From an optimization exercise on the open Yosys and OpenROAD flow, aimed at small area; shortcuts taken in it are not production practice. Only simulation tests tie the RTL to the original design; equivalence was not proved. Not every run is shown, and edits may drop behaviour that the tests do not exercise. With no activity given, the tool overestimates toggling in this design, so its power and IR-drop figures are unreliable. The flow treats the clock pin as an ideal source, which a real chip does not have.

Run 1, IR drop over the die:
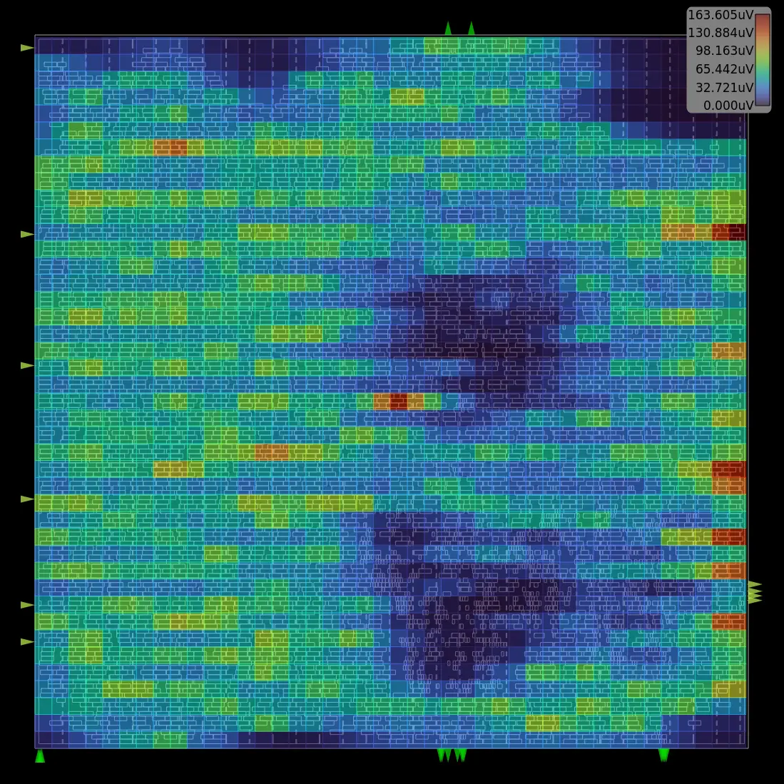
Run 1, sequential cells coloured by netlist name:
Other sequential cells in the stronger grey, the rest of the logic in the fainter grey.
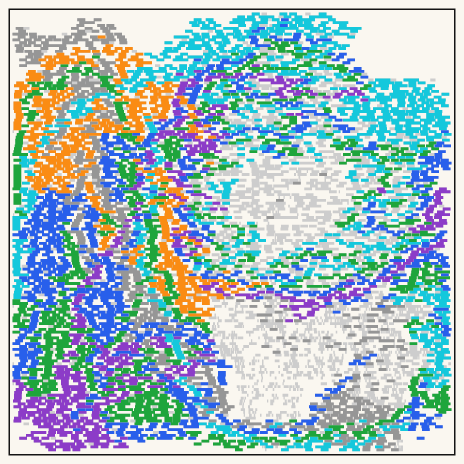
Run 1, routing congestion map:
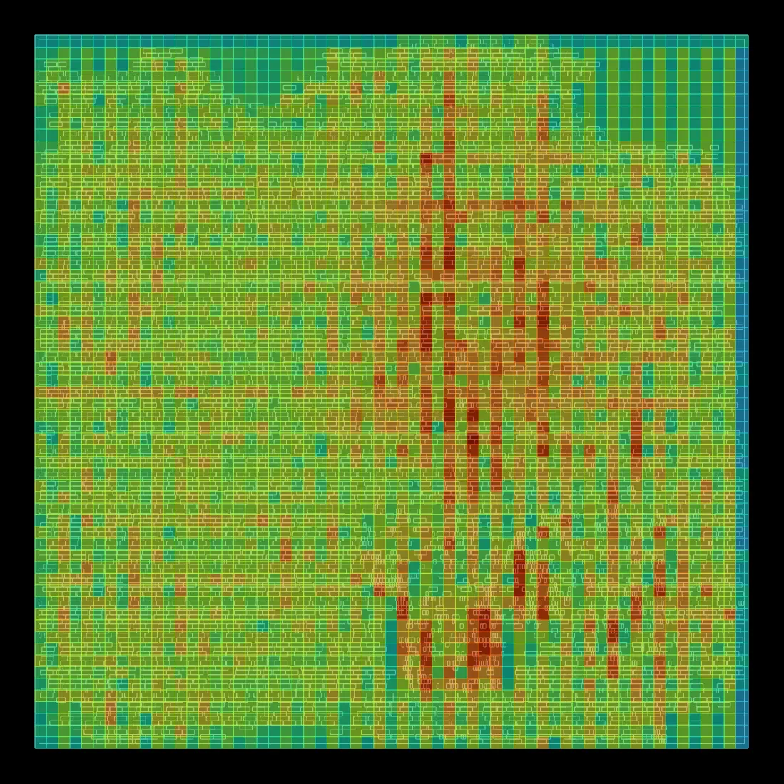
Run 1, clock wires, drivers and flops:
The bar under the picture is 100 microns long.
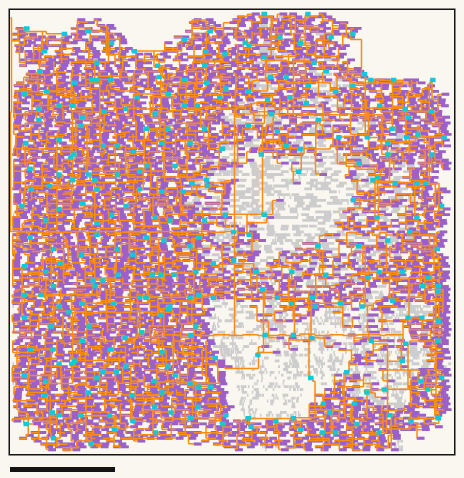
--- flow/design.v ---
module top(
  input clk,
  input [7:0] sig,
  output signed [7:0] out_1M, out_3M
);
  reg [478:0] x3;   
  reg [545:0] x4;   
  reg [946:0] x5;   
  reg [952:0] x6;   
  reg [958:0] x7;   
  reg [451:0] sl;   
  wire [9:0] wb_i;
  reg [4:0] wb_c;   
  reg [1:0] wb_m3;
  reg [2:0] wb_m4;
  reg [2:0] wb_m5;
  reg [3:0] wb_m6;
  reg [4:0] wb_m7;
  wire [16:0] wb;
  reg [9:0] cnt;   
  reg [10:0] bh;    
  reg [10:0] accb;  
  wire [9:0] wl_i;
  reg [3:0] wl_c;   
  reg [1:0] wl_m5;
  reg [2:0] wl_m6;
  reg [3:0] wl_m7;
  wire [8:0] wl;
  reg [7:0] la, lb, lc, ls;   
  reg [7:0] accl;   
  reg [6:0] ws, accw;   
  assign wb_i = cnt < 10'd303 ? cnt : 10'd604 - cnt;
  always @* begin
    case (wb_i)
      0: wb_c = 17;
      1: wb_c = 17;
      2: wb_c = 17;
      3: wb_c = 17;
      4: wb_c = 17;
      16: wb_c = 1;
      17: wb_c = 1;
      18: wb_c = 1;
      19: wb_c = 1;
      20: wb_c = 1;
      21: wb_c = 1;
      22: wb_c = 1;
      32: wb_c = 17;
      33: wb_c = 17;
      34: wb_c = 17;
      35: wb_c = 17;
      36: wb_c = 17;
      37: wb_c = 17;
      38: wb_c = 17;
      39: wb_c = 17;
      48: wb_c = 1;
      49: wb_c = 1;
      50: wb_c = 1;
      51: wb_c = 1;
      52: wb_c = 1;
      53: wb_c = 1;
      54: wb_c = 1;
      55: wb_c = 1;
      56: wb_c = 1;
      65: wb_c = 17;
      66: wb_c = 17;
      67: wb_c = 17;
      68: wb_c = 17;
      69: wb_c = 17;
      70: wb_c = 17;
      71: wb_c = 17;
      72: wb_c = 17;
      73: wb_c = 17;
      82: wb_c = 1;
      83: wb_c = 1;
      84: wb_c = 1;
      85: wb_c = 1;
      86: wb_c = 1;
      87: wb_c = 1;
      88: wb_c = 1;
      148: wb_c = 17;
      149: wb_c = 17;
      150: wb_c = 17;
      151: wb_c = 17;
      152: wb_c = 17;
      153: wb_c = 17;
      154: wb_c = 17;
      155: wb_c = 17;
      156: wb_c = 17;
      157: wb_c = 17;
      163: wb_c = 1;
      164: wb_c = 1;
      165: wb_c = 2;
      166: wb_c = 2;
      167: wb_c = 2;
      168: wb_c = 3;
      169: wb_c = 3;
      170: wb_c = 3;
      171: wb_c = 3;
      172: wb_c = 2;
      173: wb_c = 2;
      174: wb_c = 1;
      175: wb_c = 1;
      179: wb_c = 17;
      180: wb_c = 18;
      181: wb_c = 18;
      182: wb_c = 19;
      183: wb_c = 19;
      184: wb_c = 20;
      185: wb_c = 20;
      186: wb_c = 20;
      187: wb_c = 20;
      188: wb_c = 20;
      189: wb_c = 19;
      190: wb_c = 19;
      191: wb_c = 18;
      192: wb_c = 17;
      195: wb_c = 1;
      196: wb_c = 2;
      197: wb_c = 3;
      198: wb_c = 4;
      199: wb_c = 4;
      200: wb_c = 5;
      201: wb_c = 5;
      202: wb_c = 6;
      203: wb_c = 6;
      204: wb_c = 5;
      205: wb_c = 5;
      206: wb_c = 4;
      207: wb_c = 3;
      208: wb_c = 2;
      209: wb_c = 1;
      212: wb_c = 18;
      213: wb_c = 19;
      214: wb_c = 20;
      215: wb_c = 21;
      216: wb_c = 22;
      217: wb_c = 23;
      218: wb_c = 23;
      219: wb_c = 23;
      220: wb_c = 23;
      221: wb_c = 23;
      222: wb_c = 22;
      223: wb_c = 21;
      224: wb_c = 20;
      225: wb_c = 18;
      226: wb_c = 17;
      228: wb_c = 1;
      229: wb_c = 3;
      230: wb_c = 4;
      231: wb_c = 5;
      232: wb_c = 7;
      233: wb_c = 7;
      234: wb_c = 8;
      235: wb_c = 8;
      236: wb_c = 8;
      237: wb_c = 8;
      238: wb_c = 8;
      239: wb_c = 7;
      240: wb_c = 5;
      241: wb_c = 4;
      242: wb_c = 2;
      243: wb_c = 1;
      245: wb_c = 18;
      246: wb_c = 20;
      247: wb_c = 21;
      248: wb_c = 23;
      249: wb_c = 24;
      250: wb_c = 25;
      251: wb_c = 25;
      252: wb_c = 26;
      253: wb_c = 26;
      254: wb_c = 25;
      255: wb_c = 24;
      256: wb_c = 23;
      257: wb_c = 22;
      258: wb_c = 20;
      259: wb_c = 18;
      261: wb_c = 1;
      262: wb_c = 3;
      263: wb_c = 5;
      264: wb_c = 6;
      265: wb_c = 8;
      266: wb_c = 9;
      267: wb_c = 10;
      268: wb_c = 10;
      269: wb_c = 11;
      270: wb_c = 10;
      271: wb_c = 10;
      272: wb_c = 9;
      273: wb_c = 7;
      274: wb_c = 6;
      275: wb_c = 4;
      276: wb_c = 2;
      278: wb_c = 18;
      279: wb_c = 20;
      280: wb_c = 22;
      281: wb_c = 23;
      282: wb_c = 25;
      283: wb_c = 26;
      284: wb_c = 27;
      285: wb_c = 27;
      286: wb_c = 27;
      287: wb_c = 27;
      288: wb_c = 26;
      289: wb_c = 25;
      290: wb_c = 23;
      291: wb_c = 21;
      292: wb_c = 19;
      293: wb_c = 17;
      295: wb_c = 2;
      296: wb_c = 5;
      297: wb_c = 6;
      298: wb_c = 8;
      299: wb_c = 9;
      300: wb_c = 10;
      301: wb_c = 11;
      302: wb_c = 11;
      default: wb_c = 0;
    endcase
  end
  always @* begin
    case (wb_c[3:0])
      1: begin wb_m3 = 0; wb_m4 = 0; wb_m5 = 0; wb_m6 = 0; wb_m7 = 1; end
      2: begin wb_m3 = 0; wb_m4 = 0; wb_m5 = 0; wb_m6 = 1; wb_m7 = 2; end
      3: begin wb_m3 = 0; wb_m4 = 0; wb_m5 = 1; wb_m6 = 2; wb_m7 = 3; end
      4: begin wb_m3 = 0; wb_m4 = 0; wb_m5 = 1; wb_m6 = 2; wb_m7 = 4; end
      5: begin wb_m3 = 0; wb_m4 = 0; wb_m5 = 1; wb_m6 = 2; wb_m7 = 5; end
      6: begin wb_m3 = 0; wb_m4 = 1; wb_m5 = 2; wb_m6 = 3; wb_m7 = 6; end
      7: begin wb_m3 = 0; wb_m4 = 1; wb_m5 = 2; wb_m6 = 4; wb_m7 = 7; end
      8: begin wb_m3 = 0; wb_m4 = 1; wb_m5 = 2; wb_m6 = 4; wb_m7 = 8; end
      9: begin wb_m3 = 0; wb_m4 = 1; wb_m5 = 2; wb_m6 = 4; wb_m7 = 9; end
      10: begin wb_m3 = 0; wb_m4 = 1; wb_m5 = 2; wb_m6 = 5; wb_m7 = 10; end
      11: begin wb_m3 = 1; wb_m4 = 2; wb_m5 = 3; wb_m6 = 6; wb_m7 = 11; end
      default: begin wb_m3 = 0; wb_m4 = 0; wb_m5 = 0; wb_m6 = 0; wb_m7 = 0; end
    endcase
  end
  assign wb = {wb_c[4] ? -wb_m7 : wb_m7, wb_c[4] ? -wb_m6 : wb_m6, wb_c[4] ? -wb_m5 : wb_m5, wb_c[4] ? -wb_m4 : wb_m4, wb_c[4] ? -wb_m3 : wb_m3};
  wire nzb = |cnt;
  wire calb = cnt == 10'd605;
  assign wl_i = cnt[8:0] < 10'd25 ? cnt[8:0] : 10'd49 - cnt[8:0];
  always @* begin
    case (wl_i)
      0: wl_c = 1;
      1: wl_c = 1;
      2: wl_c = 1;
      3: wl_c = 1;
      4: wl_c = 1;
      5: wl_c = 1;
      6: wl_c = 2;
      7: wl_c = 2;
      8: wl_c = 2;
      9: wl_c = 2;
      10: wl_c = 2;
      11: wl_c = 2;
      12: wl_c = 3;
      13: wl_c = 3;
      14: wl_c = 3;
      15: wl_c = 3;
      16: wl_c = 3;
      17: wl_c = 3;
      18: wl_c = 3;
      19: wl_c = 3;
      20: wl_c = 3;
      21: wl_c = 3;
      22: wl_c = 4;
      23: wl_c = 4;
      24: wl_c = 4;
      default: wl_c = 0;
    endcase
  end
  always @* begin
    case (wl_c[2:0])
      1: begin wl_m5 = 0; wl_m6 = 0; wl_m7 = 1; end
      2: begin wl_m5 = 0; wl_m6 = 1; wl_m7 = 2; end
      3: begin wl_m5 = 1; wl_m6 = 2; wl_m7 = 3; end
      4: begin wl_m5 = 1; wl_m6 = 2; wl_m7 = 4; end
      default: begin wl_m5 = 0; wl_m6 = 0; wl_m7 = 0; end
    endcase
  end
  assign wl = {wl_c[3] ? -wl_m7 : wl_m7, wl_c[3] ? -wl_m6 : wl_m6, wl_c[3] ? -wl_m5 : wl_m5};
  wire nzl = |cnt[8:0];
  wire cala = cnt[8:0] == 9'd50;
  wire cals = cnt[8:0] == 9'd51;
  wire calbb = cnt[8:0] == 9'd434;
  wire calc = cnt[8:0] == 9'd468;
  wire w0 = cnt[8:0] == 9'd64;
  wire wtake = cnt[8:0] != 9'd98;
  wire calw = cnt[8:0] == 9'd132;
  wire n0 = accb[0] & nzb;
  wire n1 = accb[1] & nzb;
  wire n2 = accb[2] & nzb;
  wire n3 = accb[3] & nzb;
  wire n4 = accb[4] & nzb;
  wire n5 = accb[5] & nzb;
  wire n6 = accb[6] & nzb;
  wire n7 = accb[7] & nzb;
  wire n8 = accb[8] & nzb;
  wire n9 = accb[9] & nzb;
  wire n10 = accb[10] & nzb;
  wire n11 = wb[0] & x3[142];
  wire n12 = wb[1] & x3[142];
  wire n13 = wb[2] & x4[142];
  wire n14 = wb[3] & x4[142];
  wire n15 = wb[4] & x4[142];
  wire n16 = wb[5] & x5[142];
  wire n17 = wb[6] & x5[142];
  wire n18 = wb[7] & x5[142];
  wire n19 = wb[8] & x6[142];
  wire n20 = wb[9] & x6[142];
  wire n21 = wb[10] & x6[142];
  wire n22 = wb[11] & x6[142];
  wire n23 = ~x7[142];
  wire n24 = wb[12] & n23;
  wire n25 = wb[13] & n23;
  wire n26 = wb[14] & n23;
  wire n27 = wb[15] & n23;
  wire n28 = wb[16] & n23;
  wire n29, n30;
  fa3 un29 (.a(n0), .b(n11), .c(n13), .s(n29), .co(n30));
  wire n31 = ~n24;
  wire n32, n33;
  fa3 un32 (.a(n16), .b(n19), .c(n31), .s(n32), .co(n33));
  wire n34 = (1'b1 & n29) | (1'b1 & n32) | (n29 & n32);
  wire n35 = 1'b1 ^ n29 ^ n32;
  wire n36, n37;
  fa3 un36 (.a(n1), .b(n14), .c(n17), .s(n36), .co(n37));
  wire n38 = ~n20;
  wire n39, n40;
  fa3 un39 (.a(n12), .b(n38), .c(n25), .s(n39), .co(n40));
  wire n41, n42;
  fa3 un41 (.a(n30), .b(n33), .c(n36), .s(n41), .co(n42));
  wire n43 = (1'b1 & ~n39) | (1'b1 & n34) | (~n39 & n34);
  wire n44 = 1'b1 ^ ~n39 ^ n34;
  wire n45 = n41 & n44;
  wire n46 = n41 ^ n44;
  wire n47, n48;
  fa3 un47 (.a(n15), .b(n18), .c(n26), .s(n47), .co(n48));
  wire n49 = (n2 & n21) | (n2 & 1'b1) | (n21 & 1'b1);
  wire n50 = n2 ^ n21 ^ 1'b1;
  wire n51 = ~n40;
  wire n52, n53;
  fa3 un52 (.a(n50), .b(n37), .c(n51), .s(n52), .co(n53));
  wire n54, n55;
  fa3 un54 (.a(n42), .b(n52), .c(n43), .s(n54), .co(n55));
  wire n56 = ~n47;
  wire n57, n58;
  fa3 un57 (.a(n56), .b(n45), .c(n54), .s(n57), .co(n58));
  wire n59 = ~n3;
  wire n60, n61;
  fa3 un60 (.a(n59), .b(n22), .c(n27), .s(n60), .co(n61));
  wire n62 = (1'b1 & n49) | (1'b1 & ~n48) | (n49 & ~n48);
  wire n63 = 1'b1 ^ n49 ^ ~n48;
  wire n64 = ~n60;
  wire n65, n66;
  fa3 un65 (.a(n64), .b(n63), .c(n53), .s(n65), .co(n66));
  wire n67, n68;
  fa3 un67 (.a(n55), .b(n65), .c(n58), .s(n67), .co(n68));
  wire n69 = (n4 & n28) | (n4 & 1'b1) | (n28 & 1'b1);
  wire n70 = n4 ^ n28 ^ 1'b1;
  wire n71 = ~n61;
  wire n72, n73;
  fa3 un72 (.a(n70), .b(n71), .c(n62), .s(n72), .co(n73));
  wire n74, n75;
  fa3 un74 (.a(n72), .b(n66), .c(n68), .s(n74), .co(n75));
  wire n76, n77;
  fa3 un76 (.a(n5), .b(n69), .c(n73), .s(n76), .co(n77));
  wire n78 = n76 & n75;
  wire n79 = n76 ^ n75;
  wire n80 = (n6 & 1'b1) | (n6 & n77) | (1'b1 & n77);
  wire n81 = n6 ^ 1'b1 ^ n77;
  wire n82 = n81 & n78;
  wire n83 = n81 ^ n78;
  wire n84 = (n7 & 1'b1) | (n7 & n80) | (1'b1 & n80);
  wire n85 = n7 ^ 1'b1 ^ n80;
  wire n86 = n85 & n82;
  wire n87 = n85 ^ n82;
  wire n88 = (n8 & 1'b1) | (n8 & n84) | (1'b1 & n84);
  wire n89 = n8 ^ 1'b1 ^ n84;
  wire n90 = n89 & n86;
  wire n91 = n89 ^ n86;
  wire n92 = (n9 & 1'b1) | (n9 & n88) | (1'b1 & n88);
  wire n93 = n9 ^ 1'b1 ^ n88;
  wire n94 = n93 & n90;
  wire n95 = n93 ^ n90;
  wire n96 = n10 ^ n92;
  wire n97 = n96 ^ n94;
  wire n98 = calb ? accb[0] : bh[0];
  wire n99 = calb ? accb[1] : bh[1];
  wire n100 = calb ? accb[2] : bh[2];
  wire n101 = calb ? accb[3] : bh[3];
  wire n102 = calb ? accb[4] : bh[4];
  wire n103 = calb ? accb[5] : bh[5];
  wire n104 = calb ? accb[6] : bh[6];
  wire n105 = calb ? accb[7] : bh[7];
  wire n106 = calb ? accb[8] : bh[8];
  wire n107 = calb ? accb[9] : bh[9];
  wire n108 = calb ? accb[10] : bh[10];
  wire n109, n110;
  fa3 un109 (.a(n98), .b(x7[147]), .c(x7[158]), .s(n109), .co(n110));
  wire n111, n112;
  fa3 un111 (.a(x7[182]), .b(x7[190]), .c(x7[216]), .s(n111), .co(n112));
  wire n113, n114;
  fa3 un113 (.a(x7[224]), .b(x7[300]), .c(x7[305]), .s(n113), .co(n114));
  wire n115, n116;
  fa3 un115 (.a(x6[307]), .b(x7[307]), .c(x5[310]), .s(n115), .co(n116));
  wire n117, n118;
  fa3 un117 (.a(x6[310]), .b(x7[310]), .c(x7[331]), .s(n117), .co(n118));
  wire n119, n120;
  fa3 un119 (.a(x5[333]), .b(x6[333]), .c(x7[333]), .s(n119), .co(n120));
  wire n121, n122;
  fa3 un121 (.a(x6[334]), .b(x7[334]), .c(x7[335]), .s(n121), .co(n122));
  wire n123, n124;
  fa3 un123 (.a(x7[337]), .b(x6[338]), .c(x7[338]), .s(n123), .co(n124));
  wire n125, n126;
  fa3 un125 (.a(x5[339]), .b(x6[339]), .c(x7[339]), .s(n125), .co(n126));
  wire n127, n128;
  fa3 un127 (.a(x7[340]), .b(x7[342]), .c(x4[344]), .s(n127), .co(n128));
  wire n129, n130;
  fa3 un129 (.a(x5[344]), .b(x6[344]), .c(x7[344]), .s(n129), .co(n130));
  wire n131, n132;
  fa3 un131 (.a(x6[364]), .b(x7[364]), .c(x4[365]), .s(n131), .co(n132));
  wire n133, n134;
  fa3 un133 (.a(x5[365]), .b(x6[365]), .c(x7[365]), .s(n133), .co(n134));
  wire n135, n136;
  fa3 un135 (.a(x7[366]), .b(x5[367]), .c(x6[367]), .s(n135), .co(n136));
  wire n137, n138;
  fa3 un137 (.a(x6[368]), .b(x7[368]), .c(x7[369]), .s(n137), .co(n138));
  wire n139, n140;
  fa3 un139 (.a(x7[370]), .b(x5[371]), .c(x7[372]), .s(n139), .co(n140));
  wire n141, n142;
  fa3 un141 (.a(x7[373]), .b(x4[374]), .c(x5[374]), .s(n141), .co(n142));
  wire n143, n144;
  fa3 un143 (.a(x7[376]), .b(x6[396]), .c(x7[396]), .s(n143), .co(n144));
  wire n145, n146;
  fa3 un145 (.a(x7[397]), .b(x7[398]), .c(x6[399]), .s(n145), .co(n146));
  wire n147, n148;
  fa3 un147 (.a(x7[399]), .b(x4[400]), .c(x5[400]), .s(n147), .co(n148));
  wire n149, n150;
  fa3 un149 (.a(x6[400]), .b(x5[401]), .c(x6[401]), .s(n149), .co(n150));
  wire n151, n152;
  fa3 un151 (.a(x6[402]), .b(x7[403]), .c(x5[404]), .s(n151), .co(n152));
  wire n153, n154;
  fa3 un153 (.a(x4[406]), .b(x5[406]), .c(x6[406]), .s(n153), .co(n154));
  wire n155, n156;
  fa3 un155 (.a(x7[406]), .b(x6[407]), .c(x7[408]), .s(n155), .co(n156));
  wire n157, n158;
  fa3 un157 (.a(x6[409]), .b(x7[409]), .c(x3[411]), .s(n157), .co(n158));
  wire n159, n160;
  fa3 un159 (.a(x4[411]), .b(x5[411]), .c(x6[411]), .s(n159), .co(n160));
  wire n161, n162;
  fa3 un161 (.a(x7[411]), .b(x3[430]), .c(x4[430]), .s(n161), .co(n162));
  wire n163, n164;
  fa3 un163 (.a(x5[430]), .b(x6[430]), .c(x7[430]), .s(n163), .co(n164));
  wire n165, n166;
  fa3 un165 (.a(x6[431]), .b(x7[431]), .c(x4[433]), .s(n165), .co(n166));
  wire n167, n168;
  fa3 un167 (.a(x5[433]), .b(x5[435]), .c(x7[436]), .s(n167), .co(n168));
  wire n169, n170;
  fa3 un169 (.a(x6[437]), .b(x5[438]), .c(x6[438]), .s(n169), .co(n170));
  wire n171, n172;
  fa3 un171 (.a(x4[439]), .b(x5[439]), .c(x6[439]), .s(n171), .co(n172));
  wire n173, n174;
  fa3 un173 (.a(x7[439]), .b(x6[440]), .c(x7[441]), .s(n173), .co(n174));
  wire n175, n176;
  fa3 un175 (.a(x6[442]), .b(x7[442]), .c(x3[443]), .s(n175), .co(n176));
  wire n177, n178;
  fa3 un177 (.a(x4[443]), .b(x5[443]), .c(x6[443]), .s(n177), .co(n178));
  wire n179, n180;
  fa3 un179 (.a(x7[443]), .b(x7[451]), .c(x3[463]), .s(n179), .co(n180));
  wire n181, n182;
  fa3 un181 (.a(x4[463]), .b(x5[463]), .c(x6[463]), .s(n181), .co(n182));
  wire n183, n184;
  fa3 un183 (.a(x7[463]), .b(x6[464]), .c(x7[464]), .s(n183), .co(n184));
  wire n185, n186;
  fa3 un185 (.a(x6[466]), .b(x7[466]), .c(x4[467]), .s(n185), .co(n186));
  wire n187, n188;
  fa3 un187 (.a(x5[467]), .b(x6[467]), .c(x5[468]), .s(n187), .co(n188));
  wire n189, n190;
  fa3 un189 (.a(x6[468]), .b(x6[469]), .c(x6[470]), .s(n189), .co(n190));
  wire n191, n192;
  fa3 un191 (.a(x5[471]), .b(x6[471]), .c(x4[472]), .s(n191), .co(n192));
  wire n193, n194;
  fa3 un193 (.a(x5[472]), .b(x6[472]), .c(x6[473]), .s(n193), .co(n194));
  wire n195, n196;
  fa3 un195 (.a(x7[473]), .b(x6[475]), .c(x7[475]), .s(n195), .co(n196));
  wire n197, n198;
  fa3 un197 (.a(x3[477]), .b(x4[477]), .c(x5[477]), .s(n197), .co(n198));
  wire n199, n200;
  fa3 un199 (.a(x6[477]), .b(x7[477]), .c(x6[495]), .s(n199), .co(n200));
  wire n201, n202;
  fa3 un201 (.a(x7[495]), .b(x7[497]), .c(x7[498]), .s(n201), .co(n202));
  wire n203, n204;
  fa3 un203 (.a(x4[499]), .b(x5[499]), .c(x7[500]), .s(n203), .co(n204));
  wire n205, n206;
  fa3 un205 (.a(x5[501]), .b(x6[501]), .c(x6[502]), .s(n205), .co(n206));
  wire n207, n208;
  fa3 un207 (.a(x7[503]), .b(x6[504]), .c(x7[504]), .s(n207), .co(n208));
  wire n209, n210;
  fa3 un209 (.a(x5[505]), .b(x6[505]), .c(x7[506]), .s(n209), .co(n210));
  wire n211, n212;
  fa3 un211 (.a(x4[507]), .b(x5[507]), .c(x7[508]), .s(n211), .co(n212));
  wire n213, n214;
  fa3 un213 (.a(x6[530]), .b(x7[530]), .c(x4[531]), .s(n213), .co(n214));
  wire n215, n216;
  fa3 un215 (.a(x5[531]), .b(x6[531]), .c(x7[531]), .s(n215), .co(n216));
  wire n217, n218;
  fa3 un217 (.a(x7[532]), .b(x7[533]), .c(x5[534]), .s(n217), .co(n218));
  wire n219, n220;
  fa3 un219 (.a(x6[534]), .b(x7[534]), .c(x6[535]), .s(n219), .co(n220));
  wire n221, n222;
  fa3 un221 (.a(x7[537]), .b(x6[538]), .c(x7[538]), .s(n221), .co(n222));
  wire n223, n224;
  fa3 un223 (.a(x5[539]), .b(x6[539]), .c(x7[539]), .s(n223), .co(n224));
  wire n225, n226;
  fa3 un225 (.a(x7[540]), .b(x7[541]), .c(x4[543]), .s(n225), .co(n226));
  wire n227, n228;
  fa3 un227 (.a(x5[543]), .b(x6[543]), .c(x7[543]), .s(n227), .co(n228));
  wire n229, n230;
  fa3 un229 (.a(x7[563]), .b(x5[565]), .c(x6[565]), .s(n229), .co(n230));
  wire n231, n232;
  fa3 un231 (.a(x7[565]), .b(x6[567]), .c(x7[567]), .s(n231), .co(n232));
  wire n233, n234;
  fa3 un233 (.a(x7[568]), .b(x7[571]), .c(x6[573]), .s(n233), .co(n234));
  wire n235, n236;
  fa3 un235 (.a(x7[573]), .b(x5[575]), .c(x6[575]), .s(n235), .co(n236));
  wire n237, n238;
  fa3 un237 (.a(x7[575]), .b(x7[599]), .c(x7[658]), .s(n237), .co(n238));
  wire n239, n240;
  fa3 un239 (.a(x7[682]), .b(x7[690]), .c(x7[715]), .s(n239), .co(n240));
  wire n241, n242;
  fa3 un241 (.a(x7[142]), .b(x7[165]), .c(x7[174]), .s(n241), .co(n242));
  wire n243, n244;
  fa3 un243 (.a(x7[199]), .b(x7[207]), .c(x7[231]), .s(n243), .co(n244));
  wire n245, n246;
  fa3 un245 (.a(x7[290]), .b(x5[314]), .c(x6[314]), .s(n245), .co(n246));
  wire n247, n248;
  fa3 un247 (.a(x7[314]), .b(x6[316]), .c(x7[316]), .s(n247), .co(n248));
  wire n249, n250;
  fa3 un249 (.a(x7[318]), .b(x7[321]), .c(x6[322]), .s(n249), .co(n250));
  wire n251, n252;
  fa3 un251 (.a(x7[322]), .b(x5[324]), .c(x6[324]), .s(n251), .co(n252));
  wire n253, n254;
  fa3 un253 (.a(x7[324]), .b(x7[326]), .c(x4[346]), .s(n253), .co(n254));
  wire n255, n256;
  fa3 un255 (.a(x5[346]), .b(x6[346]), .c(x7[346]), .s(n255), .co(n256));
  wire n257, n258;
  fa3 un257 (.a(x7[348]), .b(x7[349]), .c(x5[350]), .s(n257), .co(n258));
  wire n259, n260;
  fa3 un259 (.a(x6[350]), .b(x7[350]), .c(x6[351]), .s(n259), .co(n260));
  wire n261, n262;
  fa3 un261 (.a(x7[351]), .b(x7[352]), .c(x6[354]), .s(n261), .co(n262));
  wire n263, n264;
  fa3 un263 (.a(x5[355]), .b(x6[355]), .c(x7[355]), .s(n263), .co(n264));
  wire n265, n266;
  fa3 un265 (.a(x7[356]), .b(x7[357]), .c(x4[358]), .s(n265), .co(n266));
  wire n267, n268;
  fa3 un267 (.a(x5[358]), .b(x6[358]), .c(x7[358]), .s(n267), .co(n268));
  wire n269, n270;
  fa3 un269 (.a(x6[359]), .b(x7[359]), .c(x7[381]), .s(n269), .co(n270));
  wire n271, n272;
  fa3 un271 (.a(x4[382]), .b(x5[382]), .c(x7[383]), .s(n271), .co(n272));
  wire n273, n274;
  fa3 un273 (.a(x5[384]), .b(x6[384]), .c(x6[385]), .s(n273), .co(n274));
  wire n275, n276;
  fa3 un275 (.a(x7[385]), .b(x7[386]), .c(x6[387]), .s(n275), .co(n276));
  wire n277, n278;
  fa3 un277 (.a(x5[388]), .b(x6[388]), .c(x7[389]), .s(n277), .co(n278));
  wire n279, n280;
  fa3 un279 (.a(x4[390]), .b(x5[390]), .c(x7[391]), .s(n279), .co(n280));
  wire n281, n282;
  fa3 un281 (.a(x7[392]), .b(x6[394]), .c(x7[394]), .s(n281), .co(n282));
  wire n283, n284;
  fa3 un283 (.a(x3[412]), .b(x4[412]), .c(x5[412]), .s(n283), .co(n284));
  wire n285, n286;
  fa3 un285 (.a(x6[412]), .b(x7[412]), .c(x6[414]), .s(n285), .co(n286));
  wire n287, n288;
  fa3 un287 (.a(x7[414]), .b(x6[416]), .c(x7[416]), .s(n287), .co(n288));
  wire n289, n290;
  fa3 un289 (.a(x4[417]), .b(x5[417]), .c(x6[417]), .s(n289), .co(n290));
  wire n291, n292;
  fa3 un291 (.a(x5[418]), .b(x6[418]), .c(x6[419]), .s(n291), .co(n292));
  wire n293, n294;
  fa3 un293 (.a(x6[420]), .b(x5[421]), .c(x6[421]), .s(n293), .co(n294));
  wire n295, n296;
  fa3 un295 (.a(x4[422]), .b(x5[422]), .c(x6[422]), .s(n295), .co(n296));
  wire n297, n298;
  fa3 un297 (.a(x6[423]), .b(x7[423]), .c(x6[425]), .s(n297), .co(n298));
  wire n299, n300;
  fa3 un299 (.a(x7[425]), .b(x3[426]), .c(x4[426]), .s(n299), .co(n300));
  wire n301, n302;
  fa3 un301 (.a(x5[426]), .b(x6[426]), .c(x7[426]), .s(n301), .co(n302));
  wire n303, n304;
  fa3 un303 (.a(x7[438]), .b(x3[446]), .c(x4[446]), .s(n303), .co(n304));
  wire n305, n306;
  fa3 un305 (.a(x5[446]), .b(x6[446]), .c(x7[446]), .s(n305), .co(n306));
  wire n307, n308;
  fa3 un307 (.a(x6[447]), .b(x7[447]), .c(x7[448]), .s(n307), .co(n308));
  wire n309, n310;
  fa3 un309 (.a(x6[449]), .b(x4[450]), .c(x5[450]), .s(n309), .co(n310));
  wire n311, n312;
  fa3 un311 (.a(x6[450]), .b(x7[450]), .c(x5[451]), .s(n311), .co(n312));
  wire n313, n314;
  fa3 un313 (.a(x6[451]), .b(x6[452]), .c(x7[453]), .s(n313), .co(n314));
  wire n315, n316;
  fa3 un315 (.a(x5[454]), .b(x4[456]), .c(x5[456]), .s(n315), .co(n316));
  wire n317, n318;
  fa3 un317 (.a(x6[458]), .b(x7[458]), .c(x3[459]), .s(n317), .co(n318));
  wire n319, n320;
  fa3 un319 (.a(x4[459]), .b(x5[459]), .c(x6[459]), .s(n319), .co(n320));
  wire n321, n322;
  fa3 un321 (.a(x7[459]), .b(x3[478]), .c(x4[478]), .s(n321), .co(n322));
  wire n323, n324;
  fa3 un323 (.a(x5[478]), .b(x6[478]), .c(x7[478]), .s(n323), .co(n324));
  wire n325, n326;
  fa3 un325 (.a(x6[480]), .b(x7[480]), .c(x7[481]), .s(n325), .co(n326));
  wire n327, n328;
  fa3 un327 (.a(x6[482]), .b(x4[483]), .c(x5[483]), .s(n327), .co(n328));
  wire n329, n330;
  fa3 un329 (.a(x6[483]), .b(x7[483]), .c(x5[485]), .s(n329), .co(n330));
  wire n331, n332;
  fa3 un331 (.a(x7[486]), .b(x6[487]), .c(x5[488]), .s(n331), .co(n332));
  wire n333, n334;
  fa3 un333 (.a(x6[488]), .b(x4[489]), .c(x5[489]), .s(n333), .co(n334));
  wire n335, n336;
  fa3 un335 (.a(x6[489]), .b(x6[490]), .c(x7[490]), .s(n335), .co(n336));
  wire n337, n338;
  fa3 un337 (.a(x7[491]), .b(x7[492]), .c(x6[493]), .s(n337), .co(n338));
  wire n339, n340;
  fa3 un339 (.a(x7[493]), .b(x7[513]), .c(x4[515]), .s(n339), .co(n340));
  wire n341, n342;
  fa3 un341 (.a(x5[515]), .b(x7[516]), .c(x7[517]), .s(n341), .co(n342));
  wire n343, n344;
  fa3 un343 (.a(x5[518]), .b(x7[519]), .c(x7[520]), .s(n343), .co(n344));
  wire n345, n346;
  fa3 un345 (.a(x6[521]), .b(x7[521]), .c(x5[522]), .s(n345), .co(n346));
  wire n347, n348;
  fa3 un347 (.a(x6[522]), .b(x7[523]), .c(x4[524]), .s(n347), .co(n348));
  wire n349, n350;
  fa3 un349 (.a(x5[524]), .b(x6[524]), .c(x7[524]), .s(n349), .co(n350));
  wire n351, n352;
  fa3 un351 (.a(x6[525]), .b(x7[525]), .c(x4[545]), .s(n351), .co(n352));
  wire n353, n354;
  fa3 un353 (.a(x5[545]), .b(x6[545]), .c(x7[545]), .s(n353), .co(n354));
  wire n355, n356;
  fa3 un355 (.a(x7[547]), .b(x7[549]), .c(x5[550]), .s(n355), .co(n356));
  wire n357, n358;
  fa3 un357 (.a(x6[550]), .b(x7[550]), .c(x6[551]), .s(n357), .co(n358));
  wire n359, n360;
  fa3 un359 (.a(x7[551]), .b(x7[552]), .c(x7[554]), .s(n359), .co(n360));
  wire n361, n362;
  fa3 un361 (.a(x6[555]), .b(x7[555]), .c(x5[556]), .s(n361), .co(n362));
  wire n363, n364;
  fa3 un363 (.a(x6[556]), .b(x7[556]), .c(x7[558]), .s(n363), .co(n364));
  wire n365, n366;
  fa3 un365 (.a(x5[579]), .b(x6[579]), .c(x7[579]), .s(n365), .co(n366));
  wire n367, n368;
  fa3 un367 (.a(x6[582]), .b(x7[582]), .c(x7[584]), .s(n367), .co(n368));
  wire n369, n370;
  fa3 un369 (.a(x7[589]), .b(x7[665]), .c(x7[673]), .s(n369), .co(n370));
  wire n371, n372;
  fa3 un371 (.a(x7[699]), .b(x7[707]), .c(x7[731]), .s(n371), .co(n372));
  wire n373 = ~x7[742];
  wire n374, n375;
  fa3 un374 (.a(x7[724]), .b(n373), .c(x7[747]), .s(n374), .co(n375));
  wire n376, n377;
  fa3 un376 (.a(n109), .b(n111), .c(n113), .s(n376), .co(n377));
  wire n378, n379;
  fa3 un378 (.a(n115), .b(n117), .c(n119), .s(n378), .co(n379));
  wire n380, n381;
  fa3 un380 (.a(n121), .b(n123), .c(n125), .s(n380), .co(n381));
  wire n382, n383;
  fa3 un382 (.a(n127), .b(n129), .c(n131), .s(n382), .co(n383));
  wire n384, n385;
  fa3 un384 (.a(n133), .b(n135), .c(n137), .s(n384), .co(n385));
  wire n386, n387;
  fa3 un386 (.a(n139), .b(n141), .c(n143), .s(n386), .co(n387));
  wire n388, n389;
  fa3 un388 (.a(n145), .b(n147), .c(n149), .s(n388), .co(n389));
  wire n390, n391;
  fa3 un390 (.a(n151), .b(n153), .c(n155), .s(n390), .co(n391));
  wire n392, n393;
  fa3 un392 (.a(n157), .b(n159), .c(n161), .s(n392), .co(n393));
  wire n394, n395;
  fa3 un394 (.a(n163), .b(n165), .c(n167), .s(n394), .co(n395));
  wire n396, n397;
  fa3 un396 (.a(n169), .b(n171), .c(n173), .s(n396), .co(n397));
  wire n398, n399;
  fa3 un398 (.a(n175), .b(n177), .c(n179), .s(n398), .co(n399));
  wire n400, n401;
  fa3 un400 (.a(n181), .b(n183), .c(n185), .s(n400), .co(n401));
  wire n402, n403;
  fa3 un402 (.a(n187), .b(n189), .c(n191), .s(n402), .co(n403));
  wire n404, n405;
  fa3 un404 (.a(n193), .b(n195), .c(n197), .s(n404), .co(n405));
  wire n406, n407;
  fa3 un406 (.a(n199), .b(n201), .c(n203), .s(n406), .co(n407));
  wire n408, n409;
  fa3 un408 (.a(n205), .b(n207), .c(n209), .s(n408), .co(n409));
  wire n410, n411;
  fa3 un410 (.a(n211), .b(n213), .c(n215), .s(n410), .co(n411));
  wire n412, n413;
  fa3 un412 (.a(n217), .b(n219), .c(n221), .s(n412), .co(n413));
  wire n414, n415;
  fa3 un414 (.a(n223), .b(n225), .c(n227), .s(n414), .co(n415));
  wire n416, n417;
  fa3 un416 (.a(n229), .b(n231), .c(n233), .s(n416), .co(n417));
  wire n418, n419;
  fa3 un418 (.a(n235), .b(n237), .c(n239), .s(n418), .co(n419));
  wire n420, n421;
  fa3 un420 (.a(n241), .b(n243), .c(n245), .s(n420), .co(n421));
  wire n422, n423;
  fa3 un422 (.a(n247), .b(n249), .c(n251), .s(n422), .co(n423));
  wire n424, n425;
  fa3 un424 (.a(n253), .b(n255), .c(n257), .s(n424), .co(n425));
  wire n426, n427;
  fa3 un426 (.a(n259), .b(n261), .c(n263), .s(n426), .co(n427));
  wire n428, n429;
  fa3 un428 (.a(n265), .b(n267), .c(n269), .s(n428), .co(n429));
  wire n430, n431;
  fa3 un430 (.a(n271), .b(n273), .c(n275), .s(n430), .co(n431));
  wire n432, n433;
  fa3 un432 (.a(n277), .b(n279), .c(n281), .s(n432), .co(n433));
  wire n434, n435;
  fa3 un434 (.a(n283), .b(n285), .c(n287), .s(n434), .co(n435));
  wire n436, n437;
  fa3 un436 (.a(n289), .b(n291), .c(n293), .s(n436), .co(n437));
  wire n438, n439;
  fa3 un438 (.a(n295), .b(n297), .c(n299), .s(n438), .co(n439));
  wire n440, n441;
  fa3 un440 (.a(n301), .b(n303), .c(n305), .s(n440), .co(n441));
  wire n442, n443;
  fa3 un442 (.a(n307), .b(n309), .c(n311), .s(n442), .co(n443));
  wire n444, n445;
  fa3 un444 (.a(n313), .b(n315), .c(n317), .s(n444), .co(n445));
  wire n446, n447;
  fa3 un446 (.a(n319), .b(n321), .c(n323), .s(n446), .co(n447));
  wire n448, n449;
  fa3 un448 (.a(n325), .b(n327), .c(n329), .s(n448), .co(n449));
  wire n450, n451;
  fa3 un450 (.a(n331), .b(n333), .c(n335), .s(n450), .co(n451));
  wire n452, n453;
  fa3 un452 (.a(n337), .b(n339), .c(n341), .s(n452), .co(n453));
  wire n454, n455;
  fa3 un454 (.a(n343), .b(n345), .c(n347), .s(n454), .co(n455));
  wire n456, n457;
  fa3 un456 (.a(n349), .b(n351), .c(n353), .s(n456), .co(n457));
  wire n458, n459;
  fa3 un458 (.a(n355), .b(n357), .c(n359), .s(n458), .co(n459));
  wire n460, n461;
  fa3 un460 (.a(n361), .b(n363), .c(n365), .s(n460), .co(n461));
  wire n462, n463;
  fa3 un462 (.a(n367), .b(n369), .c(n371), .s(n462), .co(n463));
  wire n464, n465;
  fa3 un464 (.a(n374), .b(n376), .c(n378), .s(n464), .co(n465));
  wire n466, n467;
  fa3 un466 (.a(n380), .b(n382), .c(n384), .s(n466), .co(n467));
  wire n468, n469;
  fa3 un468 (.a(n386), .b(n388), .c(n390), .s(n468), .co(n469));
  wire n470, n471;
  fa3 un470 (.a(n392), .b(n394), .c(n396), .s(n470), .co(n471));
  wire n472, n473;
  fa3 un472 (.a(n398), .b(n400), .c(n402), .s(n472), .co(n473));
  wire n474, n475;
  fa3 un474 (.a(n404), .b(n406), .c(n408), .s(n474), .co(n475));
  wire n476, n477;
  fa3 un476 (.a(n410), .b(n412), .c(n414), .s(n476), .co(n477));
  wire n478, n479;
  fa3 un478 (.a(n420), .b(n422), .c(n424), .s(n478), .co(n479));
  wire n480, n481;
  fa3 un480 (.a(n426), .b(n428), .c(n430), .s(n480), .co(n481));
  wire n482, n483;
  fa3 un482 (.a(n432), .b(n434), .c(n436), .s(n482), .co(n483));
  wire n484, n485;
  fa3 un484 (.a(n438), .b(n440), .c(n442), .s(n484), .co(n485));
  wire n486, n487;
  fa3 un486 (.a(n444), .b(n446), .c(n448), .s(n486), .co(n487));
  wire n488, n489;
  fa3 un488 (.a(n450), .b(n452), .c(n454), .s(n488), .co(n489));
  wire n490, n491;
  fa3 un490 (.a(n456), .b(n458), .c(n460), .s(n490), .co(n491));
  wire n492 = (1'b1 & n416) | (1'b1 & n418) | (n416 & n418);
  wire n493 = 1'b1 ^ n416 ^ n418;
  wire n494, n495;
  fa3 un494 (.a(n493), .b(n464), .c(n466), .s(n494), .co(n495));
  wire n496, n497;
  fa3 un496 (.a(n468), .b(n470), .c(n472), .s(n496), .co(n497));
  wire n498, n499;
  fa3 un498 (.a(n462), .b(n478), .c(n480), .s(n498), .co(n499));
  wire n500, n501;
  fa3 un500 (.a(n482), .b(n484), .c(n486), .s(n500), .co(n501));
  wire n502 = ~n488;
  wire n503, n504;
  fa3 un503 (.a(n474), .b(n476), .c(n502), .s(n503), .co(n504));
  wire n505, n506;
  fa3 un505 (.a(n490), .b(n498), .c(n500), .s(n505), .co(n506));
  wire n507, n508;
  fa3 un507 (.a(n494), .b(n496), .c(n503), .s(n507), .co(n508));
  wire n509 = ~n505 & n507;
  wire n510 = ~n505 ^ n507;
  wire n511, n512;
  fa3 un511 (.a(n99), .b(x7[367]), .c(x6[371]), .s(n511), .co(n512));
  wire n513, n514;
  fa3 un513 (.a(x7[371]), .b(x6[374]), .c(x7[374]), .s(n513), .co(n514));
  wire n515, n516;
  fa3 un515 (.a(x7[400]), .b(x7[401]), .c(x7[402]), .s(n515), .co(n516));
  wire n517, n518;
  fa3 un517 (.a(x6[404]), .b(x7[404]), .c(x7[405]), .s(n517), .co(n518));
  wire n519, n520;
  fa3 un519 (.a(x7[407]), .b(x7[432]), .c(x6[433]), .s(n519), .co(n520));
  wire n521, n522;
  fa3 un521 (.a(x7[433]), .b(x7[434]), .c(x6[435]), .s(n521), .co(n522));
  wire n523, n524;
  fa3 un523 (.a(x7[435]), .b(x7[437]), .c(x7[440]), .s(n523), .co(n524));
  wire n525, n526;
  fa3 un525 (.a(x7[465]), .b(x7[467]), .c(x7[468]), .s(n525), .co(n526));
  wire n527, n528;
  fa3 un527 (.a(x7[469]), .b(x7[470]), .c(x7[471]), .s(n527), .co(n528));
  wire n529, n530;
  fa3 un529 (.a(x7[472]), .b(x7[474]), .c(x6[499]), .s(n529), .co(n530));
  wire n531, n532;
  fa3 un531 (.a(x7[499]), .b(x7[501]), .c(x7[502]), .s(n531), .co(n532));
  wire n533, n534;
  fa3 un533 (.a(x7[505]), .b(x6[507]), .c(x7[507]), .s(n533), .co(n534));
  wire n535, n536;
  fa3 un535 (.a(x7[354]), .b(x6[382]), .c(x7[382]), .s(n535), .co(n536));
  wire n537, n538;
  fa3 un537 (.a(x7[384]), .b(x7[387]), .c(x7[388]), .s(n537), .co(n538));
  wire n539, n540;
  fa3 un539 (.a(x6[390]), .b(x7[390]), .c(x7[415]), .s(n539), .co(n540));
  wire n541, n542;
  fa3 un541 (.a(x7[417]), .b(x7[418]), .c(x7[419]), .s(n541), .co(n542));
  wire n543, n544;
  fa3 un543 (.a(x7[420]), .b(x7[421]), .c(x7[422]), .s(n543), .co(n544));
  wire n545, n546;
  fa3 un545 (.a(x7[424]), .b(x7[449]), .c(x7[452]), .s(n545), .co(n546));
  wire n547, n548;
  fa3 un547 (.a(x6[454]), .b(x7[454]), .c(x7[455]), .s(n547), .co(n548));
  wire n549, n550;
  fa3 un549 (.a(x6[456]), .b(x7[456]), .c(x7[457]), .s(n549), .co(n550));
  wire n551, n552;
  fa3 un551 (.a(x7[482]), .b(x7[484]), .c(x6[485]), .s(n551), .co(n552));
  wire n553, n554;
  fa3 un553 (.a(x7[485]), .b(x7[487]), .c(x7[488]), .s(n553), .co(n554));
  wire n555, n556;
  fa3 un555 (.a(x7[489]), .b(x6[515]), .c(x7[515]), .s(n555), .co(n556));
  wire n557, n558;
  fa3 un557 (.a(x6[518]), .b(x7[518]), .c(x7[522]), .s(n557), .co(n558));
  wire n559, n560;
  fa3 un559 (.a(x7[535]), .b(n110), .c(n112), .s(n559), .co(n560));
  wire n561, n562;
  fa3 un561 (.a(n114), .b(n116), .c(n118), .s(n561), .co(n562));
  wire n563, n564;
  fa3 un563 (.a(n120), .b(n122), .c(n124), .s(n563), .co(n564));
  wire n565, n566;
  fa3 un565 (.a(n126), .b(n128), .c(n130), .s(n565), .co(n566));
  wire n567, n568;
  fa3 un567 (.a(n132), .b(n134), .c(n136), .s(n567), .co(n568));
  wire n569, n570;
  fa3 un569 (.a(n138), .b(n140), .c(n142), .s(n569), .co(n570));
  wire n571, n572;
  fa3 un571 (.a(n144), .b(n146), .c(n148), .s(n571), .co(n572));
  wire n573, n574;
  fa3 un573 (.a(n150), .b(n152), .c(n154), .s(n573), .co(n574));
  wire n575, n576;
  fa3 un575 (.a(n156), .b(n158), .c(n160), .s(n575), .co(n576));
  wire n577, n578;
  fa3 un577 (.a(n162), .b(n164), .c(n166), .s(n577), .co(n578));
  wire n579, n580;
  fa3 un579 (.a(n168), .b(n170), .c(n172), .s(n579), .co(n580));
  wire n581, n582;
  fa3 un581 (.a(n174), .b(n176), .c(n178), .s(n581), .co(n582));
  wire n583, n584;
  fa3 un583 (.a(n180), .b(n182), .c(n184), .s(n583), .co(n584));
  wire n585, n586;
  fa3 un585 (.a(n186), .b(n188), .c(n190), .s(n585), .co(n586));
  wire n587, n588;
  fa3 un587 (.a(n192), .b(n194), .c(n196), .s(n587), .co(n588));
  wire n589, n590;
  fa3 un589 (.a(n198), .b(n200), .c(n202), .s(n589), .co(n590));
  wire n591, n592;
  fa3 un591 (.a(n204), .b(n206), .c(n208), .s(n591), .co(n592));
  wire n593, n594;
  fa3 un593 (.a(n210), .b(n212), .c(n214), .s(n593), .co(n594));
  wire n595, n596;
  fa3 un595 (.a(n216), .b(n218), .c(n220), .s(n595), .co(n596));
  wire n597, n598;
  fa3 un597 (.a(n222), .b(n224), .c(n226), .s(n597), .co(n598));
  wire n599, n600;
  fa3 un599 (.a(n228), .b(n230), .c(n232), .s(n599), .co(n600));
  wire n601, n602;
  fa3 un601 (.a(n234), .b(n236), .c(n238), .s(n601), .co(n602));
  wire n603, n604;
  fa3 un603 (.a(n242), .b(n244), .c(n246), .s(n603), .co(n604));
  wire n605, n606;
  fa3 un605 (.a(n248), .b(n250), .c(n252), .s(n605), .co(n606));
  wire n607, n608;
  fa3 un607 (.a(n254), .b(n256), .c(n258), .s(n607), .co(n608));
  wire n609, n610;
  fa3 un609 (.a(n260), .b(n262), .c(n264), .s(n609), .co(n610));
  wire n611, n612;
  fa3 un611 (.a(n266), .b(n268), .c(n270), .s(n611), .co(n612));
  wire n613, n614;
  fa3 un613 (.a(n272), .b(n274), .c(n276), .s(n613), .co(n614));
  wire n615, n616;
  fa3 un615 (.a(n278), .b(n280), .c(n282), .s(n615), .co(n616));
  wire n617, n618;
  fa3 un617 (.a(n284), .b(n286), .c(n288), .s(n617), .co(n618));
  wire n619, n620;
  fa3 un619 (.a(n290), .b(n292), .c(n294), .s(n619), .co(n620));
  wire n621, n622;
  fa3 un621 (.a(n296), .b(n298), .c(n300), .s(n621), .co(n622));
  wire n623, n624;
  fa3 un623 (.a(n302), .b(n304), .c(n306), .s(n623), .co(n624));
  wire n625, n626;
  fa3 un625 (.a(n308), .b(n310), .c(n312), .s(n625), .co(n626));
  wire n627, n628;
  fa3 un627 (.a(n314), .b(n316), .c(n318), .s(n627), .co(n628));
  wire n629, n630;
  fa3 un629 (.a(n320), .b(n322), .c(n324), .s(n629), .co(n630));
  wire n631, n632;
  fa3 un631 (.a(n326), .b(n328), .c(n330), .s(n631), .co(n632));
  wire n633, n634;
  fa3 un633 (.a(n332), .b(n334), .c(n336), .s(n633), .co(n634));
  wire n635, n636;
  fa3 un635 (.a(n338), .b(n340), .c(n342), .s(n635), .co(n636));
  wire n637, n638;
  fa3 un637 (.a(n344), .b(n346), .c(n348), .s(n637), .co(n638));
  wire n639, n640;
  fa3 un639 (.a(n350), .b(n352), .c(n354), .s(n639), .co(n640));
  wire n641, n642;
  fa3 un641 (.a(n356), .b(n358), .c(n360), .s(n641), .co(n642));
  wire n643, n644;
  fa3 un643 (.a(n362), .b(n364), .c(n366), .s(n643), .co(n644));
  wire n645, n646;
  fa3 un645 (.a(n368), .b(n370), .c(n372), .s(n645), .co(n646));
  wire n647, n648;
  fa3 un647 (.a(n240), .b(n375), .c(n511), .s(n647), .co(n648));
  wire n649, n650;
  fa3 un649 (.a(n513), .b(n515), .c(n517), .s(n649), .co(n650));
  wire n651, n652;
  fa3 un651 (.a(n519), .b(n521), .c(n523), .s(n651), .co(n652));
  wire n653, n654;
  fa3 un653 (.a(n525), .b(n527), .c(n529), .s(n653), .co(n654));
  wire n655, n656;
  fa3 un655 (.a(n535), .b(n537), .c(n539), .s(n655), .co(n656));
  wire n657, n658;
  fa3 un657 (.a(n541), .b(n543), .c(n545), .s(n657), .co(n658));
  wire n659, n660;
  fa3 un659 (.a(n547), .b(n549), .c(n551), .s(n659), .co(n660));
  wire n661, n662;
  fa3 un661 (.a(n553), .b(n555), .c(n557), .s(n661), .co(n662));
  wire n663, n664;
  fa3 un663 (.a(n531), .b(n533), .c(n377), .s(n663), .co(n664));
  wire n665, n666;
  fa3 un665 (.a(n379), .b(n381), .c(n383), .s(n665), .co(n666));
  wire n667, n668;
  fa3 un667 (.a(n385), .b(n387), .c(n389), .s(n667), .co(n668));
  wire n669, n670;
  fa3 un669 (.a(n391), .b(n393), .c(n395), .s(n669), .co(n670));
  wire n671, n672;
  fa3 un671 (.a(n397), .b(n399), .c(n401), .s(n671), .co(n672));
  wire n673, n674;
  fa3 un673 (.a(n403), .b(n405), .c(n407), .s(n673), .co(n674));
  wire n675, n676;
  fa3 un675 (.a(n409), .b(n411), .c(n413), .s(n675), .co(n676));
  wire n677, n678;
  fa3 un677 (.a(n415), .b(n417), .c(n419), .s(n677), .co(n678));
  wire n679, n680;
  fa3 un679 (.a(n559), .b(n561), .c(n563), .s(n679), .co(n680));
  wire n681, n682;
  fa3 un681 (.a(n565), .b(n567), .c(n569), .s(n681), .co(n682));
  wire n683, n684;
  fa3 un683 (.a(n571), .b(n573), .c(n575), .s(n683), .co(n684));
  wire n685, n686;
  fa3 un685 (.a(n577), .b(n579), .c(n581), .s(n685), .co(n686));
  wire n687, n688;
  fa3 un687 (.a(n583), .b(n585), .c(n587), .s(n687), .co(n688));
  wire n689, n690;
  fa3 un689 (.a(n589), .b(n591), .c(n593), .s(n689), .co(n690));
  wire n691, n692;
  fa3 un691 (.a(n595), .b(n597), .c(n599), .s(n691), .co(n692));
  wire n693, n694;
  fa3 un693 (.a(n421), .b(n423), .c(n425), .s(n693), .co(n694));
  wire n695, n696;
  fa3 un695 (.a(n427), .b(n429), .c(n431), .s(n695), .co(n696));
  wire n697, n698;
  fa3 un697 (.a(n433), .b(n435), .c(n437), .s(n697), .co(n698));
  wire n699, n700;
  fa3 un699 (.a(n439), .b(n441), .c(n443), .s(n699), .co(n700));
  wire n701, n702;
  fa3 un701 (.a(n445), .b(n447), .c(n449), .s(n701), .co(n702));
  wire n703, n704;
  fa3 un703 (.a(n451), .b(n453), .c(n455), .s(n703), .co(n704));
  wire n705, n706;
  fa3 un705 (.a(n457), .b(n459), .c(n461), .s(n705), .co(n706));
  wire n707, n708;
  fa3 un707 (.a(n463), .b(n603), .c(n605), .s(n707), .co(n708));
  wire n709, n710;
  fa3 un709 (.a(n607), .b(n609), .c(n611), .s(n709), .co(n710));
  wire n711, n712;
  fa3 un711 (.a(n613), .b(n615), .c(n617), .s(n711), .co(n712));
  wire n713, n714;
  fa3 un713 (.a(n619), .b(n621), .c(n623), .s(n713), .co(n714));
  wire n715, n716;
  fa3 un715 (.a(n625), .b(n627), .c(n629), .s(n715), .co(n716));
  wire n717, n718;
  fa3 un717 (.a(n631), .b(n633), .c(n635), .s(n717), .co(n718));
  wire n719, n720;
  fa3 un719 (.a(n637), .b(n639), .c(n641), .s(n719), .co(n720));
  wire n721, n722;
  fa3 un721 (.a(n601), .b(n647), .c(n649), .s(n721), .co(n722));
  wire n723, n724;
  fa3 un723 (.a(n643), .b(n645), .c(n655), .s(n723), .co(n724));
  wire n725, n726;
  fa3 un725 (.a(n657), .b(n659), .c(n661), .s(n725), .co(n726));
  wire n727, n728;
  fa3 un727 (.a(n651), .b(n653), .c(n492), .s(n727), .co(n728));
  wire n729, n730;
  fa3 un729 (.a(n465), .b(n467), .c(n469), .s(n729), .co(n730));
  wire n731, n732;
  fa3 un731 (.a(n471), .b(n473), .c(n475), .s(n731), .co(n732));
  wire n733, n734;
  fa3 un733 (.a(n477), .b(n663), .c(n665), .s(n733), .co(n734));
  wire n735, n736;
  fa3 un735 (.a(n667), .b(n669), .c(n671), .s(n735), .co(n736));
  wire n737, n738;
  fa3 un737 (.a(n673), .b(n675), .c(n677), .s(n737), .co(n738));
  wire n739, n740;
  fa3 un739 (.a(n679), .b(n681), .c(n683), .s(n739), .co(n740));
  wire n741, n742;
  fa3 un741 (.a(n685), .b(n687), .c(n689), .s(n741), .co(n742));
  wire n743, n744;
  fa3 un743 (.a(n479), .b(n481), .c(n483), .s(n743), .co(n744));
  wire n745, n746;
  fa3 un745 (.a(n485), .b(n487), .c(n489), .s(n745), .co(n746));
  wire n747, n748;
  fa3 un747 (.a(n491), .b(n693), .c(n695), .s(n747), .co(n748));
  wire n749, n750;
  fa3 un749 (.a(n697), .b(n699), .c(n701), .s(n749), .co(n750));
  wire n751, n752;
  fa3 un751 (.a(n703), .b(n705), .c(n707), .s(n751), .co(n752));
  wire n753, n754;
  fa3 un753 (.a(n709), .b(n711), .c(n713), .s(n753), .co(n754));
  wire n755, n756;
  fa3 un755 (.a(n715), .b(n717), .c(n719), .s(n755), .co(n756));
  wire n757, n758;
  fa3 un757 (.a(n691), .b(n721), .c(n727), .s(n757), .co(n758));
  wire n759, n760;
  fa3 un759 (.a(n495), .b(n497), .c(n729), .s(n759), .co(n760));
  wire n761, n762;
  fa3 un761 (.a(n731), .b(n733), .c(n735), .s(n761), .co(n762));
  wire n763, n764;
  fa3 un763 (.a(n737), .b(n739), .c(n741), .s(n763), .co(n764));
  wire n765, n766;
  fa3 un765 (.a(n723), .b(n725), .c(n499), .s(n765), .co(n766));
  wire n767, n768;
  fa3 un767 (.a(n501), .b(n743), .c(n745), .s(n767), .co(n768));
  wire n769, n770;
  fa3 un769 (.a(n747), .b(n749), .c(n751), .s(n769), .co(n770));
  wire n771 = ~n504;
  wire n772, n773;
  fa3 un772 (.a(n753), .b(n755), .c(n771), .s(n772), .co(n773));
  wire n774, n775;
  fa3 un774 (.a(n757), .b(n759), .c(n761), .s(n774), .co(n775));
  wire n776, n777;
  fa3 un776 (.a(n506), .b(n765), .c(n767), .s(n776), .co(n777));
  wire n778 = ~n769;
  wire n779, n780;
  fa3 un779 (.a(n763), .b(n778), .c(n508), .s(n779), .co(n780));
  wire n781, n782;
  fa3 un781 (.a(n509), .b(n774), .c(n779), .s(n781), .co(n782));
  wire n783 = ~n781;
  wire n784, n785;
  fa3 un784 (.a(n772), .b(n776), .c(n783), .s(n784), .co(n785));
  wire n786 = ~x7[451];
  wire n787, n788;
  fa3 un787 (.a(n100), .b(x7[438]), .c(n786), .s(n787), .co(n788));
  wire n789, n790;
  fa3 un789 (.a(n512), .b(n514), .c(n516), .s(n789), .co(n790));
  wire n791, n792;
  fa3 un791 (.a(n518), .b(n520), .c(n522), .s(n791), .co(n792));
  wire n793, n794;
  fa3 un793 (.a(n524), .b(n526), .c(n528), .s(n793), .co(n794));
  wire n795, n796;
  fa3 un795 (.a(n530), .b(n532), .c(n534), .s(n795), .co(n796));
  wire n797, n798;
  fa3 un797 (.a(n536), .b(n538), .c(n540), .s(n797), .co(n798));
  wire n799, n800;
  fa3 un799 (.a(n542), .b(n544), .c(n546), .s(n799), .co(n800));
  wire n801, n802;
  fa3 un801 (.a(n548), .b(n550), .c(n552), .s(n801), .co(n802));
  wire n803, n804;
  fa3 un803 (.a(n554), .b(n556), .c(n558), .s(n803), .co(n804));
  wire n805, n806;
  fa3 un805 (.a(n787), .b(n560), .c(n562), .s(n805), .co(n806));
  wire n807, n808;
  fa3 un807 (.a(n564), .b(n566), .c(n568), .s(n807), .co(n808));
  wire n809, n810;
  fa3 un809 (.a(n570), .b(n572), .c(n574), .s(n809), .co(n810));
  wire n811, n812;
  fa3 un811 (.a(n576), .b(n578), .c(n580), .s(n811), .co(n812));
  wire n813, n814;
  fa3 un813 (.a(n582), .b(n584), .c(n586), .s(n813), .co(n814));
  wire n815, n816;
  fa3 un815 (.a(n588), .b(n590), .c(n592), .s(n815), .co(n816));
  wire n817, n818;
  fa3 un817 (.a(n594), .b(n596), .c(n598), .s(n817), .co(n818));
  wire n819, n820;
  fa3 un819 (.a(n604), .b(n606), .c(n608), .s(n819), .co(n820));
  wire n821, n822;
  fa3 un821 (.a(n610), .b(n612), .c(n614), .s(n821), .co(n822));
  wire n823, n824;
  fa3 un823 (.a(n616), .b(n618), .c(n620), .s(n823), .co(n824));
  wire n825, n826;
  fa3 un825 (.a(n622), .b(n624), .c(n626), .s(n825), .co(n826));
  wire n827, n828;
  fa3 un827 (.a(n628), .b(n630), .c(n632), .s(n827), .co(n828));
  wire n829, n830;
  fa3 un829 (.a(n634), .b(n636), .c(n638), .s(n829), .co(n830));
  wire n831, n832;
  fa3 un831 (.a(n640), .b(n642), .c(n644), .s(n831), .co(n832));
  wire n833, n834;
  fa3 un833 (.a(n600), .b(n602), .c(n648), .s(n833), .co(n834));
  wire n835, n836;
  fa3 un835 (.a(n650), .b(n652), .c(n654), .s(n835), .co(n836));
  wire n837, n838;
  fa3 un837 (.a(n789), .b(n791), .c(n793), .s(n837), .co(n838));
  wire n839, n840;
  fa3 un839 (.a(n646), .b(n656), .c(n658), .s(n839), .co(n840));
  wire n841, n842;
  fa3 un841 (.a(n660), .b(n662), .c(n797), .s(n841), .co(n842));
  wire n843, n844;
  fa3 un843 (.a(n799), .b(n801), .c(n803), .s(n843), .co(n844));
  wire n845, n846;
  fa3 un845 (.a(n795), .b(n664), .c(n666), .s(n845), .co(n846));
  wire n847, n848;
  fa3 un847 (.a(n668), .b(n670), .c(n672), .s(n847), .co(n848));
  wire n849, n850;
  fa3 un849 (.a(n674), .b(n676), .c(n678), .s(n849), .co(n850));
  wire n851, n852;
  fa3 un851 (.a(n680), .b(n682), .c(n684), .s(n851), .co(n852));
  wire n853, n854;
  fa3 un853 (.a(n686), .b(n688), .c(n690), .s(n853), .co(n854));
  wire n855, n856;
  fa3 un855 (.a(n692), .b(n805), .c(n807), .s(n855), .co(n856));
  wire n857, n858;
  fa3 un857 (.a(n809), .b(n811), .c(n813), .s(n857), .co(n858));
  wire n859, n860;
  fa3 un859 (.a(n694), .b(n696), .c(n698), .s(n859), .co(n860));
  wire n861, n862;
  fa3 un861 (.a(n700), .b(n702), .c(n704), .s(n861), .co(n862));
  wire n863, n864;
  fa3 un863 (.a(n706), .b(n708), .c(n710), .s(n863), .co(n864));
  wire n865, n866;
  fa3 un865 (.a(n712), .b(n714), .c(n716), .s(n865), .co(n866));
  wire n867, n868;
  fa3 un867 (.a(n718), .b(n720), .c(n819), .s(n867), .co(n868));
  wire n869, n870;
  fa3 un869 (.a(n821), .b(n823), .c(n825), .s(n869), .co(n870));
  wire n871, n872;
  fa3 un871 (.a(n827), .b(n829), .c(n831), .s(n871), .co(n872));
  wire n873, n874;
  fa3 un873 (.a(n815), .b(n817), .c(n722), .s(n873), .co(n874));
  wire n875, n876;
  fa3 un875 (.a(n833), .b(n835), .c(n837), .s(n875), .co(n876));
  wire n877, n878;
  fa3 un877 (.a(n724), .b(n726), .c(n839), .s(n877), .co(n878));
  wire n879 = (1'b1 & ~n841) | (1'b1 & ~n843) | (~n841 & ~n843);
  wire n880 = 1'b1 ^ ~n841 ^ ~n843;
  wire n881, n882;
  fa3 un881 (.a(n728), .b(n880), .c(n730), .s(n881), .co(n882));
  wire n883, n884;
  fa3 un883 (.a(n732), .b(n734), .c(n736), .s(n883), .co(n884));
  wire n885, n886;
  fa3 un885 (.a(n738), .b(n740), .c(n742), .s(n885), .co(n886));
  wire n887, n888;
  fa3 un887 (.a(n744), .b(n746), .c(n748), .s(n887), .co(n888));
  wire n889, n890;
  fa3 un889 (.a(n750), .b(n752), .c(n754), .s(n889), .co(n890));
  wire n891, n892;
  fa3 un891 (.a(n845), .b(n847), .c(n849), .s(n891), .co(n892));
  wire n893, n894;
  fa3 un893 (.a(n851), .b(n853), .c(n855), .s(n893), .co(n894));
  wire n895, n896;
  fa3 un895 (.a(n756), .b(n859), .c(n861), .s(n895), .co(n896));
  wire n897, n898;
  fa3 un897 (.a(n863), .b(n865), .c(n867), .s(n897), .co(n898));
  wire n899, n900;
  fa3 un899 (.a(n857), .b(n873), .c(n875), .s(n899), .co(n900));
  wire n901, n902;
  fa3 un901 (.a(n869), .b(n871), .c(n877), .s(n901), .co(n902));
  wire n903, n904;
  fa3 un903 (.a(n758), .b(n760), .c(n762), .s(n903), .co(n904));
  wire n905, n906;
  fa3 un905 (.a(n764), .b(n881), .c(n883), .s(n905), .co(n906));
  wire n907, n908;
  fa3 un907 (.a(n885), .b(n891), .c(n893), .s(n907), .co(n908));
  wire n909, n910;
  fa3 un909 (.a(n766), .b(n768), .c(n770), .s(n909), .co(n910));
  wire n911, n912;
  fa3 un911 (.a(n887), .b(n889), .c(n895), .s(n911), .co(n912));
  wire n913, n914;
  fa3 un913 (.a(n897), .b(n773), .c(n901), .s(n913), .co(n914));
  wire n915, n916;
  fa3 un915 (.a(n899), .b(n775), .c(n903), .s(n915), .co(n916));
  wire n917, n918;
  fa3 un917 (.a(n777), .b(n909), .c(n911), .s(n917), .co(n918));
  wire n919, n920;
  fa3 un919 (.a(n905), .b(n907), .c(n780), .s(n919), .co(n920));
  wire n921, n922;
  fa3 un921 (.a(n915), .b(n782), .c(n919), .s(n921), .co(n922));
  wire n923, n924;
  fa3 un923 (.a(n913), .b(n917), .c(n785), .s(n923), .co(n924));
  wire n925 = n921 & ~n923;
  wire n926 = n921 ^ ~n923;
  wire n927 = (n101 & 1'b1) | (n101 & n788) | (1'b1 & n788);
  wire n928 = n101 ^ 1'b1 ^ n788;
  wire n929, n930;
  fa3 un929 (.a(n928), .b(n790), .c(n792), .s(n929), .co(n930));
  wire n931, n932;
  fa3 un931 (.a(n798), .b(n800), .c(n802), .s(n931), .co(n932));
  wire n933 = ~n804;
  wire n934, n935;
  fa3 un934 (.a(n794), .b(n796), .c(n933), .s(n934), .co(n935));
  wire n936, n937;
  fa3 un936 (.a(n806), .b(n808), .c(n810), .s(n936), .co(n937));
  wire n938, n939;
  fa3 un938 (.a(n812), .b(n814), .c(n816), .s(n938), .co(n939));
  wire n940, n941;
  fa3 un940 (.a(n820), .b(n822), .c(n824), .s(n940), .co(n941));
  wire n942, n943;
  fa3 un942 (.a(n826), .b(n828), .c(n830), .s(n942), .co(n943));
  wire n944, n945;
  fa3 un944 (.a(n818), .b(n834), .c(n836), .s(n944), .co(n945));
  wire n946, n947;
  fa3 un946 (.a(n832), .b(n840), .c(n842), .s(n946), .co(n947));
  wire n948, n949;
  fa3 un948 (.a(n838), .b(n929), .c(n934), .s(n948), .co(n949));
  wire n950, n951;
  fa3 un950 (.a(n879), .b(n846), .c(n848), .s(n950), .co(n951));
  wire n952, n953;
  fa3 un952 (.a(n850), .b(n852), .c(n854), .s(n952), .co(n953));
  wire n954, n955;
  fa3 un954 (.a(n856), .b(n858), .c(n936), .s(n954), .co(n955));
  wire n956, n957;
  fa3 un956 (.a(n844), .b(n931), .c(n860), .s(n956), .co(n957));
  wire n958, n959;
  fa3 un958 (.a(n862), .b(n864), .c(n866), .s(n958), .co(n959));
  wire n960, n961;
  fa3 un960 (.a(n868), .b(n870), .c(n872), .s(n960), .co(n961));
  wire n962, n963;
  fa3 un962 (.a(n938), .b(n874), .c(n876), .s(n962), .co(n963));
  wire n964, n965;
  fa3 un964 (.a(n940), .b(n942), .c(n878), .s(n964), .co(n965));
  wire n966 = ~n946;
  wire n967, n968;
  fa3 un967 (.a(n944), .b(n966), .c(n948), .s(n967), .co(n968));
  wire n969, n970;
  fa3 un969 (.a(n882), .b(n884), .c(n886), .s(n969), .co(n970));
  wire n971, n972;
  fa3 un971 (.a(n892), .b(n894), .c(n950), .s(n971), .co(n972));
  wire n973, n974;
  fa3 un973 (.a(n888), .b(n890), .c(n896), .s(n973), .co(n974));
  wire n975, n976;
  fa3 un975 (.a(n898), .b(n956), .c(n958), .s(n975), .co(n976));
  wire n977, n978;
  fa3 un977 (.a(n952), .b(n954), .c(n900), .s(n977), .co(n978));
  wire n979, n980;
  fa3 un979 (.a(n960), .b(n902), .c(n964), .s(n979), .co(n980));
  wire n981, n982;
  fa3 un981 (.a(n962), .b(n967), .c(n904), .s(n981), .co(n982));
  wire n983, n984;
  fa3 un983 (.a(n906), .b(n908), .c(n969), .s(n983), .co(n984));
  wire n985, n986;
  fa3 un985 (.a(n910), .b(n912), .c(n973), .s(n985), .co(n986));
  wire n987, n988;
  fa3 un987 (.a(n975), .b(n914), .c(n979), .s(n987), .co(n988));
  wire n989, n990;
  fa3 un989 (.a(n971), .b(n977), .c(n916), .s(n989), .co(n990));
  wire n991, n992;
  fa3 un991 (.a(n981), .b(n983), .c(n920), .s(n991), .co(n992));
  wire n993, n994;
  fa3 un993 (.a(n918), .b(n985), .c(n987), .s(n993), .co(n994));
  wire n995, n996;
  fa3 un995 (.a(n989), .b(n922), .c(n991), .s(n995), .co(n996));
  wire n997 = ~n995;
  wire n998, n999;
  fa3 un998 (.a(n993), .b(n997), .c(n924), .s(n998), .co(n999));
  wire n1000 = n925 & ~n998;
  wire n1001 = n925 ^ ~n998;
  wire n1002, n1003;
  fa3 un1002 (.a(n102), .b(n927), .c(n930), .s(n1002), .co(n1003));
  wire n1004, n1005;
  fa3 un1004 (.a(n935), .b(n937), .c(n939), .s(n1004), .co(n1005));
  wire n1006, n1007;
  fa3 un1006 (.a(n932), .b(n941), .c(n943), .s(n1006), .co(n1007));
  wire n1008, n1009;
  fa3 un1008 (.a(n945), .b(n1002), .c(n949), .s(n1008), .co(n1009));
  wire n1010, n1011;
  fa3 un1010 (.a(n951), .b(n953), .c(n955), .s(n1010), .co(n1011));
  wire n1012, n1013;
  fa3 un1012 (.a(n947), .b(n957), .c(n959), .s(n1012), .co(n1013));
  wire n1014, n1015;
  fa3 un1014 (.a(n961), .b(n1006), .c(n965), .s(n1014), .co(n1015));
  wire n1016, n1017;
  fa3 un1016 (.a(n1004), .b(n963), .c(n1008), .s(n1016), .co(n1017));
  wire n1018, n1019;
  fa3 un1018 (.a(n968), .b(n970), .c(n972), .s(n1018), .co(n1019));
  wire n1020, n1021;
  fa3 un1020 (.a(n974), .b(n976), .c(n1012), .s(n1020), .co(n1021));
  wire n1022, n1023;
  fa3 un1022 (.a(n1010), .b(n978), .c(n1016), .s(n1022), .co(n1023));
  wire n1024, n1025;
  fa3 un1024 (.a(n982), .b(n984), .c(n1018), .s(n1024), .co(n1025));
  wire n1026, n1027;
  fa3 un1026 (.a(n980), .b(n1014), .c(n986), .s(n1026), .co(n1027));
  wire n1028 = ~n1022;
  wire n1029, n1030;
  fa3 un1029 (.a(n1020), .b(n988), .c(n1028), .s(n1029), .co(n1030));
  wire n1031, n1032;
  fa3 un1031 (.a(n990), .b(n1024), .c(n992), .s(n1031), .co(n1032));
  wire n1033, n1034;
  fa3 un1033 (.a(n1026), .b(n994), .c(n1029), .s(n1033), .co(n1034));
  wire n1035 = ~n1033;
  wire n1036, n1037;
  fa3 un1036 (.a(n1031), .b(n996), .c(n1035), .s(n1036), .co(n1037));
  wire n1038 = ~n999;
  wire n1039, n1040;
  fa3 un1039 (.a(n1038), .b(n1036), .c(n1000), .s(n1039), .co(n1040));
  wire n1041 = (n103 & 1'b1) | (n103 & n1003) | (1'b1 & n1003);
  wire n1042 = n103 ^ 1'b1 ^ n1003;
  wire n1043, n1044;
  fa3 un1043 (.a(n1042), .b(n1005), .c(n1009), .s(n1043), .co(n1044));
  wire n1045, n1046;
  fa3 un1045 (.a(n1007), .b(n1013), .c(n1015), .s(n1045), .co(n1046));
  wire n1047, n1048;
  fa3 un1047 (.a(n1011), .b(n1017), .c(n1043), .s(n1047), .co(n1048));
  wire n1049, n1050;
  fa3 un1049 (.a(n1019), .b(n1023), .c(n1047), .s(n1049), .co(n1050));
  wire n1051, n1052;
  fa3 un1051 (.a(n1021), .b(n1045), .c(n1027), .s(n1051), .co(n1052));
  wire n1053 = ~n1030;
  wire n1054, n1055;
  fa3 un1054 (.a(n1025), .b(n1049), .c(n1053), .s(n1054), .co(n1055));
  wire n1056 = ~n1032;
  wire n1057, n1058;
  fa3 un1057 (.a(n1051), .b(n1056), .c(n1034), .s(n1057), .co(n1058));
  wire n1059 = ~n1057;
  wire n1060, n1061;
  fa3 un1060 (.a(n1054), .b(n1037), .c(n1059), .s(n1060), .co(n1061));
  wire n1062 = n1060 & n1040;
  wire n1063 = n1060 ^ n1040;
  wire n1064 = (n104 & 1'b1) | (n104 & n1041) | (1'b1 & n1041);
  wire n1065 = n104 ^ 1'b1 ^ n1041;
  wire n1066, n1067;
  fa3 un1066 (.a(n1065), .b(n1044), .c(n1048), .s(n1066), .co(n1067));
  wire n1068 = ~n1046;
  wire n1069, n1070;
  fa3 un1069 (.a(n1068), .b(n1050), .c(n1066), .s(n1069), .co(n1070));
  wire n1071 = ~n1052;
  wire n1072, n1073;
  fa3 un1072 (.a(n1071), .b(n1069), .c(n1055), .s(n1072), .co(n1073));
  wire n1074 = ~n1058;
  wire n1075, n1076;
  fa3 un1075 (.a(n1074), .b(n1072), .c(n1061), .s(n1075), .co(n1076));
  wire n1077 = n1075 & n1062;
  wire n1078 = n1075 ^ n1062;
  wire n1079 = (n105 & 1'b1) | (n105 & n1064) | (1'b1 & n1064);
  wire n1080 = n105 ^ 1'b1 ^ n1064;
  wire n1081, n1082;
  fa3 un1081 (.a(n1080), .b(n1067), .c(n1070), .s(n1081), .co(n1082));
  wire n1083, n1084;
  fa3 un1083 (.a(n1081), .b(n1073), .c(n1076), .s(n1083), .co(n1084));
  wire n1085 = n1077 & n1083;
  wire n1086 = n1077 ^ n1083;
  wire n1087, n1088;
  fa3 un1087 (.a(n106), .b(n1079), .c(n1082), .s(n1087), .co(n1088));
  wire n1089, n1090;
  fa3 un1089 (.a(n1087), .b(n1084), .c(n1085), .s(n1089), .co(n1090));
  wire n1091 = (n107 & 1'b1) | (n107 & n1088) | (1'b1 & n1088);
  wire n1092 = n107 ^ 1'b1 ^ n1088;
  wire n1093 = n1092 & n1090;
  wire n1094 = n1092 ^ n1090;
  wire n1095 = n108 ^ n1091;
  wire n1096 = n1095 ^ n1093;
  wire n1097 = accl[0] & nzl;
  wire n1098 = accl[1] & nzl;
  wire n1099 = accl[2] & nzl;
  wire n1100 = accl[3] & nzl;
  wire n1101 = accl[4] & nzl;
  wire n1102 = accl[5] & nzl;
  wire n1103 = accl[6] & nzl;
  wire n1104 = accl[7] & nzl;
  wire n1105 = wl[0] & x5[490];
  wire n1106 = wl[1] & x5[490];
  wire n1107 = wl[2] & x6[490];
  wire n1108 = wl[3] & x6[490];
  wire n1109 = wl[4] & x6[490];
  wire n1110 = ~x7[490];
  wire n1111 = wl[5] & n1110;
  wire n1112 = wl[6] & n1110;
  wire n1113 = wl[7] & n1110;
  wire n1114 = wl[8] & n1110;
  wire n1115, n1116;
  fa3 un1115 (.a(n1097), .b(n1105), .c(n1107), .s(n1115), .co(n1116));
  wire n1117 = (~n1111 & 1'b1) | (~n1111 & n1115) | (1'b1 & n1115);
  wire n1118 = ~n1111 ^ 1'b1 ^ n1115;
  wire n1119 = ~n1106;
  wire n1120, n1121;
  fa3 un1120 (.a(n1098), .b(n1119), .c(n1108), .s(n1120), .co(n1121));
  wire n1122 = (~n1112 & 1'b1) | (~n1112 & n1116) | (1'b1 & n1116);
  wire n1123 = ~n1112 ^ 1'b1 ^ n1116;
  wire n1124, n1125;
  fa3 un1124 (.a(n1120), .b(n1123), .c(n1117), .s(n1124), .co(n1125));
  wire n1126 = ~n1099;
  wire n1127, n1128;
  fa3 un1127 (.a(n1126), .b(n1109), .c(n1113), .s(n1127), .co(n1128));
  wire n1129 = ~n1127;
  wire n1130, n1131;
  fa3 un1130 (.a(n1121), .b(n1129), .c(n1122), .s(n1130), .co(n1131));
  wire n1132 = n1125 & n1130;
  wire n1133 = n1125 ^ n1130;
  wire n1134 = ~n1128;
  wire n1135, n1136;
  fa3 un1135 (.a(n1100), .b(n1114), .c(n1134), .s(n1135), .co(n1136));
  wire n1137, n1138;
  fa3 un1137 (.a(n1135), .b(n1131), .c(n1132), .s(n1137), .co(n1138));
  wire n1139 = (n1101 & 1'b1) | (n1101 & n1136) | (1'b1 & n1136);
  wire n1140 = n1101 ^ 1'b1 ^ n1136;
  wire n1141 = n1140 & n1138;
  wire n1142 = n1140 ^ n1138;
  wire n1143 = (n1102 & 1'b1) | (n1102 & n1139) | (1'b1 & n1139);
  wire n1144 = n1102 ^ 1'b1 ^ n1139;
  wire n1145 = n1144 & n1141;
  wire n1146 = n1144 ^ n1141;
  wire n1147 = (n1103 & 1'b1) | (n1103 & n1143) | (1'b1 & n1143);
  wire n1148 = n1103 ^ 1'b1 ^ n1143;
  wire n1149 = n1148 & n1145;
  wire n1150 = n1148 ^ n1145;
  wire n1151 = n1104 ^ n1147;
  wire n1152 = n1151 ^ n1149;
  wire n1153 = cala ? accl[0] : la[0];
  wire n1154 = cala ? accl[1] : la[1];
  wire n1155 = cala ? accl[2] : la[2];
  wire n1156 = cala ? accl[3] : la[3];
  wire n1157 = cala ? accl[4] : la[4];
  wire n1158 = cala ? accl[5] : la[5];
  wire n1159 = cala ? accl[6] : la[6];
  wire n1160 = cala ? accl[7] : la[7];
  wire n1161, n1162;
  fa3 un1161 (.a(n1153), .b(x7[490]), .c(x6[496]), .s(n1161), .co(n1162));
  wire n1163, n1164;
  fa3 un1163 (.a(x7[496]), .b(x5[502]), .c(x6[502]), .s(n1163), .co(n1164));
  wire n1165, n1166;
  fa3 un1165 (.a(x7[518]), .b(x5[528]), .c(x6[528]), .s(n1165), .co(n1166));
  wire n1167, n1168;
  fa3 un1167 (.a(x7[528]), .b(x6[534]), .c(x7[534]), .s(n1167), .co(n1168));
  wire n1169 = ~x7[540];
  wire n1170, n1171;
  fa3 un1170 (.a(x7[502]), .b(x7[512]), .c(n1169), .s(n1170), .co(n1171));
  wire n1172, n1173;
  fa3 un1172 (.a(n1161), .b(n1163), .c(n1170), .s(n1172), .co(n1173));
  wire n1174 = (1'b1 & ~n1165) | (1'b1 & ~n1167) | (~n1165 & ~n1167);
  wire n1175 = 1'b1 ^ ~n1165 ^ ~n1167;
  wire n1176 = n1175 & n1172;
  wire n1177 = n1175 ^ n1172;
  wire n1178, n1179;
  fa3 un1178 (.a(n1154), .b(n1162), .c(n1164), .s(n1178), .co(n1179));
  wire n1180 = ~n1171;
  wire n1181, n1182;
  fa3 un1181 (.a(n1166), .b(n1168), .c(n1180), .s(n1181), .co(n1182));
  wire n1183, n1184;
  fa3 un1183 (.a(n1174), .b(n1178), .c(n1173), .s(n1183), .co(n1184));
  wire n1185 = ~n1181;
  wire n1186, n1187;
  fa3 un1186 (.a(n1185), .b(n1176), .c(n1183), .s(n1186), .co(n1187));
  wire n1188 = ~n1182;
  wire n1189, n1190;
  fa3 un1189 (.a(n1155), .b(n1179), .c(n1188), .s(n1189), .co(n1190));
  wire n1191, n1192;
  fa3 un1191 (.a(n1184), .b(n1189), .c(n1187), .s(n1191), .co(n1192));
  wire n1193 = (n1156 & 1'b1) | (n1156 & n1190) | (1'b1 & n1190);
  wire n1194 = n1156 ^ 1'b1 ^ n1190;
  wire n1195 = n1194 & n1192;
  wire n1196 = n1194 ^ n1192;
  wire n1197 = (n1157 & 1'b1) | (n1157 & n1193) | (1'b1 & n1193);
  wire n1198 = n1157 ^ 1'b1 ^ n1193;
  wire n1199 = n1198 & n1195;
  wire n1200 = n1198 ^ n1195;
  wire n1201 = (n1158 & 1'b1) | (n1158 & n1197) | (1'b1 & n1197);
  wire n1202 = n1158 ^ 1'b1 ^ n1197;
  wire n1203 = n1202 & n1199;
  wire n1204 = n1202 ^ n1199;
  wire n1205 = (n1159 & 1'b1) | (n1159 & n1201) | (1'b1 & n1201);
  wire n1206 = n1159 ^ 1'b1 ^ n1201;
  wire n1207 = n1206 & n1203;
  wire n1208 = n1206 ^ n1203;
  wire n1209 = n1160 ^ n1205;
  wire n1210 = n1209 ^ n1207;
  wire n1211, n1212;
  fa3 un1211 (.a(lb[0]), .b(x7[874]), .c(x6[880]), .s(n1211), .co(n1212));
  wire n1213, n1214;
  fa3 un1213 (.a(x7[880]), .b(x5[886]), .c(x6[886]), .s(n1213), .co(n1214));
  wire n1215, n1216;
  fa3 un1215 (.a(x7[902]), .b(x5[912]), .c(x6[912]), .s(n1215), .co(n1216));
  wire n1217, n1218;
  fa3 un1217 (.a(x7[912]), .b(x6[918]), .c(x7[918]), .s(n1217), .co(n1218));
  wire n1219 = ~x7[924];
  wire n1220, n1221;
  fa3 un1220 (.a(x7[886]), .b(x7[896]), .c(n1219), .s(n1220), .co(n1221));
  wire n1222, n1223;
  fa3 un1222 (.a(n1211), .b(n1213), .c(n1220), .s(n1222), .co(n1223));
  wire n1224 = (1'b1 & ~n1215) | (1'b1 & ~n1217) | (~n1215 & ~n1217);
  wire n1225 = 1'b1 ^ ~n1215 ^ ~n1217;
  wire n1226 = n1225 & n1222;
  wire n1227 = n1225 ^ n1222;
  wire n1228, n1229;
  fa3 un1228 (.a(lb[1]), .b(n1212), .c(n1214), .s(n1228), .co(n1229));
  wire n1230 = ~n1221;
  wire n1231, n1232;
  fa3 un1231 (.a(n1216), .b(n1218), .c(n1230), .s(n1231), .co(n1232));
  wire n1233, n1234;
  fa3 un1233 (.a(n1224), .b(n1228), .c(n1223), .s(n1233), .co(n1234));
  wire n1235 = ~n1231;
  wire n1236, n1237;
  fa3 un1236 (.a(n1235), .b(n1226), .c(n1233), .s(n1236), .co(n1237));
  wire n1238 = ~n1232;
  wire n1239, n1240;
  fa3 un1239 (.a(lb[2]), .b(n1229), .c(n1238), .s(n1239), .co(n1240));
  wire n1241, n1242;
  fa3 un1241 (.a(n1234), .b(n1239), .c(n1237), .s(n1241), .co(n1242));
  wire n1243 = (lb[3] & 1'b1) | (lb[3] & n1240) | (1'b1 & n1240);
  wire n1244 = lb[3] ^ 1'b1 ^ n1240;
  wire n1245 = n1244 & n1242;
  wire n1246 = n1244 ^ n1242;
  wire n1247 = (lb[4] & 1'b1) | (lb[4] & n1243) | (1'b1 & n1243);
  wire n1248 = lb[4] ^ 1'b1 ^ n1243;
  wire n1249 = n1248 & n1245;
  wire n1250 = n1248 ^ n1245;
  wire n1251 = (lb[5] & 1'b1) | (lb[5] & n1247) | (1'b1 & n1247);
  wire n1252 = lb[5] ^ 1'b1 ^ n1247;
  wire n1253 = n1252 & n1249;
  wire n1254 = n1252 ^ n1249;
  wire n1255 = (lb[6] & 1'b1) | (lb[6] & n1251) | (1'b1 & n1251);
  wire n1256 = lb[6] ^ 1'b1 ^ n1251;
  wire n1257 = n1256 & n1253;
  wire n1258 = n1256 ^ n1253;
  wire n1259 = lb[7] ^ n1255;
  wire n1260 = n1259 ^ n1257;
  wire n1261, n1262;
  fa3 un1261 (.a(lc[0]), .b(x7[908]), .c(x6[914]), .s(n1261), .co(n1262));
  wire n1263, n1264;
  fa3 un1263 (.a(x7[914]), .b(x5[920]), .c(x6[920]), .s(n1263), .co(n1264));
  wire n1265, n1266;
  fa3 un1265 (.a(x7[936]), .b(x5[946]), .c(x6[946]), .s(n1265), .co(n1266));
  wire n1267, n1268;
  fa3 un1267 (.a(x7[946]), .b(x6[952]), .c(x7[952]), .s(n1267), .co(n1268));
  wire n1269 = ~x7[958];
  wire n1270, n1271;
  fa3 un1270 (.a(x7[920]), .b(x7[930]), .c(n1269), .s(n1270), .co(n1271));
  wire n1272, n1273;
  fa3 un1272 (.a(n1261), .b(n1263), .c(n1270), .s(n1272), .co(n1273));
  wire n1274 = (1'b1 & ~n1265) | (1'b1 & ~n1267) | (~n1265 & ~n1267);
  wire n1275 = 1'b1 ^ ~n1265 ^ ~n1267;
  wire n1276 = n1275 & n1272;
  wire n1277 = n1275 ^ n1272;
  wire n1278, n1279;
  fa3 un1278 (.a(lc[1]), .b(n1262), .c(n1264), .s(n1278), .co(n1279));
  wire n1280 = ~n1271;
  wire n1281, n1282;
  fa3 un1281 (.a(n1266), .b(n1268), .c(n1280), .s(n1281), .co(n1282));
  wire n1283, n1284;
  fa3 un1283 (.a(n1274), .b(n1278), .c(n1273), .s(n1283), .co(n1284));
  wire n1285 = ~n1281;
  wire n1286, n1287;
  fa3 un1286 (.a(n1285), .b(n1276), .c(n1283), .s(n1286), .co(n1287));
  wire n1288 = ~n1282;
  wire n1289, n1290;
  fa3 un1289 (.a(lc[2]), .b(n1279), .c(n1288), .s(n1289), .co(n1290));
  wire n1291, n1292;
  fa3 un1291 (.a(n1284), .b(n1289), .c(n1287), .s(n1291), .co(n1292));
  wire n1293 = (lc[3] & 1'b1) | (lc[3] & n1290) | (1'b1 & n1290);
  wire n1294 = lc[3] ^ 1'b1 ^ n1290;
  wire n1295 = n1294 & n1292;
  wire n1296 = n1294 ^ n1292;
  wire n1297 = (lc[4] & 1'b1) | (lc[4] & n1293) | (1'b1 & n1293);
  wire n1298 = lc[4] ^ 1'b1 ^ n1293;
  wire n1299 = n1298 & n1295;
  wire n1300 = n1298 ^ n1295;
  wire n1301 = (lc[5] & 1'b1) | (lc[5] & n1297) | (1'b1 & n1297);
  wire n1302 = lc[5] ^ 1'b1 ^ n1297;
  wire n1303 = n1302 & n1299;
  wire n1304 = n1302 ^ n1299;
  wire n1305 = (lc[6] & 1'b1) | (lc[6] & n1301) | (1'b1 & n1301);
  wire n1306 = lc[6] ^ 1'b1 ^ n1301;
  wire n1307 = n1306 & n1303;
  wire n1308 = n1306 ^ n1303;
  wire n1309 = lc[7] ^ n1305;
  wire n1310 = n1309 ^ n1307;
  wire n1311 = accw[0] & ~w0;
  wire n1312 = accw[1] & ~w0;
  wire n1313 = accw[2] & ~w0;
  wire n1314 = accw[3] & ~w0;
  wire n1315 = accw[4] & ~w0;
  wire n1316 = accw[5] & ~w0;
  wire n1317 = accw[6] & ~w0;
  wire n1318 = lb[7] & wtake;
  wire n1319 = n1311 & n1318;
  wire n1320 = n1311 ^ n1318;
  wire n1321 = n1312 & n1319;
  wire n1322 = n1312 ^ n1319;
  wire n1323 = n1313 & n1321;
  wire n1324 = n1313 ^ n1321;
  wire n1325 = n1314 & n1323;
  wire n1326 = n1314 ^ n1323;
  wire n1327 = n1315 & n1325;
  wire n1328 = n1315 ^ n1325;
  wire n1329 = n1316 & n1327;
  wire n1330 = n1316 ^ n1327;
  wire n1331 = n1317 ^ n1329;
  wire n1332 = calw ? accw[0] : ws[0];
  wire n1333 = calw ? accw[1] : ws[1];
  wire n1334 = calw ? accw[2] : ws[2];
  wire n1335 = calw ? accw[3] : ws[3];
  wire n1336 = calw ? accw[4] : ws[4];
  wire n1337 = calw ? accw[5] : ws[5];
  wire n1338 = calw ? accw[6] : ws[6];
  wire n1339, n1340;
  fa3 un1339 (.a(n1332), .b(lb[7]), .c(sl[33]), .s(n1339), .co(n1340));
  wire n1341 = ~n1339;
  wire n1342, n1343;
  fa3 un1342 (.a(sl[32]), .b(sl[67]), .c(n1341), .s(n1342), .co(n1343));
  wire n1344 = (n1333 & 1'b1) | (n1333 & n1340) | (1'b1 & n1340);
  wire n1345 = n1333 ^ 1'b1 ^ n1340;
  wire n1346 = n1345 & ~n1343;
  wire n1347 = n1345 ^ ~n1343;
  wire n1348 = (n1334 & 1'b1) | (n1334 & n1344) | (1'b1 & n1344);
  wire n1349 = n1334 ^ 1'b1 ^ n1344;
  wire n1350 = n1349 & n1346;
  wire n1351 = n1349 ^ n1346;
  wire n1352 = (n1335 & 1'b1) | (n1335 & n1348) | (1'b1 & n1348);
  wire n1353 = n1335 ^ 1'b1 ^ n1348;
  wire n1354 = n1353 & n1350;
  wire n1355 = n1353 ^ n1350;
  wire n1356 = (n1336 & 1'b1) | (n1336 & n1352) | (1'b1 & n1352);
  wire n1357 = n1336 ^ 1'b1 ^ n1352;
  wire n1358 = n1357 & n1354;
  wire n1359 = n1357 ^ n1354;
  wire n1360 = (n1337 & 1'b1) | (n1337 & n1356) | (1'b1 & n1356);
  wire n1361 = n1337 ^ 1'b1 ^ n1356;
  wire n1362 = n1361 & n1358;
  wire n1363 = n1361 ^ n1358;
  wire n1364 = n1338 ^ n1360;
  wire n1365 = n1364 ^ n1362;
  wire n1366, n1367;
  fa3 un1366 (.a(lb[7]), .b(lc[0]), .c(ws[0]), .s(n1366), .co(n1367));
  wire n1368, n1369;
  fa3 un1368 (.a(la[7]), .b(lc[6]), .c(sl[451]), .s(n1368), .co(n1369));
  wire n1370 = (1'b1 & n1366) | (1'b1 & ~n1368) | (n1366 & ~n1368);
  wire n1371 = 1'b1 ^ n1366 ^ ~n1368;
  wire n1372, n1373;
  fa3 un1372 (.a(lc[1]), .b(lc[7]), .c(ws[1]), .s(n1372), .co(n1373));
  wire n1374, n1375;
  fa3 un1374 (.a(n1367), .b(n1372), .c(n1370), .s(n1374), .co(n1375));
  wire n1376 = ~n1369 & n1374;
  wire n1377 = ~n1369 ^ n1374;
  wire n1378 = (lc[2] & ws[2]) | (lc[2] & 1'b1) | (ws[2] & 1'b1);
  wire n1379 = lc[2] ^ ws[2] ^ 1'b1;
  wire n1380, n1381;
  fa3 un1380 (.a(n1379), .b(n1373), .c(n1375), .s(n1380), .co(n1381));
  wire n1382 = n1376 & n1380;
  wire n1383 = n1376 ^ n1380;
  wire n1384, n1385;
  fa3 un1384 (.a(lc[3]), .b(ws[3]), .c(n1378), .s(n1384), .co(n1385));
  wire n1386 = (1'b1 & n1384) | (1'b1 & n1381) | (n1384 & n1381);
  wire n1387 = 1'b1 ^ n1384 ^ n1381;
  wire n1388 = n1387 & n1382;
  wire n1389 = n1387 ^ n1382;
  wire n1390 = (lc[4] & ws[4]) | (lc[4] & 1'b1) | (ws[4] & 1'b1);
  wire n1391 = lc[4] ^ ws[4] ^ 1'b1;
  wire n1392, n1393;
  fa3 un1392 (.a(n1391), .b(n1385), .c(n1386), .s(n1392), .co(n1393));
  wire n1394 = n1388 & n1392;
  wire n1395 = n1388 ^ n1392;
  wire n1396, n1397;
  fa3 un1396 (.a(lc[5]), .b(ws[5]), .c(n1390), .s(n1396), .co(n1397));
  wire n1398 = (1'b1 & n1396) | (1'b1 & n1393) | (n1396 & n1393);
  wire n1399 = 1'b1 ^ n1396 ^ n1393;
  wire n1400 = n1399 & n1394;
  wire n1401 = n1399 ^ n1394;
  wire n1402 = (lc[6] & ws[6]) | (lc[6] & 1'b1) | (ws[6] & 1'b1);
  wire n1403 = lc[6] ^ ws[6] ^ 1'b1;
  wire n1404, n1405;
  fa3 un1404 (.a(n1403), .b(n1397), .c(n1398), .s(n1404), .co(n1405));
  wire n1406 = n1400 & n1404;
  wire n1407 = n1400 ^ n1404;
  wire n1408 = lc[7] ^ n1402;
  wire n1409 = n1408 ^ n1405;
  wire n1410 = n1409 ^ n1406;
  always @(posedge clk) begin
    x3 <= {x3[477:0], sig[3]};
    x4 <= {x4[544:0], sig[4]};
    x5 <= {x5[945:0], sig[5]};
    x6 <= {x6[951:0], sig[6]};
    x7 <= {x7[957:0], sig[7]};
    sl <= {sl[450:0], lb[7]};
    cnt <= cnt + 10'd1;
    accb <= {~n97, n95, n91, n87, n83, n79, n74, n67, n57, n46, n35};
    bh <= {~n1096, n1094, n1089, n1086, n1078, n1063, n1039, n1001, n926, ~n784, n510};
    accl <= {~n1152, n1150, n1146, n1142, n1137, n1133, n1124, n1118};
    la <= {~n1210, n1208, n1204, n1200, n1196, n1191, n1186, n1177};
    lb <= calbb ? ls : {~n1260, n1258, n1254, n1250, n1246, n1241, n1236, n1227};
    lc <= calc ? ls : {~n1310, n1308, n1304, n1300, n1296, n1291, n1286, n1277};
    if (cals) ls <= la;
    accw <= {n1331, n1330, n1328, n1326, n1324, n1322, n1320};
    ws <= {~n1365, n1363, n1359, n1355, n1351, n1347, ~n1342};
  end
  assign out_3M = bh[10:3];
  assign out_1M = {~n1410, n1407, n1401, n1395, n1389, n1383, n1377, n1371};
endmodule
module fa3(input a, input b, input c, output s, output co);
  assign s = a ^ b ^ c;
  assign co = (a & b) | (a & c) | (b & c);
endmodule
--- flow/flow/run.sh ---
#!/bin/bash
# The standard flow, with a clock tree built without dummy loads and
# the smallest buffer on each port.
bash standard.sh CTS_ARGS="-sink_clustering_enable -repair_clock_nets -sink_clustering_size 20 -sink_clustering_max_diameter 60 -buf_list sky130_fd_sc_hd__clkbuf_8 -dont_use_dummy_load" BUFFER_PORTS_ARGS="-buffer_cell sky130_fd_sc_hd__buf_1" finish > standard.log 2>&1
--- flow/standard.sh ---
#!/bin/bash
# synth_recipe.tcl (not shown) runs the flow's synth.tcl, then flattens the netlist and writes it again
# the make line also repeats each setting of config.mk as NAME=value (left out here)
make -C /OpenROAD-flow-scripts/flow DESIGN_CONFIG=/design/flow/config.mk WORK_HOME=/design/flow/orfs CLKGATE_MAP_FILE= SYNTH_SCRIPT=/design/flow/synth_recipe.tcl "${@:-finish}"
--- flow/config.mk ---
export PLATFORM = sky130hd
export DESIGN_NAME = top
export DESIGN_NICKNAME = top
export VERILOG_FILES = /design/flow/design.v
export SDC_FILE = /design/flow/constraint.sdc
export NUM_CORES = 8
export LEC_CHECK = 0
export ABC_AREA = 1
export CAP_MARGIN = 20
export CORE_MARGIN = 2
export CORE_UTILIZATION = 60
export GPL_TIMING_DRIVEN = 0
export PLACE_DENSITY = 0.7
export SLEW_MARGIN = 20
export SYNTH_HIERARCHICAL = 1
export SYNTH_MEMORY_MAX_BITS = 65536
--- flow/constraint.sdc ---
create_clock -name core_clock -period 10.0 [get_ports {clk}]
set_input_delay 2.0000 -clock core_clock [delete_from_list [all_inputs] [get_ports {clk}]]
set_output_delay 2.0000 -clock core_clock [all_outputs]
set_load 0.01 [all_outputs]
==> impl_results.md, run 1 <==
* Hold Crit Start: x7[188]
* #FFs+latches synth at 4422
* Crit path to: bh[10]
* Crit path from: cnt[2]
* Synth Area per Inst at 17.91 sq um
* R2R cell count at 26
* Largest family of logic cells by synthesized area: adder cells
* Synth Area in XOR/XNOR at 0.2837%
* Nets@finish at 6807
* Clock tree buffer depth at 4
* Setup violators final at 0
* Post-CTS setup buffers at 0
* Clock H-tree levels at 5
* Hold_buf cts at 0
* WL per Instance at 14.99 microns
* Final Hold Fails at 0
* Crit Path Category: reg -> reg
* Met2 Use GR at 21.44%
* Vias at 36649
* Remaining DRCs at 0
* Fillcell total at 12110
* Synth cell count leaders: dfxtp_1, fa_1, inv_1
* Layout cells sized above 1 at 5.927%
* Row count at 153
* Vias per cell at 4.327
* Antenna violation net count after detailed routing at 0
* Post-cts resize count at 2
* Critical path endpoint category: flip-flop
* Starting Density at 60.26%
* Global Route met1 Usage at 22.30%
* Cells after synthesis at 5835
* Area Growth Syn to Fin at 6.595%
* Area of the multi-input gates at 0.01484 sq mm
* Ys flop type: dfxtp_1
* Outcome: finished clean
* Sum Neg Setup Slack at 0 ns
* Clock-pin slew on the worst setup and hold paths at 0.11 ns
* GR Util met3 at 3.063%
* Die area at 0.1775 sq mm
* Post-synthesis mux area share at 0.1185%
* First-pass iteration count of the detailed router at 4
* Yosys warning total at 7
* Post-Synth Simple-Gate Area at 1.602%
* First-pass GRT wire length at 207500 microns
* Most common cell in the netlist: dfxtp_1
* Fraction of registers with async set/reset at 0%
* Chip Height at 421.4 microns
* Sequential fraction of the synthesis area at 84.78%
* I/O pin total at 25
* Hold path endpoint: x7[189]
* HPWL after detailed placement at 82000 microns
* Initial antenna violation count at 5
* Mapped Area at 0.1045 sq mm
* Synth cell types at 44
* Largest net degree at the start of global routing at 21
* Worst-Margin Slew at 0.6392 ns
* Area fraction in compound gates after synthesis at 0.4681%
* Die X at 421.4 microns
* R2r startpoint: cnt[2]
* Worst rel slew slack at 57.24%
* Crit path launch type: flip-flop
* Unrepaired setup endpoints after global routing: no
* Core area at 0.1734 sq mm
* Fin. max-slew vios at 0
* Worst Path Required at 10.83 ns
* Remaining Overflow, GRT at 0
* EDFF count, synth at 8
* Synth area leaders: dfxtp_1, fa_1, ha_1, inv_1, nand2_1
* Hold depth at 0
* Minimum clock period at 9.468 ns
* Worst EP arrival at 10.30 ns
* DRT Wirelength at 127000 microns
* Cell type with the largest total area after synthesis: dfxtp_1
About 'IR drop over the die':

About 'sequential cells coloured by netlist name':
netlist name	colour	sequential cells
`x5`	blue	947
`x6`	green	953
`x3`	orange	479
`x4`	purple	546
`x7`	cyan	959
Reg area: 0.08861 sq mm
sequential fraction of total cell area: 79.53%

About 'routing congestion map':
All-Layer GR Usage: 14.89%
Util after Layout: 64.24%

About 'clock wires, drivers and flops':
[clock drivers] cyan | count: 280
[clock wires] orange | length: 37.1 mm
[flip-flops] purple | count: 4422
flops lie	all over the die
routed clock nets	281
clock latency on the worst-skew pair: 1.02 ns
Clock Skew: 0.1218 ns

[run 1: per-module statistics from Yosys (local to each module, per instance)]
module  cell area (sq um)  flops+latches  cells  copies in the design
fa3                 20.02              0      1                   539
top                 93730           4422   5296                     1
[run 1: registers in the layout (all words and copies together), names as in the netlist, 10 cells and up]
signal / flops
sl: 452
x3: 479
x4: 546
bh: 11
x7: 959
x5: 947
cnt: 10
accb: 11
x6: 953
[run 1: through the flow]
step / utilization, % / instances / area (sq um) / hold slack, ns / worst slack [ns]
2_1_floorplan: - / 5836 / 104500 / 0.3096 / 1.387
3_3_place_gp: 61.99 / 8182 / 107500 / 0.3097 / -0.1286
3_5_place_dp: 61.99 / 8183 / 107500 / 0.3121 / -0.1166
4_1_cts: 64.22 / 8463 / 111400 / 0.2525 / 0.1212
5_1_grt: 64.23 / 8469 / 111400 / 0.2477 / 0.08613
6_report: 64.24 / 8470 / 111400 / 0.2558 / 0.5321
[run 1: worst max-delay path: stages (launching register included)]
cell,delay [ns]
dfxtp_1,0.55
nand2_2,0.16
nor4_1,0.30
nand4_1,0.13
buf_4,0.18
clkbuf_2,0.27
o21ai_1,0.37
fa_1,0.49
fa_1,0.54
fa_1,0.43
fa_1,0.45
fa_1,0.44
fa_1,0.52
fa_1,0.54
inv_1,0.06
fa_1,0.46
fa_1,0.49
inv_1,0.05
fa_1,0.39
fa_1,0.43
fa_1,0.41
fa_1,0.49
ha_1,0.24
fa_1,0.40
ha_1,0.22
xnor2_1,0.13
xor2_1,0.16
[run 1: per-layer routing]
metal,part of all wire (%),wire length (microns)
met2,42,52790
met3,3.8,4827
met1,51,64880
met4,3.5,4480
met5,0,0
[run 1: cell usage in the layout (no fill, tap or decap), drive strengths merged, types with 4 or more instances in the layout]
master  netlist  routed
nand3        55      55
clkbuf        4     284
inv         223     223
nor3          9       9
a21oi        33      33
dfxtp      4414    4414
nor2         84      84
buf          29      54
nand4         9       9
mux2i         9       9
ha          116     116
xnor2        13      13
diode         0       4
xor2         20      20
fa          539     539
o21ai        45      45
nand2       205     205
o211ai        4       4
edfxtp        8       8
[run 1: cell type report]
cell class                      instances  share of cell area (%)
Sequential cell                      4422                   79.53
Multi-Input combinational cell       1157                   13.32
Clock buffer                          280                   3.459
Tap cell                             2325                   2.611
Inverter                              224                  0.7614
Buffer                                 33                  0.2078
Timing Repair Buffer                   25                 0.09771
Antenna cell                            4                0.008985
Run 1, cell classes on the final placement:
The bar under the picture is 100 microns long.
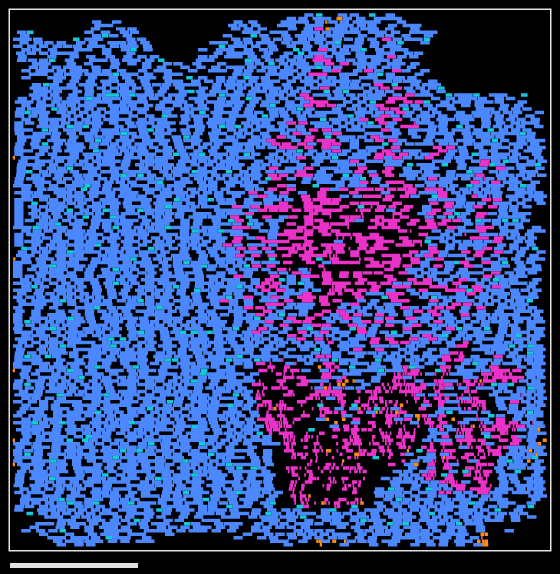

==> run 2: changes to the inputs <==
==> flow/flow/run.sh (replaced) <==
#!/bin/bash
# The standard flow, with a clock tree built without dummy loads and
# the smallest buffer on each port.
bash standard.sh CTS_ARGS="-sink_clustering_enable -repair_clock_nets -sink_clustering_size 10 -sink_clustering_max_diameter 40 -buf_list sky130_fd_sc_hd__clkbuf_4 -dont_use_dummy_load" BUFFER_PORTS_ARGS="-buffer_cell sky130_fd_sc_hd__buf_1" finish > standard.log 2>&1
Run 2, cell classes on the final placement:
The bar under the picture is 100 microns long.
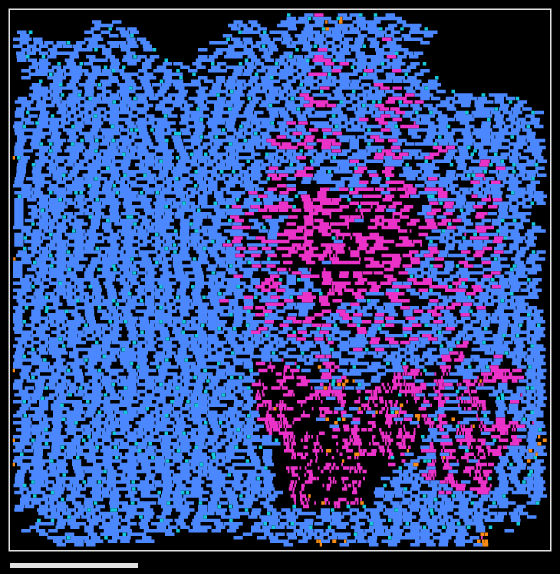
class	colour	cells
clock drivers	cyan	543
flops	blue	4422
other buffers and delay cells	orange	58
combinational and other logic	magenta	1381
row count: 153
sequential fraction of total cell area: 79.35%

Run 2, routing congestion map:
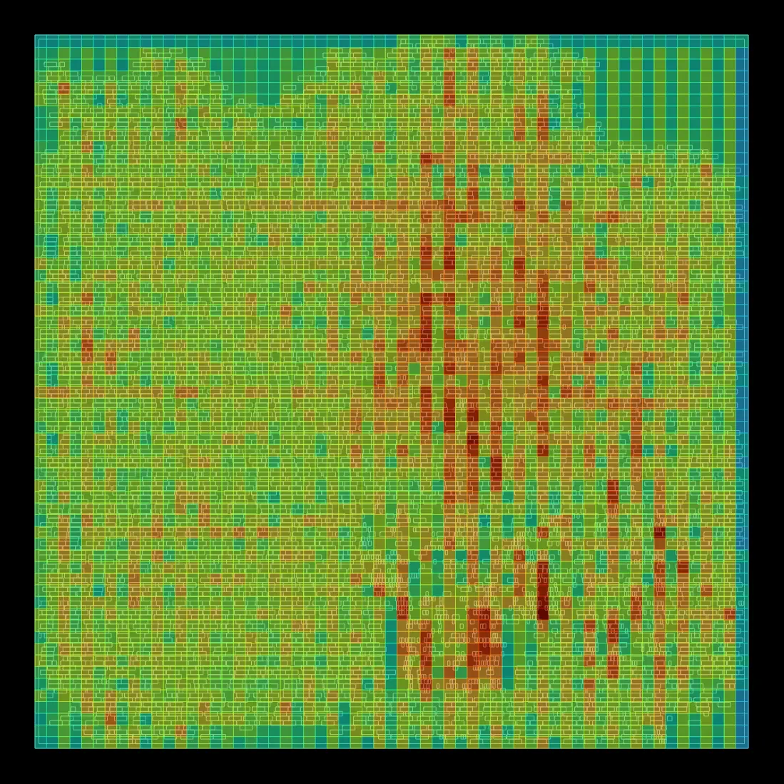
Global Route met1 Usage: 22.12%
Util after Layout: 64.38%

Run 2, nets reached from selected ports:
The bar under the picture is 100 microns long.
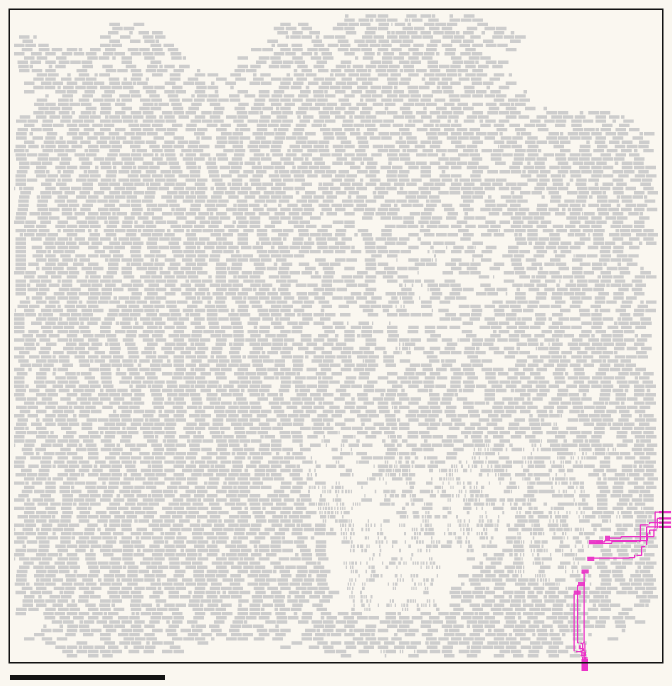
port	colour	direction	edge	end cells	wire
`out_1M`	magenta	output	4 bottom, 4 right	8	396 microns

==> run 2 against run 1 <==
Still clean. Sequential share of layout area fell by 0.18 points. Die area stayed put. Critical path depth stayed put. Via count increased by 4.2%. Utilization rose by 0.14 points. Highest routed layer unchanged.
==> impl_results.md, run 2 <==
* Outcome: finished clean
* Clock-pin slew on the worst setup and hold paths at 0.10 ns (about the same)
* Final Cycle Share at 94.27%
* Hold Path Class: reg -> reg
* Chip Height at 421.4 microns (unchanged)
* Clock latency on the worst-skew pair at 1.36 ns (+0.34 ns)
* Fmax at 106.1 MHz
* Crit-path max FO at 10
* Clock H-tree levels at 6 (+1)
* TritonCTS Sinks at 4422
* Synth cell count leaders: dfxtp_1, fa_1, inv_1
* Largest register FFs at 959 (unchanged)
* Final Hold Fails at 0 (unchanged)
* Clock tree buffer depth at 4 (unchanged)
* First-pass iteration count of the detailed router at 5 (+1)
* I/O pin total at 25 (unchanged)
* Routability cong. at 0.8166
* Nets@finish at 7070 (+3.9%)
* Synth cell types at 44 (unchanged)
* Largest net degree at the start of global routing at 17 (-19%)
* Setup violators final at 0 (unchanged)
* Number of I/O port buffers at 21
* Met2 Use GR at 21.89% (+0.45 points)
* Max incr delay on CP at 0.55 ns (about the same)
* Worst EP arrival at 10.57 ns (+0.27 ns)
* Crit Path Category: reg -> reg
* Hold Slack at 0.2401 ns (-0.01567 ns)
* Crit path launch type: flip-flop
* Max Cap Viol at 0
* Clock Skew at 0.1376 ns (+0.01576 ns)
* Fin. max-slew vios at 0 (unchanged)
* Number of global-route vias before repair at 41299
* Sequential fraction of the synthesis area at 84.78% (unchanged)
* Remaining DRCs at 0 (unchanged)
* CTS Root Cell: clkbuf_4
* Most frequent cells in the layout: dfxtp_1, clkbuf_4, fa_1
* DRT iter0 DRCs at 1445
* Area Growth Syn to Fin at 6.832%
* Top Registers: x7 x959, x6 x953, x5 x947
* Synth area leaders: dfxtp_1, fa_1, ha_1, inv_1, nand2_1
* Crit path buf inv count at 4 (unchanged)
* Cell type with the largest total area after synthesis: dfxtp_1
* DRT Wirelength at 129700 microns (+2.1%)
* #FFs+latches synth at 4422 (unchanged)
* Layout cells sized above 1 at 9.791% (+3.9 points)
* Commonest non-fill, non-tap cell in the layout: dfxtp_1
* Critical path endpoint category: flip-flop
* Yosys warning total at 7 (unchanged)
* Vias at 38181 (+4.2%)
* Ys flop type: dfxtp_1
* Fin area at 0.1117 sq mm (+0.22%)
* Initial antenna violation count at 4 (-1)
* Worst rel slew slack at 56.79% (-0.45 points)
* CTS tree: built
* Worst Path Required at 11.14 ns (+0.31 ns)
* HPWL after detailed placement at 82000 microns (unchanged)
* Most common cell in the netlist: dfxtp_1
* First-pass GRT wire length at 214900 microns (+3.6%)
* Num CTS Buffers at 543
* Die area at 0.1775 sq mm (unchanged)
* Antenna violation net count after detailed routing at 0 (unchanged)
* Cell Area, Placed at 0.1075 sq mm (unchanged)
* Mapped Area at 0.1045 sq mm (unchanged)
* Worst-Margin Slew at 0.6460 ns (+0.006800 ns)
* CP delay by family, top: adder cells
* EDFF count, synth at 8 (unchanged)
* Cells after synthesis at 5835 (unchanged)
* Starting Density at 60.26% (unchanged)
* Remaining Overflow, GRT at 0 (unchanged)
* Minimum clock period at 9.427 ns (-0.04069 ns)
* Most frequent CP cell: fa_1
* Fraction of registers with async set/reset at 0% (unchanged)
* Sum Neg Setup Slack at 0 ns (unchanged)
* CP max-delay cell: fa_1
* GR peak layer: met1
* Core area at 0.1734 sq mm (unchanged)
* Synth Area per Inst at 17.91 sq um (unchanged)
* Die X at 421.4 microns (unchanged)
* GR Util met3 at 4.134% (+1.1 points)
* Vias per cell at 4.367 (+0.93%)
* Biggest register: x7
* Top cell type's share of synthesized area at 84.55%
* WL per Instance at 14.83 microns (-1.1%)
* All-Layer GR Usage at 15.39% (+0.50 points)
* Unrepaired setup endpoints after global routing: no
* Hold_buf cts at 0 (unchanged)
run 2: cell count changes in the layout (fill, tap and decap cells not counted), sizes merged:
cell | previous run | this run
clkbuf | 284 | 547
diode | 4 | 14
run 2: what timing repair did:
action                     CTS  global route
gates resized for setup      1             3
pin swaps                    0             1
setup buffers                0             3
setup endpoints to repair    1             1
run 2: cells by family (layout without fill, tap and decap cells):
family | count (synthesis) | in the layout | share of synthesized area, %
flip-flops | 4422 | 4422 | 84.78
other | 2 | 17 | 0.007185
buffers and inverters | 257 | 825 | 1.032
multiplexers | 12 | 12 | 0.1185
adder cells (fa/ha/maj) | 655 | 655 | 11.71
AO/OA/AOI/OAI | 88 | 88 | 0.4681
XOR/XNOR | 33 | 33 | 0.2837
AND/OR/NAND/NOR | 366 | 366 | 1.602
run 2: layout make-up:
cell class	count	area, sq um
diodes	14	35.03
multi-input cells	1157	14840
flip-flops and latches	4422	88610
inverters	224	848.3
plain buffers	33	231.5
repair buffers	25	108.9
fillers	12275	61780
clock buffers	543	4076
well taps	2325	2909
run 2: through the flow:
stage | worst slack (ns) | instances
after floorplan | 1.387 | 5836
after global placement | -0.1286 | 8182
after detailed placement | -0.1166 | 8183
after CTS | 0.06545 | 8726
after global routing | 0.1686 | 8742
final | 0.5728 | 8743
run 2: final timing paths:
check / slack, ns / cells past startpoint / from / to
setup reg to reg: 0.57 / 26 / cnt[2] / bh[10]
hold reg to reg: 0.24 / 0 / x4[429] / x4[430]
setup / recovery: 0.57 / 26 / cnt[2] / bh[10]
hold / removal: 0.24 / 0 / x4[429] / x4[430]
run 2: per-module statistics from Yosys, one instance, submodules excluded:
module	copies in the design	cell area (sq um)	cells
top	1	93730	5296
fa3	539	20.02	1
run 2: per-layer routing:
| layer | vias to the layer above | wire, microns |
|---|---|---|
| met5 | - | 0 |
| met3 | 309 | 6007 |
| met2 | 673 | 54730 |
| li1 | 18990 | - |
| met1 | 18209 | 64300 |
| met4 | 0 | 4619 |
Run 2, sequential cells coloured by netlist name:
Other sequential cells in the stronger grey, the rest of the logic in the fainter grey.
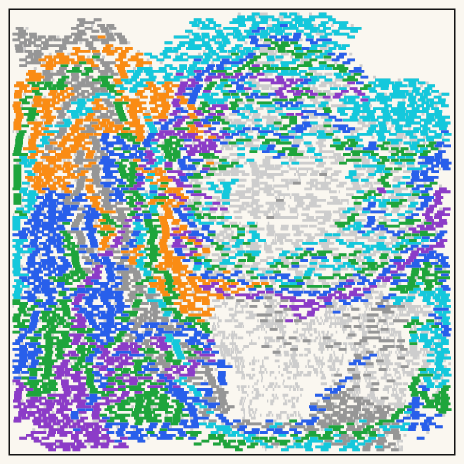

==> run 3: changes to the inputs <==
==> flow/flow/run.sh (replaced) <==
#!/bin/bash
# The standard flow, with a clock tree built without dummy loads and
# the smallest buffer on each port.
bash standard.sh CTS_ARGS="-sink_clustering_enable -repair_clock_nets -sink_clustering_size 28 -sink_clustering_max_diameter 70 -buf_list sky130_fd_sc_hd__clkbuf_16 -dont_use_dummy_load" BUFFER_PORTS_ARGS="-buffer_cell sky130_fd_sc_hd__buf_1" finish > standard.log 2>&1
Run 3, sequential cells coloured by netlist name:
Other sequential cells in the stronger grey, the rest of the logic in the fainter grey.
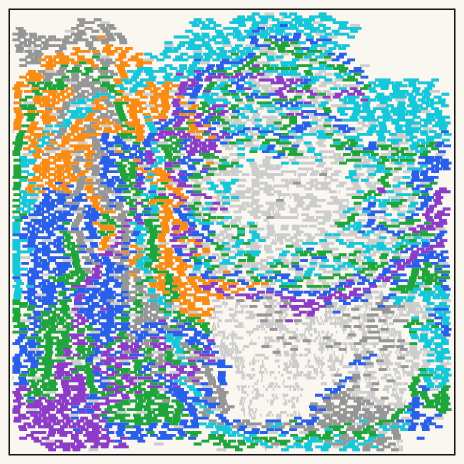
netlist name	colour	sequential cells
`x3`	orange	479
`x4`	purple	546
`x7`	cyan	959
`x6`	green	953
`x5`	blue	947
not coloured	538
Util after Layout: 64.71%
sequential fraction of total cell area: 78.95%

Run 3, routing congestion map:
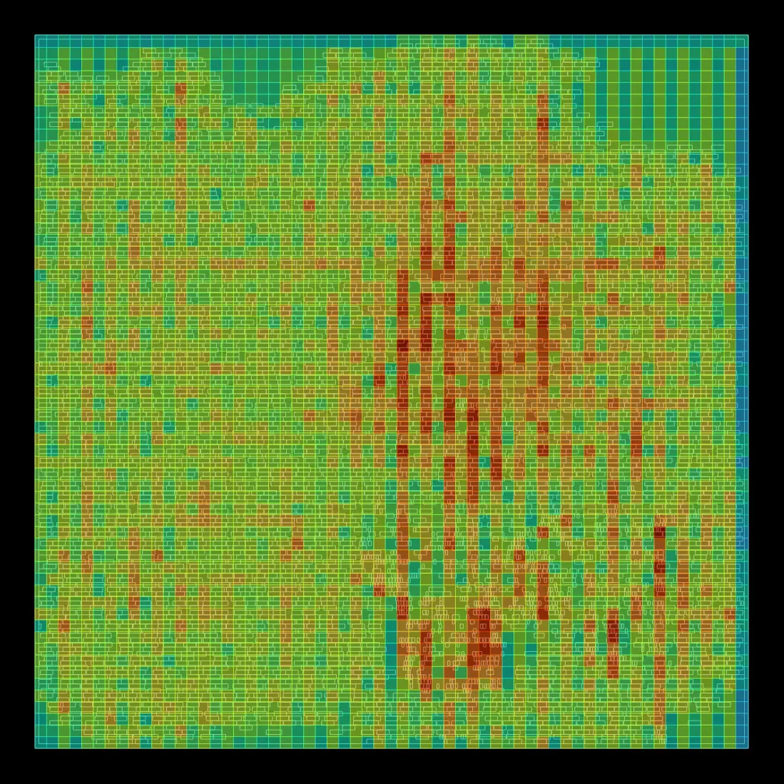
GR peak layer: met2
Global Route met1 Usage: 22.54%
met2 Use GR: 22.92%
All-Layer GR Usage: 15.15%
WL per Instance: 15.46 microns

==> run 3 against run 2 <==
Register-to-register slack got worse by 0.02 ns. Utilization rose by 0.33 points. Flip-flop and latch count unchanged. Via count decreased by 4.8%. Clock-buffer cell count shrank 356. Critical path type unchanged. Die area did not move. Clock skew is 0.043 ns lower. Non-clock buffer count unchanged. Setup slack worse by 0.015 ns. First-iteration DRC count up 34%.
==> impl_results.md, run 3 <==
* CTS tree: built
* CP max-delay cell: fa_1
* First-pass iteration count of the detailed router at 5 (unchanged)
* Minimum clock period at 9.443 ns (+0.01534 ns)
* CTS Root Cell: clkbuf_16
* Number of I/O port buffers at 21 (unchanged)
* Outcome: finished clean
* Initial antenna violation count at 2 (-2)
* Final Hold Fails at 0 (unchanged)
* Synth cell types at 44 (unchanged)
* Cell type with the largest total area after synthesis: dfxtp_1
* Most common cell in the netlist: dfxtp_1
* Synth cell count leaders: dfxtp_1, fa_1, inv_1
* Crit Path Category: reg -> reg
* Hold Path Class: reg -> reg
* Worst EP arrival at 10.07 ns (-0.50 ns)
* Fin. max-slew vios at 0 (unchanged)
* Most frequent CP cell: fa_1
* Crit path from: cnt[2]
* Sequential fraction of the synthesis area at 84.78% (unchanged)
* Critical path endpoint category: flip-flop
* Clock latency on the worst-skew pair at 0.83 ns (-0.53 ns)
* Row count at 153 (unchanged)
* Core area at 0.1734 sq mm (unchanged)
* TritonCTS Sinks at 4422 (unchanged)
* Max incr delay on CP at 0.55 ns (about the same)
* Synth Area per Inst at 17.91 sq um (unchanged)
* GR Util met3 at 2.835% (-1.3 points)
* Mapped Area at 0.1045 sq mm (unchanged)
* Area Growth Syn to Fin at 7.385%
* EDFF count, synth at 8 (unchanged)
* Remaining DRCs at 0 (unchanged)
* CP delay by family, top: adder cells
* Layout cells sized above 1 at 4.481% (-5.3 points)
* First-pass GRT wire length at 210400 microns (-2.1%)
* Fillcell total at 11979 (-2.4%)
* Setup violators final at 0 (unchanged)
* I/O pin total at 25 (unchanged)
* Fraction of registers with async set/reset at 0% (unchanged)
* Unrepaired setup endpoints after global routing: no
* Routability cong. at 0.8166 (unchanged)
* Top Registers: x7 x959, x6 x953, x5 x947
* Clock Skew at 0.09462 ns (-0.04294 ns)
* Crit path launch type: flip-flop
* Largest register FFs at 959 (unchanged)
* Starting Density at 60.26% (unchanged)
* Chip Height at 421.4 microns (unchanged)
* Ys flop type: dfxtp_1
* Commonest non-fill, non-tap cell in the layout: dfxtp_1
* Clock tree buffer depth at 3 (-1)
* Post-placement cell count at 8183 (unchanged)
* Cells after synthesis at 5835 (unchanged)
* Top cell type's share of synthesized area at 84.55% (unchanged)
* HPWL after detailed placement at 82000 microns (unchanged)
* Hold Slack at 0.2441 ns (+0.003907 ns)
* Sum Neg Setup Slack at 0 ns (unchanged)
* Hold_buf cts at 0 (unchanged)
* Number of global-route vias before repair at 38395 (-7.0%)
* Worst rel slew slack at 56.40% (-0.39 points)
* R2r startpoint: cnt[2]
* Die X at 421.4 microns (unchanged)
* Crit path buf inv count at 4 (unchanged)
* Vias at 36338 (-4.8%)
* Final Cycle Share at 94.43% (+0.15 points)
* Crit-path max FO at 10 (unchanged)
* Largest net degree at the start of global routing at 29 (+12)
* Max Cap Viol at 0 (unchanged)
* Worst Path Required at 10.63 ns (-0.51 ns)
* Hold Crit Start: sl[274]
* Antenna violation net count after detailed routing at 0 (unchanged)
* Most frequent cells in the layout: dfxtp_1, fa_1, inv_1
* #FFs+latches synth at 4422 (unchanged)
* Worst-Margin Slew at 0.6518 ns (+0.005779 ns)
* Fmax at 105.9 MHz (-0.16%)
* Die area at 0.1775 sq mm (unchanged)
* Num CTS Buffers at 187 (-66%)
* Final Non-Filler Cells at 8377 (-4.2%)
* Yosys warning total at 7 (unchanged)
* Clock H-tree levels at 4 (-2)
* DRT Wirelength at 129500 microns (-0.13%)
* DRT iter0 DRCs at 1932 (+34%)
* Vias per cell at 4.338 (-0.67%)
* Synth area leaders: dfxtp_1, fa_1, ha_1, inv_1, nand2_1
* Nets@finish at 6714 (-5.0%)
* Clock-pin slew on the worst setup and hold paths at 0.10 ns (about the same)
* Biggest register: x7
* Remaining Overflow, GRT at 0 (unchanged)
Run 3, clock wires, drivers and flops:
The bar under the picture is 100 microns long.
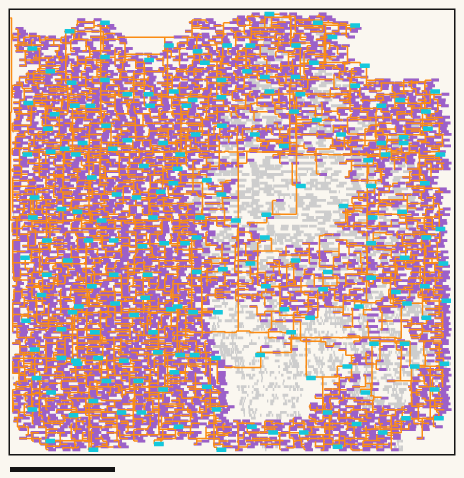
[clock wires] orange | length: 35.7 mm
[flip-flops] purple | count: 4422
[clock drivers] cyan | count: 187
routed clock nets	188

run 3: changes by cell type in the layout (fill, tap and decap cells not counted), sizes merged:
cell | before | now
clkbuf | 547 | 191
diode | 14 | 4
run 3: worst paths after layout:
| path | slack (ns) | end | cells past startpoint |
|---|---|---|---|
| max | 0.56 | bh[10] | 26 |
| min | 0.24 | sl[275] | 0 |
| max reg2reg | 0.56 | bh[10] | 26 |
| min reg2reg | 0.24 | sl[275] | 0 |
run 3: Yosys stat by module (local to each module, per instance):
module  flops+latches  cells inside  times used
fa3                 0             1         539
top              4422          5296           1
run 3: what timing repair did:
action                     in CTS  in global routing
resized for setup               1                  3
setup endpoints to repair       1                  2
pin swaps                       0                  1
buffers inserted                0                  3
cloned                          0                  0
run 3: per-layer routing:
metal  part of all wire, %  up-vias
li1                      -    18117
met1                    51    17656
met2                    44      348
met3                   3.4      217
met4                   2.4        0
met5                     0        -
run 3: per-stage QoR:
stage	cell area, sq um	utilization, %	setup slack [ns]
final	112200	64.71	0.5574
after floorplan	104500	-	1.387
after global placement	107500	61.99	-0.1286
after CTS	112200	64.69	0.04453
after global routing	112200	64.71	0.1469
after detailed placement	107500	61.99	-0.1166
run 3: cell type report:
class / count / area [sq um] / share of cell area [%]
Buffer: 33 / 231.5 / 0.2062
Timing Repair Buffer: 25 / 108.9 / 0.09699
Sequential cell: 4422 / 88610 / 78.95
Antenna cell: 4 / 10.01 / 0.008918
Multi-Input combinational cell: 1157 / 14840 / 13.22
Inverter: 224 / 848.3 / 0.7558
Tap cell: 2325 / 2909 / 2.592
Clock buffer: 187 / 4679 / 4.169
run 3: cell families after synthesis:
logic type                 after synthesis  synth area share (%)
buffers and inverters                  257                 1.032
muxes                                   12                0.1185
other                                    2              0.007185
adders and majority gates              655                 11.71
and+or+nand+nor                        366                 1.602
AOI/OAI and AO/OA                       88                0.4681
xor gates and xnor gates                33                0.2837
DFF                                   4422                 84.78
Run 3, IR drop over the die:
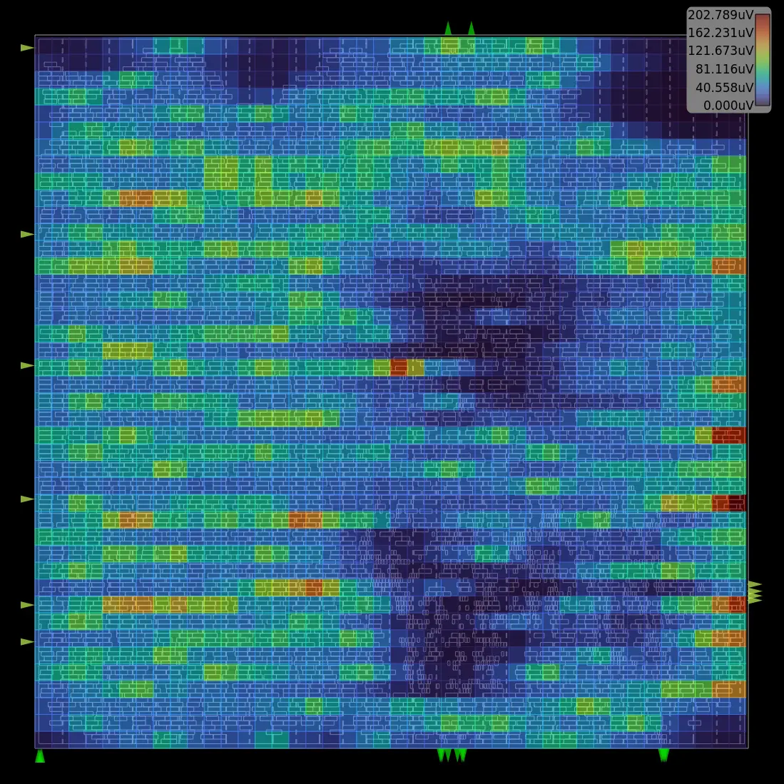

==> run 4: changes to the inputs <==
==> flow/flow/run.sh (replaced) <==
#!/bin/bash
# The standard flow, with a clock tree built without dummy loads and
# the smallest buffer on each port.
bash standard.sh CTS_ARGS="-sink_clustering_enable -repair_clock_nets -sink_clustering_size 36 -sink_clustering_max_diameter 60 -buf_list sky130_fd_sc_hd__clkbuf_16 -dont_use_dummy_load" BUFFER_PORTS_ARGS="-buffer_cell sky130_fd_sc_hd__buf_1" finish > standard.log 2>&1
Run 4, IR drop over the die:
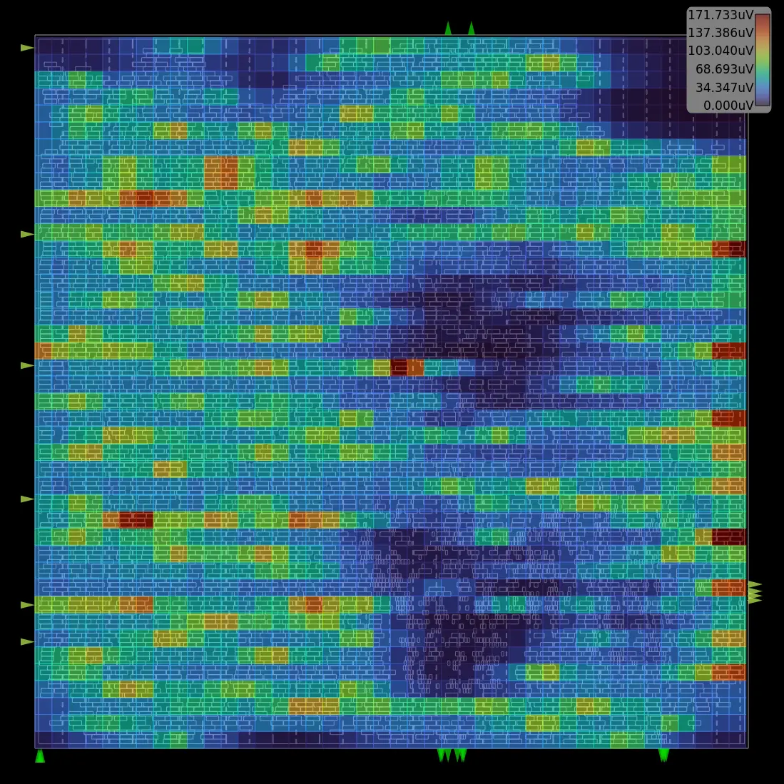

Run 4, nets reached from selected ports:
The bar under the picture is 100 microns long.
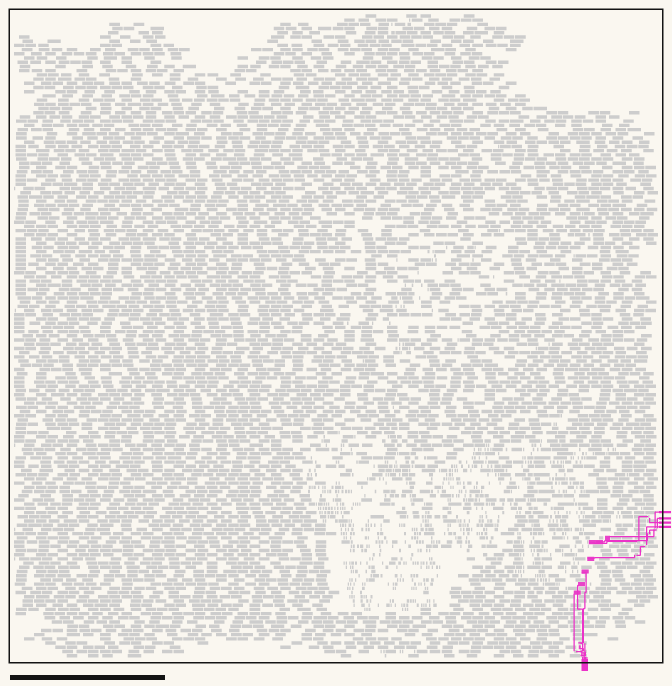
port	colour	direction	edge	end cells	wire
`out_1M`	magenta	output	4 bottom, 4 right	8	411 microns

==> run 4 against run 3 <==
Final cell count fell by 0.18%. Clock skew grew 0.016 ns. Synthesized cell count is the same. Global-route usage shrank 0.34 points. Die area unchanged. Area after synthesis is the same. Fmax fell by 0.30%. Utilization decreased by 0.19 points.
==> impl_results.md, run 4 <==
* I/O pin total at 25 (unchanged)
* Area Growth Syn to Fin at 7.069%
* Hold_buf cts at 0 (unchanged)
* CTS Root Cell: clkbuf_16
* Biggest register: x7
* Clock tree buffer depth at 3 (unchanged)
* Synth cell count leaders: dfxtp_1, fa_1, inv_1
* Synth cell types at 44 (unchanged)
* Cell Area, Placed at 0.1075 sq mm (unchanged)
* Layout cells sized above 1 at 4.275% (-0.21 points)
* Worst Path Required at 10.61 ns (-0.02 ns)
* Max incr delay on CP at 0.56 ns (about the same)
* Worst-Margin Slew at 0.6474 ns (-0.004447 ns)
* Row count at 153 (unchanged)
* Most frequent CP cell: fa_1
* Initial antenna violation count at 2 (unchanged)
* Sum Neg Setup Slack at 0 ns (unchanged)
* Pre-CTS setup slack at -0.1166 ns (unchanged)
* Starting Density at 60.26% (unchanged)
* Chip Height at 421.4 microns (unchanged)
* Number of global-route vias before repair at 37686 (-1.8%)
* Synth Area per Inst at 17.91 sq um (unchanged)
* Outcome: finished clean
* Cells after synthesis at 5835 (unchanged)
* Sequential fraction of the synthesis area at 84.78% (unchanged)
* Vias per cell at 4.316 (-0.50%)
* Clock H-tree levels at 4 (unchanged)
* Crit-path max FO at 10 (unchanged)
* Largest register FFs at 959 (unchanged)
* Synth area leaders: dfxtp_1, fa_1, ha_1, inv_1, nand2_1
* #FFs+latches synth at 4422 (unchanged)
* WL per Instance at 15.21 microns (-1.6%)
* Clock latency on the worst-skew pair at 0.84 ns (about the same)
* Fraction of registers with async set/reset at 0% (unchanged)
* Top cell type's share of synthesized area at 84.55% (unchanged)
* CP max-delay cell: fa_1
* Crit Path Category: reg -> reg
* Crit path launch type: flip-flop
* Post-placement cell count at 8183 (unchanged)
* Reg area at 0.08861 sq mm (unchanged)
* Top Registers: x7 x959, x6 x953, x5 x947
* Commonest non-fill, non-tap cell in the layout: dfxtp_1
* EDFF count, synth at 8 (unchanged)
* Yosys warning total at 7 (unchanged)
* Fmax at 105.6 MHz (-0.30%)
* CTS tree: built
* Most frequent cells in the layout: dfxtp_1, fa_1, inv_1
* Final Cycle Share at 94.71% (+0.29 points)
* First-pass GRT wire length at 206100 microns (-2.1%)
* DRT iter0 DRCs at 1764 (-8.7%)
* Routability cong. at 0.8166 (unchanged)
* Worst setup margin at 0.5287 ns (-0.02873 ns)
* Nets@finish at 6701 (-0.19%)
* Vias at 36091 (-0.68%)
* Antenna violation net count after detailed routing at 0 (unchanged)
* Largest net degree at the start of global routing at 37 (+28%)
* Setup violators final at 0 (unchanged)
* Die area at 0.1775 sq mm (unchanged)
* Die X at 421.4 microns (unchanged)
* Minimum clock period at 9.471 ns (+0.02873 ns)
* Worst EP arrival at 10.08 ns (about the same)
* Cell type with the largest total area after synthesis: dfxtp_1
* Max Cap Viol at 0 (unchanged)
* Clock-pin slew on the worst setup and hold paths at 0.12 ns (+0.02 ns)
* Worst rel slew slack at 56.70% (+0.30 points)
* Remaining DRCs at 0 (unchanged)
* Number of I/O port buffers at 21 (unchanged)
* TritonCTS Sinks at 4422 (unchanged)
* Final Non-Filler Cells at 8362 (-0.18%)
* All-Layer GR Usage at 14.81% (-0.34 points)
* Most common cell in the netlist: dfxtp_1
* Ys flop type: dfxtp_1
* Core area at 0.1734 sq mm (unchanged)
Run 4, cell classes on the final placement:
The bar under the picture is 100 microns long.
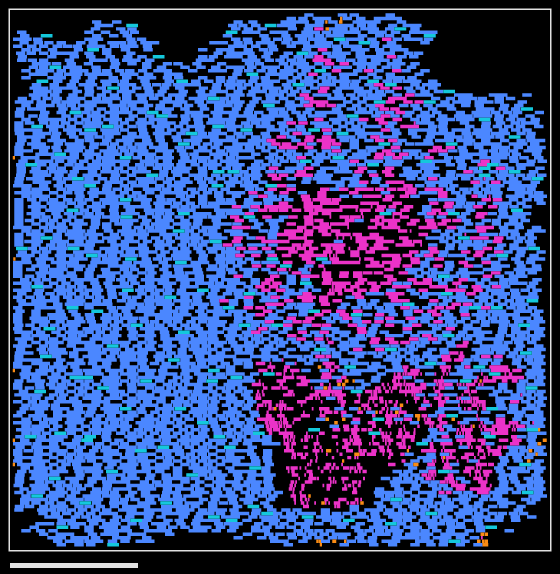
sequential fraction of total cell area: 79.18%
fin area: 0.1119 sq mm
Util after Layout: 64.52%

[run 4: cell counts after synthesis]
Identical to the previous run, type by type.
[run 4: cells by family (layout without fill, tap and decap cells)]
family                     Yosys count  after routing  synth area share [%]
other                                2              5              0.007185
xor gates and xnor gates            33             33                0.2837
DFF                               4422           4422                 84.78
muxes                               12             12                0.1185
buffers and inverters              257            456                 1.032
AOI/OAI and AO/OA                   88             88                0.4681
and+or+nand+nor                    366            366                 1.602
adders and majority gates          655            655                 11.71
[run 4: final timing paths]
kind          start      to  slack, ns  depth (start not counted)
max reg2reg  cnt[2]  bh[10]       0.53                         26
min reg2reg  x3[63]  x3[64]       0.25                          0
max          cnt[2]  bh[10]       0.53                         26
min          x3[63]  x3[64]       0.25                          0
[run 4: what timing repair did]
| action | CTS | global route |
|---|---|---|
| pin swaps | 0 | 1 |
| setup endpoints to repair | 1 | 2 |
| endpoints found under the hold margin | 0 | 0 |
| resized for setup | 1 | 3 |
| buffers inserted | 0 | 3 |
[run 4: critical path, delay by kind of cell (launching register included)]
| family | cells | cell delay, ns |
|---|---|---|
| and+or+nand+nor | 3 | 0.60 |
| xor gates and xnor gates | 2 | 0.29 |
| buffers and inverters | 4 | 0.56 |
| AOI/OAI and AO/OA | 1 | 0.36 |
| adders and majority gates | 16 | 6.96 |
| DFF | 1 | 0.54 |
[run 4: area by class of cell]
| type | count | share of cell area (%) |
|---|---|---|
| buffer | 33 | 0.2068 |
| inverter | 224 | 0.7581 |
| multi-input combinational | 1157 | 13.26 |
| tap | 2325 | 2.600 |
| clock buffer | 174 | 3.891 |
| timing repair buffer | 25 | 0.09727 |
| antenna | 2 | 0.004472 |
| sequential | 4422 | 79.18 |
[run 4: layer usage]
layer | part of all wire (%) | up-vias | track usage [%]
li1 | - | 18076 | -
met1 | 51 | 17452 | 22.30
met2 | 42 | 354 | 21.97
met3 | 3.5 | 209 | 2.774
met4 | 2.7 | 0 | 4.558
met5 | 0 | - | 0
[run 4: per-module statistics from Yosys (local to each module, per instance)]
module,area [sq um],flops+latches
top,93730,4422
fa3,20.02,0
Run 4, routing congestion map:
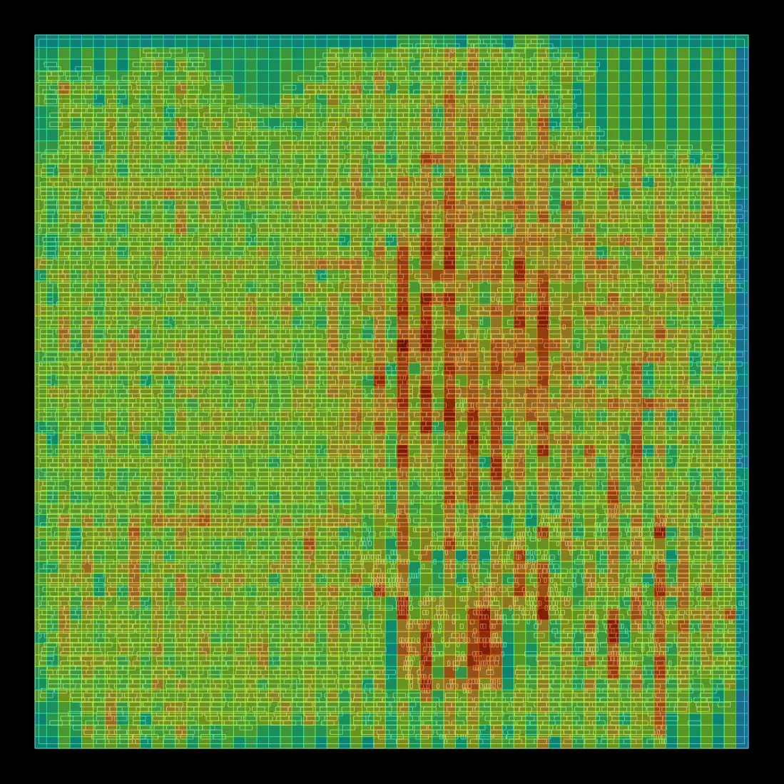

==> run 5: changes to the inputs <==
==> flow/flow/run.sh (replaced) <==
#!/bin/bash
# The standard flow, with a clock tree built without dummy loads and
# the smallest buffer on each port.
bash standard.sh CTS_ARGS="-sink_clustering_enable -repair_clock_nets -sink_clustering_size 32 -sink_clustering_max_diameter 100 -buf_list sky130_fd_sc_hd__clkbuf_16 -dont_use_dummy_load" BUFFER_PORTS_ARGS="-buffer_cell sky130_fd_sc_hd__buf_1" finish > standard.log 2>&1
Run 5, routing congestion map:
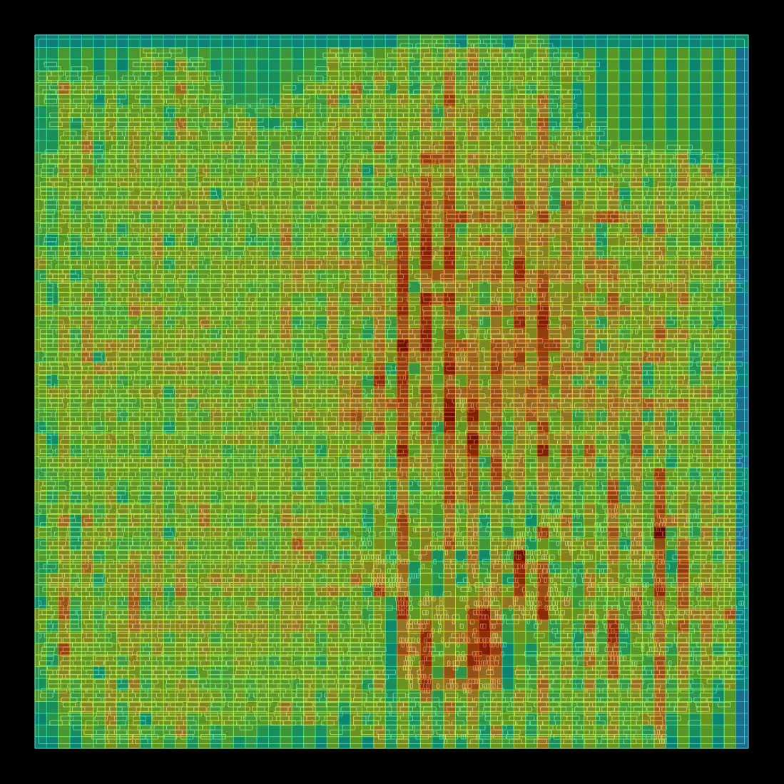
Util after Layout: 64.29%
met2 Use GR: 21.79%
Global Route met1 Usage: 22.48%
GR peak layer: met1

Run 5, cell classes on the final placement:
The bar under the picture is 100 microns long.
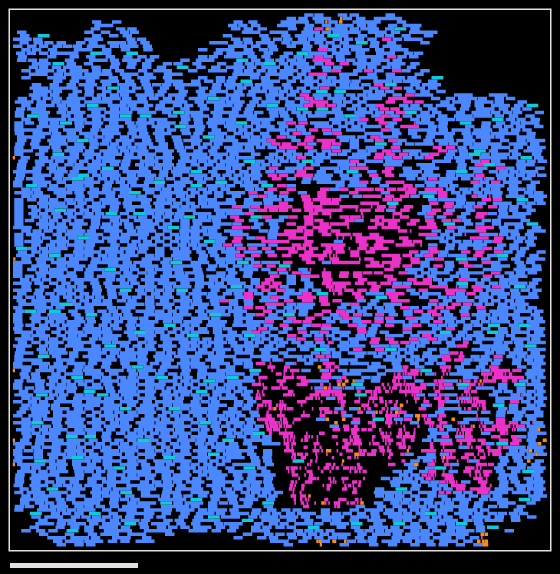
sequential fraction of total cell area: 79.46%
fin area: 0.1115 sq mm
core area: 0.1734 sq mm

==> run 5 against run 4 <==
Final cell count fell by 0.19%. Fmax rose by 0.58%. Wire length fell by 0.58%. First-iteration DRC count rose by 8.0%. Synthesized cell count did not move. Clock skew fell by 0.021 ns. Non-clock buffer count did not move. Highest routed layer unchanged.
==> impl_results.md, run 5 <==
* Max Cap Viol at 0 (unchanged)
* WL per Instance at 15.15 microns (-0.39%)
* Worst rel slew slack at 57.10% (+0.41 points)
* Hold_buf cts at 0 (unchanged)
* R2R cell count at 26 (unchanged)
* Largest net degree at the start of global routing at 33 (-11%)
* Remaining DRCs at 0 (unchanged)
* Crit path buf inv count at 4 (unchanged)
* CTS Root Cell: clkbuf_16
* Critical path depth at 26 (unchanged)
* DRT Wirelength at 126400 microns
* Cell type with the largest total area after synthesis: dfxtp_1
* Number of I/O port buffers at 21 (unchanged)
* Crit path from: cnt[2]
* Worst EP arrival at 10.10 ns (+0.02 ns)
* Nets@finish at 6685 (-0.24%)
* R2r setup slk at 0.58 ns (+0.05 ns)
* All-Layer GR Usage at 14.77% (-0.042 points)
* Unrepaired setup endpoints after global routing: no
* Most common cell in the netlist: dfxtp_1
* Routability cong. at 0.8166 (unchanged)
* CP delay by family, top: adder cells
* Top Registers: x7 x959, x6 x953, x5 x947
* Crit path to: bh[10]
* Critical path endpoint category: flip-flop
* Minimum clock period at 9.417 ns (-0.05434 ns)
* Outcome: finished clean
* First-pass iteration count of the detailed router at 4
* Sequential fraction of the synthesis area at 84.78% (unchanged)
* Die area at 0.1775 sq mm (unchanged)
* Clock tree buffer depth at 3 (unchanged)
* TritonCTS Sinks at 4422 (unchanged)
* Most frequent cells in the layout: dfxtp_1, fa_1, inv_1
* Remaining Overflow, GRT at 0
* Synth cell types at 44 (unchanged)
* Commonest non-fill, non-tap cell in the layout: dfxtp_1
* Crit-path max FO at 10 (unchanged)
* CTS tree: built
* Fin. max-slew vios at 0
* Num CTS Buffers at 158
* Reg-to-reg endpoint: bh[10]
* First-pass GRT wire length at 205500 microns (-0.26%)
* Synth Area per Inst at 17.91 sq um (unchanged)
* Setup violators final at 0 (unchanged)
* Starting Density at 60.26% (unchanged)
* Fmax at 106.2 MHz (+0.58%)
* EDFF count, synth at 8 (unchanged)
* Chip Height at 421.4 microns (unchanged)
* Post-placement cell count at 8183 (unchanged)
* Synth cell count leaders: dfxtp_1, fa_1, inv_1
* Yosys warning total at 7 (unchanged)
* Crit path launch type: flip-flop
* Initial antenna violation count at 1 (-1)
* Worst-Margin Slew at 0.6413 ns (-0.006099 ns)
* Mapped Area at 0.1045 sq mm
* CP max-delay cell: dfxtp_1
* Area Growth Syn to Fin at 6.686%
* Layout cells sized above 1 at 4.021% (-0.25 points)
* Biggest register: x7
* Clock H-tree levels at 4 (unchanged)
* Vias per cell at 4.315 (about the same)
* Final Non-Filler Cells at 8346 (-0.19%)
* Ys flop type: dfxtp_1
* Clock latency on the worst-skew pair at 0.83 ns (about the same)
* R2r startpoint: cnt[2]
* Vias at 36009 (-0.23%)
* Hold Path Class: reg -> reg
* Synth area leaders: dfxtp_1, fa_1, ha_1, inv_1, nand2_1
* Cells after synthesis at 5835 (unchanged)
* Most frequent CP cell: fa_1
* DRT iter0 DRCs at 1905 (+8.0%)
* Number of global-route vias before repair at 37565 (-0.32%)
* I/O pin total at 25 (unchanged)
* Clock-pin slew on the worst setup and hold paths at 0.12 ns (about the same)
* Antenna violation net count after detailed routing at 0 (unchanged)
* Worst Path Required at 10.69 ns (+0.08 ns)
* Clock Skew at 0.09000 ns
* Fillcell total at 12076
* HPWL after detailed placement at 82000 microns
* Top cell type's share of synthesized area at 84.55% (unchanged)
* Final Cycle Share at 94.17% (-0.54 points)
* Final Hold Fails at 0
* Die X at 421.4 microns (unchanged)
* Max incr delay on CP at 0.55 ns (about the same)
* #FFs+latches synth at 4422 (unchanged)
* Fraction of registers with async set/reset at 0% (unchanged)
* Crit Path Category: reg -> reg
* Row count at 153 (unchanged)
* Largest register FFs at 959 (unchanged)
Run 5, IR drop over the die:
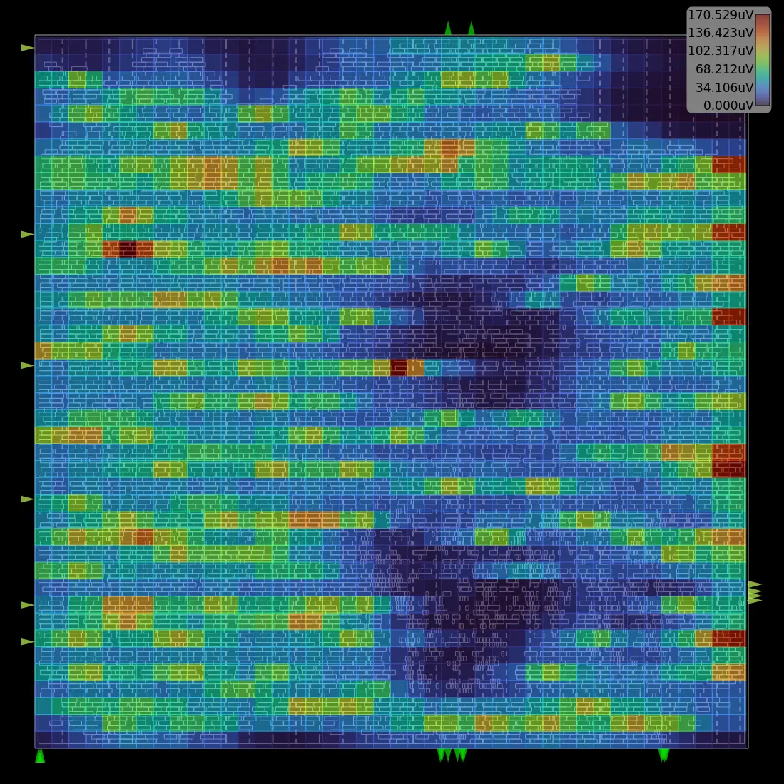

==> run 5: cell type report <==
cell class	instances	area [sq um]	area share (%)
Sequential cell	4422	88610	79.46
Clock buffer	158	3954	3.546
Multi-Input combinational cell	1157	14840	13.31
Inverter	224	848.3	0.7608
Buffer	33	231.5	0.2076
Tap cell	2325	2909	2.609
Antenna cell	2	5.005	0.004488
Timing Repair Buffer	25	108.9	0.09762
==> run 5: Yosys stat by module (local to each module, per instance) <==
module | cells inside | flops+latches | times used | cell area, sq um
top | 5296 | 4422 | 1 | 93730
fa3 | 1 | 0 | 539 | 20.02
==> run 5: how the worst min path moves through the flow <==
stage          cells after the start      end  startpoint  slack, ns
2_1_floorplan                      0  sl[100]      sl[99]       0.31
5_1_grt                            0  x5[151]     x5[150]       0.26
4_1_cts                            0  x5[151]     x5[150]       0.25
3_3_place_gp                       0  sl[429]     sl[428]       0.31
3_5_place_dp                       0  sl[336]     sl[335]       0.31
6_report                           0  x5[151]     x5[150]       0.26
==> run 5: timing repair <==
item / 4_1_cts / 5_1_grt
pin swaps: 0 / 1
setup buffers: 0 / 3
setup endpoints to repair: 1 / 2
gates resized for setup: 1 / 3
==> run 5: per-layer routing <==
layer	GRT usage, %	part of all wire [%]
met3	2.702	3.1
met4	4.337	2.6
met5	0	0
met2	21.79	42
met1	22.48	52
==> run 5: through the flow <==
step	hold WS (ns)	utilization [%]	instance area (sq um)	TNS [ns]	worst slack [ns]
floorplan	0.3096	-	104500	0	1.387
global placement	0.3097	61.99	107500	-0.1286	-0.1286
detailed placement	0.3121	61.99	107500	-0.1166	-0.1166
CTS	0.2504	64.27	111500	0	0.06604
global route	0.2561	64.29	111500	0	0.1636
finish	0.2553	64.29	111500	0	0.5830
==> run 5: kinds of logic after synthesis <==
family	Yosys count	share of synthesized area (%)
DFF	4422	84.78
adders and majority gates	655	11.71
and+or+nand+nor	366	1.602
buffers and inverters	257	1.032
AOI/OAI and AO/OA	88	0.4681
xor gates and xnor gates	33	0.2837
muxes	12	0.1185
other	2	0.007185
Run 5, nets reached from selected ports:
The bar under the picture is 100 microns long.
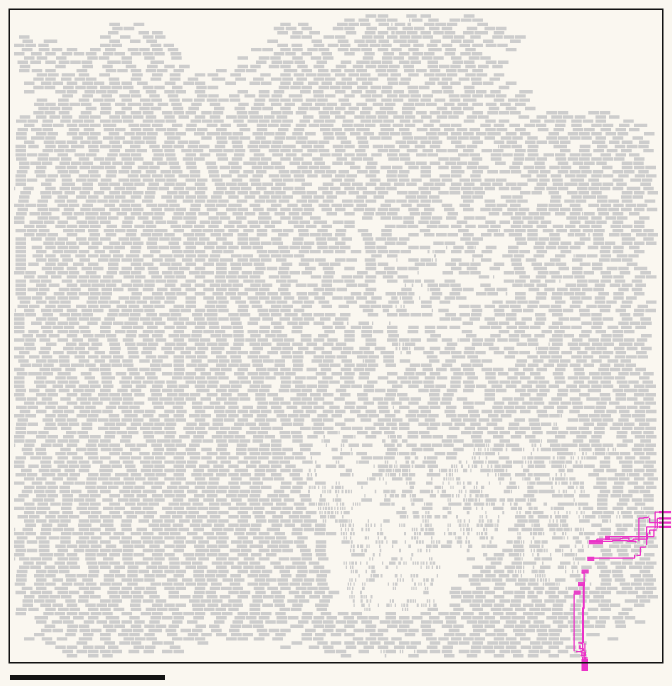

==> run 6: changes to the inputs <==
==> flow/run.sh (new file) <==
#!/bin/bash
# synth_recipe.tcl (not shown) runs the flow's synth.tcl, then flattens the netlist and writes it again
# the make line also repeats each setting of config.mk as NAME=value (left out here)
make -C /OpenROAD-flow-scripts/flow DESIGN_CONFIG=/design/flow/config.mk WORK_HOME=/design/flow/orfs CLKGATE_MAP_FILE= SYNTH_SCRIPT=/design/flow/synth_recipe.tcl finish
--- a/flow/config.mk
+++ b/flow/config.mk
@@ -10,4 +10,7 @@
 export CORE_MARGIN = 2
 export CORE_UTILIZATION = 60
+export CTS_BUF_LIST = sky130_fd_sc_hd__clkbuf_8
+export CTS_CLUSTER_DIAMETER = 60
+export CTS_CLUSTER_SIZE = 20
 export GPL_TIMING_DRIVEN = 0
 export PLACE_DENSITY = 0.7
removed: flow/flow/run.sh
removed: flow/standard.sh
Run 6, nets reached from selected ports:
The bar under the picture is 100 microns long.
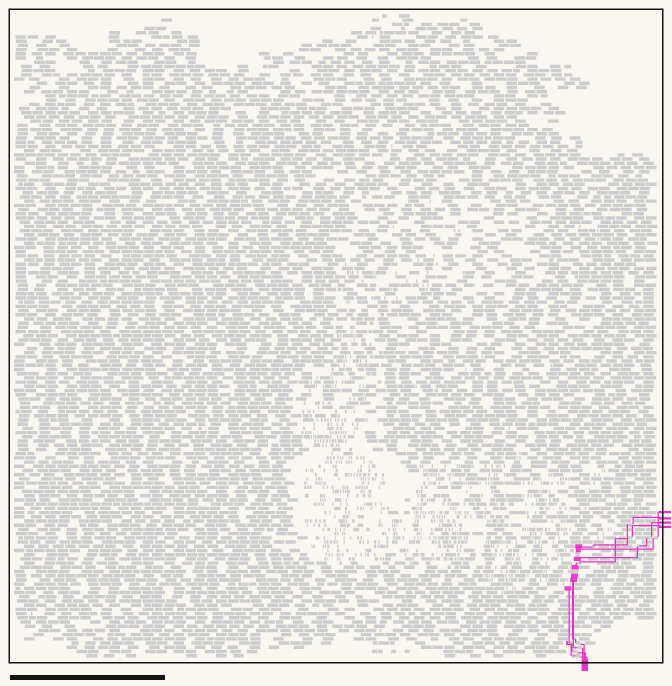
port	colour	direction	edge	end cells	wire
`out_1M`	magenta	output	4 bottom, 4 right	8	478 microns
I/O pin total: 25
number of I/O port buffers: 21

Run 6, cell classes on the final placement:
The bar under the picture is 100 microns long.
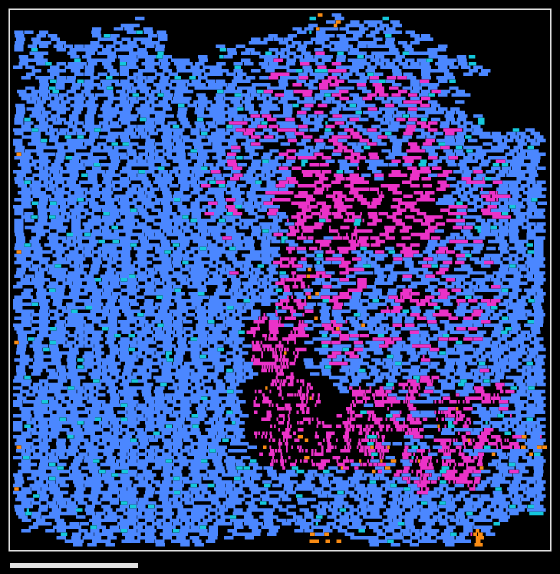
class	colour	cells
other buffers and delay cells	orange	56
combinational and other logic	magenta	1381
clock drivers and dummy loads	cyan	317
flops	blue	4422

==> run 6 against run 5 <==
Still clean. Utilization grew 0.25 points. Worst hold slack gained 0.037 ns. Critical endpoint unchanged. Highest routed layer is now met5.
==> impl_results.md, run 6 <==
* Outcome: finished clean
* CP max-delay cell: fa_1
* Chip Height at 421.4 microns (unchanged)
* Worst Path Required at 10.93 ns (+0.24 ns)
* Hold Slack at 0.2927 ns (+0.03745 ns)
* Max incr delay on CP at 0.59 ns (+0.04 ns)
* CTS Root Cell: clkbuf_8
* Die area at 0.1775 sq mm (unchanged)
* Largest net degree at the start of global routing at 22 (-33%)
* Vias per cell at 4.330 (+0.36%)
* Core area at 0.1734 sq mm (unchanged)
* Synth Area per Inst at 17.91 sq um (unchanged)
* Vias at 36830 (+2.3%)
* Antenna violation net count after detailed routing at 0 (unchanged)
* Worst EP arrival at 10.16 ns (+0.06 ns)
* Yosys warning total at 7 (unchanged)
* Top Registers: x7 x959, x6 x953, x5 x947
* Hold_buf cts at 0 (unchanged)
* Hold Path Class: reg -> reg
* Num CTS Buffers at 279 (+77%)
* TritonCTS Sinks at 4422 (unchanged)
* Clock tree buffer depth at 4 (+1)
* Clock H-tree levels at 5 (+1)
* Clock-pin slew on the worst setup and hold paths at 0.11 ns (about the same)
* HPWL after detailed placement at 83510 microns (+1.8%)
* Routability cong. at 0.8455 (+3.5%)
* Nets@finish at 6804 (+1.8%)
* Ys flop type: dfxtp_1
* Unrepaired setup endpoints after global routing: no
* Reg area at 0.08861 sq mm (unchanged)
* Clock Skew at 0.07299 ns (-0.01701 ns)
* Max Cap Viol at 0 (unchanged)
* Synth cell count leaders: dfxtp_1, fa_1, inv_1
* Remaining Overflow, GRT at 0 (unchanged)
* First-pass iteration count of the detailed router at 5 (+1)
* Sum Neg Setup Slack at 0 ns (unchanged)
* Critical path endpoint category: flip-flop
* Minimum clock period at 9.233 ns (-0.1837 ns)
* CTS tree: built
* Die X at 421.4 microns (unchanged)
* Fillcell total at 12008 (-0.56%)
* Worst rel slew slack at 52.36% (-4.7 points)
* Synth cell types at 44 (unchanged)
* Crit-path max FO at 11 (+1)
* Fraction of registers with async set/reset at 0% (unchanged)
* Cells after synthesis at 5835 (unchanged)
* WL per Instance at 15.13 microns (-0.15%)
* Fmax at 108.3 MHz (+2.0%)
* Most frequent cells in the layout: dfxtp_1, fa_1, clkbuf_8
* Biggest register: x7
* Initial antenna violation count at 5 (+4)
* First-pass GRT wire length at 212100 microns (+3.2%)
* All-Layer GR Usage at 15.19% (+0.43 points)
* #FFs+latches synth at 4422 (unchanged)
* Sequential fraction of the synthesis area at 84.78% (unchanged)
* R2r setup slk at 0.77 ns (+0.18 ns)
* Commonest non-fill, non-tap cell in the layout: dfxtp_1
* Clock latency on the worst-skew pair at 1.04 ns (+0.21 ns)
* Number of global-route vias before repair at 39409 (+4.9%)
* Fin. max-slew vios at 0 (unchanged)
* Most common cell in the netlist: dfxtp_1
* DRT iter0 DRCs at 1624 (-15%)
* Synth area leaders: dfxtp_1, fa_1, ha_1, inv_1, nand2_1
* Area of the multi-input gates at 0.01484 sq mm (unchanged)
* EDFF count, synth at 8 (unchanged)
* Remaining DRCs at 0 (unchanged)
* Top cell type's share of synthesized area at 84.55% (unchanged)
* Crit path buf inv count at 3 (-1)
Run 6, clock wires, drivers and flops:
The bar under the picture is 100 microns long.
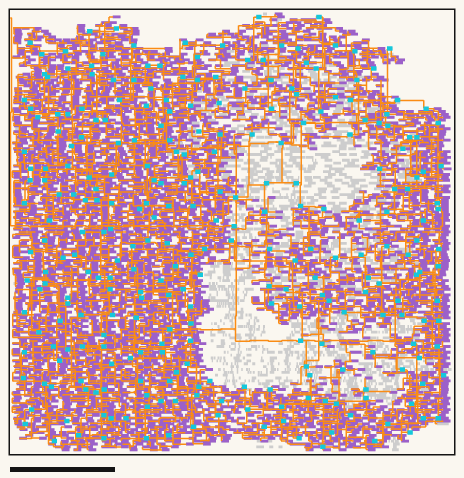
[clock drivers] cyan | count: 279
[clock wires] orange | length: 37.2 mm
[flip-flops] purple | count: 4422
flops lie	all over the die

[run 6: layer usage]
layer  vias to the layer above  track usage [%]  share of wire [%]
met5                         -                0             0.0093
met4                         2            5.669                3.3
met3                       305            3.211                3.9
met2                       466            22.39                 42
met1                     17777            22.36                 50
li1                      18280                -                  -
[run 6: path summary, 6_finish.rpt]
check / start / endpoint / cells after the start
min reg2reg: x7[750] / x7[751] / 0
max reg2reg: cnt[2] / bh[10] / 25
max: cnt[2] / bh[10] / 25
min: x7[750] / x7[751] / 0
[run 6: cells by family after synthesis]
| kind of cell | synth area share (%) |
|---|---|
| buffers and inverters | 1.032 |
| other | 0.007185 |
| AO/OA/AOI/OAI | 0.4681 |
| flip-flops | 84.78 |
| AND/OR/NAND/NOR | 1.602 |
| multiplexers | 0.1185 |
| XOR/XNOR | 0.2837 |
| adder cells (fa/ha/maj) | 11.71 |
[run 6: Yosys stat by module (local to each module, per instance)]
module | times used | flip-flops and latches
fa3 | 539 | 0
top | 1 | 4422
[run 6: layout make-up]
type	instances	share of cell area (%)
sequential	4422	79.15
antenna	5	0.01118
inverter	224	0.7578
clock buffer	291	3.578
buffer	32	0.2023
timing repair buffer	24	0.2057
clock inverter	26	0.2358
multi-input combinational	1157	13.26
tap	2325	2.599
[run 6: timing repair]
| action | in CTS | in global routing |
|---|---|---|
| pin swaps | 1 | 0 |
| endpoints found under the setup margin | 1 | 1 |
| hold endpoints to repair | 0 | 0 |
| buffers inserted | 2 | 0 |
[run 6: stage by stage]
stage	setup WS (ns)	area [sq um]	instances	util, %
global placement	0.004635	107600	8182	62.06
floorplan	1.387	104500	5836	-
finish	0.7668	111900	8506	64.54
CTS	0.2983	111900	8502	64.54
detailed placement	0.009773	107700	8183	62.07
global route	0.3029	111900	8503	64.54
Run 6, routing congestion map:
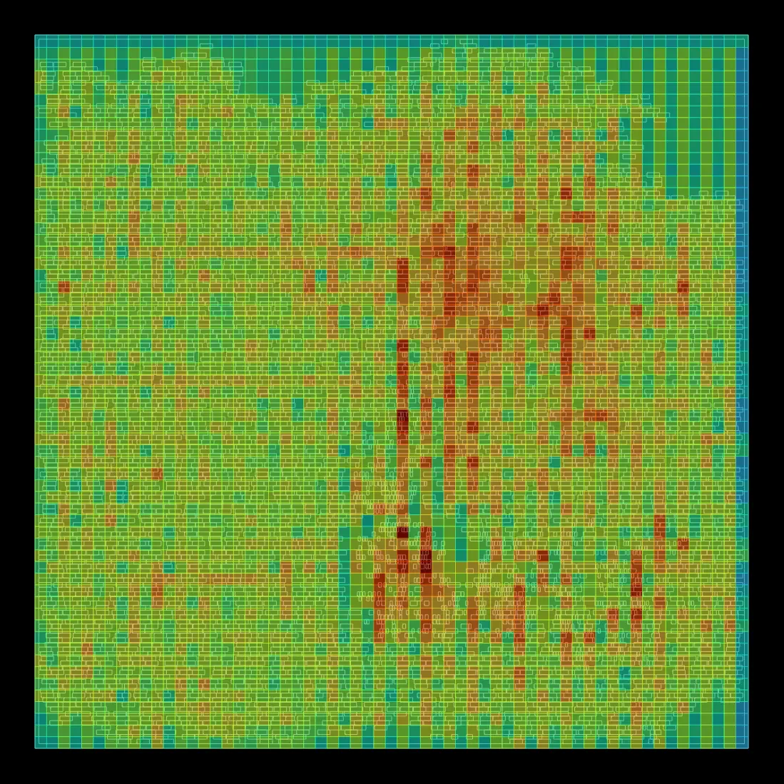

==> run 7: changes to the inputs <==
==> flow/flow/run.sh (new file) <==
#!/bin/bash
# The standard flow, with a clock tree built without dummy loads and
# the smallest buffer on each port.
bash standard.sh CTS_ARGS="-sink_clustering_enable -repair_clock_nets -sink_clustering_size 36 -sink_clustering_max_diameter 80 -sink_clustering_buffer sky130_fd_sc_hd__clkbuf_16 -buf_list {sky130_fd_sc_hd__clkbuf_4 sky130_fd_sc_hd__clkbuf_16} -dont_use_dummy_load" BUFFER_PORTS_ARGS="-buffer_cell sky130_fd_sc_hd__buf_1" finish > standard.log 2>&1
==> flow/standard.sh (new file) <==
#!/bin/bash
# synth_recipe.tcl (not shown) runs the flow's synth.tcl, then flattens the netlist and writes it again
# the make line also repeats each setting of config.mk as NAME=value (left out here)
make -C /OpenROAD-flow-scripts/flow DESIGN_CONFIG=/design/flow/config.mk WORK_HOME=/design/flow/orfs CLKGATE_MAP_FILE= SYNTH_SCRIPT=/design/flow/synth_recipe.tcl "${@:-finish}"
--- a/flow/config.mk
+++ b/flow/config.mk
@@ -10,7 +10,4 @@
 export CORE_MARGIN = 2
 export CORE_UTILIZATION = 60
-export CTS_BUF_LIST = sky130_fd_sc_hd__clkbuf_8
-export CTS_CLUSTER_DIAMETER = 60
-export CTS_CLUSTER_SIZE = 20
 export GPL_TIMING_DRIVEN = 0
 export PLACE_DENSITY = 0.7
removed: flow/run.sh
Run 7, routing congestion map:
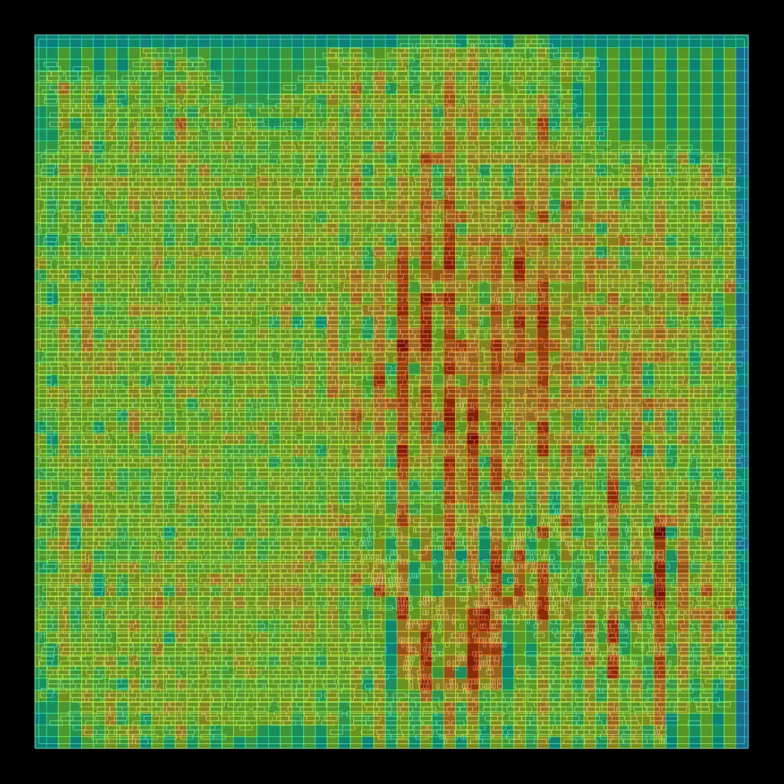
All-Layer GR Usage: 14.71%
Util after Layout: 64.19%
Global Route met1 Usage: 22.43%
met2 Use GR: 21.64%
WL per Instance: 15.08 microns

Run 7, nets reached from selected ports:
The bar under the picture is 100 microns long.
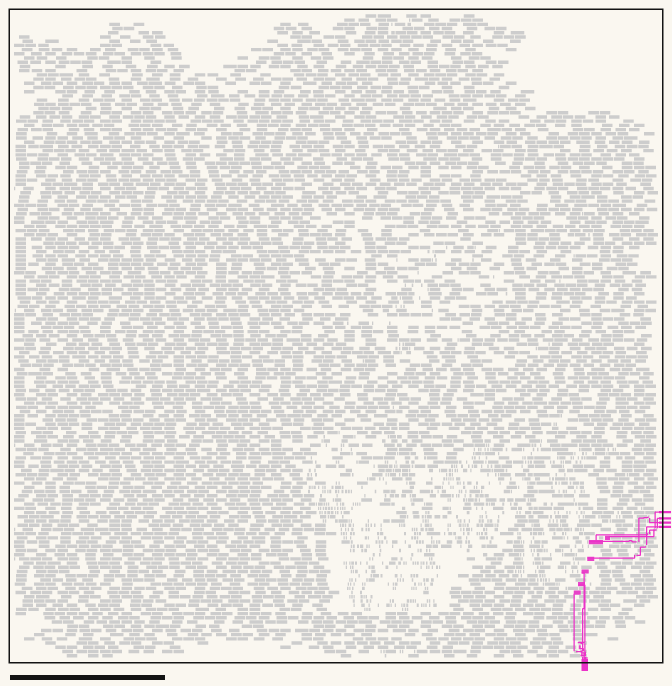

Run 7, cell classes on the final placement:
The bar under the picture is 100 microns long.
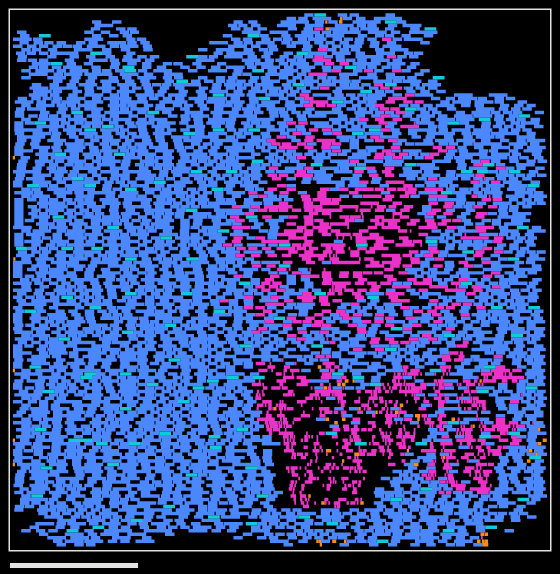
sequential fraction of total cell area: 79.59%
fin area: 0.1113 sq mm

==> run 7 against run 6 <==
Flip-flop and latch count is the same. Area after synthesis is the same. Global-route usage shrank 0.49 points. Clock skew grew 0.048 ns. Synthesized cell count is the same. Clock-buffer cell count shrank 140. Worst hold slack lost 0.059 ns. Critical path depth shrank 1. Critical path type unchanged. Largest cell class unchanged. Highest routed layer is now met4.
==> impl_results.md, run 7 <==
* Final Cycle Share at 94.42%
* Top Registers: x7 x959, x6 x953, x5 x947
* DRT Wirelength at 125800 microns
* Largest net degree at the start of global routing at 37 (+68%)
* Row count at 153
* Num CTS Buffers at 151 (-46%)
* I/O pin total at 25 (unchanged)
* Critical path depth at 24 (-4.0%)
* Most frequent cells in the layout: dfxtp_1, fa_1, inv_1
* Largest register FFs at 959
* Clock latency on the worst-skew pair at 0.84 ns (-0.20 ns)
* Chip Height at 421.4 microns (unchanged)
* Layout cells sized above 1 at 3.909%
* Clock-pin slew on the worst setup and hold paths at 0.12 ns (about the same)
* Crit path buf inv count at 2 (-1)
* Vias per cell at 4.305 (-0.57%)
* Remaining Overflow, GRT at 0 (unchanged)
* Commonest non-fill, non-tap cell in the layout: dfxtp_1
* CTS Root Cell: clkbuf_16
* Die area at 0.1775 sq mm (unchanged)
* Clock tree buffer depth at 3 (-1)
* CP max-delay cell: fa_1
* Critical path endpoint category: flip-flop
* Worst rel slew slack at 56.94% (+4.6 points)
* Setup violators final at 0
* Worst EP arrival at 10.05 ns (-0.11 ns)
* Routability cong. at 0.8166 (-3.4%)
* Mapped Area at 0.1045 sq mm
* Fraction of registers with async set/reset at 0% (unchanged)
* TritonCTS Sinks at 4422 (unchanged)
* Core area at 0.1734 sq mm (unchanged)
* Synth cell types at 44 (unchanged)
* Nets@finish at 6678 (-1.9%)
* Fmax at 105.9 MHz (-2.2%)
* First-pass iteration count of the detailed router at 5 (unchanged)
* Outcome: finished clean
* Ys flop type: dfxtp_1
* Top cell type's share of synthesized area at 84.55% (unchanged)
* CP delay by family, top: adder cells
* Synth Area per Inst at 17.91 sq um (unchanged)
* Clock Skew at 0.1205 ns (+0.04753 ns)
* Most common cell in the netlist: dfxtp_1
* Cell Area, Placed at 0.1075 sq mm (-0.12%)
* Cells after synthesis at 5835 (unchanged)
* Area Growth Syn to Fin at 6.518%
* Number of global-route vias before repair at 37515 (-4.8%)
* Starting Density at 60.26%
* Crit Path Category: reg -> reg
* First-pass GRT wire length at 204900 microns (-3.4%)
* Initial antenna violation count at 1 (-4)
* Crit-path max FO at 10 (-1)
* Cell type with the largest total area after synthesis: dfxtp_1
* Hold Path Class: reg -> reg
* Die X at 421.4 microns (unchanged)
* Remaining DRCs at 0 (unchanged)
* Hold Slack at 0.2333 ns (-0.05939 ns)
* Yosys warning total at 7 (unchanged)
* Most frequent CP cell: fa_1
* DRT iter0 DRCs at 1846 (+14%)
* Synth area leaders: dfxtp_1, fa_1, ha_1, inv_1, nand2_1
* Final Hold Fails at 0
* Vias at 35900 (-2.5%)
* Sequential fraction of the synthesis area at 84.78% (unchanged)
* Max Cap Viol at 0 (unchanged)
* R2R cell count at 24 (-4.0%)
* Hold_buf cts at 0 (unchanged)
* EDFF count, synth at 8 (unchanged)
* CP Cell Sequence: nand2_2, nor4_1, nand4_1, buf_4, clkbuf_2, o21ai_1, fa_1, fa_1, fa_1, fa_1, fa_1, fa_1, fa_1, fa_1, fa_1, fa_1, fa_1, fa_1, fa_1, ha_1, fa_1, ha_1, xnor2_1, xor2_1
* Clock H-tree levels at 4 (-1)
* Worst-Margin Slew at 0.6437 ns
* #FFs+latches synth at 4422 (unchanged)
* Worst Path Required at 10.60 ns (-0.33 ns)
* Fin. max-slew vios at 0 (unchanged)
* Crit path launch type: flip-flop
* Biggest register: x7
* Minimum clock period at 9.442 ns (+0.2085 ns)
* Unrepaired setup endpoints after global routing: no
* Synth cell count leaders: dfxtp_1, fa_1, inv_1
* HPWL after detailed placement at 82000 microns (-1.8%)
* Number of I/O port buffers at 21 (unchanged)
* Fillcell total at 12100 (+0.77%)
* Max incr delay on CP at 0.55 ns (-0.04 ns)
* CTS tree: built
* Antenna violation net count after detailed routing at 0 (unchanged)
* Hold depth at 0 (unchanged)
## run 7: cell types whose count changed in the layout (fill, tap and decap cells not counted), sizes merged, moves of 5 or more
cell           change
clkinvlp           -5
clkdlybuf4s50     -21
clkinv             -5
buf               +22
clkbuf           -139
inv               -15
## run 7: routing by layer
metal	GRT usage (%)	part of all wire, %	vias up
li1	-	-	18052
met1	22.43	52	17352
met2	21.64	42	306
met3	2.608	3.1	190
met4	4.510	2.8	0
met5	0	0	-
## run 7: through the flow
step / setup WS, ns / setup TNS (ns) / utilization [%] / cells
floorplan: 1.387 / 0 / - / 5836
global placement: -0.1286 / -0.1286 / 61.99 / 8182
detailed placement: -0.1166 / -0.1166 / 61.99 / 8183
CTS: 0.04453 / 0 / 64.17 / 8334
global route: 0.1436 / 0 / 64.19 / 8337
finish: 0.5583 / 0 / 64.19 / 8339
## run 7: what timing repair did
action | 4_1_cts | 5_1_grt
pin swaps | 0 | 1
buffers inserted | 0 | 3
endpoints found under the setup margin | 1 | 1
resized for setup | 1 | 3
## run 7: worst paths after layout
kind | startpoint | end | slack [ns]
max reg2reg | cnt[2] | bh[10] | 0.56
min reg2reg | x5[150] | x5[151] | 0.23
min | x5[150] | x5[151] | 0.23
max | cnt[2] | bh[10] | 0.56
## run 7: area by class of cell
type | count | area, sq um | area share [%]
flip-flops and latches | 4422 | 88610 | 79.59
multi-input cells | 1157 | 14840 | 13.33
clock buffers | 151 | 3779 | 3.394
well taps | 2325 | 2909 | 2.613
inverters | 224 | 848.3 | 0.7620
plain buffers | 33 | 231.5 | 0.2079
repair buffers | 25 | 108.9 | 0.09778
diodes | 2 | 5.005 | 0.004496
## run 7: cell families (layout without fill, tap and decap cells)
kind of cell	count (synthesis)	after routing	synth area share, %
flops	4422	4422	84.78
other cells	2	5	0.007185
compound gates	88	88	0.4681
mux	12	12	0.1185
simple gates	366	366	1.602
buf+inv	257	433	1.032
fa+ha+maj	655	655	11.71
xor+xnor	33	33	0.2837
## run 7: modules after synthesis (local to each module, per instance)
module / flip-flops and latches / cells / times used
fa3: 0 / 1 / 539
top: 4422 / 5296 / 1
==> run 8: changes to the inputs <==
==> flow/flow/run.sh (replaced) <==
#!/bin/bash
# The standard flow, with a clock tree built without dummy loads and
# the smallest buffer on each port.
bash standard.sh CTS_ARGS="-sink_clustering_enable -repair_clock_nets -sink_clustering_size 36 -sink_clustering_max_diameter 80 -sink_clustering_buffer sky130_fd_sc_hd__clkbuf_16 -buf_list {sky130_fd_sc_hd__clkbuf_8 sky130_fd_sc_hd__clkbuf_16} -dont_use_dummy_load" BUFFER_PORTS_ARGS="-buffer_cell sky130_fd_sc_hd__buf_1" finish > standard.log 2>&1
Run 8, clock wires, drivers and flops:
The bar under the picture is 100 microns long.
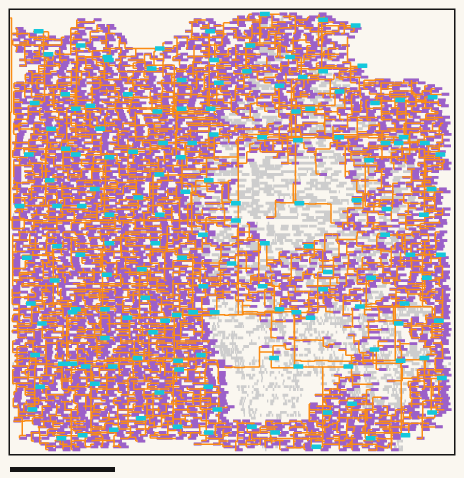
[clock wires] orange | length: 34.7 mm
[clock drivers] cyan | count: 151
[flip-flops] purple | count: 4422
flops lie	all over the die
routed clock nets	152
Clock Skew: 0.1205 ns
clock latency on the worst-skew pair: 0.84 ns

Run 8, IR drop over the die:
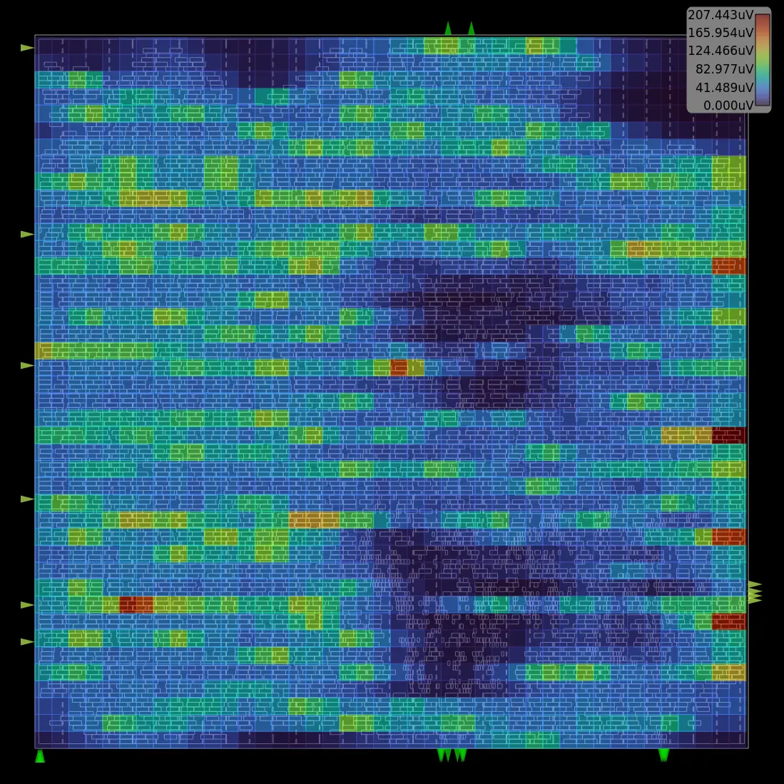

==> run 8 against run 7 <==
Wire length unchanged. Worst hold slack unchanged. Clock skew unchanged.
==> impl_results.md, run 8 <==
* First-pass GRT wire length at 204900 microns (unchanged)
* CTS Root Cell: clkbuf_16
* Routability cong. at 0.8166 (unchanged)
* DRT Wirelength at 125800 microns (unchanged)
* Synth cell count leaders: dfxtp_1, fa_1, inv_1
* Pre-CTS setup slack at -0.1166 ns (unchanged)
* Global Route met1 Usage at 22.43% (unchanged)
* Area of the multi-input gates at 0.01484 sq mm (unchanged)
* Final Hold Fails at 0 (unchanged)
* Final Non-Filler Cells at 8339 (unchanged)
* Largest net degree at the start of global routing at 37 (unchanged)
* Number of global-route vias before repair at 37515 (unchanged)
* Post-placement cell count at 8183 (unchanged)
* Crit path from: cnt[2]
* CP delay by family, top: adder cells
* Cell Area, Placed at 0.1075 sq mm (unchanged)
* #FFs+latches synth at 4422 (unchanged)
* Most common cell in the netlist: dfxtp_1
* Clock H-tree levels at 4 (unchanged)
* Chip Height at 421.4 microns (unchanged)
* I/O pin total at 25 (unchanged)
* Layout cells sized above 1 at 3.909% (unchanged)
* Core area at 0.1734 sq mm (unchanged)
* Synth Area per Inst at 17.91 sq um (unchanged)
* Crit path to: bh[10]
* Cell type with the largest total area after synthesis: dfxtp_1
* Nets@finish at 6678 (unchanged)
* Remaining DRCs at 0 (unchanged)
* Ys flop type: dfxtp_1
* Worst setup margin at 0.5583 ns (unchanged)
* CTS tree: built
* Yosys warning total at 7 (unchanged)
* Vias at 35900 (unchanged)
* CP max-delay cell: fa_1
* Reg-to-reg endpoint: bh[10]
* EDFF count, synth at 8 (unchanged)
* Hold Slack at 0.2333 ns (unchanged)
* Cells after synthesis at 5835 (unchanged)
* Max incr delay on CP at 0.55 ns (about the same)
* Hold_buf cts at 0 (unchanged)
* Synth area leaders: dfxtp_1, fa_1, ha_1, inv_1, nand2_1
* Crit Path Category: reg -> reg
* Biggest register: x7
* R2r setup slk at 0.56 ns (about the same)
* Worst Path Required at 10.60 ns (about the same)
* Top Registers: x7 x959, x6 x953, x5 x947
* Final Cycle Share at 94.42% (unchanged)
* First-pass iteration count of the detailed router at 5 (unchanged)
* Antenna violation net count after detailed routing at 0 (unchanged)
* GR Util met3 at 2.608% (unchanged)
* Commonest non-fill, non-tap cell in the layout: dfxtp_1
* Setup violators final at 0 (unchanged)
* Initial antenna violation count at 1 (unchanged)
* R2R cell count at 24 (unchanged)
* DRT iter0 DRCs at 1846 (unchanged)
* Largest register FFs at 959 (unchanged)
* Most frequent CP cell: fa_1
* Util after Layout at 64.19% (unchanged)
* Outcome: finished clean
* Mapped Area at 0.1045 sq mm (unchanged)
* Fillcell total at 12100 (unchanged)
* Fin. max-slew vios at 0 (unchanged)
* Worst rel slew slack at 56.94% (unchanged)
* Starting Density at 60.26% (unchanged)
* Max Cap Viol at 0 (unchanged)
* WL per Instance at 15.08 microns (unchanged)
* Row count at 153 (unchanged)
* Critical path depth at 24 (unchanged)
* Synth cell types at 44 (unchanged)
* Area Growth Syn to Fin at 6.518% (unchanged)
* Most frequent cells in the layout: dfxtp_1, fa_1, inv_1
* Vias per cell at 4.305 (unchanged)
* HPWL after detailed placement at 82000 microns (unchanged)
* Critical path endpoint category: flip-flop
* Clock-pin slew on the worst setup and hold paths at 0.12 ns (about the same)
* All-Layer GR Usage at 14.71% (unchanged)
* Fmax at 105.9 MHz (unchanged)
* Hold Path Class: reg -> reg
* Crit path buf inv count at 2 (unchanged)
* Number of I/O port buffers at 21 (unchanged)
* Unrepaired setup endpoints after global routing: no
* Die area at 0.1775 sq mm (unchanged)
* Sequential fraction of the synthesis area at 84.78% (unchanged)
* CP Cell Sequence: nand2_2, nor4_1, nand4_1, buf_4, clkbuf_2, o21ai_1, fa_1, fa_1, fa_1, fa_1, fa_1, fa_1, fa_1, fa_1, fa_1, fa_1, fa_1, fa_1, fa_1, ha_1, fa_1, ha_1, xnor2_1, xor2_1
* Met2 Use GR at 21.64% (unchanged)
* Sum Neg Setup Slack at 0 ns (unchanged)
* Reg area at 0.08861 sq mm (unchanged)
* Worst-Margin Slew at 0.6437 ns (unchanged)
* GR peak layer: met1
* TritonCTS Sinks at 4422 (unchanged)
* Remaining Overflow, GRT at 0 (unchanged)
* Worst EP arrival at 10.05 ns (about the same)
* Crit-path max FO at 10 (unchanged)
* Top cell type's share of synthesized area at 84.55% (unchanged)
* Fin area at 0.1113 sq mm (unchanged)
* Crit path launch type: flip-flop
* Minimum clock period at 9.442 ns (unchanged)
* Num CTS Buffers at 151 (unchanged)
* Fraction of registers with async set/reset at 0% (unchanged)
* Die X at 421.4 microns (unchanged)
* Clock tree buffer depth at 3 (unchanged)
* R2r startpoint: cnt[2]
Run 8, sequential cells coloured by netlist name:
Other sequential cells in the stronger grey, the rest of the logic in the fainter grey.
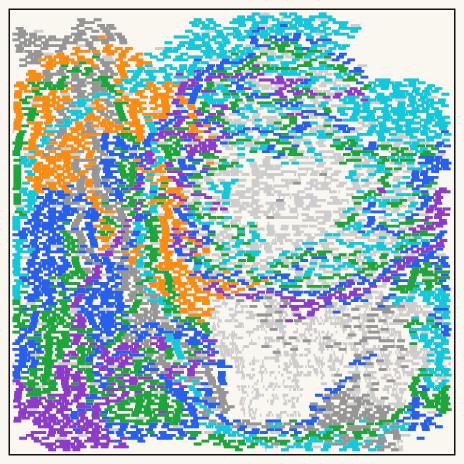

run 8: per-layer routing:
metal / share of wire (%) / routed length, microns
met5: 0 / 0
met4: 2.8 / 3491
met3: 3.1 / 3861
met2: 42 / 52850
met1: 52 / 65550
run 8: layout make-up:
type                    count  area share (%)
repair buffers             25         0.09778
multi-input cells        1157           13.33
inverters                 224          0.7620
plain buffers              33          0.2079
clock buffers             151           3.394
flip-flops and latches   4422           79.59
well taps                2325           2.613
diodes                      2        0.004496
run 8: how the worst min path moves through the flow:
stage / from / end / slack (ns) / cells past startpoint
6_report: x5[150] / x5[151] / 0.23 / 0
2_1_floorplan: sl[99] / sl[100] / 0.31 / 0
3_3_place_gp: sl[428] / sl[429] / 0.31 / 0
4_1_cts: x5[150] / x5[151] / 0.23 / 0
3_5_place_dp: sl[335] / sl[336] / 0.31 / 0
5_1_grt: x5[150] / x5[151] / 0.24 / 0
run 8: repair_timing:
action,4_1_cts,5_1_grt
buffers inserted,0,3
pin swaps,0,1
setup endpoints to repair,1,1
gates resized for setup,1,3
run 8: cells by family after synthesis:
group | after synthesis | share of synthesized area (%)
flops | 4422 | 84.78
fa+ha+maj | 655 | 11.71
simple gates | 366 | 1.602
buf+inv | 257 | 1.032
compound gates | 88 | 0.4681
xor+xnor | 33 | 0.2837
mux | 12 | 0.1185
other cells | 2 | 0.007185
run 8: worst register-to-register path: stages (launching register included):
cell,delay (ns)
dfxtp_1,0.53
nand2_2,0.16
nor4_1,0.31
nand4_1,0.13
buf_4,0.18
clkbuf_2,0.27
o21ai_1,0.37
fa_1,0.50
fa_1,0.55
fa_1,0.43
fa_1,0.51
fa_1,0.53
fa_1,0.43
fa_1,0.44
fa_1,0.50
fa_1,0.53
fa_1,0.46
fa_1,0.43
fa_1,0.41
fa_1,0.49
ha_1,0.24
fa_1,0.40
ha_1,0.22
xnor2_1,0.13
xor2_1,0.16
run 8: Yosys stat by module, one instance, submodules excluded:
module / area, sq um / cells inside / times used
top: 93730 / 5296 / 1
fa3: 20.02 / 1 / 539
==> run 9: changes to the inputs <==
==> flow/flow/run.sh (replaced) <==
#!/bin/bash
# The standard flow, with a clock tree built without dummy loads and
# the smallest buffer on each port.
bash standard.sh CTS_ARGS="-sink_clustering_enable -repair_clock_nets -sink_clustering_size 36 -sink_clustering_max_diameter 80 -buf_list sky130_fd_sc_hd__clkbuf_16 -dont_use_dummy_load" BUFFER_PORTS_ARGS="-buffer_cell sky130_fd_sc_hd__buf_1" finish > standard.log 2>&1
--- a/flow/config.mk
+++ b/flow/config.mk
@@ -9,7 +9,7 @@
 export CAP_MARGIN = 20
 export CORE_MARGIN = 2
-export CORE_UTILIZATION = 60
+export CORE_UTILIZATION = 75
 export GPL_TIMING_DRIVEN = 0
-export PLACE_DENSITY = 0.7
+export PLACE_DENSITY = 0.8
 export SLEW_MARGIN = 20
 export SYNTH_HIERARCHICAL = 1
==> run 9 against run 8 <==
The flow now stops in detailed placement. Synthesized cell count did not move. Area after synthesis did not move.
==> impl_results.md, run 9 <==
* I/O pin total at 25 (unchanged)
* Ys flop type: dfxtp_1
* Err: [ERROR DPL-0033] detailed placement checks failed during check placement.
* Synth cell count leaders: dfxtp_1, fa_1, inv_1
* Sequential fraction of the synthesis area at 84.78% (unchanged)
* Mapped Area at 0.1045 sq mm (unchanged)
* Synth Area per Inst at 17.91 sq um (unchanged)
* Cells after synthesis at 5835 (unchanged)
* Yosys warning total at 7 (unchanged)
* Cell type with the largest total area after synthesis: dfxtp_1
* Fraction of registers with async set/reset at 0% (unchanged)
* HPWL after detailed placement at 109000 microns (+33%)
* Routability cong. at 0.8844 (+8.3%)
* Synth area leaders: dfxtp_1, fa_1, ha_1, inv_1, nand2_1
* Starting Density at 75.83% (+16 points)
* Die X at 377.3 microns (-10%)
* Outcome: did not finish
* EDFF count, synth at 8 (unchanged)
* Top cell type's share of synthesized area at 84.55% (unchanged)
* #FFs+latches synth at 4422 (unchanged)
* Number of I/O port buffers at 21 (unchanged)
* Row count at 136 (-11%)
* Most common cell in the netlist: dfxtp_1
* Failed at: detailed placement
* Synth cell types at 44 (unchanged)
* Chip Height at 377.3 microns (-10%)
## run 9: cell counts after synthesis
No cell type changed its count.
## run 9: worst max-delay path by stage
stage             startpoint      to  slack (ns)  cells after the start
floorplan             cnt[2]  bh[10]        1.39                     24
global placement      cnt[2]  bh[10]       -0.06                     25
## run 9: cells by family after synthesis
kind of cell / count (synthesis) / synth area share, %
flops: 4422 / 84.78
fa+ha+maj: 655 / 11.71
simple gates: 366 / 1.602
buf+inv: 257 / 1.032
compound gates: 88 / 0.4681
xor+xnor: 33 / 0.2837
mux: 12 / 0.1185
other cells: 2 / 0.007185
## run 9: Yosys stat by module (local to each module, per instance)
| module | times used | cells | flip-flops and latches |
|---|---|---|---|
| fa3 | 539 | 1 | 0 |
| top | 1 | 5296 | 4422 |
## run 9: stage by stage
| stage | std cells | hold WS, ns |
|---|---|---|
| 2_1_floorplan | 5836 | 0.3096 |
| 3_3_place_gp | 7651 | 0.3096 |
==> run 10: changes to the inputs <==
--- a/flow/config.mk
+++ b/flow/config.mk
@@ -9,7 +9,7 @@
 export CAP_MARGIN = 20
 export CORE_MARGIN = 2
-export CORE_UTILIZATION = 75
+export CORE_UTILIZATION = 85
 export GPL_TIMING_DRIVEN = 0
-export PLACE_DENSITY = 0.8
+export PLACE_DENSITY = 0.9
 export SLEW_MARGIN = 20
 export SYNTH_HIERARCHICAL = 1
==> run 10 against run 9 <==
Synthesized cell count stayed put. The run again fails in detailed placement. Area after synthesis stayed put.
==> impl_results.md, run 10 <==
* Failed at: detailed placement
* Synth Area in XOR/XNOR at 0.2837% (unchanged)
* Area fraction in compound gates after synthesis at 0.4681% (unchanged)
* Starting Density at 85.76% (+9.9 points)
* Ys flop type: dfxtp_1
* Post-synthesis mux area share at 0.1185% (unchanged)
* Number of I/O port buffers at 21 (unchanged)
* Fraction of registers with async set/reset at 0% (unchanged)
* Mapped Area at 0.1045 sq mm (unchanged)
* Row count at 128 (-5.9%)
* Most common cell in the netlist: dfxtp_1
* Cell type with the largest total area after synthesis: dfxtp_1
* Yosys warning total at 7 (unchanged)
* Routability cong. at 0.8900 (+0.63%)
* Sequential fraction of the synthesis area at 84.78% (unchanged)
* Outcome: did not finish
* Post-Synth Adder-Cell Area at 11.71% (unchanged)
* Synth cell count leaders: dfxtp_1, fa_1, inv_1
* Synth cell types at 44 (unchanged)
* Post-Synth Simple-Gate Area at 1.602% (unchanged)
* Largest family of logic cells by synthesized area: adder cells
* Synth area leaders: dfxtp_1, fa_1, ha_1, inv_1, nand2_1
* Chip Height at 354.7 microns (-6.0%)
* Synth Area per Inst at 17.91 sq um (unchanged)
* I/O pin total at 25 (unchanged)
* #FFs+latches synth at 4422 (unchanged)
* Die X at 354.7 microns (-6.0%)
* EDFF count, synth at 8 (unchanged)
* Err: Error: detail_place.tcl, 38 bad optional access
* Cells after synthesis at 5835 (unchanged)
* Top cell type's share of synthesized area at 84.55% (unchanged)
## run 10: how the worst min path moves through the flow
stage | from | to
after floorplan | sl[99] | sl[100]
after global placement | x5[329] | x5[330]
## run 10: modules after synthesis (local to each module, per instance)
module  cells  times used  cell area (sq um)
fa3         1         539              20.02
top      5296           1              93730
## run 10: cell families after synthesis
| group | Yosys count |
|---|---|
| mux | 12 |
| xor+xnor | 33 |
| fa+ha+maj | 655 |
| compound gates | 88 |
| buf+inv | 257 |
| other cells | 2 |
| flops | 4422 |
| simple gates | 366 |
## run 10: metrics by stage
stage / setup WS [ns]
after floorplan: 1.387
after global placement: -0.7676
==> run 11: changes to the inputs <==
--- a/flow/config.mk
+++ b/flow/config.mk
@@ -7,10 +7,10 @@
 export LEC_CHECK = 0
 export ABC_AREA = 1
-export CAP_MARGIN = 20
+export CAP_MARGIN = 0
 export CORE_MARGIN = 2
-export CORE_UTILIZATION = 85
+export CORE_UTILIZATION = 60
 export GPL_TIMING_DRIVEN = 0
-export PLACE_DENSITY = 0.9
-export SLEW_MARGIN = 20
+export PLACE_DENSITY = 0.7
+export SLEW_MARGIN = 0
 export SYNTH_HIERARCHICAL = 1
 export SYNTH_MEMORY_MAX_BITS = 65536
Run 11, clock wires, drivers and flops:
The bar under the picture is 100 microns long.
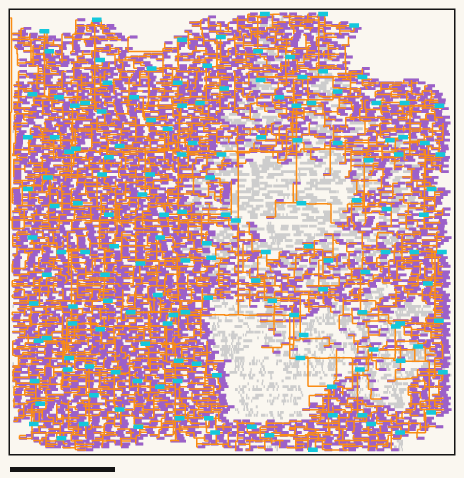
[flip-flops] purple | count: 4422
[clock wires] orange | length: 34.9 mm
[clock drivers] cyan | count: 151
flops lie	all over the die
routed clock nets	152

Run 11, nets reached from selected ports:
The bar under the picture is 100 microns long.
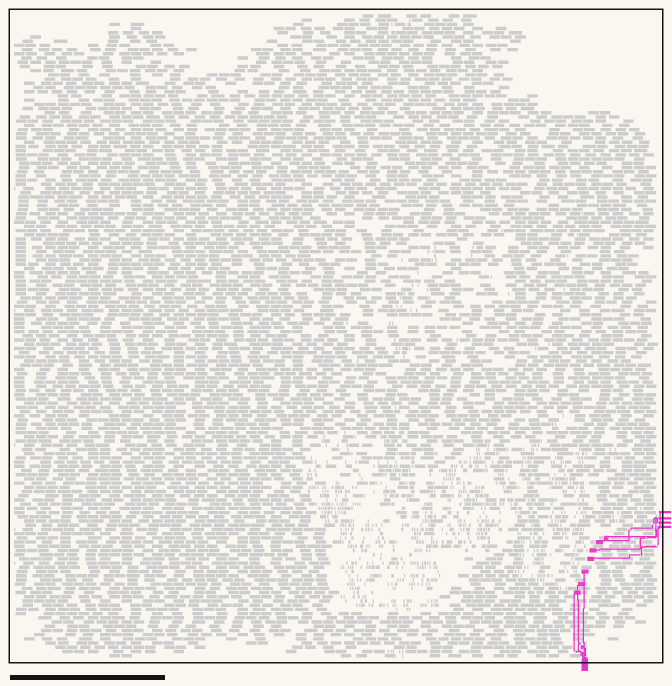
port	colour	direction	edge	end cells	wire
`out_1M`	magenta	output	4 bottom, 4 right	8	405 microns

==> run 11 against run 10 <==
The run now finishes clean. Area after synthesis is the same. Synthesized cell count did not move.
==> impl_results.md, run 11 <==
* Worst rel slew slack at 57.95%
* Crit-path max FO at 10
* Fillcell total at 12132
* #FFs+latches synth at 4422 (unchanged)
* Hold Crit Start: x4[16]
* Outcome: finished clean
* Row count at 153 (+20%)
* Num CTS Buffers at 151
* CP max-delay cell: fa_1
* EDFF count, synth at 8 (unchanged)
* Layout cells sized above 1 at 3.909%
* Largest register FFs at 959
* Starting Density at 60.26% (-25 points)
* Mapped Area at 0.1045 sq mm (unchanged)
* Chip Height at 421.4 microns (+19%)
* Reg-to-reg endpoint: bh[10]
* Most frequent cells in the layout: dfxtp_1, fa_1, inv_1
* Hold depth at 0
* Core area at 0.1734 sq mm
* Pre-CTS setup slack at -0.1518 ns
* Sequential fraction of the synthesis area at 84.78% (unchanged)
* Antenna violation net count after detailed routing at 0
* Minimum clock period at 9.503 ns
* Area Growth Syn to Fin at 6.518%
* Clock H-tree levels at 4
* Area of the multi-input gates at 0.01484 sq mm
* Clock tree buffer depth at 3
* Critical path endpoint category: flip-flop
* R2R cell count at 26
* Commonest non-fill, non-tap cell in the layout: dfxtp_1
* Worst Path Required at 10.64 ns
* Fin. max-slew vios at 0
* DRT iter0 DRCs at 1889
* Final Hold Fails at 0
* Fraction of registers with async set/reset at 0% (unchanged)
* Crit Path Category: reg -> reg
* Most frequent CP cell: fa_1
* Vias per cell at 4.312
* Synth area leaders: dfxtp_1, fa_1, ha_1, inv_1, nand2_1
* Sum Neg Setup Slack at 0 ns
* Cell type with the largest total area after synthesis: dfxtp_1
* Synth Area per Inst at 17.91 sq um (unchanged)
* Number of global-route vias before repair at 37674
* Hold path endpoint: x4[17]
* Reg area at 0.08861 sq mm
* R2r startpoint: cnt[2]
* First-pass iteration count of the detailed router at 5
* Remaining Overflow, GRT at 0
* Largest net degree at the start of global routing at 37
* Top cell type's share of synthesized area at 84.55% (unchanged)
* Crit path launch type: flip-flop
* Fin area at 0.1113 sq mm
* Die area at 0.1775 sq mm
* CP delay by family, top: adder cells
* Cells after synthesis at 5835 (unchanged)
* I/O pin total at 25 (unchanged)
* Worst-Margin Slew at 0.6287 ns
* Util after Layout at 64.19%
* Most common cell in the netlist: dfxtp_1
* Worst EP arrival at 10.15 ns
* WL per Instance at 15.23 microns
* Hold Slack at 0.2550 ns
* CTS tree: built
* Max incr delay on CP at 0.56 ns
* Max Cap Viol at 0
* Clock-pin slew on the worst setup and hold paths at 0.11 ns
* Final Non-Filler Cells at 8339
* First-pass GRT wire length at 205900 microns
* Number of I/O port buffers at 21 (unchanged)
* Final Cycle Share at 95.03%
* Yosys warning total at 7 (unchanged)
* Clock Skew at 0.1232 ns
* Cell Area, Placed at 0.1075 sq mm
* Ys flop type: dfxtp_1
* CTS Root Cell: clkbuf_16
* Setup violators final at 0
* R2r setup slk at 0.50 ns
* Worst setup margin at 0.4970 ns
* TritonCTS Sinks at 4422
* Hold Path Class: reg -> reg
* Top Registers: x7 x959, x6 x953, x5 x947
* Remaining DRCs at 0
* Biggest register: x7
* Synth cell count leaders: dfxtp_1, fa_1, inv_1
* Crit path buf inv count at 4
* Post-placement cell count at 8183
* Initial antenna violation count at 3
* Clock latency on the worst-skew pair at 0.84 ns
* Hold_buf cts at 0
* Synth cell types at 44 (unchanged)
* Routability cong. at 0.8166 (-8.2%)
* Unrepaired setup endpoints after global routing: no
* HPWL after detailed placement at 82170 microns
* Die X at 421.4 microns (+19%)
* All-Layer GR Usage at 14.79%
* Fmax at 105.2 MHz
* Vias at 35954
* DRT Wirelength at 127000 microns
* Nets@finish at 6678
Run 11, cell classes on the final placement:
The bar under the picture is 100 microns long.
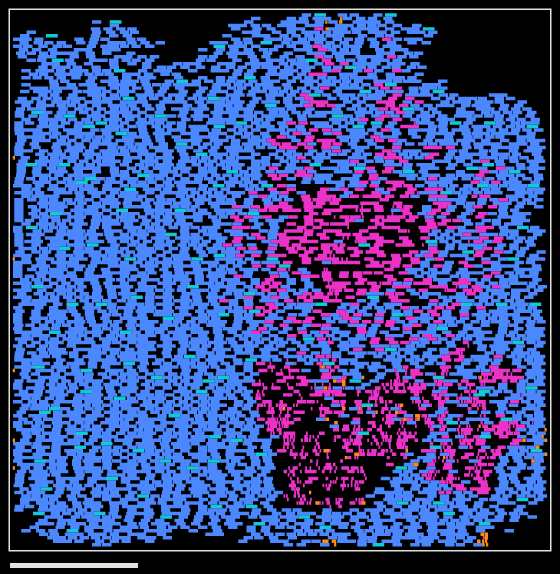
class	colour	cells
flops	blue	4422
combinational and other logic	magenta	1381
clock drivers	cyan	151
other buffers and delay cells	orange	58

[run 11: cell counts after synthesis]
Identical to the previous run, type by type.
[run 11: metal layers]
layer	global-route usage, %	part of all wire, %	vias up
li1	-	-	18035
met5	0	0	-
met3	2.695	3.2	179
met1	22.48	52	17428
met4	4.205	2.5	0
met2	21.93	42	312
[run 11: what timing repair did]
item / 4_1_cts / 5_1_grt
pin swaps: 0 / 1
setup endpoints to repair: 1 / 2
gates resized for setup: 1 / 3
buffers inserted: 0 / 3
endpoints found under the hold margin: 0 / 0
[run 11: modules after synthesis (local to each module, per instance)]
module  copies in the design  flip-flops and latches  cell area, sq um
top                        1                    4422             93730
fa3                      539                       0             20.02
[run 11: final cells by class]
type / instances / share of cell area, %
plain buffers: 33 / 0.2079
well taps: 2325 / 2.613
inverters: 224 / 0.7620
repair buffers: 25 / 0.09778
multi-input cells: 1157 / 13.33
diodes: 2 / 0.004496
clock buffers: 151 / 3.394
flip-flops and latches: 4422 / 79.59
[run 11: cells by family after synthesis]
| family | after synthesis | synth area share, % |
|---|---|---|
| AND/OR/NAND/NOR | 366 | 1.602 |
| flip-flops | 4422 | 84.78 |
| adder cells (fa/ha/maj) | 655 | 11.71 |
| AO/OA/AOI/OAI | 88 | 0.4681 |
| XOR/XNOR | 33 | 0.2837 |
| other | 2 | 0.007185 |
| multiplexers | 12 | 0.1185 |
| buffers and inverters | 257 | 1.032 |
[run 11: worst max path at each step]
stage	depth (start not counted)	endpoint	slack, ns	start
2_1_floorplan	24	bh[10]	1.39	cnt[2]
3_3_place_gp	23	bh[10]	-0.13	cnt[2]
3_5_place_dp	25	bh[10]	-0.15	cnt[2]
4_1_cts	23	bh[10]	0.006	cnt[2]
5_1_grt	26	bh[10]	0.12	cnt[2]
6_report	26	bh[10]	0.50	cnt[2]
==> run 12: changes to the inputs <==
--- a/flow/config.mk
+++ b/flow/config.mk
@@ -7,10 +7,10 @@
 export LEC_CHECK = 0
 export ABC_AREA = 1
-export CAP_MARGIN = 0
+export CAP_MARGIN = 10
 export CORE_MARGIN = 2
 export CORE_UTILIZATION = 60
 export GPL_TIMING_DRIVEN = 0
 export PLACE_DENSITY = 0.7
-export SLEW_MARGIN = 0
+export SLEW_MARGIN = 10
 export SYNTH_HIERARCHICAL = 1
 export SYNTH_MEMORY_MAX_BITS = 65536
==> run 12 against run 11 <==
Setup slack better by 0.061 ns. Flip-flop and latch count unchanged. Global-route usage down 0.078 points. Utilization unchanged. Critical endpoint unchanged. Highest routed layer unchanged.
==> impl_results.md, run 12 <==
* Synth Area per Inst at 17.91 sq um (unchanged)
* Most frequent cells in the layout: dfxtp_1, fa_1, inv_1
* Num CTS Buffers at 151 (unchanged)
* Core area at 0.1734 sq mm (unchanged)
* Clock-pin slew on the worst setup and hold paths at 0.12 ns (about the same)
* Critical path depth at 24 (-7.7%)
* Worst-Margin Slew at 0.6437 ns (+0.01508 ns)
* Synth area leaders: dfxtp_1, fa_1, ha_1, inv_1, nand2_1
* DRT iter0 DRCs at 1846 (-2.3%)
* Global Route met1 Usage at 22.43% (-0.042 points)
* Outcome: finished clean
* Remaining DRCs at 0 (unchanged)
* Commonest non-fill, non-tap cell in the layout: dfxtp_1
* Cells after synthesis at 5835 (unchanged)
* I/O pin total at 25 (unchanged)
* Hold depth at 0 (unchanged)
* Cell type with the largest total area after synthesis: dfxtp_1
* TritonCTS Sinks at 4422 (unchanged)
* Nets@finish at 6678 (unchanged)
* Ys flop type: dfxtp_1
* Clock H-tree levels at 4 (unchanged)
* CP delay by family, top: adder cells
* Die X at 421.4 microns (unchanged)
* Hold path endpoint: x5[151]
* Fraction of registers with async set/reset at 0% (unchanged)
* Clock tree buffer depth at 3 (unchanged)
* Final Hold Fails at 0 (unchanged)
* Die area at 0.1775 sq mm (unchanged)
* Minimum clock period at 9.442 ns (-0.06133 ns)
* Hold Crit Start: x5[150]
* GR Util met3 at 2.608% (-0.087 points)
* Clock Skew at 0.1205 ns (-0.002713 ns)
* Hold_buf cts at 0 (unchanged)
* Row count at 153 (unchanged)
* R2r setup slk at 0.56 ns (+0.06 ns)
* Critical path endpoint category: flip-flop
* Biggest register: x7
* EDFF count, synth at 8 (unchanged)
* First-pass GRT wire length at 204900 microns (-0.48%)
* Crit Path Category: reg -> reg
* Layout cells sized above 1 at 3.909% (unchanged)
* Most common cell in the netlist: dfxtp_1
* Pre-CTS setup slack at -0.1166 ns (+0.03515 ns)
* Largest register FFs at 959 (unchanged)
* Crit-path max FO at 10 (unchanged)
* Top Registers: x7 x959, x6 x953, x5 x947
* First-pass iteration count of the detailed router at 5 (unchanged)
* Reg-to-reg endpoint: bh[10]
* Worst setup margin at 0.5583 ns (+0.06133 ns)
* Worst Path Required at 10.60 ns (-0.04 ns)
* Final Cycle Share at 94.42% (-0.61 points)
* Remaining Overflow, GRT at 0 (unchanged)
* CP max-delay cell: fa_1
* Worst rel slew slack at 56.94% (-1.0 points)
* CP Cell Sequence: nand2_2, nor4_1, nand4_1, buf_4, clkbuf_2, o21ai_1, fa_1, fa_1, fa_1, fa_1, fa_1, fa_1, fa_1, fa_1, fa_1, fa_1, fa_1, fa_1, fa_1, ha_1, fa_1, ha_1, xnor2_1, xor2_1
* Fmax at 105.9 MHz (+0.65%)
* Crit path buf inv count at 2 (-2)
* Largest net degree at the start of global routing at 37 (unchanged)
* Fin. max-slew vios at 0 (unchanged)
* Starting Density at 60.26% (unchanged)
* Setup violators final at 0 (unchanged)
* Met2 Use GR at 21.64% (-0.29 points)
* Unrepaired setup endpoints after global routing: no
* Vias per cell at 4.305 (-0.15%)
* Max incr delay on CP at 0.55 ns (about the same)
* R2r startpoint: cnt[2]
* CTS tree: built
* Number of I/O port buffers at 21 (unchanged)
* Sequential fraction of the synthesis area at 84.78% (unchanged)
* Most frequent CP cell: fa_1
* Sum Neg Setup Slack at 0 ns (unchanged)
* Routability cong. at 0.8166 (unchanged)
* Crit path to: bh[10]
* Number of global-route vias before repair at 37515 (-0.42%)
* Clock latency on the worst-skew pair at 0.84 ns (about the same)
* All-Layer GR Usage at 14.71% (-0.078 points)
* Vias at 35900 (-0.15%)
* Top cell type's share of synthesized area at 84.55% (unchanged)
* Synth cell count leaders: dfxtp_1, fa_1, inv_1
* Util after Layout at 64.19% (unchanged)
* DRT Wirelength at 125800 microns (-0.97%)
* #FFs+latches synth at 4422 (unchanged)
* Crit path launch type: flip-flop
* Synth cell types at 44 (unchanged)
* Area Growth Syn to Fin at 6.518% (unchanged)
* Mapped Area at 0.1045 sq mm (unchanged)
* Initial antenna violation count at 1 (-2)
* GR peak layer: met1
* Antenna violation net count after detailed routing at 0 (unchanged)
* R2R cell count at 24 (-7.7%)
* Yosys warning total at 7 (unchanged)
* Worst EP arrival at 10.05 ns (-0.10 ns)
* Crit path from: cnt[2]
* WL per Instance at 15.08 microns (-0.97%)
* CTS Root Cell: clkbuf_16
* Max Cap Viol at 0 (unchanged)
* Chip Height at 421.4 microns (unchanged)
* Hold Path Class: reg -> reg
* HPWL after detailed placement at 82000 microns (-0.21%)
[run 12: what timing repair did]
item | CTS | global route
gates resized for setup | 1 | 3
gates cloned | 0 | 0
buffers inserted | 0 | 3
endpoints found under the setup margin | 1 | 1
pin swaps | 0 | 1
[run 12: layout make-up]
cell class	count	area (sq um)
diodes	2	5.005
plain buffers	33	231.5
clock buffers	151	3779
fillers	12100	62110
inverters	224	848.3
multi-input cells	1157	14840
flip-flops and latches	4422	88610
well taps	2325	2909
repair buffers	25	108.9
[run 12: metrics by stage]
stage,instance area (sq um),hold WS (ns),cells
6_report,111300,0.2333,8339
3_3_place_gp,107500,0.3097,8182
3_5_place_dp,107500,0.3121,8183
4_1_cts,111300,0.2304,8334
2_1_floorplan,104500,0.3096,5836
5_1_grt,111300,0.2391,8337
[run 12: cells by family (layout without fill, tap and decap cells)]
group | Yosys count | count (layout) | synth area share, %
flip-flops | 4422 | 4422 | 84.78
XOR/XNOR | 33 | 33 | 0.2837
AO/OA/AOI/OAI | 88 | 88 | 0.4681
buffers and inverters | 257 | 433 | 1.032
other | 2 | 5 | 0.007185
AND/OR/NAND/NOR | 366 | 366 | 1.602
multiplexers | 12 | 12 | 0.1185
adder cells (fa/ha/maj) | 655 | 655 | 11.71
[run 12: worst register-to-register path: stages, from the launching register on]
cell      delay (ns)
dfxtp_1         0.53
nand2_2         0.16
nor4_1          0.31
nand4_1         0.13
buf_4           0.18
clkbuf_2        0.27
o21ai_1         0.37
fa_1            0.50
fa_1            0.55
fa_1            0.43
fa_1            0.51
fa_1            0.53
fa_1            0.43
fa_1            0.44
fa_1            0.50
fa_1            0.53
fa_1            0.46
fa_1            0.43
fa_1            0.41
fa_1            0.49
ha_1            0.24
fa_1            0.40
ha_1            0.22
xnor2_1         0.13
xor2_1          0.16
[run 12: modules after synthesis, one instance, submodules excluded]
| module | area [sq um] | times used | flip-flops and latches |
|---|---|---|---|
| top | 93730 | 1 | 4422 |
| fa3 | 20.02 | 539 | 0 |
[run 12: routing by layer]
metal	routed length, microns	share of wire [%]
met1	65550	52
met2	52850	42
met3	3861	3.1
met4	3491	2.8
met5	0	0
==> run 13: changes to the inputs <==
--- a/flow/config.mk
+++ b/flow/config.mk
@@ -7,10 +7,10 @@
 export LEC_CHECK = 0
 export ABC_AREA = 1
-export CAP_MARGIN = 10
+export CAP_MARGIN = 20
 export CORE_MARGIN = 2
 export CORE_UTILIZATION = 60
 export GPL_TIMING_DRIVEN = 0
 export PLACE_DENSITY = 0.7
-export SLEW_MARGIN = 10
+export SLEW_MARGIN = 20
 export SYNTH_HIERARCHICAL = 1
 export SYNTH_MEMORY_MAX_BITS = 65536
==> run 13 against run 12 <==
Utilization did not move. Setup slack unchanged. Flip-flop and latch count is the same. Fmax stayed put. Highest routed layer unchanged.
==> impl_results.md, run 13 <==
* Number of I/O port buffers at 21 (unchanged)
* Clock tree buffer depth at 3 (unchanged)
* Final Cycle Share at 94.42% (unchanged)
* Met2 Use GR at 21.64% (unchanged)
* Mapped Area at 0.1045 sq mm (unchanged)
* Clock-pin slew on the worst setup and hold paths at 0.12 ns (about the same)
* Final Non-Filler Cells at 8339 (unchanged)
* EDFF count, synth at 8 (unchanged)
* Synth cell count leaders: dfxtp_1, fa_1, inv_1
* Largest register FFs at 959 (unchanged)
* Fillcell total at 12100 (unchanged)
* Starting Density at 60.26% (unchanged)
* Hold depth at 0 (unchanged)
* All-Layer GR Usage at 14.71% (unchanged)
* Area fraction in compound gates after synthesis at 0.4681% (unchanged)
* Largest net degree at the start of global routing at 37 (unchanged)
* Nets@finish at 6678 (unchanged)
* Hold Slack at 0.2333 ns (unchanged)
* Remaining Overflow, GRT at 0 (unchanged)
* Num CTS Buffers at 151 (unchanged)
* Cell Area, Placed at 0.1075 sq mm (unchanged)
* Outcome: finished clean
* R2R cell count at 24 (unchanged)
* Worst-Margin Slew at 0.6437 ns (unchanged)
* Most frequent cells in the layout: dfxtp_1, fa_1, inv_1
* Post-placement cell count at 8183 (unchanged)
* Hold_buf cts at 0 (unchanged)
* Critical path endpoint category: flip-flop
* Util after Layout at 64.19% (unchanged)
* Synth Area in XOR/XNOR at 0.2837% (unchanged)
* Fraction of registers with async set/reset at 0% (unchanged)
* WL met3 at 3861 microns (unchanged)
* Most common cell in the netlist: dfxtp_1
* I/O pin total at 25 (unchanged)
* CTS Root Cell: clkbuf_16
* CTS tree: built
* Remaining DRCs at 0 (unchanged)
* Fin. max-slew vios at 0 (unchanged)
* Worst setup margin at 0.5583 ns (unchanged)
* Pre-CTS setup slack at -0.1166 ns (unchanged)
* Area Growth Syn to Fin at 6.518% (unchanged)
* Crit-path max FO at 10 (unchanged)
* First-pass GRT wire length at 204900 microns (unchanged)
* Commonest non-fill, non-tap cell in the layout: dfxtp_1
* Vias at 35900 (unchanged)
* Routed wl met2 at 52850 microns (unchanged)
* Synth cell types at 44 (unchanged)
* Clock H-tree levels at 4 (unchanged)
* Row count at 153 (unchanged)
* Clock latency on the worst-skew pair at 0.84 ns (about the same)
* Cells after synthesis at 5835 (unchanged)
* Clock Skew at 0.1205 ns (unchanged)
* Global Route met1 Usage at 22.43% (unchanged)
* Die area at 0.1775 sq mm (unchanged)
* Setup violators final at 0 (unchanged)
* Largest family of logic cells by synthesized area: adder cells
* TritonCTS Sinks at 4422 (unchanged)
* Routability cong. at 0.8166 (unchanged)
* Chip Height at 421.4 microns (unchanged)
* Uppermost routed layer: met4
* Hold Path Class: reg -> reg
* M1 WL at 65550 microns (unchanged)
* Layout cells sized above 1 at 3.909% (unchanged)
* Worst EP arrival at 10.05 ns (about the same)
* Synth area leaders: dfxtp_1, fa_1, ha_1, inv_1, nand2_1
* DRT Wirelength at 125800 microns (unchanged)
* Synth Area per Inst at 17.91 sq um (unchanged)
* Top Registers: x7 x959, x6 x953, x5 x947
* WL per Instance at 15.08 microns (unchanged)
* HPWL after detailed placement at 82000 microns (unchanged)
* Fmax at 105.9 MHz (unchanged)
* Sequential fraction of the synthesis area at 84.78% (unchanged)
* Post-synthesis mux area share at 0.1185% (unchanged)
* GR peak layer: met1
* Ys flop type: dfxtp_1
* Yosys warning total at 7 (unchanged)
* Post-Synth Adder-Cell Area at 11.71% (unchanged)
* Minimum clock period at 9.442 ns (unchanged)
* Die X at 421.4 microns (unchanged)
* Max Cap Viol at 0 (unchanged)
* Fin area at 0.1113 sq mm (unchanged)
* Initial antenna violation count at 1 (unchanged)
* Top cell type's share of synthesized area at 84.55% (unchanged)
* DRT iter0 DRCs at 1846 (unchanged)
* #FFs+latches synth at 4422 (unchanged)
* Crit path launch type: flip-flop
* Post-Synth Simple-Gate Area at 1.602% (unchanged)
* GR Util met3 at 2.608% (unchanged)
* Cell type with the largest total area after synthesis: dfxtp_1
* Final Hold Fails at 0 (unchanged)
* Worst Path Required at 10.60 ns (about the same)
* Unrepaired setup endpoints after global routing: no
* Vias per cell at 4.305 (unchanged)
* Core area at 0.1734 sq mm (unchanged)
* Crit Path Category: reg -> reg
==> run 13: worst max-delay path, cell delays in order, from the launching register on <==
cell and delay [ns]:
dfxtp_1 0.53, nand2_2 0.16, nor4_1 0.30, nand4_1 0.13
buf_4 0.18, clkbuf_2 0.27, o21ai_1 0.37, fa_1 0.50
fa_1 0.55, fa_1 0.43, fa_1 0.51, fa_1 0.53
fa_1 0.43, fa_1 0.44, fa_1 0.50, fa_1 0.53
fa_1 0.46, fa_1 0.43, fa_1 0.41, fa_1 0.49
ha_1 0.24, fa_1 0.40, ha_1 0.22, xnor2_1 0.13
xor2_1 0.16
==> run 13: cell families (layout without fill, tap and decap cells) <==
group / Yosys count / count (layout)
AO/OA/AOI/OAI: 88 / 88
XOR/XNOR: 33 / 33
adder cells (fa/ha/maj): 655 / 655
buffers and inverters: 257 / 433
flip-flops: 4422 / 4422
multiplexers: 12 / 12
other: 2 / 5
AND/OR/NAND/NOR: 366 / 366
==> run 13: Yosys stat by module, one instance, submodules excluded <==
module	flops+latches	times used
fa3	0	539
top	4422	1
==> run 13: worst paths after layout <==
check,startpoint,to,slack [ns]
worst max-delay path,cnt[2],bh[10],0.56
worst min register to register,x5[150],x5[151],0.23
worst max register to register,cnt[2],bh[10],0.56
worst min-delay path,x5[150],x5[151],0.23
==> run 13: area by class of cell <==
class	instances	area (sq um)	share of cell area (%)
multi-input cells	1157	14840	13.33
repair buffers	25	108.9	0.09778
inverters	224	848.3	0.7620
diodes	2	5.005	0.004496
clock buffers	151	3779	3.394
plain buffers	33	231.5	0.2079
flip-flops and latches	4422	88610	79.59
well taps	2325	2909	2.613
==> run 13: timing repair <==
| item | CTS | global route |
|---|---|---|
| gates resized for setup | 1 | 3 |
| cloned | 0 | 0 |
| pin swaps | 0 | 1 |
| setup endpoints to repair | 1 | 1 |
| buffers inserted | 0 | 3 |
==> run 14: changes to the inputs <==
--- a/flow/design.v
+++ b/flow/design.v
@@ -9,5 +9,5 @@
   reg [952:0] x6;   
   reg [958:0] x7;   
-  reg [451:0] sl;   
+  reg [417:0] sl;   
   wire [9:0] wb_i;
   reg [4:0] wb_c;   
@@ -221,15 +221,15 @@
   always @* begin
     case (wb_c[3:0])
-      1: begin wb_m3 = 0; wb_m4 = 0; wb_m5 = 0; wb_m6 = 0; wb_m7 = 1; end
-      2: begin wb_m3 = 0; wb_m4 = 0; wb_m5 = 0; wb_m6 = 1; wb_m7 = 2; end
-      3: begin wb_m3 = 0; wb_m4 = 0; wb_m5 = 1; wb_m6 = 2; wb_m7 = 3; end
-      4: begin wb_m3 = 0; wb_m4 = 0; wb_m5 = 1; wb_m6 = 2; wb_m7 = 4; end
-      5: begin wb_m3 = 0; wb_m4 = 0; wb_m5 = 1; wb_m6 = 2; wb_m7 = 5; end
-      6: begin wb_m3 = 0; wb_m4 = 1; wb_m5 = 2; wb_m6 = 3; wb_m7 = 6; end
-      7: begin wb_m3 = 0; wb_m4 = 1; wb_m5 = 2; wb_m6 = 4; wb_m7 = 7; end
-      8: begin wb_m3 = 0; wb_m4 = 1; wb_m5 = 2; wb_m6 = 4; wb_m7 = 8; end
-      9: begin wb_m3 = 0; wb_m4 = 1; wb_m5 = 2; wb_m6 = 4; wb_m7 = 9; end
-      10: begin wb_m3 = 0; wb_m4 = 1; wb_m5 = 2; wb_m6 = 5; wb_m7 = 10; end
-      11: begin wb_m3 = 1; wb_m4 = 2; wb_m5 = 3; wb_m6 = 6; wb_m7 = 11; end
+      1: begin wb_m3 = 2'd0; wb_m4 = 3'd0; wb_m5 = 3'd0; wb_m6 = 4'd0; wb_m7 = 5'd1; end
+      2: begin wb_m3 = 2'd0; wb_m4 = 3'd0; wb_m5 = 3'd0; wb_m6 = 4'd1; wb_m7 = 5'd2; end
+      3: begin wb_m3 = 2'd0; wb_m4 = 3'd0; wb_m5 = 3'd1; wb_m6 = 4'd2; wb_m7 = 5'd3; end
+      4: begin wb_m3 = 2'd0; wb_m4 = 3'd0; wb_m5 = 3'd1; wb_m6 = 4'd2; wb_m7 = 5'd4; end
+      5: begin wb_m3 = 2'd0; wb_m4 = 3'd0; wb_m5 = 3'd1; wb_m6 = 4'd2; wb_m7 = 5'd5; end
+      6: begin wb_m3 = 2'd0; wb_m4 = 3'd1; wb_m5 = 3'd2; wb_m6 = 4'd3; wb_m7 = 5'd6; end
+      7: begin wb_m3 = 2'd0; wb_m4 = 3'd1; wb_m5 = 3'd2; wb_m6 = 4'd4; wb_m7 = 5'd7; end
+      8: begin wb_m3 = 2'd0; wb_m4 = 3'd1; wb_m5 = 3'd2; wb_m6 = 4'd4; wb_m7 = 5'd8; end
+      9: begin wb_m3 = 2'd0; wb_m4 = 3'd1; wb_m5 = 3'd2; wb_m6 = 4'd4; wb_m7 = 5'd9; end
+      10: begin wb_m3 = 2'd0; wb_m4 = 3'd1; wb_m5 = 3'd2; wb_m6 = 4'd5; wb_m7 = 5'd10; end
+      11: begin wb_m3 = 2'd1; wb_m4 = 3'd2; wb_m5 = 3'd3; wb_m6 = 4'd6; wb_m7 = 5'd11; end
       default: begin wb_m3 = 0; wb_m4 = 0; wb_m5 = 0; wb_m6 = 0; wb_m7 = 0; end
     endcase
@@ -271,8 +271,8 @@
   always @* begin
     case (wl_c[2:0])
-      1: begin wl_m5 = 0; wl_m6 = 0; wl_m7 = 1; end
-      2: begin wl_m5 = 0; wl_m6 = 1; wl_m7 = 2; end
-      3: begin wl_m5 = 1; wl_m6 = 2; wl_m7 = 3; end
-      4: begin wl_m5 = 1; wl_m6 = 2; wl_m7 = 4; end
+      1: begin wl_m5 = 2'd0; wl_m6 = 3'd0; wl_m7 = 4'd1; end
+      2: begin wl_m5 = 2'd0; wl_m6 = 3'd1; wl_m7 = 4'd2; end
+      3: begin wl_m5 = 2'd1; wl_m6 = 3'd2; wl_m7 = 4'd3; end
+      4: begin wl_m5 = 2'd1; wl_m6 = 3'd2; wl_m7 = 4'd4; end
       default: begin wl_m5 = 0; wl_m6 = 0; wl_m7 = 0; end
     endcase
@@ -1598,104 +1598,105 @@
   wire n1309 = lc[7] ^ n1305;
   wire n1310 = n1309 ^ n1307;
-  wire n1311 = accw[0] & ~w0;
-  wire n1312 = accw[1] & ~w0;
-  wire n1313 = accw[2] & ~w0;
-  wire n1314 = accw[3] & ~w0;
-  wire n1315 = accw[4] & ~w0;
-  wire n1316 = accw[5] & ~w0;
-  wire n1317 = accw[6] & ~w0;
-  wire n1318 = lb[7] & wtake;
-  wire n1319 = n1311 & n1318;
-  wire n1320 = n1311 ^ n1318;
-  wire n1321 = n1312 & n1319;
-  wire n1322 = n1312 ^ n1319;
-  wire n1323 = n1313 & n1321;
-  wire n1324 = n1313 ^ n1321;
-  wire n1325 = n1314 & n1323;
-  wire n1326 = n1314 ^ n1323;
-  wire n1327 = n1315 & n1325;
-  wire n1328 = n1315 ^ n1325;
-  wire n1329 = n1316 & n1327;
-  wire n1330 = n1316 ^ n1327;
-  wire n1331 = n1317 ^ n1329;
-  wire n1332 = calw ? accw[0] : ws[0];
-  wire n1333 = calw ? accw[1] : ws[1];
-  wire n1334 = calw ? accw[2] : ws[2];
-  wire n1335 = calw ? accw[3] : ws[3];
-  wire n1336 = calw ? accw[4] : ws[4];
-  wire n1337 = calw ? accw[5] : ws[5];
-  wire n1338 = calw ? accw[6] : ws[6];
-  wire n1339, n1340;
-  fa3 un1339 (.a(n1332), .b(lb[7]), .c(sl[33]), .s(n1339), .co(n1340));
-  wire n1341 = ~n1339;
-  wire n1342, n1343;
-  fa3 un1342 (.a(sl[32]), .b(sl[67]), .c(n1341), .s(n1342), .co(n1343));
-  wire n1344 = (n1333 & 1'b1) | (n1333 & n1340) | (1'b1 & n1340);
-  wire n1345 = n1333 ^ 1'b1 ^ n1340;
-  wire n1346 = n1345 & ~n1343;
-  wire n1347 = n1345 ^ ~n1343;
-  wire n1348 = (n1334 & 1'b1) | (n1334 & n1344) | (1'b1 & n1344);
-  wire n1349 = n1334 ^ 1'b1 ^ n1344;
-  wire n1350 = n1349 & n1346;
-  wire n1351 = n1349 ^ n1346;
-  wire n1352 = (n1335 & 1'b1) | (n1335 & n1348) | (1'b1 & n1348);
-  wire n1353 = n1335 ^ 1'b1 ^ n1348;
-  wire n1354 = n1353 & n1350;
-  wire n1355 = n1353 ^ n1350;
-  wire n1356 = (n1336 & 1'b1) | (n1336 & n1352) | (1'b1 & n1352);
-  wire n1357 = n1336 ^ 1'b1 ^ n1352;
-  wire n1358 = n1357 & n1354;
-  wire n1359 = n1357 ^ n1354;
-  wire n1360 = (n1337 & 1'b1) | (n1337 & n1356) | (1'b1 & n1356);
-  wire n1361 = n1337 ^ 1'b1 ^ n1356;
-  wire n1362 = n1361 & n1358;
-  wire n1363 = n1361 ^ n1358;
-  wire n1364 = n1338 ^ n1360;
-  wire n1365 = n1364 ^ n1362;
-  wire n1366, n1367;
-  fa3 un1366 (.a(lb[7]), .b(lc[0]), .c(ws[0]), .s(n1366), .co(n1367));
-  wire n1368, n1369;
-  fa3 un1368 (.a(la[7]), .b(lc[6]), .c(sl[451]), .s(n1368), .co(n1369));
-  wire n1370 = (1'b1 & n1366) | (1'b1 & ~n1368) | (n1366 & ~n1368);
-  wire n1371 = 1'b1 ^ n1366 ^ ~n1368;
-  wire n1372, n1373;
-  fa3 un1372 (.a(lc[1]), .b(lc[7]), .c(ws[1]), .s(n1372), .co(n1373));
-  wire n1374, n1375;
-  fa3 un1374 (.a(n1367), .b(n1372), .c(n1370), .s(n1374), .co(n1375));
-  wire n1376 = ~n1369 & n1374;
-  wire n1377 = ~n1369 ^ n1374;
-  wire n1378 = (lc[2] & ws[2]) | (lc[2] & 1'b1) | (ws[2] & 1'b1);
-  wire n1379 = lc[2] ^ ws[2] ^ 1'b1;
-  wire n1380, n1381;
-  fa3 un1380 (.a(n1379), .b(n1373), .c(n1375), .s(n1380), .co(n1381));
-  wire n1382 = n1376 & n1380;
-  wire n1383 = n1376 ^ n1380;
-  wire n1384, n1385;
-  fa3 un1384 (.a(lc[3]), .b(ws[3]), .c(n1378), .s(n1384), .co(n1385));
-  wire n1386 = (1'b1 & n1384) | (1'b1 & n1381) | (n1384 & n1381);
-  wire n1387 = 1'b1 ^ n1384 ^ n1381;
-  wire n1388 = n1387 & n1382;
-  wire n1389 = n1387 ^ n1382;
-  wire n1390 = (lc[4] & ws[4]) | (lc[4] & 1'b1) | (ws[4] & 1'b1);
-  wire n1391 = lc[4] ^ ws[4] ^ 1'b1;
-  wire n1392, n1393;
-  fa3 un1392 (.a(n1391), .b(n1385), .c(n1386), .s(n1392), .co(n1393));
-  wire n1394 = n1388 & n1392;
-  wire n1395 = n1388 ^ n1392;
-  wire n1396, n1397;
-  fa3 un1396 (.a(lc[5]), .b(ws[5]), .c(n1390), .s(n1396), .co(n1397));
-  wire n1398 = (1'b1 & n1396) | (1'b1 & n1393) | (n1396 & n1393);
-  wire n1399 = 1'b1 ^ n1396 ^ n1393;
-  wire n1400 = n1399 & n1394;
-  wire n1401 = n1399 ^ n1394;
-  wire n1402 = (lc[6] & ws[6]) | (lc[6] & 1'b1) | (ws[6] & 1'b1);
-  wire n1403 = lc[6] ^ ws[6] ^ 1'b1;
-  wire n1404, n1405;
-  fa3 un1404 (.a(n1403), .b(n1397), .c(n1398), .s(n1404), .co(n1405));
-  wire n1406 = n1400 & n1404;
-  wire n1407 = n1400 ^ n1404;
-  wire n1408 = lc[7] ^ n1402;
-  wire n1409 = n1408 ^ n1405;
+  wire n1311 = calc ? ls[7] : ~n1310;
+  wire n1312 = accw[0] & ~w0;
+  wire n1313 = accw[1] & ~w0;
+  wire n1314 = accw[2] & ~w0;
+  wire n1315 = accw[3] & ~w0;
+  wire n1316 = accw[4] & ~w0;
+  wire n1317 = accw[5] & ~w0;
+  wire n1318 = accw[6] & ~w0;
+  wire n1319 = lb[7] & wtake;
+  wire n1320 = n1312 & n1319;
+  wire n1321 = n1312 ^ n1319;
+  wire n1322 = n1313 & n1320;
+  wire n1323 = n1313 ^ n1320;
+  wire n1324 = n1314 & n1322;
+  wire n1325 = n1314 ^ n1322;
+  wire n1326 = n1315 & n1324;
+  wire n1327 = n1315 ^ n1324;
+  wire n1328 = n1316 & n1326;
+  wire n1329 = n1316 ^ n1326;
+  wire n1330 = n1317 & n1328;
+  wire n1331 = n1317 ^ n1328;
+  wire n1332 = n1318 ^ n1330;
+  wire n1333 = calw ? accw[0] : ws[0];
+  wire n1334 = calw ? accw[1] : ws[1];
+  wire n1335 = calw ? accw[2] : ws[2];
+  wire n1336 = calw ? accw[3] : ws[3];
+  wire n1337 = calw ? accw[4] : ws[4];
+  wire n1338 = calw ? accw[5] : ws[5];
+  wire n1339 = calw ? accw[6] : ws[6];
+  wire n1340, n1341;
+  fa3 un1340 (.a(n1333), .b(lb[7]), .c(lc[7]), .s(n1340), .co(n1341));
+  wire n1342 = ~n1340;
+  wire n1343, n1344;
+  fa3 un1343 (.a(n1311), .b(sl[33]), .c(n1342), .s(n1343), .co(n1344));
+  wire n1345 = (n1334 & 1'b1) | (n1334 & n1341) | (1'b1 & n1341);
+  wire n1346 = n1334 ^ 1'b1 ^ n1341;
+  wire n1347 = n1346 & ~n1344;
+  wire n1348 = n1346 ^ ~n1344;
+  wire n1349 = (n1335 & 1'b1) | (n1335 & n1345) | (1'b1 & n1345);
+  wire n1350 = n1335 ^ 1'b1 ^ n1345;
+  wire n1351 = n1350 & n1347;
+  wire n1352 = n1350 ^ n1347;
+  wire n1353 = (n1336 & 1'b1) | (n1336 & n1349) | (1'b1 & n1349);
+  wire n1354 = n1336 ^ 1'b1 ^ n1349;
+  wire n1355 = n1354 & n1351;
+  wire n1356 = n1354 ^ n1351;
+  wire n1357 = (n1337 & 1'b1) | (n1337 & n1353) | (1'b1 & n1353);
+  wire n1358 = n1337 ^ 1'b1 ^ n1353;
+  wire n1359 = n1358 & n1355;
+  wire n1360 = n1358 ^ n1355;
+  wire n1361 = (n1338 & 1'b1) | (n1338 & n1357) | (1'b1 & n1357);
+  wire n1362 = n1338 ^ 1'b1 ^ n1357;
+  wire n1363 = n1362 & n1359;
+  wire n1364 = n1362 ^ n1359;
+  wire n1365 = n1339 ^ n1361;
+  wire n1366 = n1365 ^ n1363;
+  wire n1367, n1368;
+  fa3 un1367 (.a(lb[7]), .b(lc[0]), .c(ws[0]), .s(n1367), .co(n1368));
+  wire n1369, n1370;
+  fa3 un1369 (.a(la[7]), .b(lc[6]), .c(sl[417]), .s(n1369), .co(n1370));
+  wire n1371 = (1'b1 & n1367) | (1'b1 & ~n1369) | (n1367 & ~n1369);
+  wire n1372 = 1'b1 ^ n1367 ^ ~n1369;
+  wire n1373, n1374;
+  fa3 un1373 (.a(lc[1]), .b(lc[7]), .c(ws[1]), .s(n1373), .co(n1374));
+  wire n1375, n1376;
+  fa3 un1375 (.a(n1368), .b(n1373), .c(n1371), .s(n1375), .co(n1376));
+  wire n1377 = ~n1370 & n1375;
+  wire n1378 = ~n1370 ^ n1375;
+  wire n1379 = (lc[2] & ws[2]) | (lc[2] & 1'b1) | (ws[2] & 1'b1);
+  wire n1380 = lc[2] ^ ws[2] ^ 1'b1;
+  wire n1381, n1382;
+  fa3 un1381 (.a(n1380), .b(n1374), .c(n1376), .s(n1381), .co(n1382));
+  wire n1383 = n1377 & n1381;
+  wire n1384 = n1377 ^ n1381;
+  wire n1385, n1386;
+  fa3 un1385 (.a(lc[3]), .b(ws[3]), .c(n1379), .s(n1385), .co(n1386));
+  wire n1387 = (1'b1 & n1385) | (1'b1 & n1382) | (n1385 & n1382);
+  wire n1388 = 1'b1 ^ n1385 ^ n1382;
+  wire n1389 = n1388 & n1383;
+  wire n1390 = n1388 ^ n1383;
+  wire n1391 = (lc[4] & ws[4]) | (lc[4] & 1'b1) | (ws[4] & 1'b1);
+  wire n1392 = lc[4] ^ ws[4] ^ 1'b1;
+  wire n1393, n1394;
+  fa3 un1393 (.a(n1392), .b(n1386), .c(n1387), .s(n1393), .co(n1394));
+  wire n1395 = n1389 & n1393;
+  wire n1396 = n1389 ^ n1393;
+  wire n1397, n1398;
+  fa3 un1397 (.a(lc[5]), .b(ws[5]), .c(n1391), .s(n1397), .co(n1398));
+  wire n1399 = (1'b1 & n1397) | (1'b1 & n1394) | (n1397 & n1394);
+  wire n1400 = 1'b1 ^ n1397 ^ n1394;
+  wire n1401 = n1400 & n1395;
+  wire n1402 = n1400 ^ n1395;
+  wire n1403 = (lc[6] & ws[6]) | (lc[6] & 1'b1) | (ws[6] & 1'b1);
+  wire n1404 = lc[6] ^ ws[6] ^ 1'b1;
+  wire n1405, n1406;
+  fa3 un1405 (.a(n1404), .b(n1398), .c(n1399), .s(n1405), .co(n1406));
+  wire n1407 = n1401 & n1405;
+  wire n1408 = n1401 ^ n1405;
+  wire n1409 = lc[7] ^ n1403;
   wire n1410 = n1409 ^ n1406;
+  wire n1411 = n1410 ^ n1407;
   always @(posedge clk) begin
     x3 <= {x3[477:0], sig[3]};
@@ -1704,5 +1705,5 @@
     x6 <= {x6[951:0], sig[6]};
     x7 <= {x7[957:0], sig[7]};
-    sl <= {sl[450:0], lb[7]};
+    sl <= {sl[416:0], lc[7]};
     cnt <= cnt + 10'd1;
     accb <= {~n97, n95, n91, n87, n83, n79, n74, n67, n57, n46, n35};
@@ -1713,9 +1714,9 @@
     lc <= calc ? ls : {~n1310, n1308, n1304, n1300, n1296, n1291, n1286, n1277};
     if (cals) ls <= la;
-    accw <= {n1331, n1330, n1328, n1326, n1324, n1322, n1320};
-    ws <= {~n1365, n1363, n1359, n1355, n1351, n1347, ~n1342};
+    accw <= {n1332, n1331, n1329, n1327, n1325, n1323, n1321};
+    ws <= {~n1366, n1364, n1360, n1356, n1352, n1348, ~n1343};
   end
   assign out_3M = bh[10:3];
-  assign out_1M = {~n1410, n1407, n1401, n1395, n1389, n1383, n1377, n1371};
+  assign out_1M = {~n1411, n1408, n1402, n1396, n1390, n1384, n1378, n1372};
 endmodule
 module fa3(input a, input b, input c, output s, output co);
Run 14, sequential cells coloured by netlist name:
Other sequential cells in the stronger grey, the rest of the logic in the fainter grey.
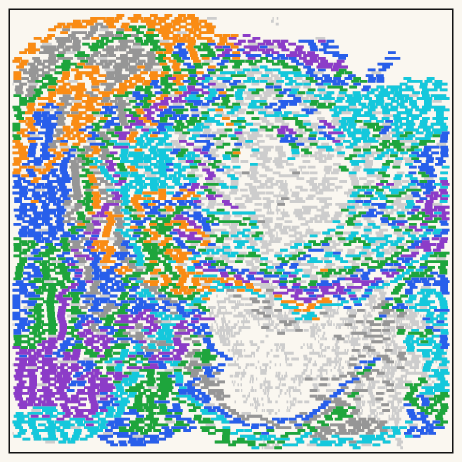
sequential fraction of total cell area: 79.50%
Util after Layout: 64.40%

Run 14, cell classes on the final placement:
The bar under the picture is 100 microns long.
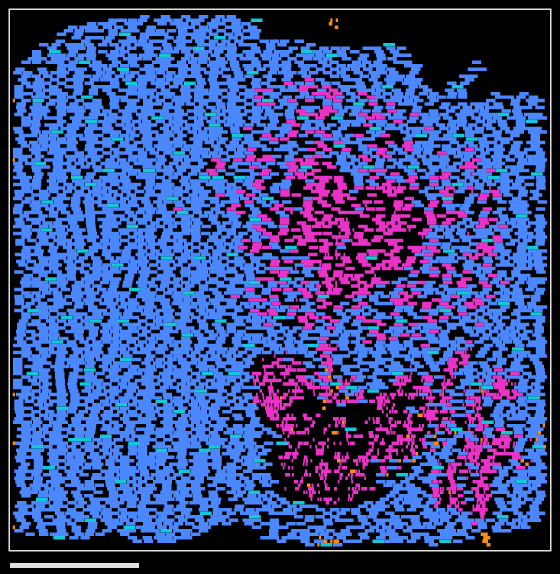
class	colour	cells
flops	blue	4388
other buffers and delay cells	orange	57
combinational and other logic	magenta	1381
clock drivers	cyan	150

==> run 14 against run 13 <==
Utilization rose by 0.21 points. First-iteration DRC count fell by 5.6%. Clock skew fell by 0.015 ns. Global-route usage rose by 0.33 points. Clock-buffer cell count down 1. Register-to-register slack about the same. Flip-flop and latch count is 34 lower. Highest routed layer is now met5.
==> impl_results.md, run 14 <==
* Outcome: finished clean
* Clock latency on the worst-skew pair at 0.83 ns (about the same)
* Cell type with the largest total area after synthesis: dfxtp_1
* Synth cell count leaders: dfxtp_1, fa_1, inv_1
* Yosys warning total at 7 (unchanged)
* Top Registers: x7 x959, x6 x953, x5 x947
* Synth cell types at 44 (unchanged)
* Row count at 152 (-0.65%)
* Critical path endpoint category: flip-flop
* Clock Skew at 0.1059 ns (-0.01465 ns)
* Core area at 0.1717 sq mm (-0.98%)
* Fin area at 0.1106 sq mm (-0.66%)
* Vias per cell at 4.310 (+0.11%)
* Most common cell in the netlist: dfxtp_1
* Most frequent CP cell: fa_1
* DRT iter0 DRCs at 1742 (-5.6%)
* Worst-Margin Slew at 0.6873 ns (+0.04358 ns)
* Worst EP arrival at 10.10 ns (+0.05 ns)
* CTS Root Cell: clkbuf_16
* Biggest register: x7
* Crit path launch type: flip-flop
* Hold Path Class: reg -> reg
* CP max-delay cell: fa_1
* First-pass iteration count of the detailed router at 5
* I/O pin total at 25 (unchanged)
* First-pass GRT wire length at 204500 microns (-0.19%)
* Area of the multi-input gates at 0.01484 sq mm (unchanged)
* Fraction of registers with async set/reset at 0% (unchanged)
* Area Growth Syn to Fin at 6.509% (about the same)
* Fillcell total at 11900 (-1.7%)
* Clock tree buffer depth at 3 (unchanged)
* Crit Path Category: reg -> reg
* Clock H-tree levels at 4 (unchanged)
* Antenna violation net count after detailed routing at 0
* Chip Height at 420.0 microns (-0.32%)
* Number of I/O port buffers at 21 (unchanged)
* Remaining DRCs at 0 (unchanged)
* CP delay by family, top: adder cells
* Worst Path Required at 10.64 ns (+0.04 ns)
* Crit path buf inv count at 2 (unchanged)
* Sequential fraction of the synthesis area at 84.68% (-0.10 points)
* Cells after synthesis at 5801 (-0.58%)
* Unrepaired setup endpoints after global routing: no
* Sum Neg Setup Slack at 0 ns
* TritonCTS Sinks at 4388 (-0.77%)
* Final Hold Fails at 0 (unchanged)
* Crit-path max FO at 10 (unchanged)
* Fmax at 105.8 MHz (-0.14%)
* Layout cells sized above 1 at 3.899% (-0.0099 points)
* Max Cap Viol at 0 (unchanged)
* Synth Area per Inst at 17.90 sq um (about the same)
* Fin. max-slew vios at 0 (unchanged)
* Max incr delay on CP at 0.70 ns (+0.15 ns)
* Nets@finish at 6642 (-0.54%)
* Minimum clock period at 9.455 ns (+0.01367 ns)
* DRT Wirelength at 127900 microns (+1.7%)
* Top cell type's share of synthesized area at 84.44% (-0.10 points)
* CP Cell Sequence: nand2_2, nor4_1, nand4_1, buf_4, clkbuf_2, o21ai_1, fa_1, fa_1, fa_1, fa_1, fa_1, fa_1, fa_1, fa_1, fa_1, fa_1, fa_1, fa_1, fa_1, ha_1, fa_1, ha_1, xnor2_1, xor2_1
* #FFs+latches synth at 4388 (-0.77%)
* Starting Density at 60.46% (+0.20 points)
* Num CTS Buffers at 150 (-0.66%)
* Clock-pin slew on the worst setup and hold paths at 0.12 ns (about the same)
* Remaining Overflow, GRT at 0 (unchanged)
* Number of global-route vias before repair at 37282
* Die X at 420.0 microns (-0.32%)
* Largest register FFs at 959 (unchanged)
* Worst rel slew slack at 54.02%
* Routability cong. at 0.8610 (+5.4%)
* CTS tree: built
* Mapped Area at 0.1038 sq mm (-0.65%)
* Ys flop type: dfxtp_1
* Die area at 0.1764 sq mm (-0.64%)
* HPWL after detailed placement at 82880 microns (+1.1%)
* Vias at 35720 (-0.50%)
* Final Cycle Share at 94.55% (+0.14 points)
* Cell Area, Placed at 0.1068 sq mm (-0.65%)
* Synth area leaders: dfxtp_1, fa_1, ha_1, inv_1, nand2_1
* EDFF count, synth at 8 (unchanged)
* Reg area at 0.08792 sq mm (-0.77%)
* Most frequent cells in the layout: dfxtp_1, fa_1, inv_1
* Largest net degree at the start of global routing at 37 (unchanged)
* Setup violators final at 0 (unchanged)
* Commonest non-fill, non-tap cell in the layout: dfxtp_1
* Initial antenna violation count at 5 (+4)
Run 14, routing congestion map:
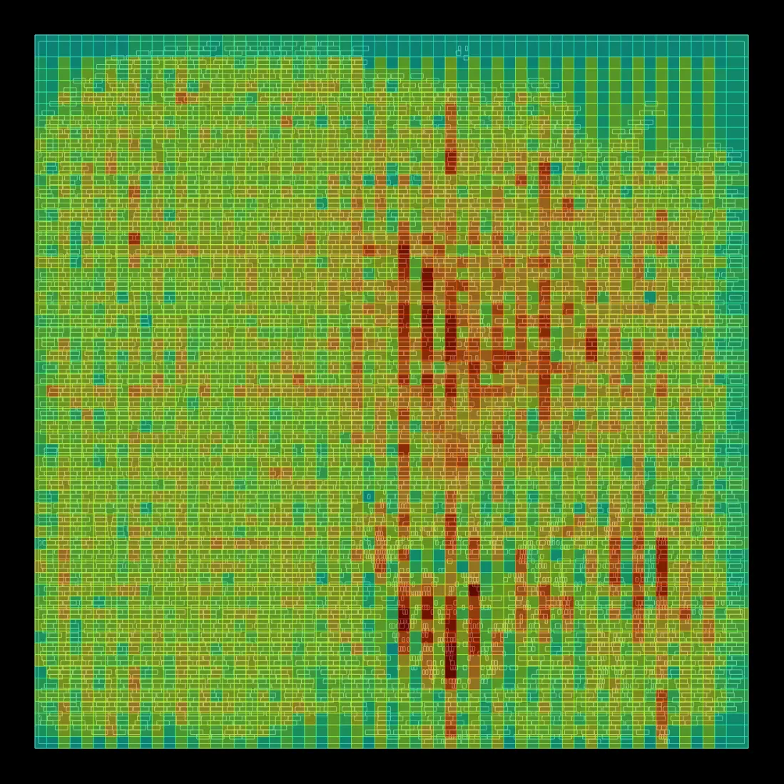
WL per Instance: 15.43 microns
Global Route met1 Usage: 22.42%
met2 Use GR: 22.08%
All-Layer GR Usage: 15.04%
GR Util met3: 3.229%

[run 14: cell count changes after synthesis]
cell	change
dfxtp_1	-34
[run 14: timing repair]
action	in CTS	in global routing
resized for setup	1	1
pin swaps	1	0
hold buffers	0	0
buffers inserted	2	0
setup endpoints to repair	1	1
[run 14: final cells by class]
type                            instances  area share [%]
Clock buffer                          150           3.394
Timing Repair Buffer                   24         0.08938
Tap cell                             2310           2.613
Antenna cell                            2        0.004525
Buffer                                 33          0.2093
Sequential cell                      4388           79.50
Multi-Input combinational cell       1157           13.42
Inverter                              224          0.7670
[run 14: worst paths after layout]
kind         startpoint  slack, ns  depth (start not counted)       to
min reg2reg     x5[152]       0.23                          0  x5[153]
min             x5[152]       0.23                          0  x5[153]
max reg2reg      cnt[2]       0.54                         24   bh[10]
max              cnt[2]       0.54                         24   bh[10]
[run 14: cells by family after synthesis]
| logic type | share of synthesized area, % |
|---|---|
| xor+xnor | 0.2856 |
| flops | 84.68 |
| buf+inv | 1.039 |
| simple gates | 1.612 |
| fa+ha+maj | 11.79 |
| other cells | 0.007233 |
| mux | 0.1193 |
| compound gates | 0.4711 |
[run 14: per-layer routing]
metal	global-route usage (%)	share of wire, %	vias up
met1	22.42	51	17243
met2	22.08	42	339
met4	4.890	2.9	2
met5	0	0.010	-
met3	3.229	4.0	214
li1	-	-	17922
[run 14: stage by stage]
| step | instances | hold slack [ns] | util, % | setup slack (ns) |
|---|---|---|---|---|
| after floorplan | 5802 | 0.3096 | - | 1.387 |
| after global placement | 8133 | 0.3096 | 62.19 | -0.1400 |
| after detailed placement | 8134 | 0.3121 | 62.20 | -0.1483 |
| after CTS | 8286 | 0.2360 | 64.40 | 0.3665 |
| after global routing | 8286 | 0.2217 | 64.40 | 0.1531 |
| final | 8288 | 0.2299 | 64.40 | 0.5446 |
[run 14: modules after synthesis, one instance, submodules excluded]
module / area (sq um) / copies in the design / flops+latches
top: 93050 / 1 / 4388
fa3: 20.02 / 539 / 0
Run 14, IR drop over the die:
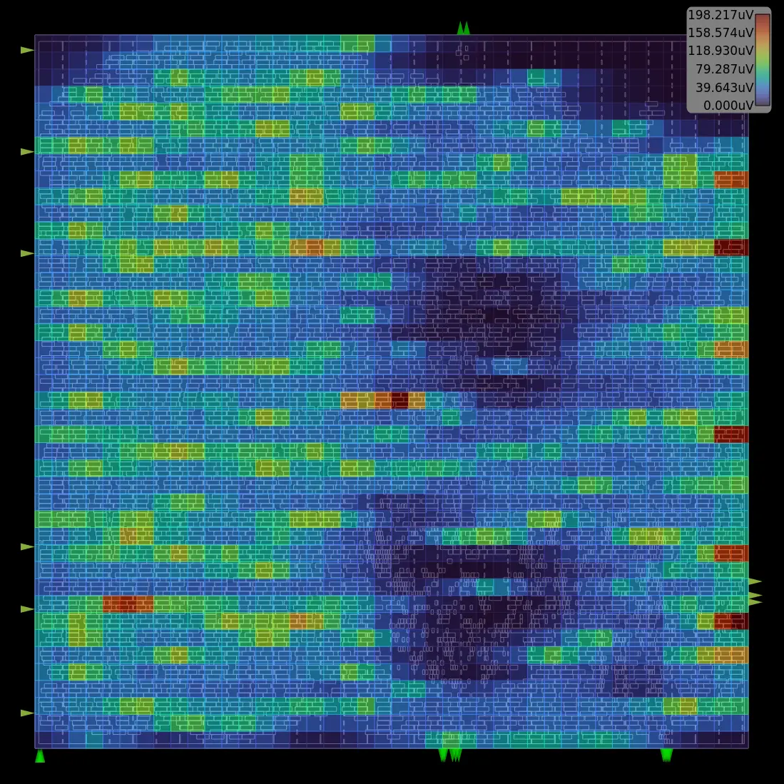

--- run 15: outline of the changes from run 14 ---
flow/design.v: 1725 -> 1690 lines; modules unchanged: 1
  top: edited, 1721 -> 1686 lines
==> flow/flow/run.sh (replaced) <==
#!/bin/bash
# The standard flow, with a clock tree built without dummy loads and
# the smallest buffer on each port.
bash standard.sh CTS_ARGS="-sink_clustering_enable -repair_clock_nets -sink_clustering_size 32 -sink_clustering_max_diameter 80 -buf_list sky130_fd_sc_hd__clkbuf_16 -dont_use_dummy_load" BUFFER_PORTS_ARGS="-buffer_cell sky130_fd_sc_hd__buf_1" finish > standard.log 2>&1
Run 15, IR drop over the die:
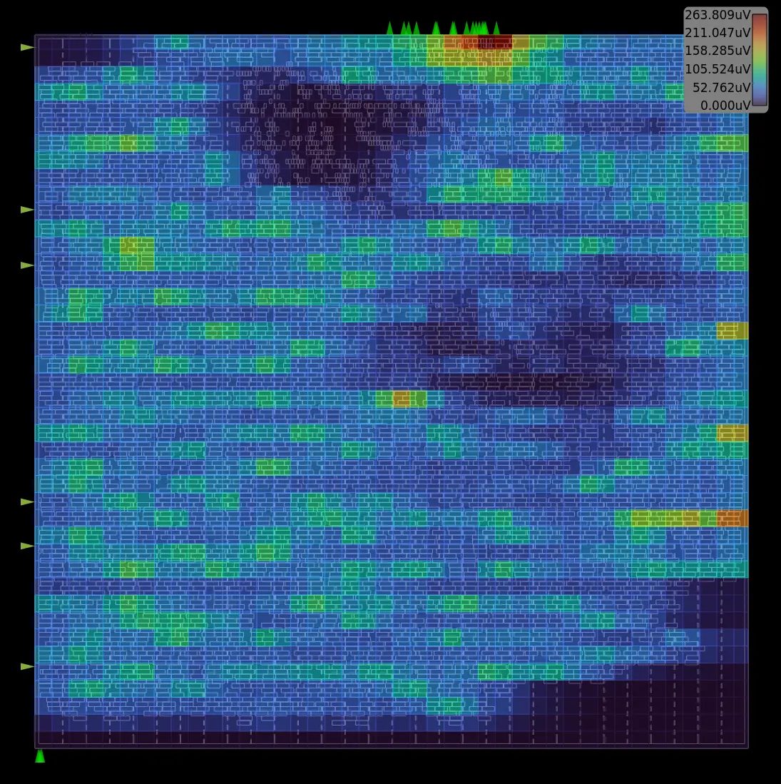

Run 15, nets reached from selected ports:
The bar under the picture is 100 microns long.
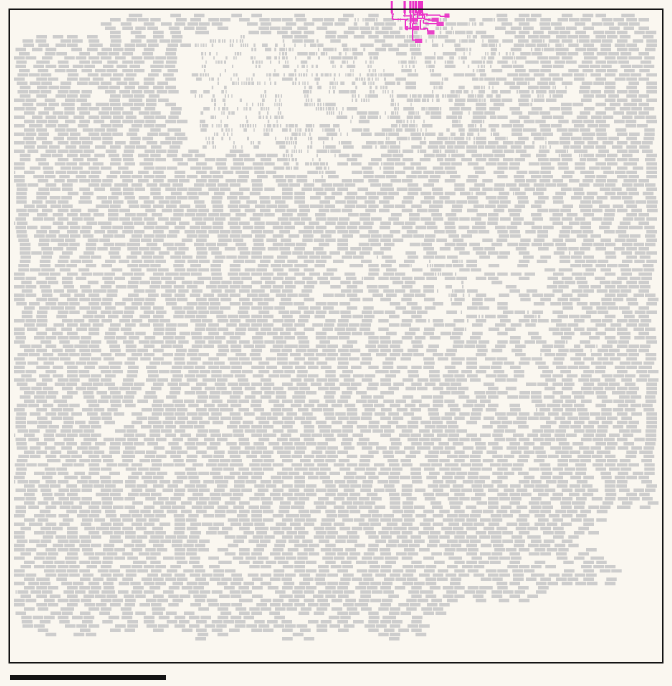
port	colour	direction	edge	end cells	wire
`out_1M`	magenta	output	top	8	155 microns

Run 15, clock wires, drivers and flops:
The bar under the picture is 100 microns long.
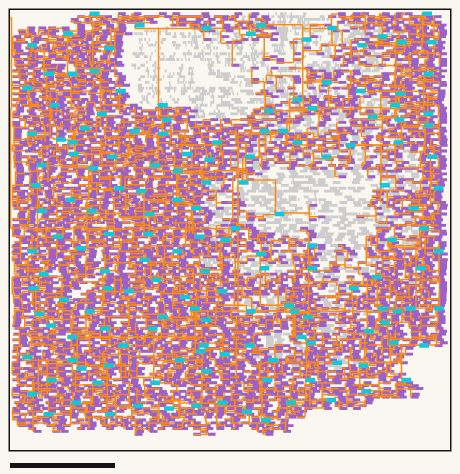
clock latency on the worst-skew pair: 0.83 ns
Clock Skew: 0.1311 ns

==> run 15 against run 14 <==
Still clean on timing, DRC and antenna. Wire length is 0.13% lower. Final area fell by 0.62%. Setup slack worse by 0.032 ns. Worst hold slack improved by 0.022 ns. Clock skew grew 0.025 ns. Via count is 0.29% lower. Final cell count decreased by 1.6%. Clock-buffer cell count increased by 10. Non-clock buffer count shrank 1. Critical path depth grew 4.
==> impl_results.md, run 15 <==
* Ys flop type: dfxtp_1
* Starting Density at 60.18% (-0.28 points)
* Remaining DRCs at 0 (unchanged)
* Largest register FFs at 959 (unchanged)
* Die area at 0.1750 sq mm (-0.79%)
* Crit path launch type: flip-flop
* DRT iter0 DRCs at 1820 (+4.5%)
* Mapped Area at 0.1030 sq mm (-0.80%)
* Synth Area per Inst at 17.95 sq um (+0.27%)
* HPWL after detailed placement at 83710 microns (+0.99%)
* Vias per cell at 4.365 (+1.3%)
* Crit path buf inv count at 6 (+4)
* Area fraction in compound gates after synthesis at 0.5211% (+0.050 points)
* Vias at 35618 (-0.29%)
* Hold_buf cts at 0 (unchanged)
* Sequential fraction of the synthesis area at 84.84% (+0.16 points)
* Area of the multi-input gates at 0.01465 sq mm (-1.3%)
* Critical path endpoint category: flip-flop
* Unrepaired setup endpoints after global routing: no
* Worst setup margin at 0.5127 ns (-0.03193 ns)
* Worst-Margin Slew at 0.9361 ns (+0.2488 ns)
* Worst rel slew slack at 37.02% (-17 points)
* Reg area at 0.08738 sq mm (-0.61%)
* Yosys warning total at 7 (unchanged)
* Most common cell in the netlist: dfxtp_1
* Remaining Overflow, GRT at 0 (unchanged)
* Layout cells sized above 1 at 4.307% (+0.41 points)
* Initial antenna violation count at 2 (-3)
* Final Hold Fails at 0 (unchanged)
* EDFF count, synth at 0 (-8)
* Commonest non-fill, non-tap cell in the layout: dfxtp_1
* Largest net degree at the start of global routing at 33 (-11%)
* Routability cong. at 0.8090 (-6.0%)
* Area Growth Syn to Fin at 6.699%
* TritonCTS Sinks at 4365 (-0.52%)
* Synth cell types at 49 (+11%)
* R2r setup slk at 0.51 ns (-0.03 ns)
* Top Registers: x7 x959, x6 x953, x5 x947
* Post-placement cell count at 7994 (-1.7%)
* Worst EP arrival at 10.13 ns (+0.03 ns)
* Hold depth at 0 (unchanged)
* Final Cycle Share at 94.87% (+0.32 points)
* Final Non-Filler Cells at 8159 (-1.6%)
* Hold Crit Start: x5[914]
* Fillcell total at 11934 (+0.29%)
* Number of global-route vias before repair at 37445 (+0.44%)
* Setup violators final at 0 (unchanged)
* Post-Synth Adder-Cell Area at 11.72% (-0.065 points)
* Post-Synth Simple-Gate Area at 1.675% (+0.063 points)
* Pre-CTS setup slack at -0.2459 ns (-0.09759 ns)
* Max incr delay on CP at 0.58 ns (-0.12 ns)
* First-pass iteration count of the detailed router at 5 (unchanged)
* First-pass GRT wire length at 205200 microns (+0.37%)
* Biggest register: x7
* Fin. max-slew vios at 0 (unchanged)
* Chip Height at 418.3 microns (-0.40%)
* Synth area leaders: dfxtp_1, fa_1, ha_1, nand2_1, inv_1
* Synth Area in XOR/XNOR at 0.2029% (-0.083 points)
* Antenna violation net count after detailed routing at 0 (unchanged)
* R2R cell count at 28 (+17%)
* Max Cap Viol at 0 (unchanged)
* Largest family of logic cells by synthesized area: adder cells
* All-Layer GR Usage at 15.13% (+0.090 points)
* WL per Instance at 15.65 microns (+1.4%)
* DRT Wirelength at 127700 microns (-0.13%)
* Clock tree buffer depth at 3 (unchanged)
* Die X at 418.3 microns (-0.40%)
* Top cell type's share of synthesized area at 84.84% (+0.39 points)
* Nets@finish at 6571 (-1.1%)
* Crit Path Category: reg -> reg
* Reg-to-reg endpoint: bh[10]
* #FFs+latches synth at 4365 (-0.52%)
* Fraction of registers with async set/reset at 0% (unchanged)
* CTS Root Cell: clkbuf_16
* Crit-path max FO at 10 (unchanged)
* CTS tree: built
* Cells after synthesis at 5739 (-1.1%)
* CP max-delay cell: fa_1
* Num CTS Buffers at 160 (+6.7%)
* Hold path endpoint: x5[915]
* Synth cell count leaders: dfxtp_1, fa_1, nand2_1
* Worst Path Required at 10.64 ns (about the same)
* R2r startpoint: cnt[7]
* Cell type with the largest total area after synthesis: dfxtp_1
* Outcome: finished clean
* Row count at 152 (unchanged)
* CP delay by family, top: adder cells
* Clock H-tree levels at 4 (unchanged)
* I/O pin total at 25 (unchanged)
* Core area at 0.1712 sq mm (-0.33%)
* Number of I/O port buffers at 21 (unchanged)
* Hold Path Class: reg -> reg
* Most frequent cells in the layout: dfxtp_1, fa_1, nand2_1
* Clock-pin slew on the worst setup and hold paths at 0.11 ns (about the same)
* Minimum clock period at 9.487 ns (+0.03193 ns)
* Fmax at 105.4 MHz (-0.34%)
* Most frequent CP cell: fa_1
* Post-synthesis mux area share at 0.08746% (-0.032 points)
* Sum Neg Setup Slack at 0 ns (unchanged)
## run 15: cell count changes after synthesis, moves of 4 or more
cell / change
nand2_2: +9
ha_1: -18
edfxtp_1: -8
dfxtp_1: -15
nand2_1: +6
nor2_1: -7
nand4_1: -4
inv_2: +4
xnor2_1: -10
inv_1: -37
## run 15: area by class of cell
| type | count | share of cell area (%) |
|---|---|---|
| clock buffer | 160 | 3.643 |
| inverter | 191 | 0.6614 |
| multi-input combinational | 1148 | 13.33 |
| antenna | 6 | 0.01366 |
| timing repair buffer | 22 | 0.07855 |
| sequential | 4365 | 79.51 |
| buffer | 34 | 0.2220 |
| tap | 2233 | 2.542 |
## run 15: kinds of logic after synthesis
| logic type | after synthesis |
|---|---|
| buffers and inverters | 227 |
| XOR/XNOR | 23 |
| multiplexers | 9 |
| other | 2 |
| AND/OR/NAND/NOR | 376 |
| adder cells (fa/ha/maj) | 640 |
| flip-flops | 4365 |
| AO/OA/AOI/OAI | 97 |
## run 15: worst max-delay path by stage
stage	start	endpoint	slack, ns	cells past startpoint
6_report	cnt[7]	bh[10]	0.51	28
5_1_grt	cnt[7]	bh[10]	0.13	27
3_3_place_gp	cnt[1]	bh[10]	-0.23	25
2_1_floorplan	cnt[7]	bh[10]	1.20	28
4_1_cts	cnt[1]	bh[10]	0.01	24
3_5_place_dp	cnt[1]	bh[10]	-0.25	25
## run 15: stage by stage
stage	util (%)	hold WS, ns	cell area (sq um)
2_1_floorplan	-	0.3096	103000
3_3_place_gp	61.86	0.3096	105900
3_5_place_dp	61.86	0.3121	105900
4_1_cts	64.20	0.2535	109900
5_1_grt	64.20	0.2545	109900
6_report	64.21	0.2521	109900
## run 15: timing repair
item	4_1_cts	5_1_grt
gates resized for setup	2	2
buffers inserted	0	1
endpoints found under the setup margin	2	2
## run 15: layer usage
metal  global-route usage [%]  vias to the layer above  wire (microns)
met2                    22.13                      343           53270
met3                    2.852                      202            4424
li1                         -                    17774               -
met4                    4.100                        0            2937
met1                    23.29                    17299           67060
met5                        0                        -               0

-- static timing again, ports no longer ideal --
The flow's constraints put no driver on any port. The routed layouts listed below were extracted and timed again, unchanged, in two steps.
Step 1 assumes that a clkbuf_16 drives the clock port and a buf_2 every other input.
Step 2 times the ports against the registers' clock, not the clock port: input delays grow and output delays shrink by t, the midpoint of the rising clock arrivals with the driver on.
a / b / c = ideal / step 1 / step 2; a / b = the first two.
run | shift t [ns] | setup WS [ns] | hold slack, ns
run 1 | 1.037 | 0.532 / 0.532 / 0.532 | 0.256 / 0.256 / 0.256
run 2 | 1.365 | 0.573 / 0.573 / 0.573 | 0.240 / 0.240 / 0.240
run 3 | 0.870 | 0.557 / 0.557 / 0.557 | 0.244 / 0.244 / 0.244
run 4 | 0.857 | 0.529 / 0.529 / 0.529 | 0.252 / 0.252 / 0.252
run 5 | 0.859 | 0.583 / 0.583 / 0.583 | 0.255 / 0.255 / 0.255
run 6 | 1.071 | 0.767 / 0.767 / 0.767 | 0.293 / 0.293 / 0.293
run 7 | 0.855 | 0.558 / 0.558 / 0.558 | 0.233 / 0.233 / 0.233
run 8 | 0.855 | 0.558 / 0.558 / 0.558 | 0.233 / 0.233 / 0.233
run 11 | 0.856 | 0.497 / 0.497 / 0.497 | 0.255 / 0.255 / 0.255
run 12 | 0.855 | 0.558 / 0.558 / 0.558 | 0.233 / 0.233 / 0.233
run 13 | 0.855 | 0.558 / 0.558 / 0.558 | 0.233 / 0.233 / 0.233
run 14 | 0.857 | 0.545 / 0.545 / 0.545 | 0.230 / 0.230 / 0.230
run 15 | 0.846 | 0.513 / 0.513 / 0.513 | 0.252 / 0.252 / 0.252
After both steps every run listed still meets setup and hold.
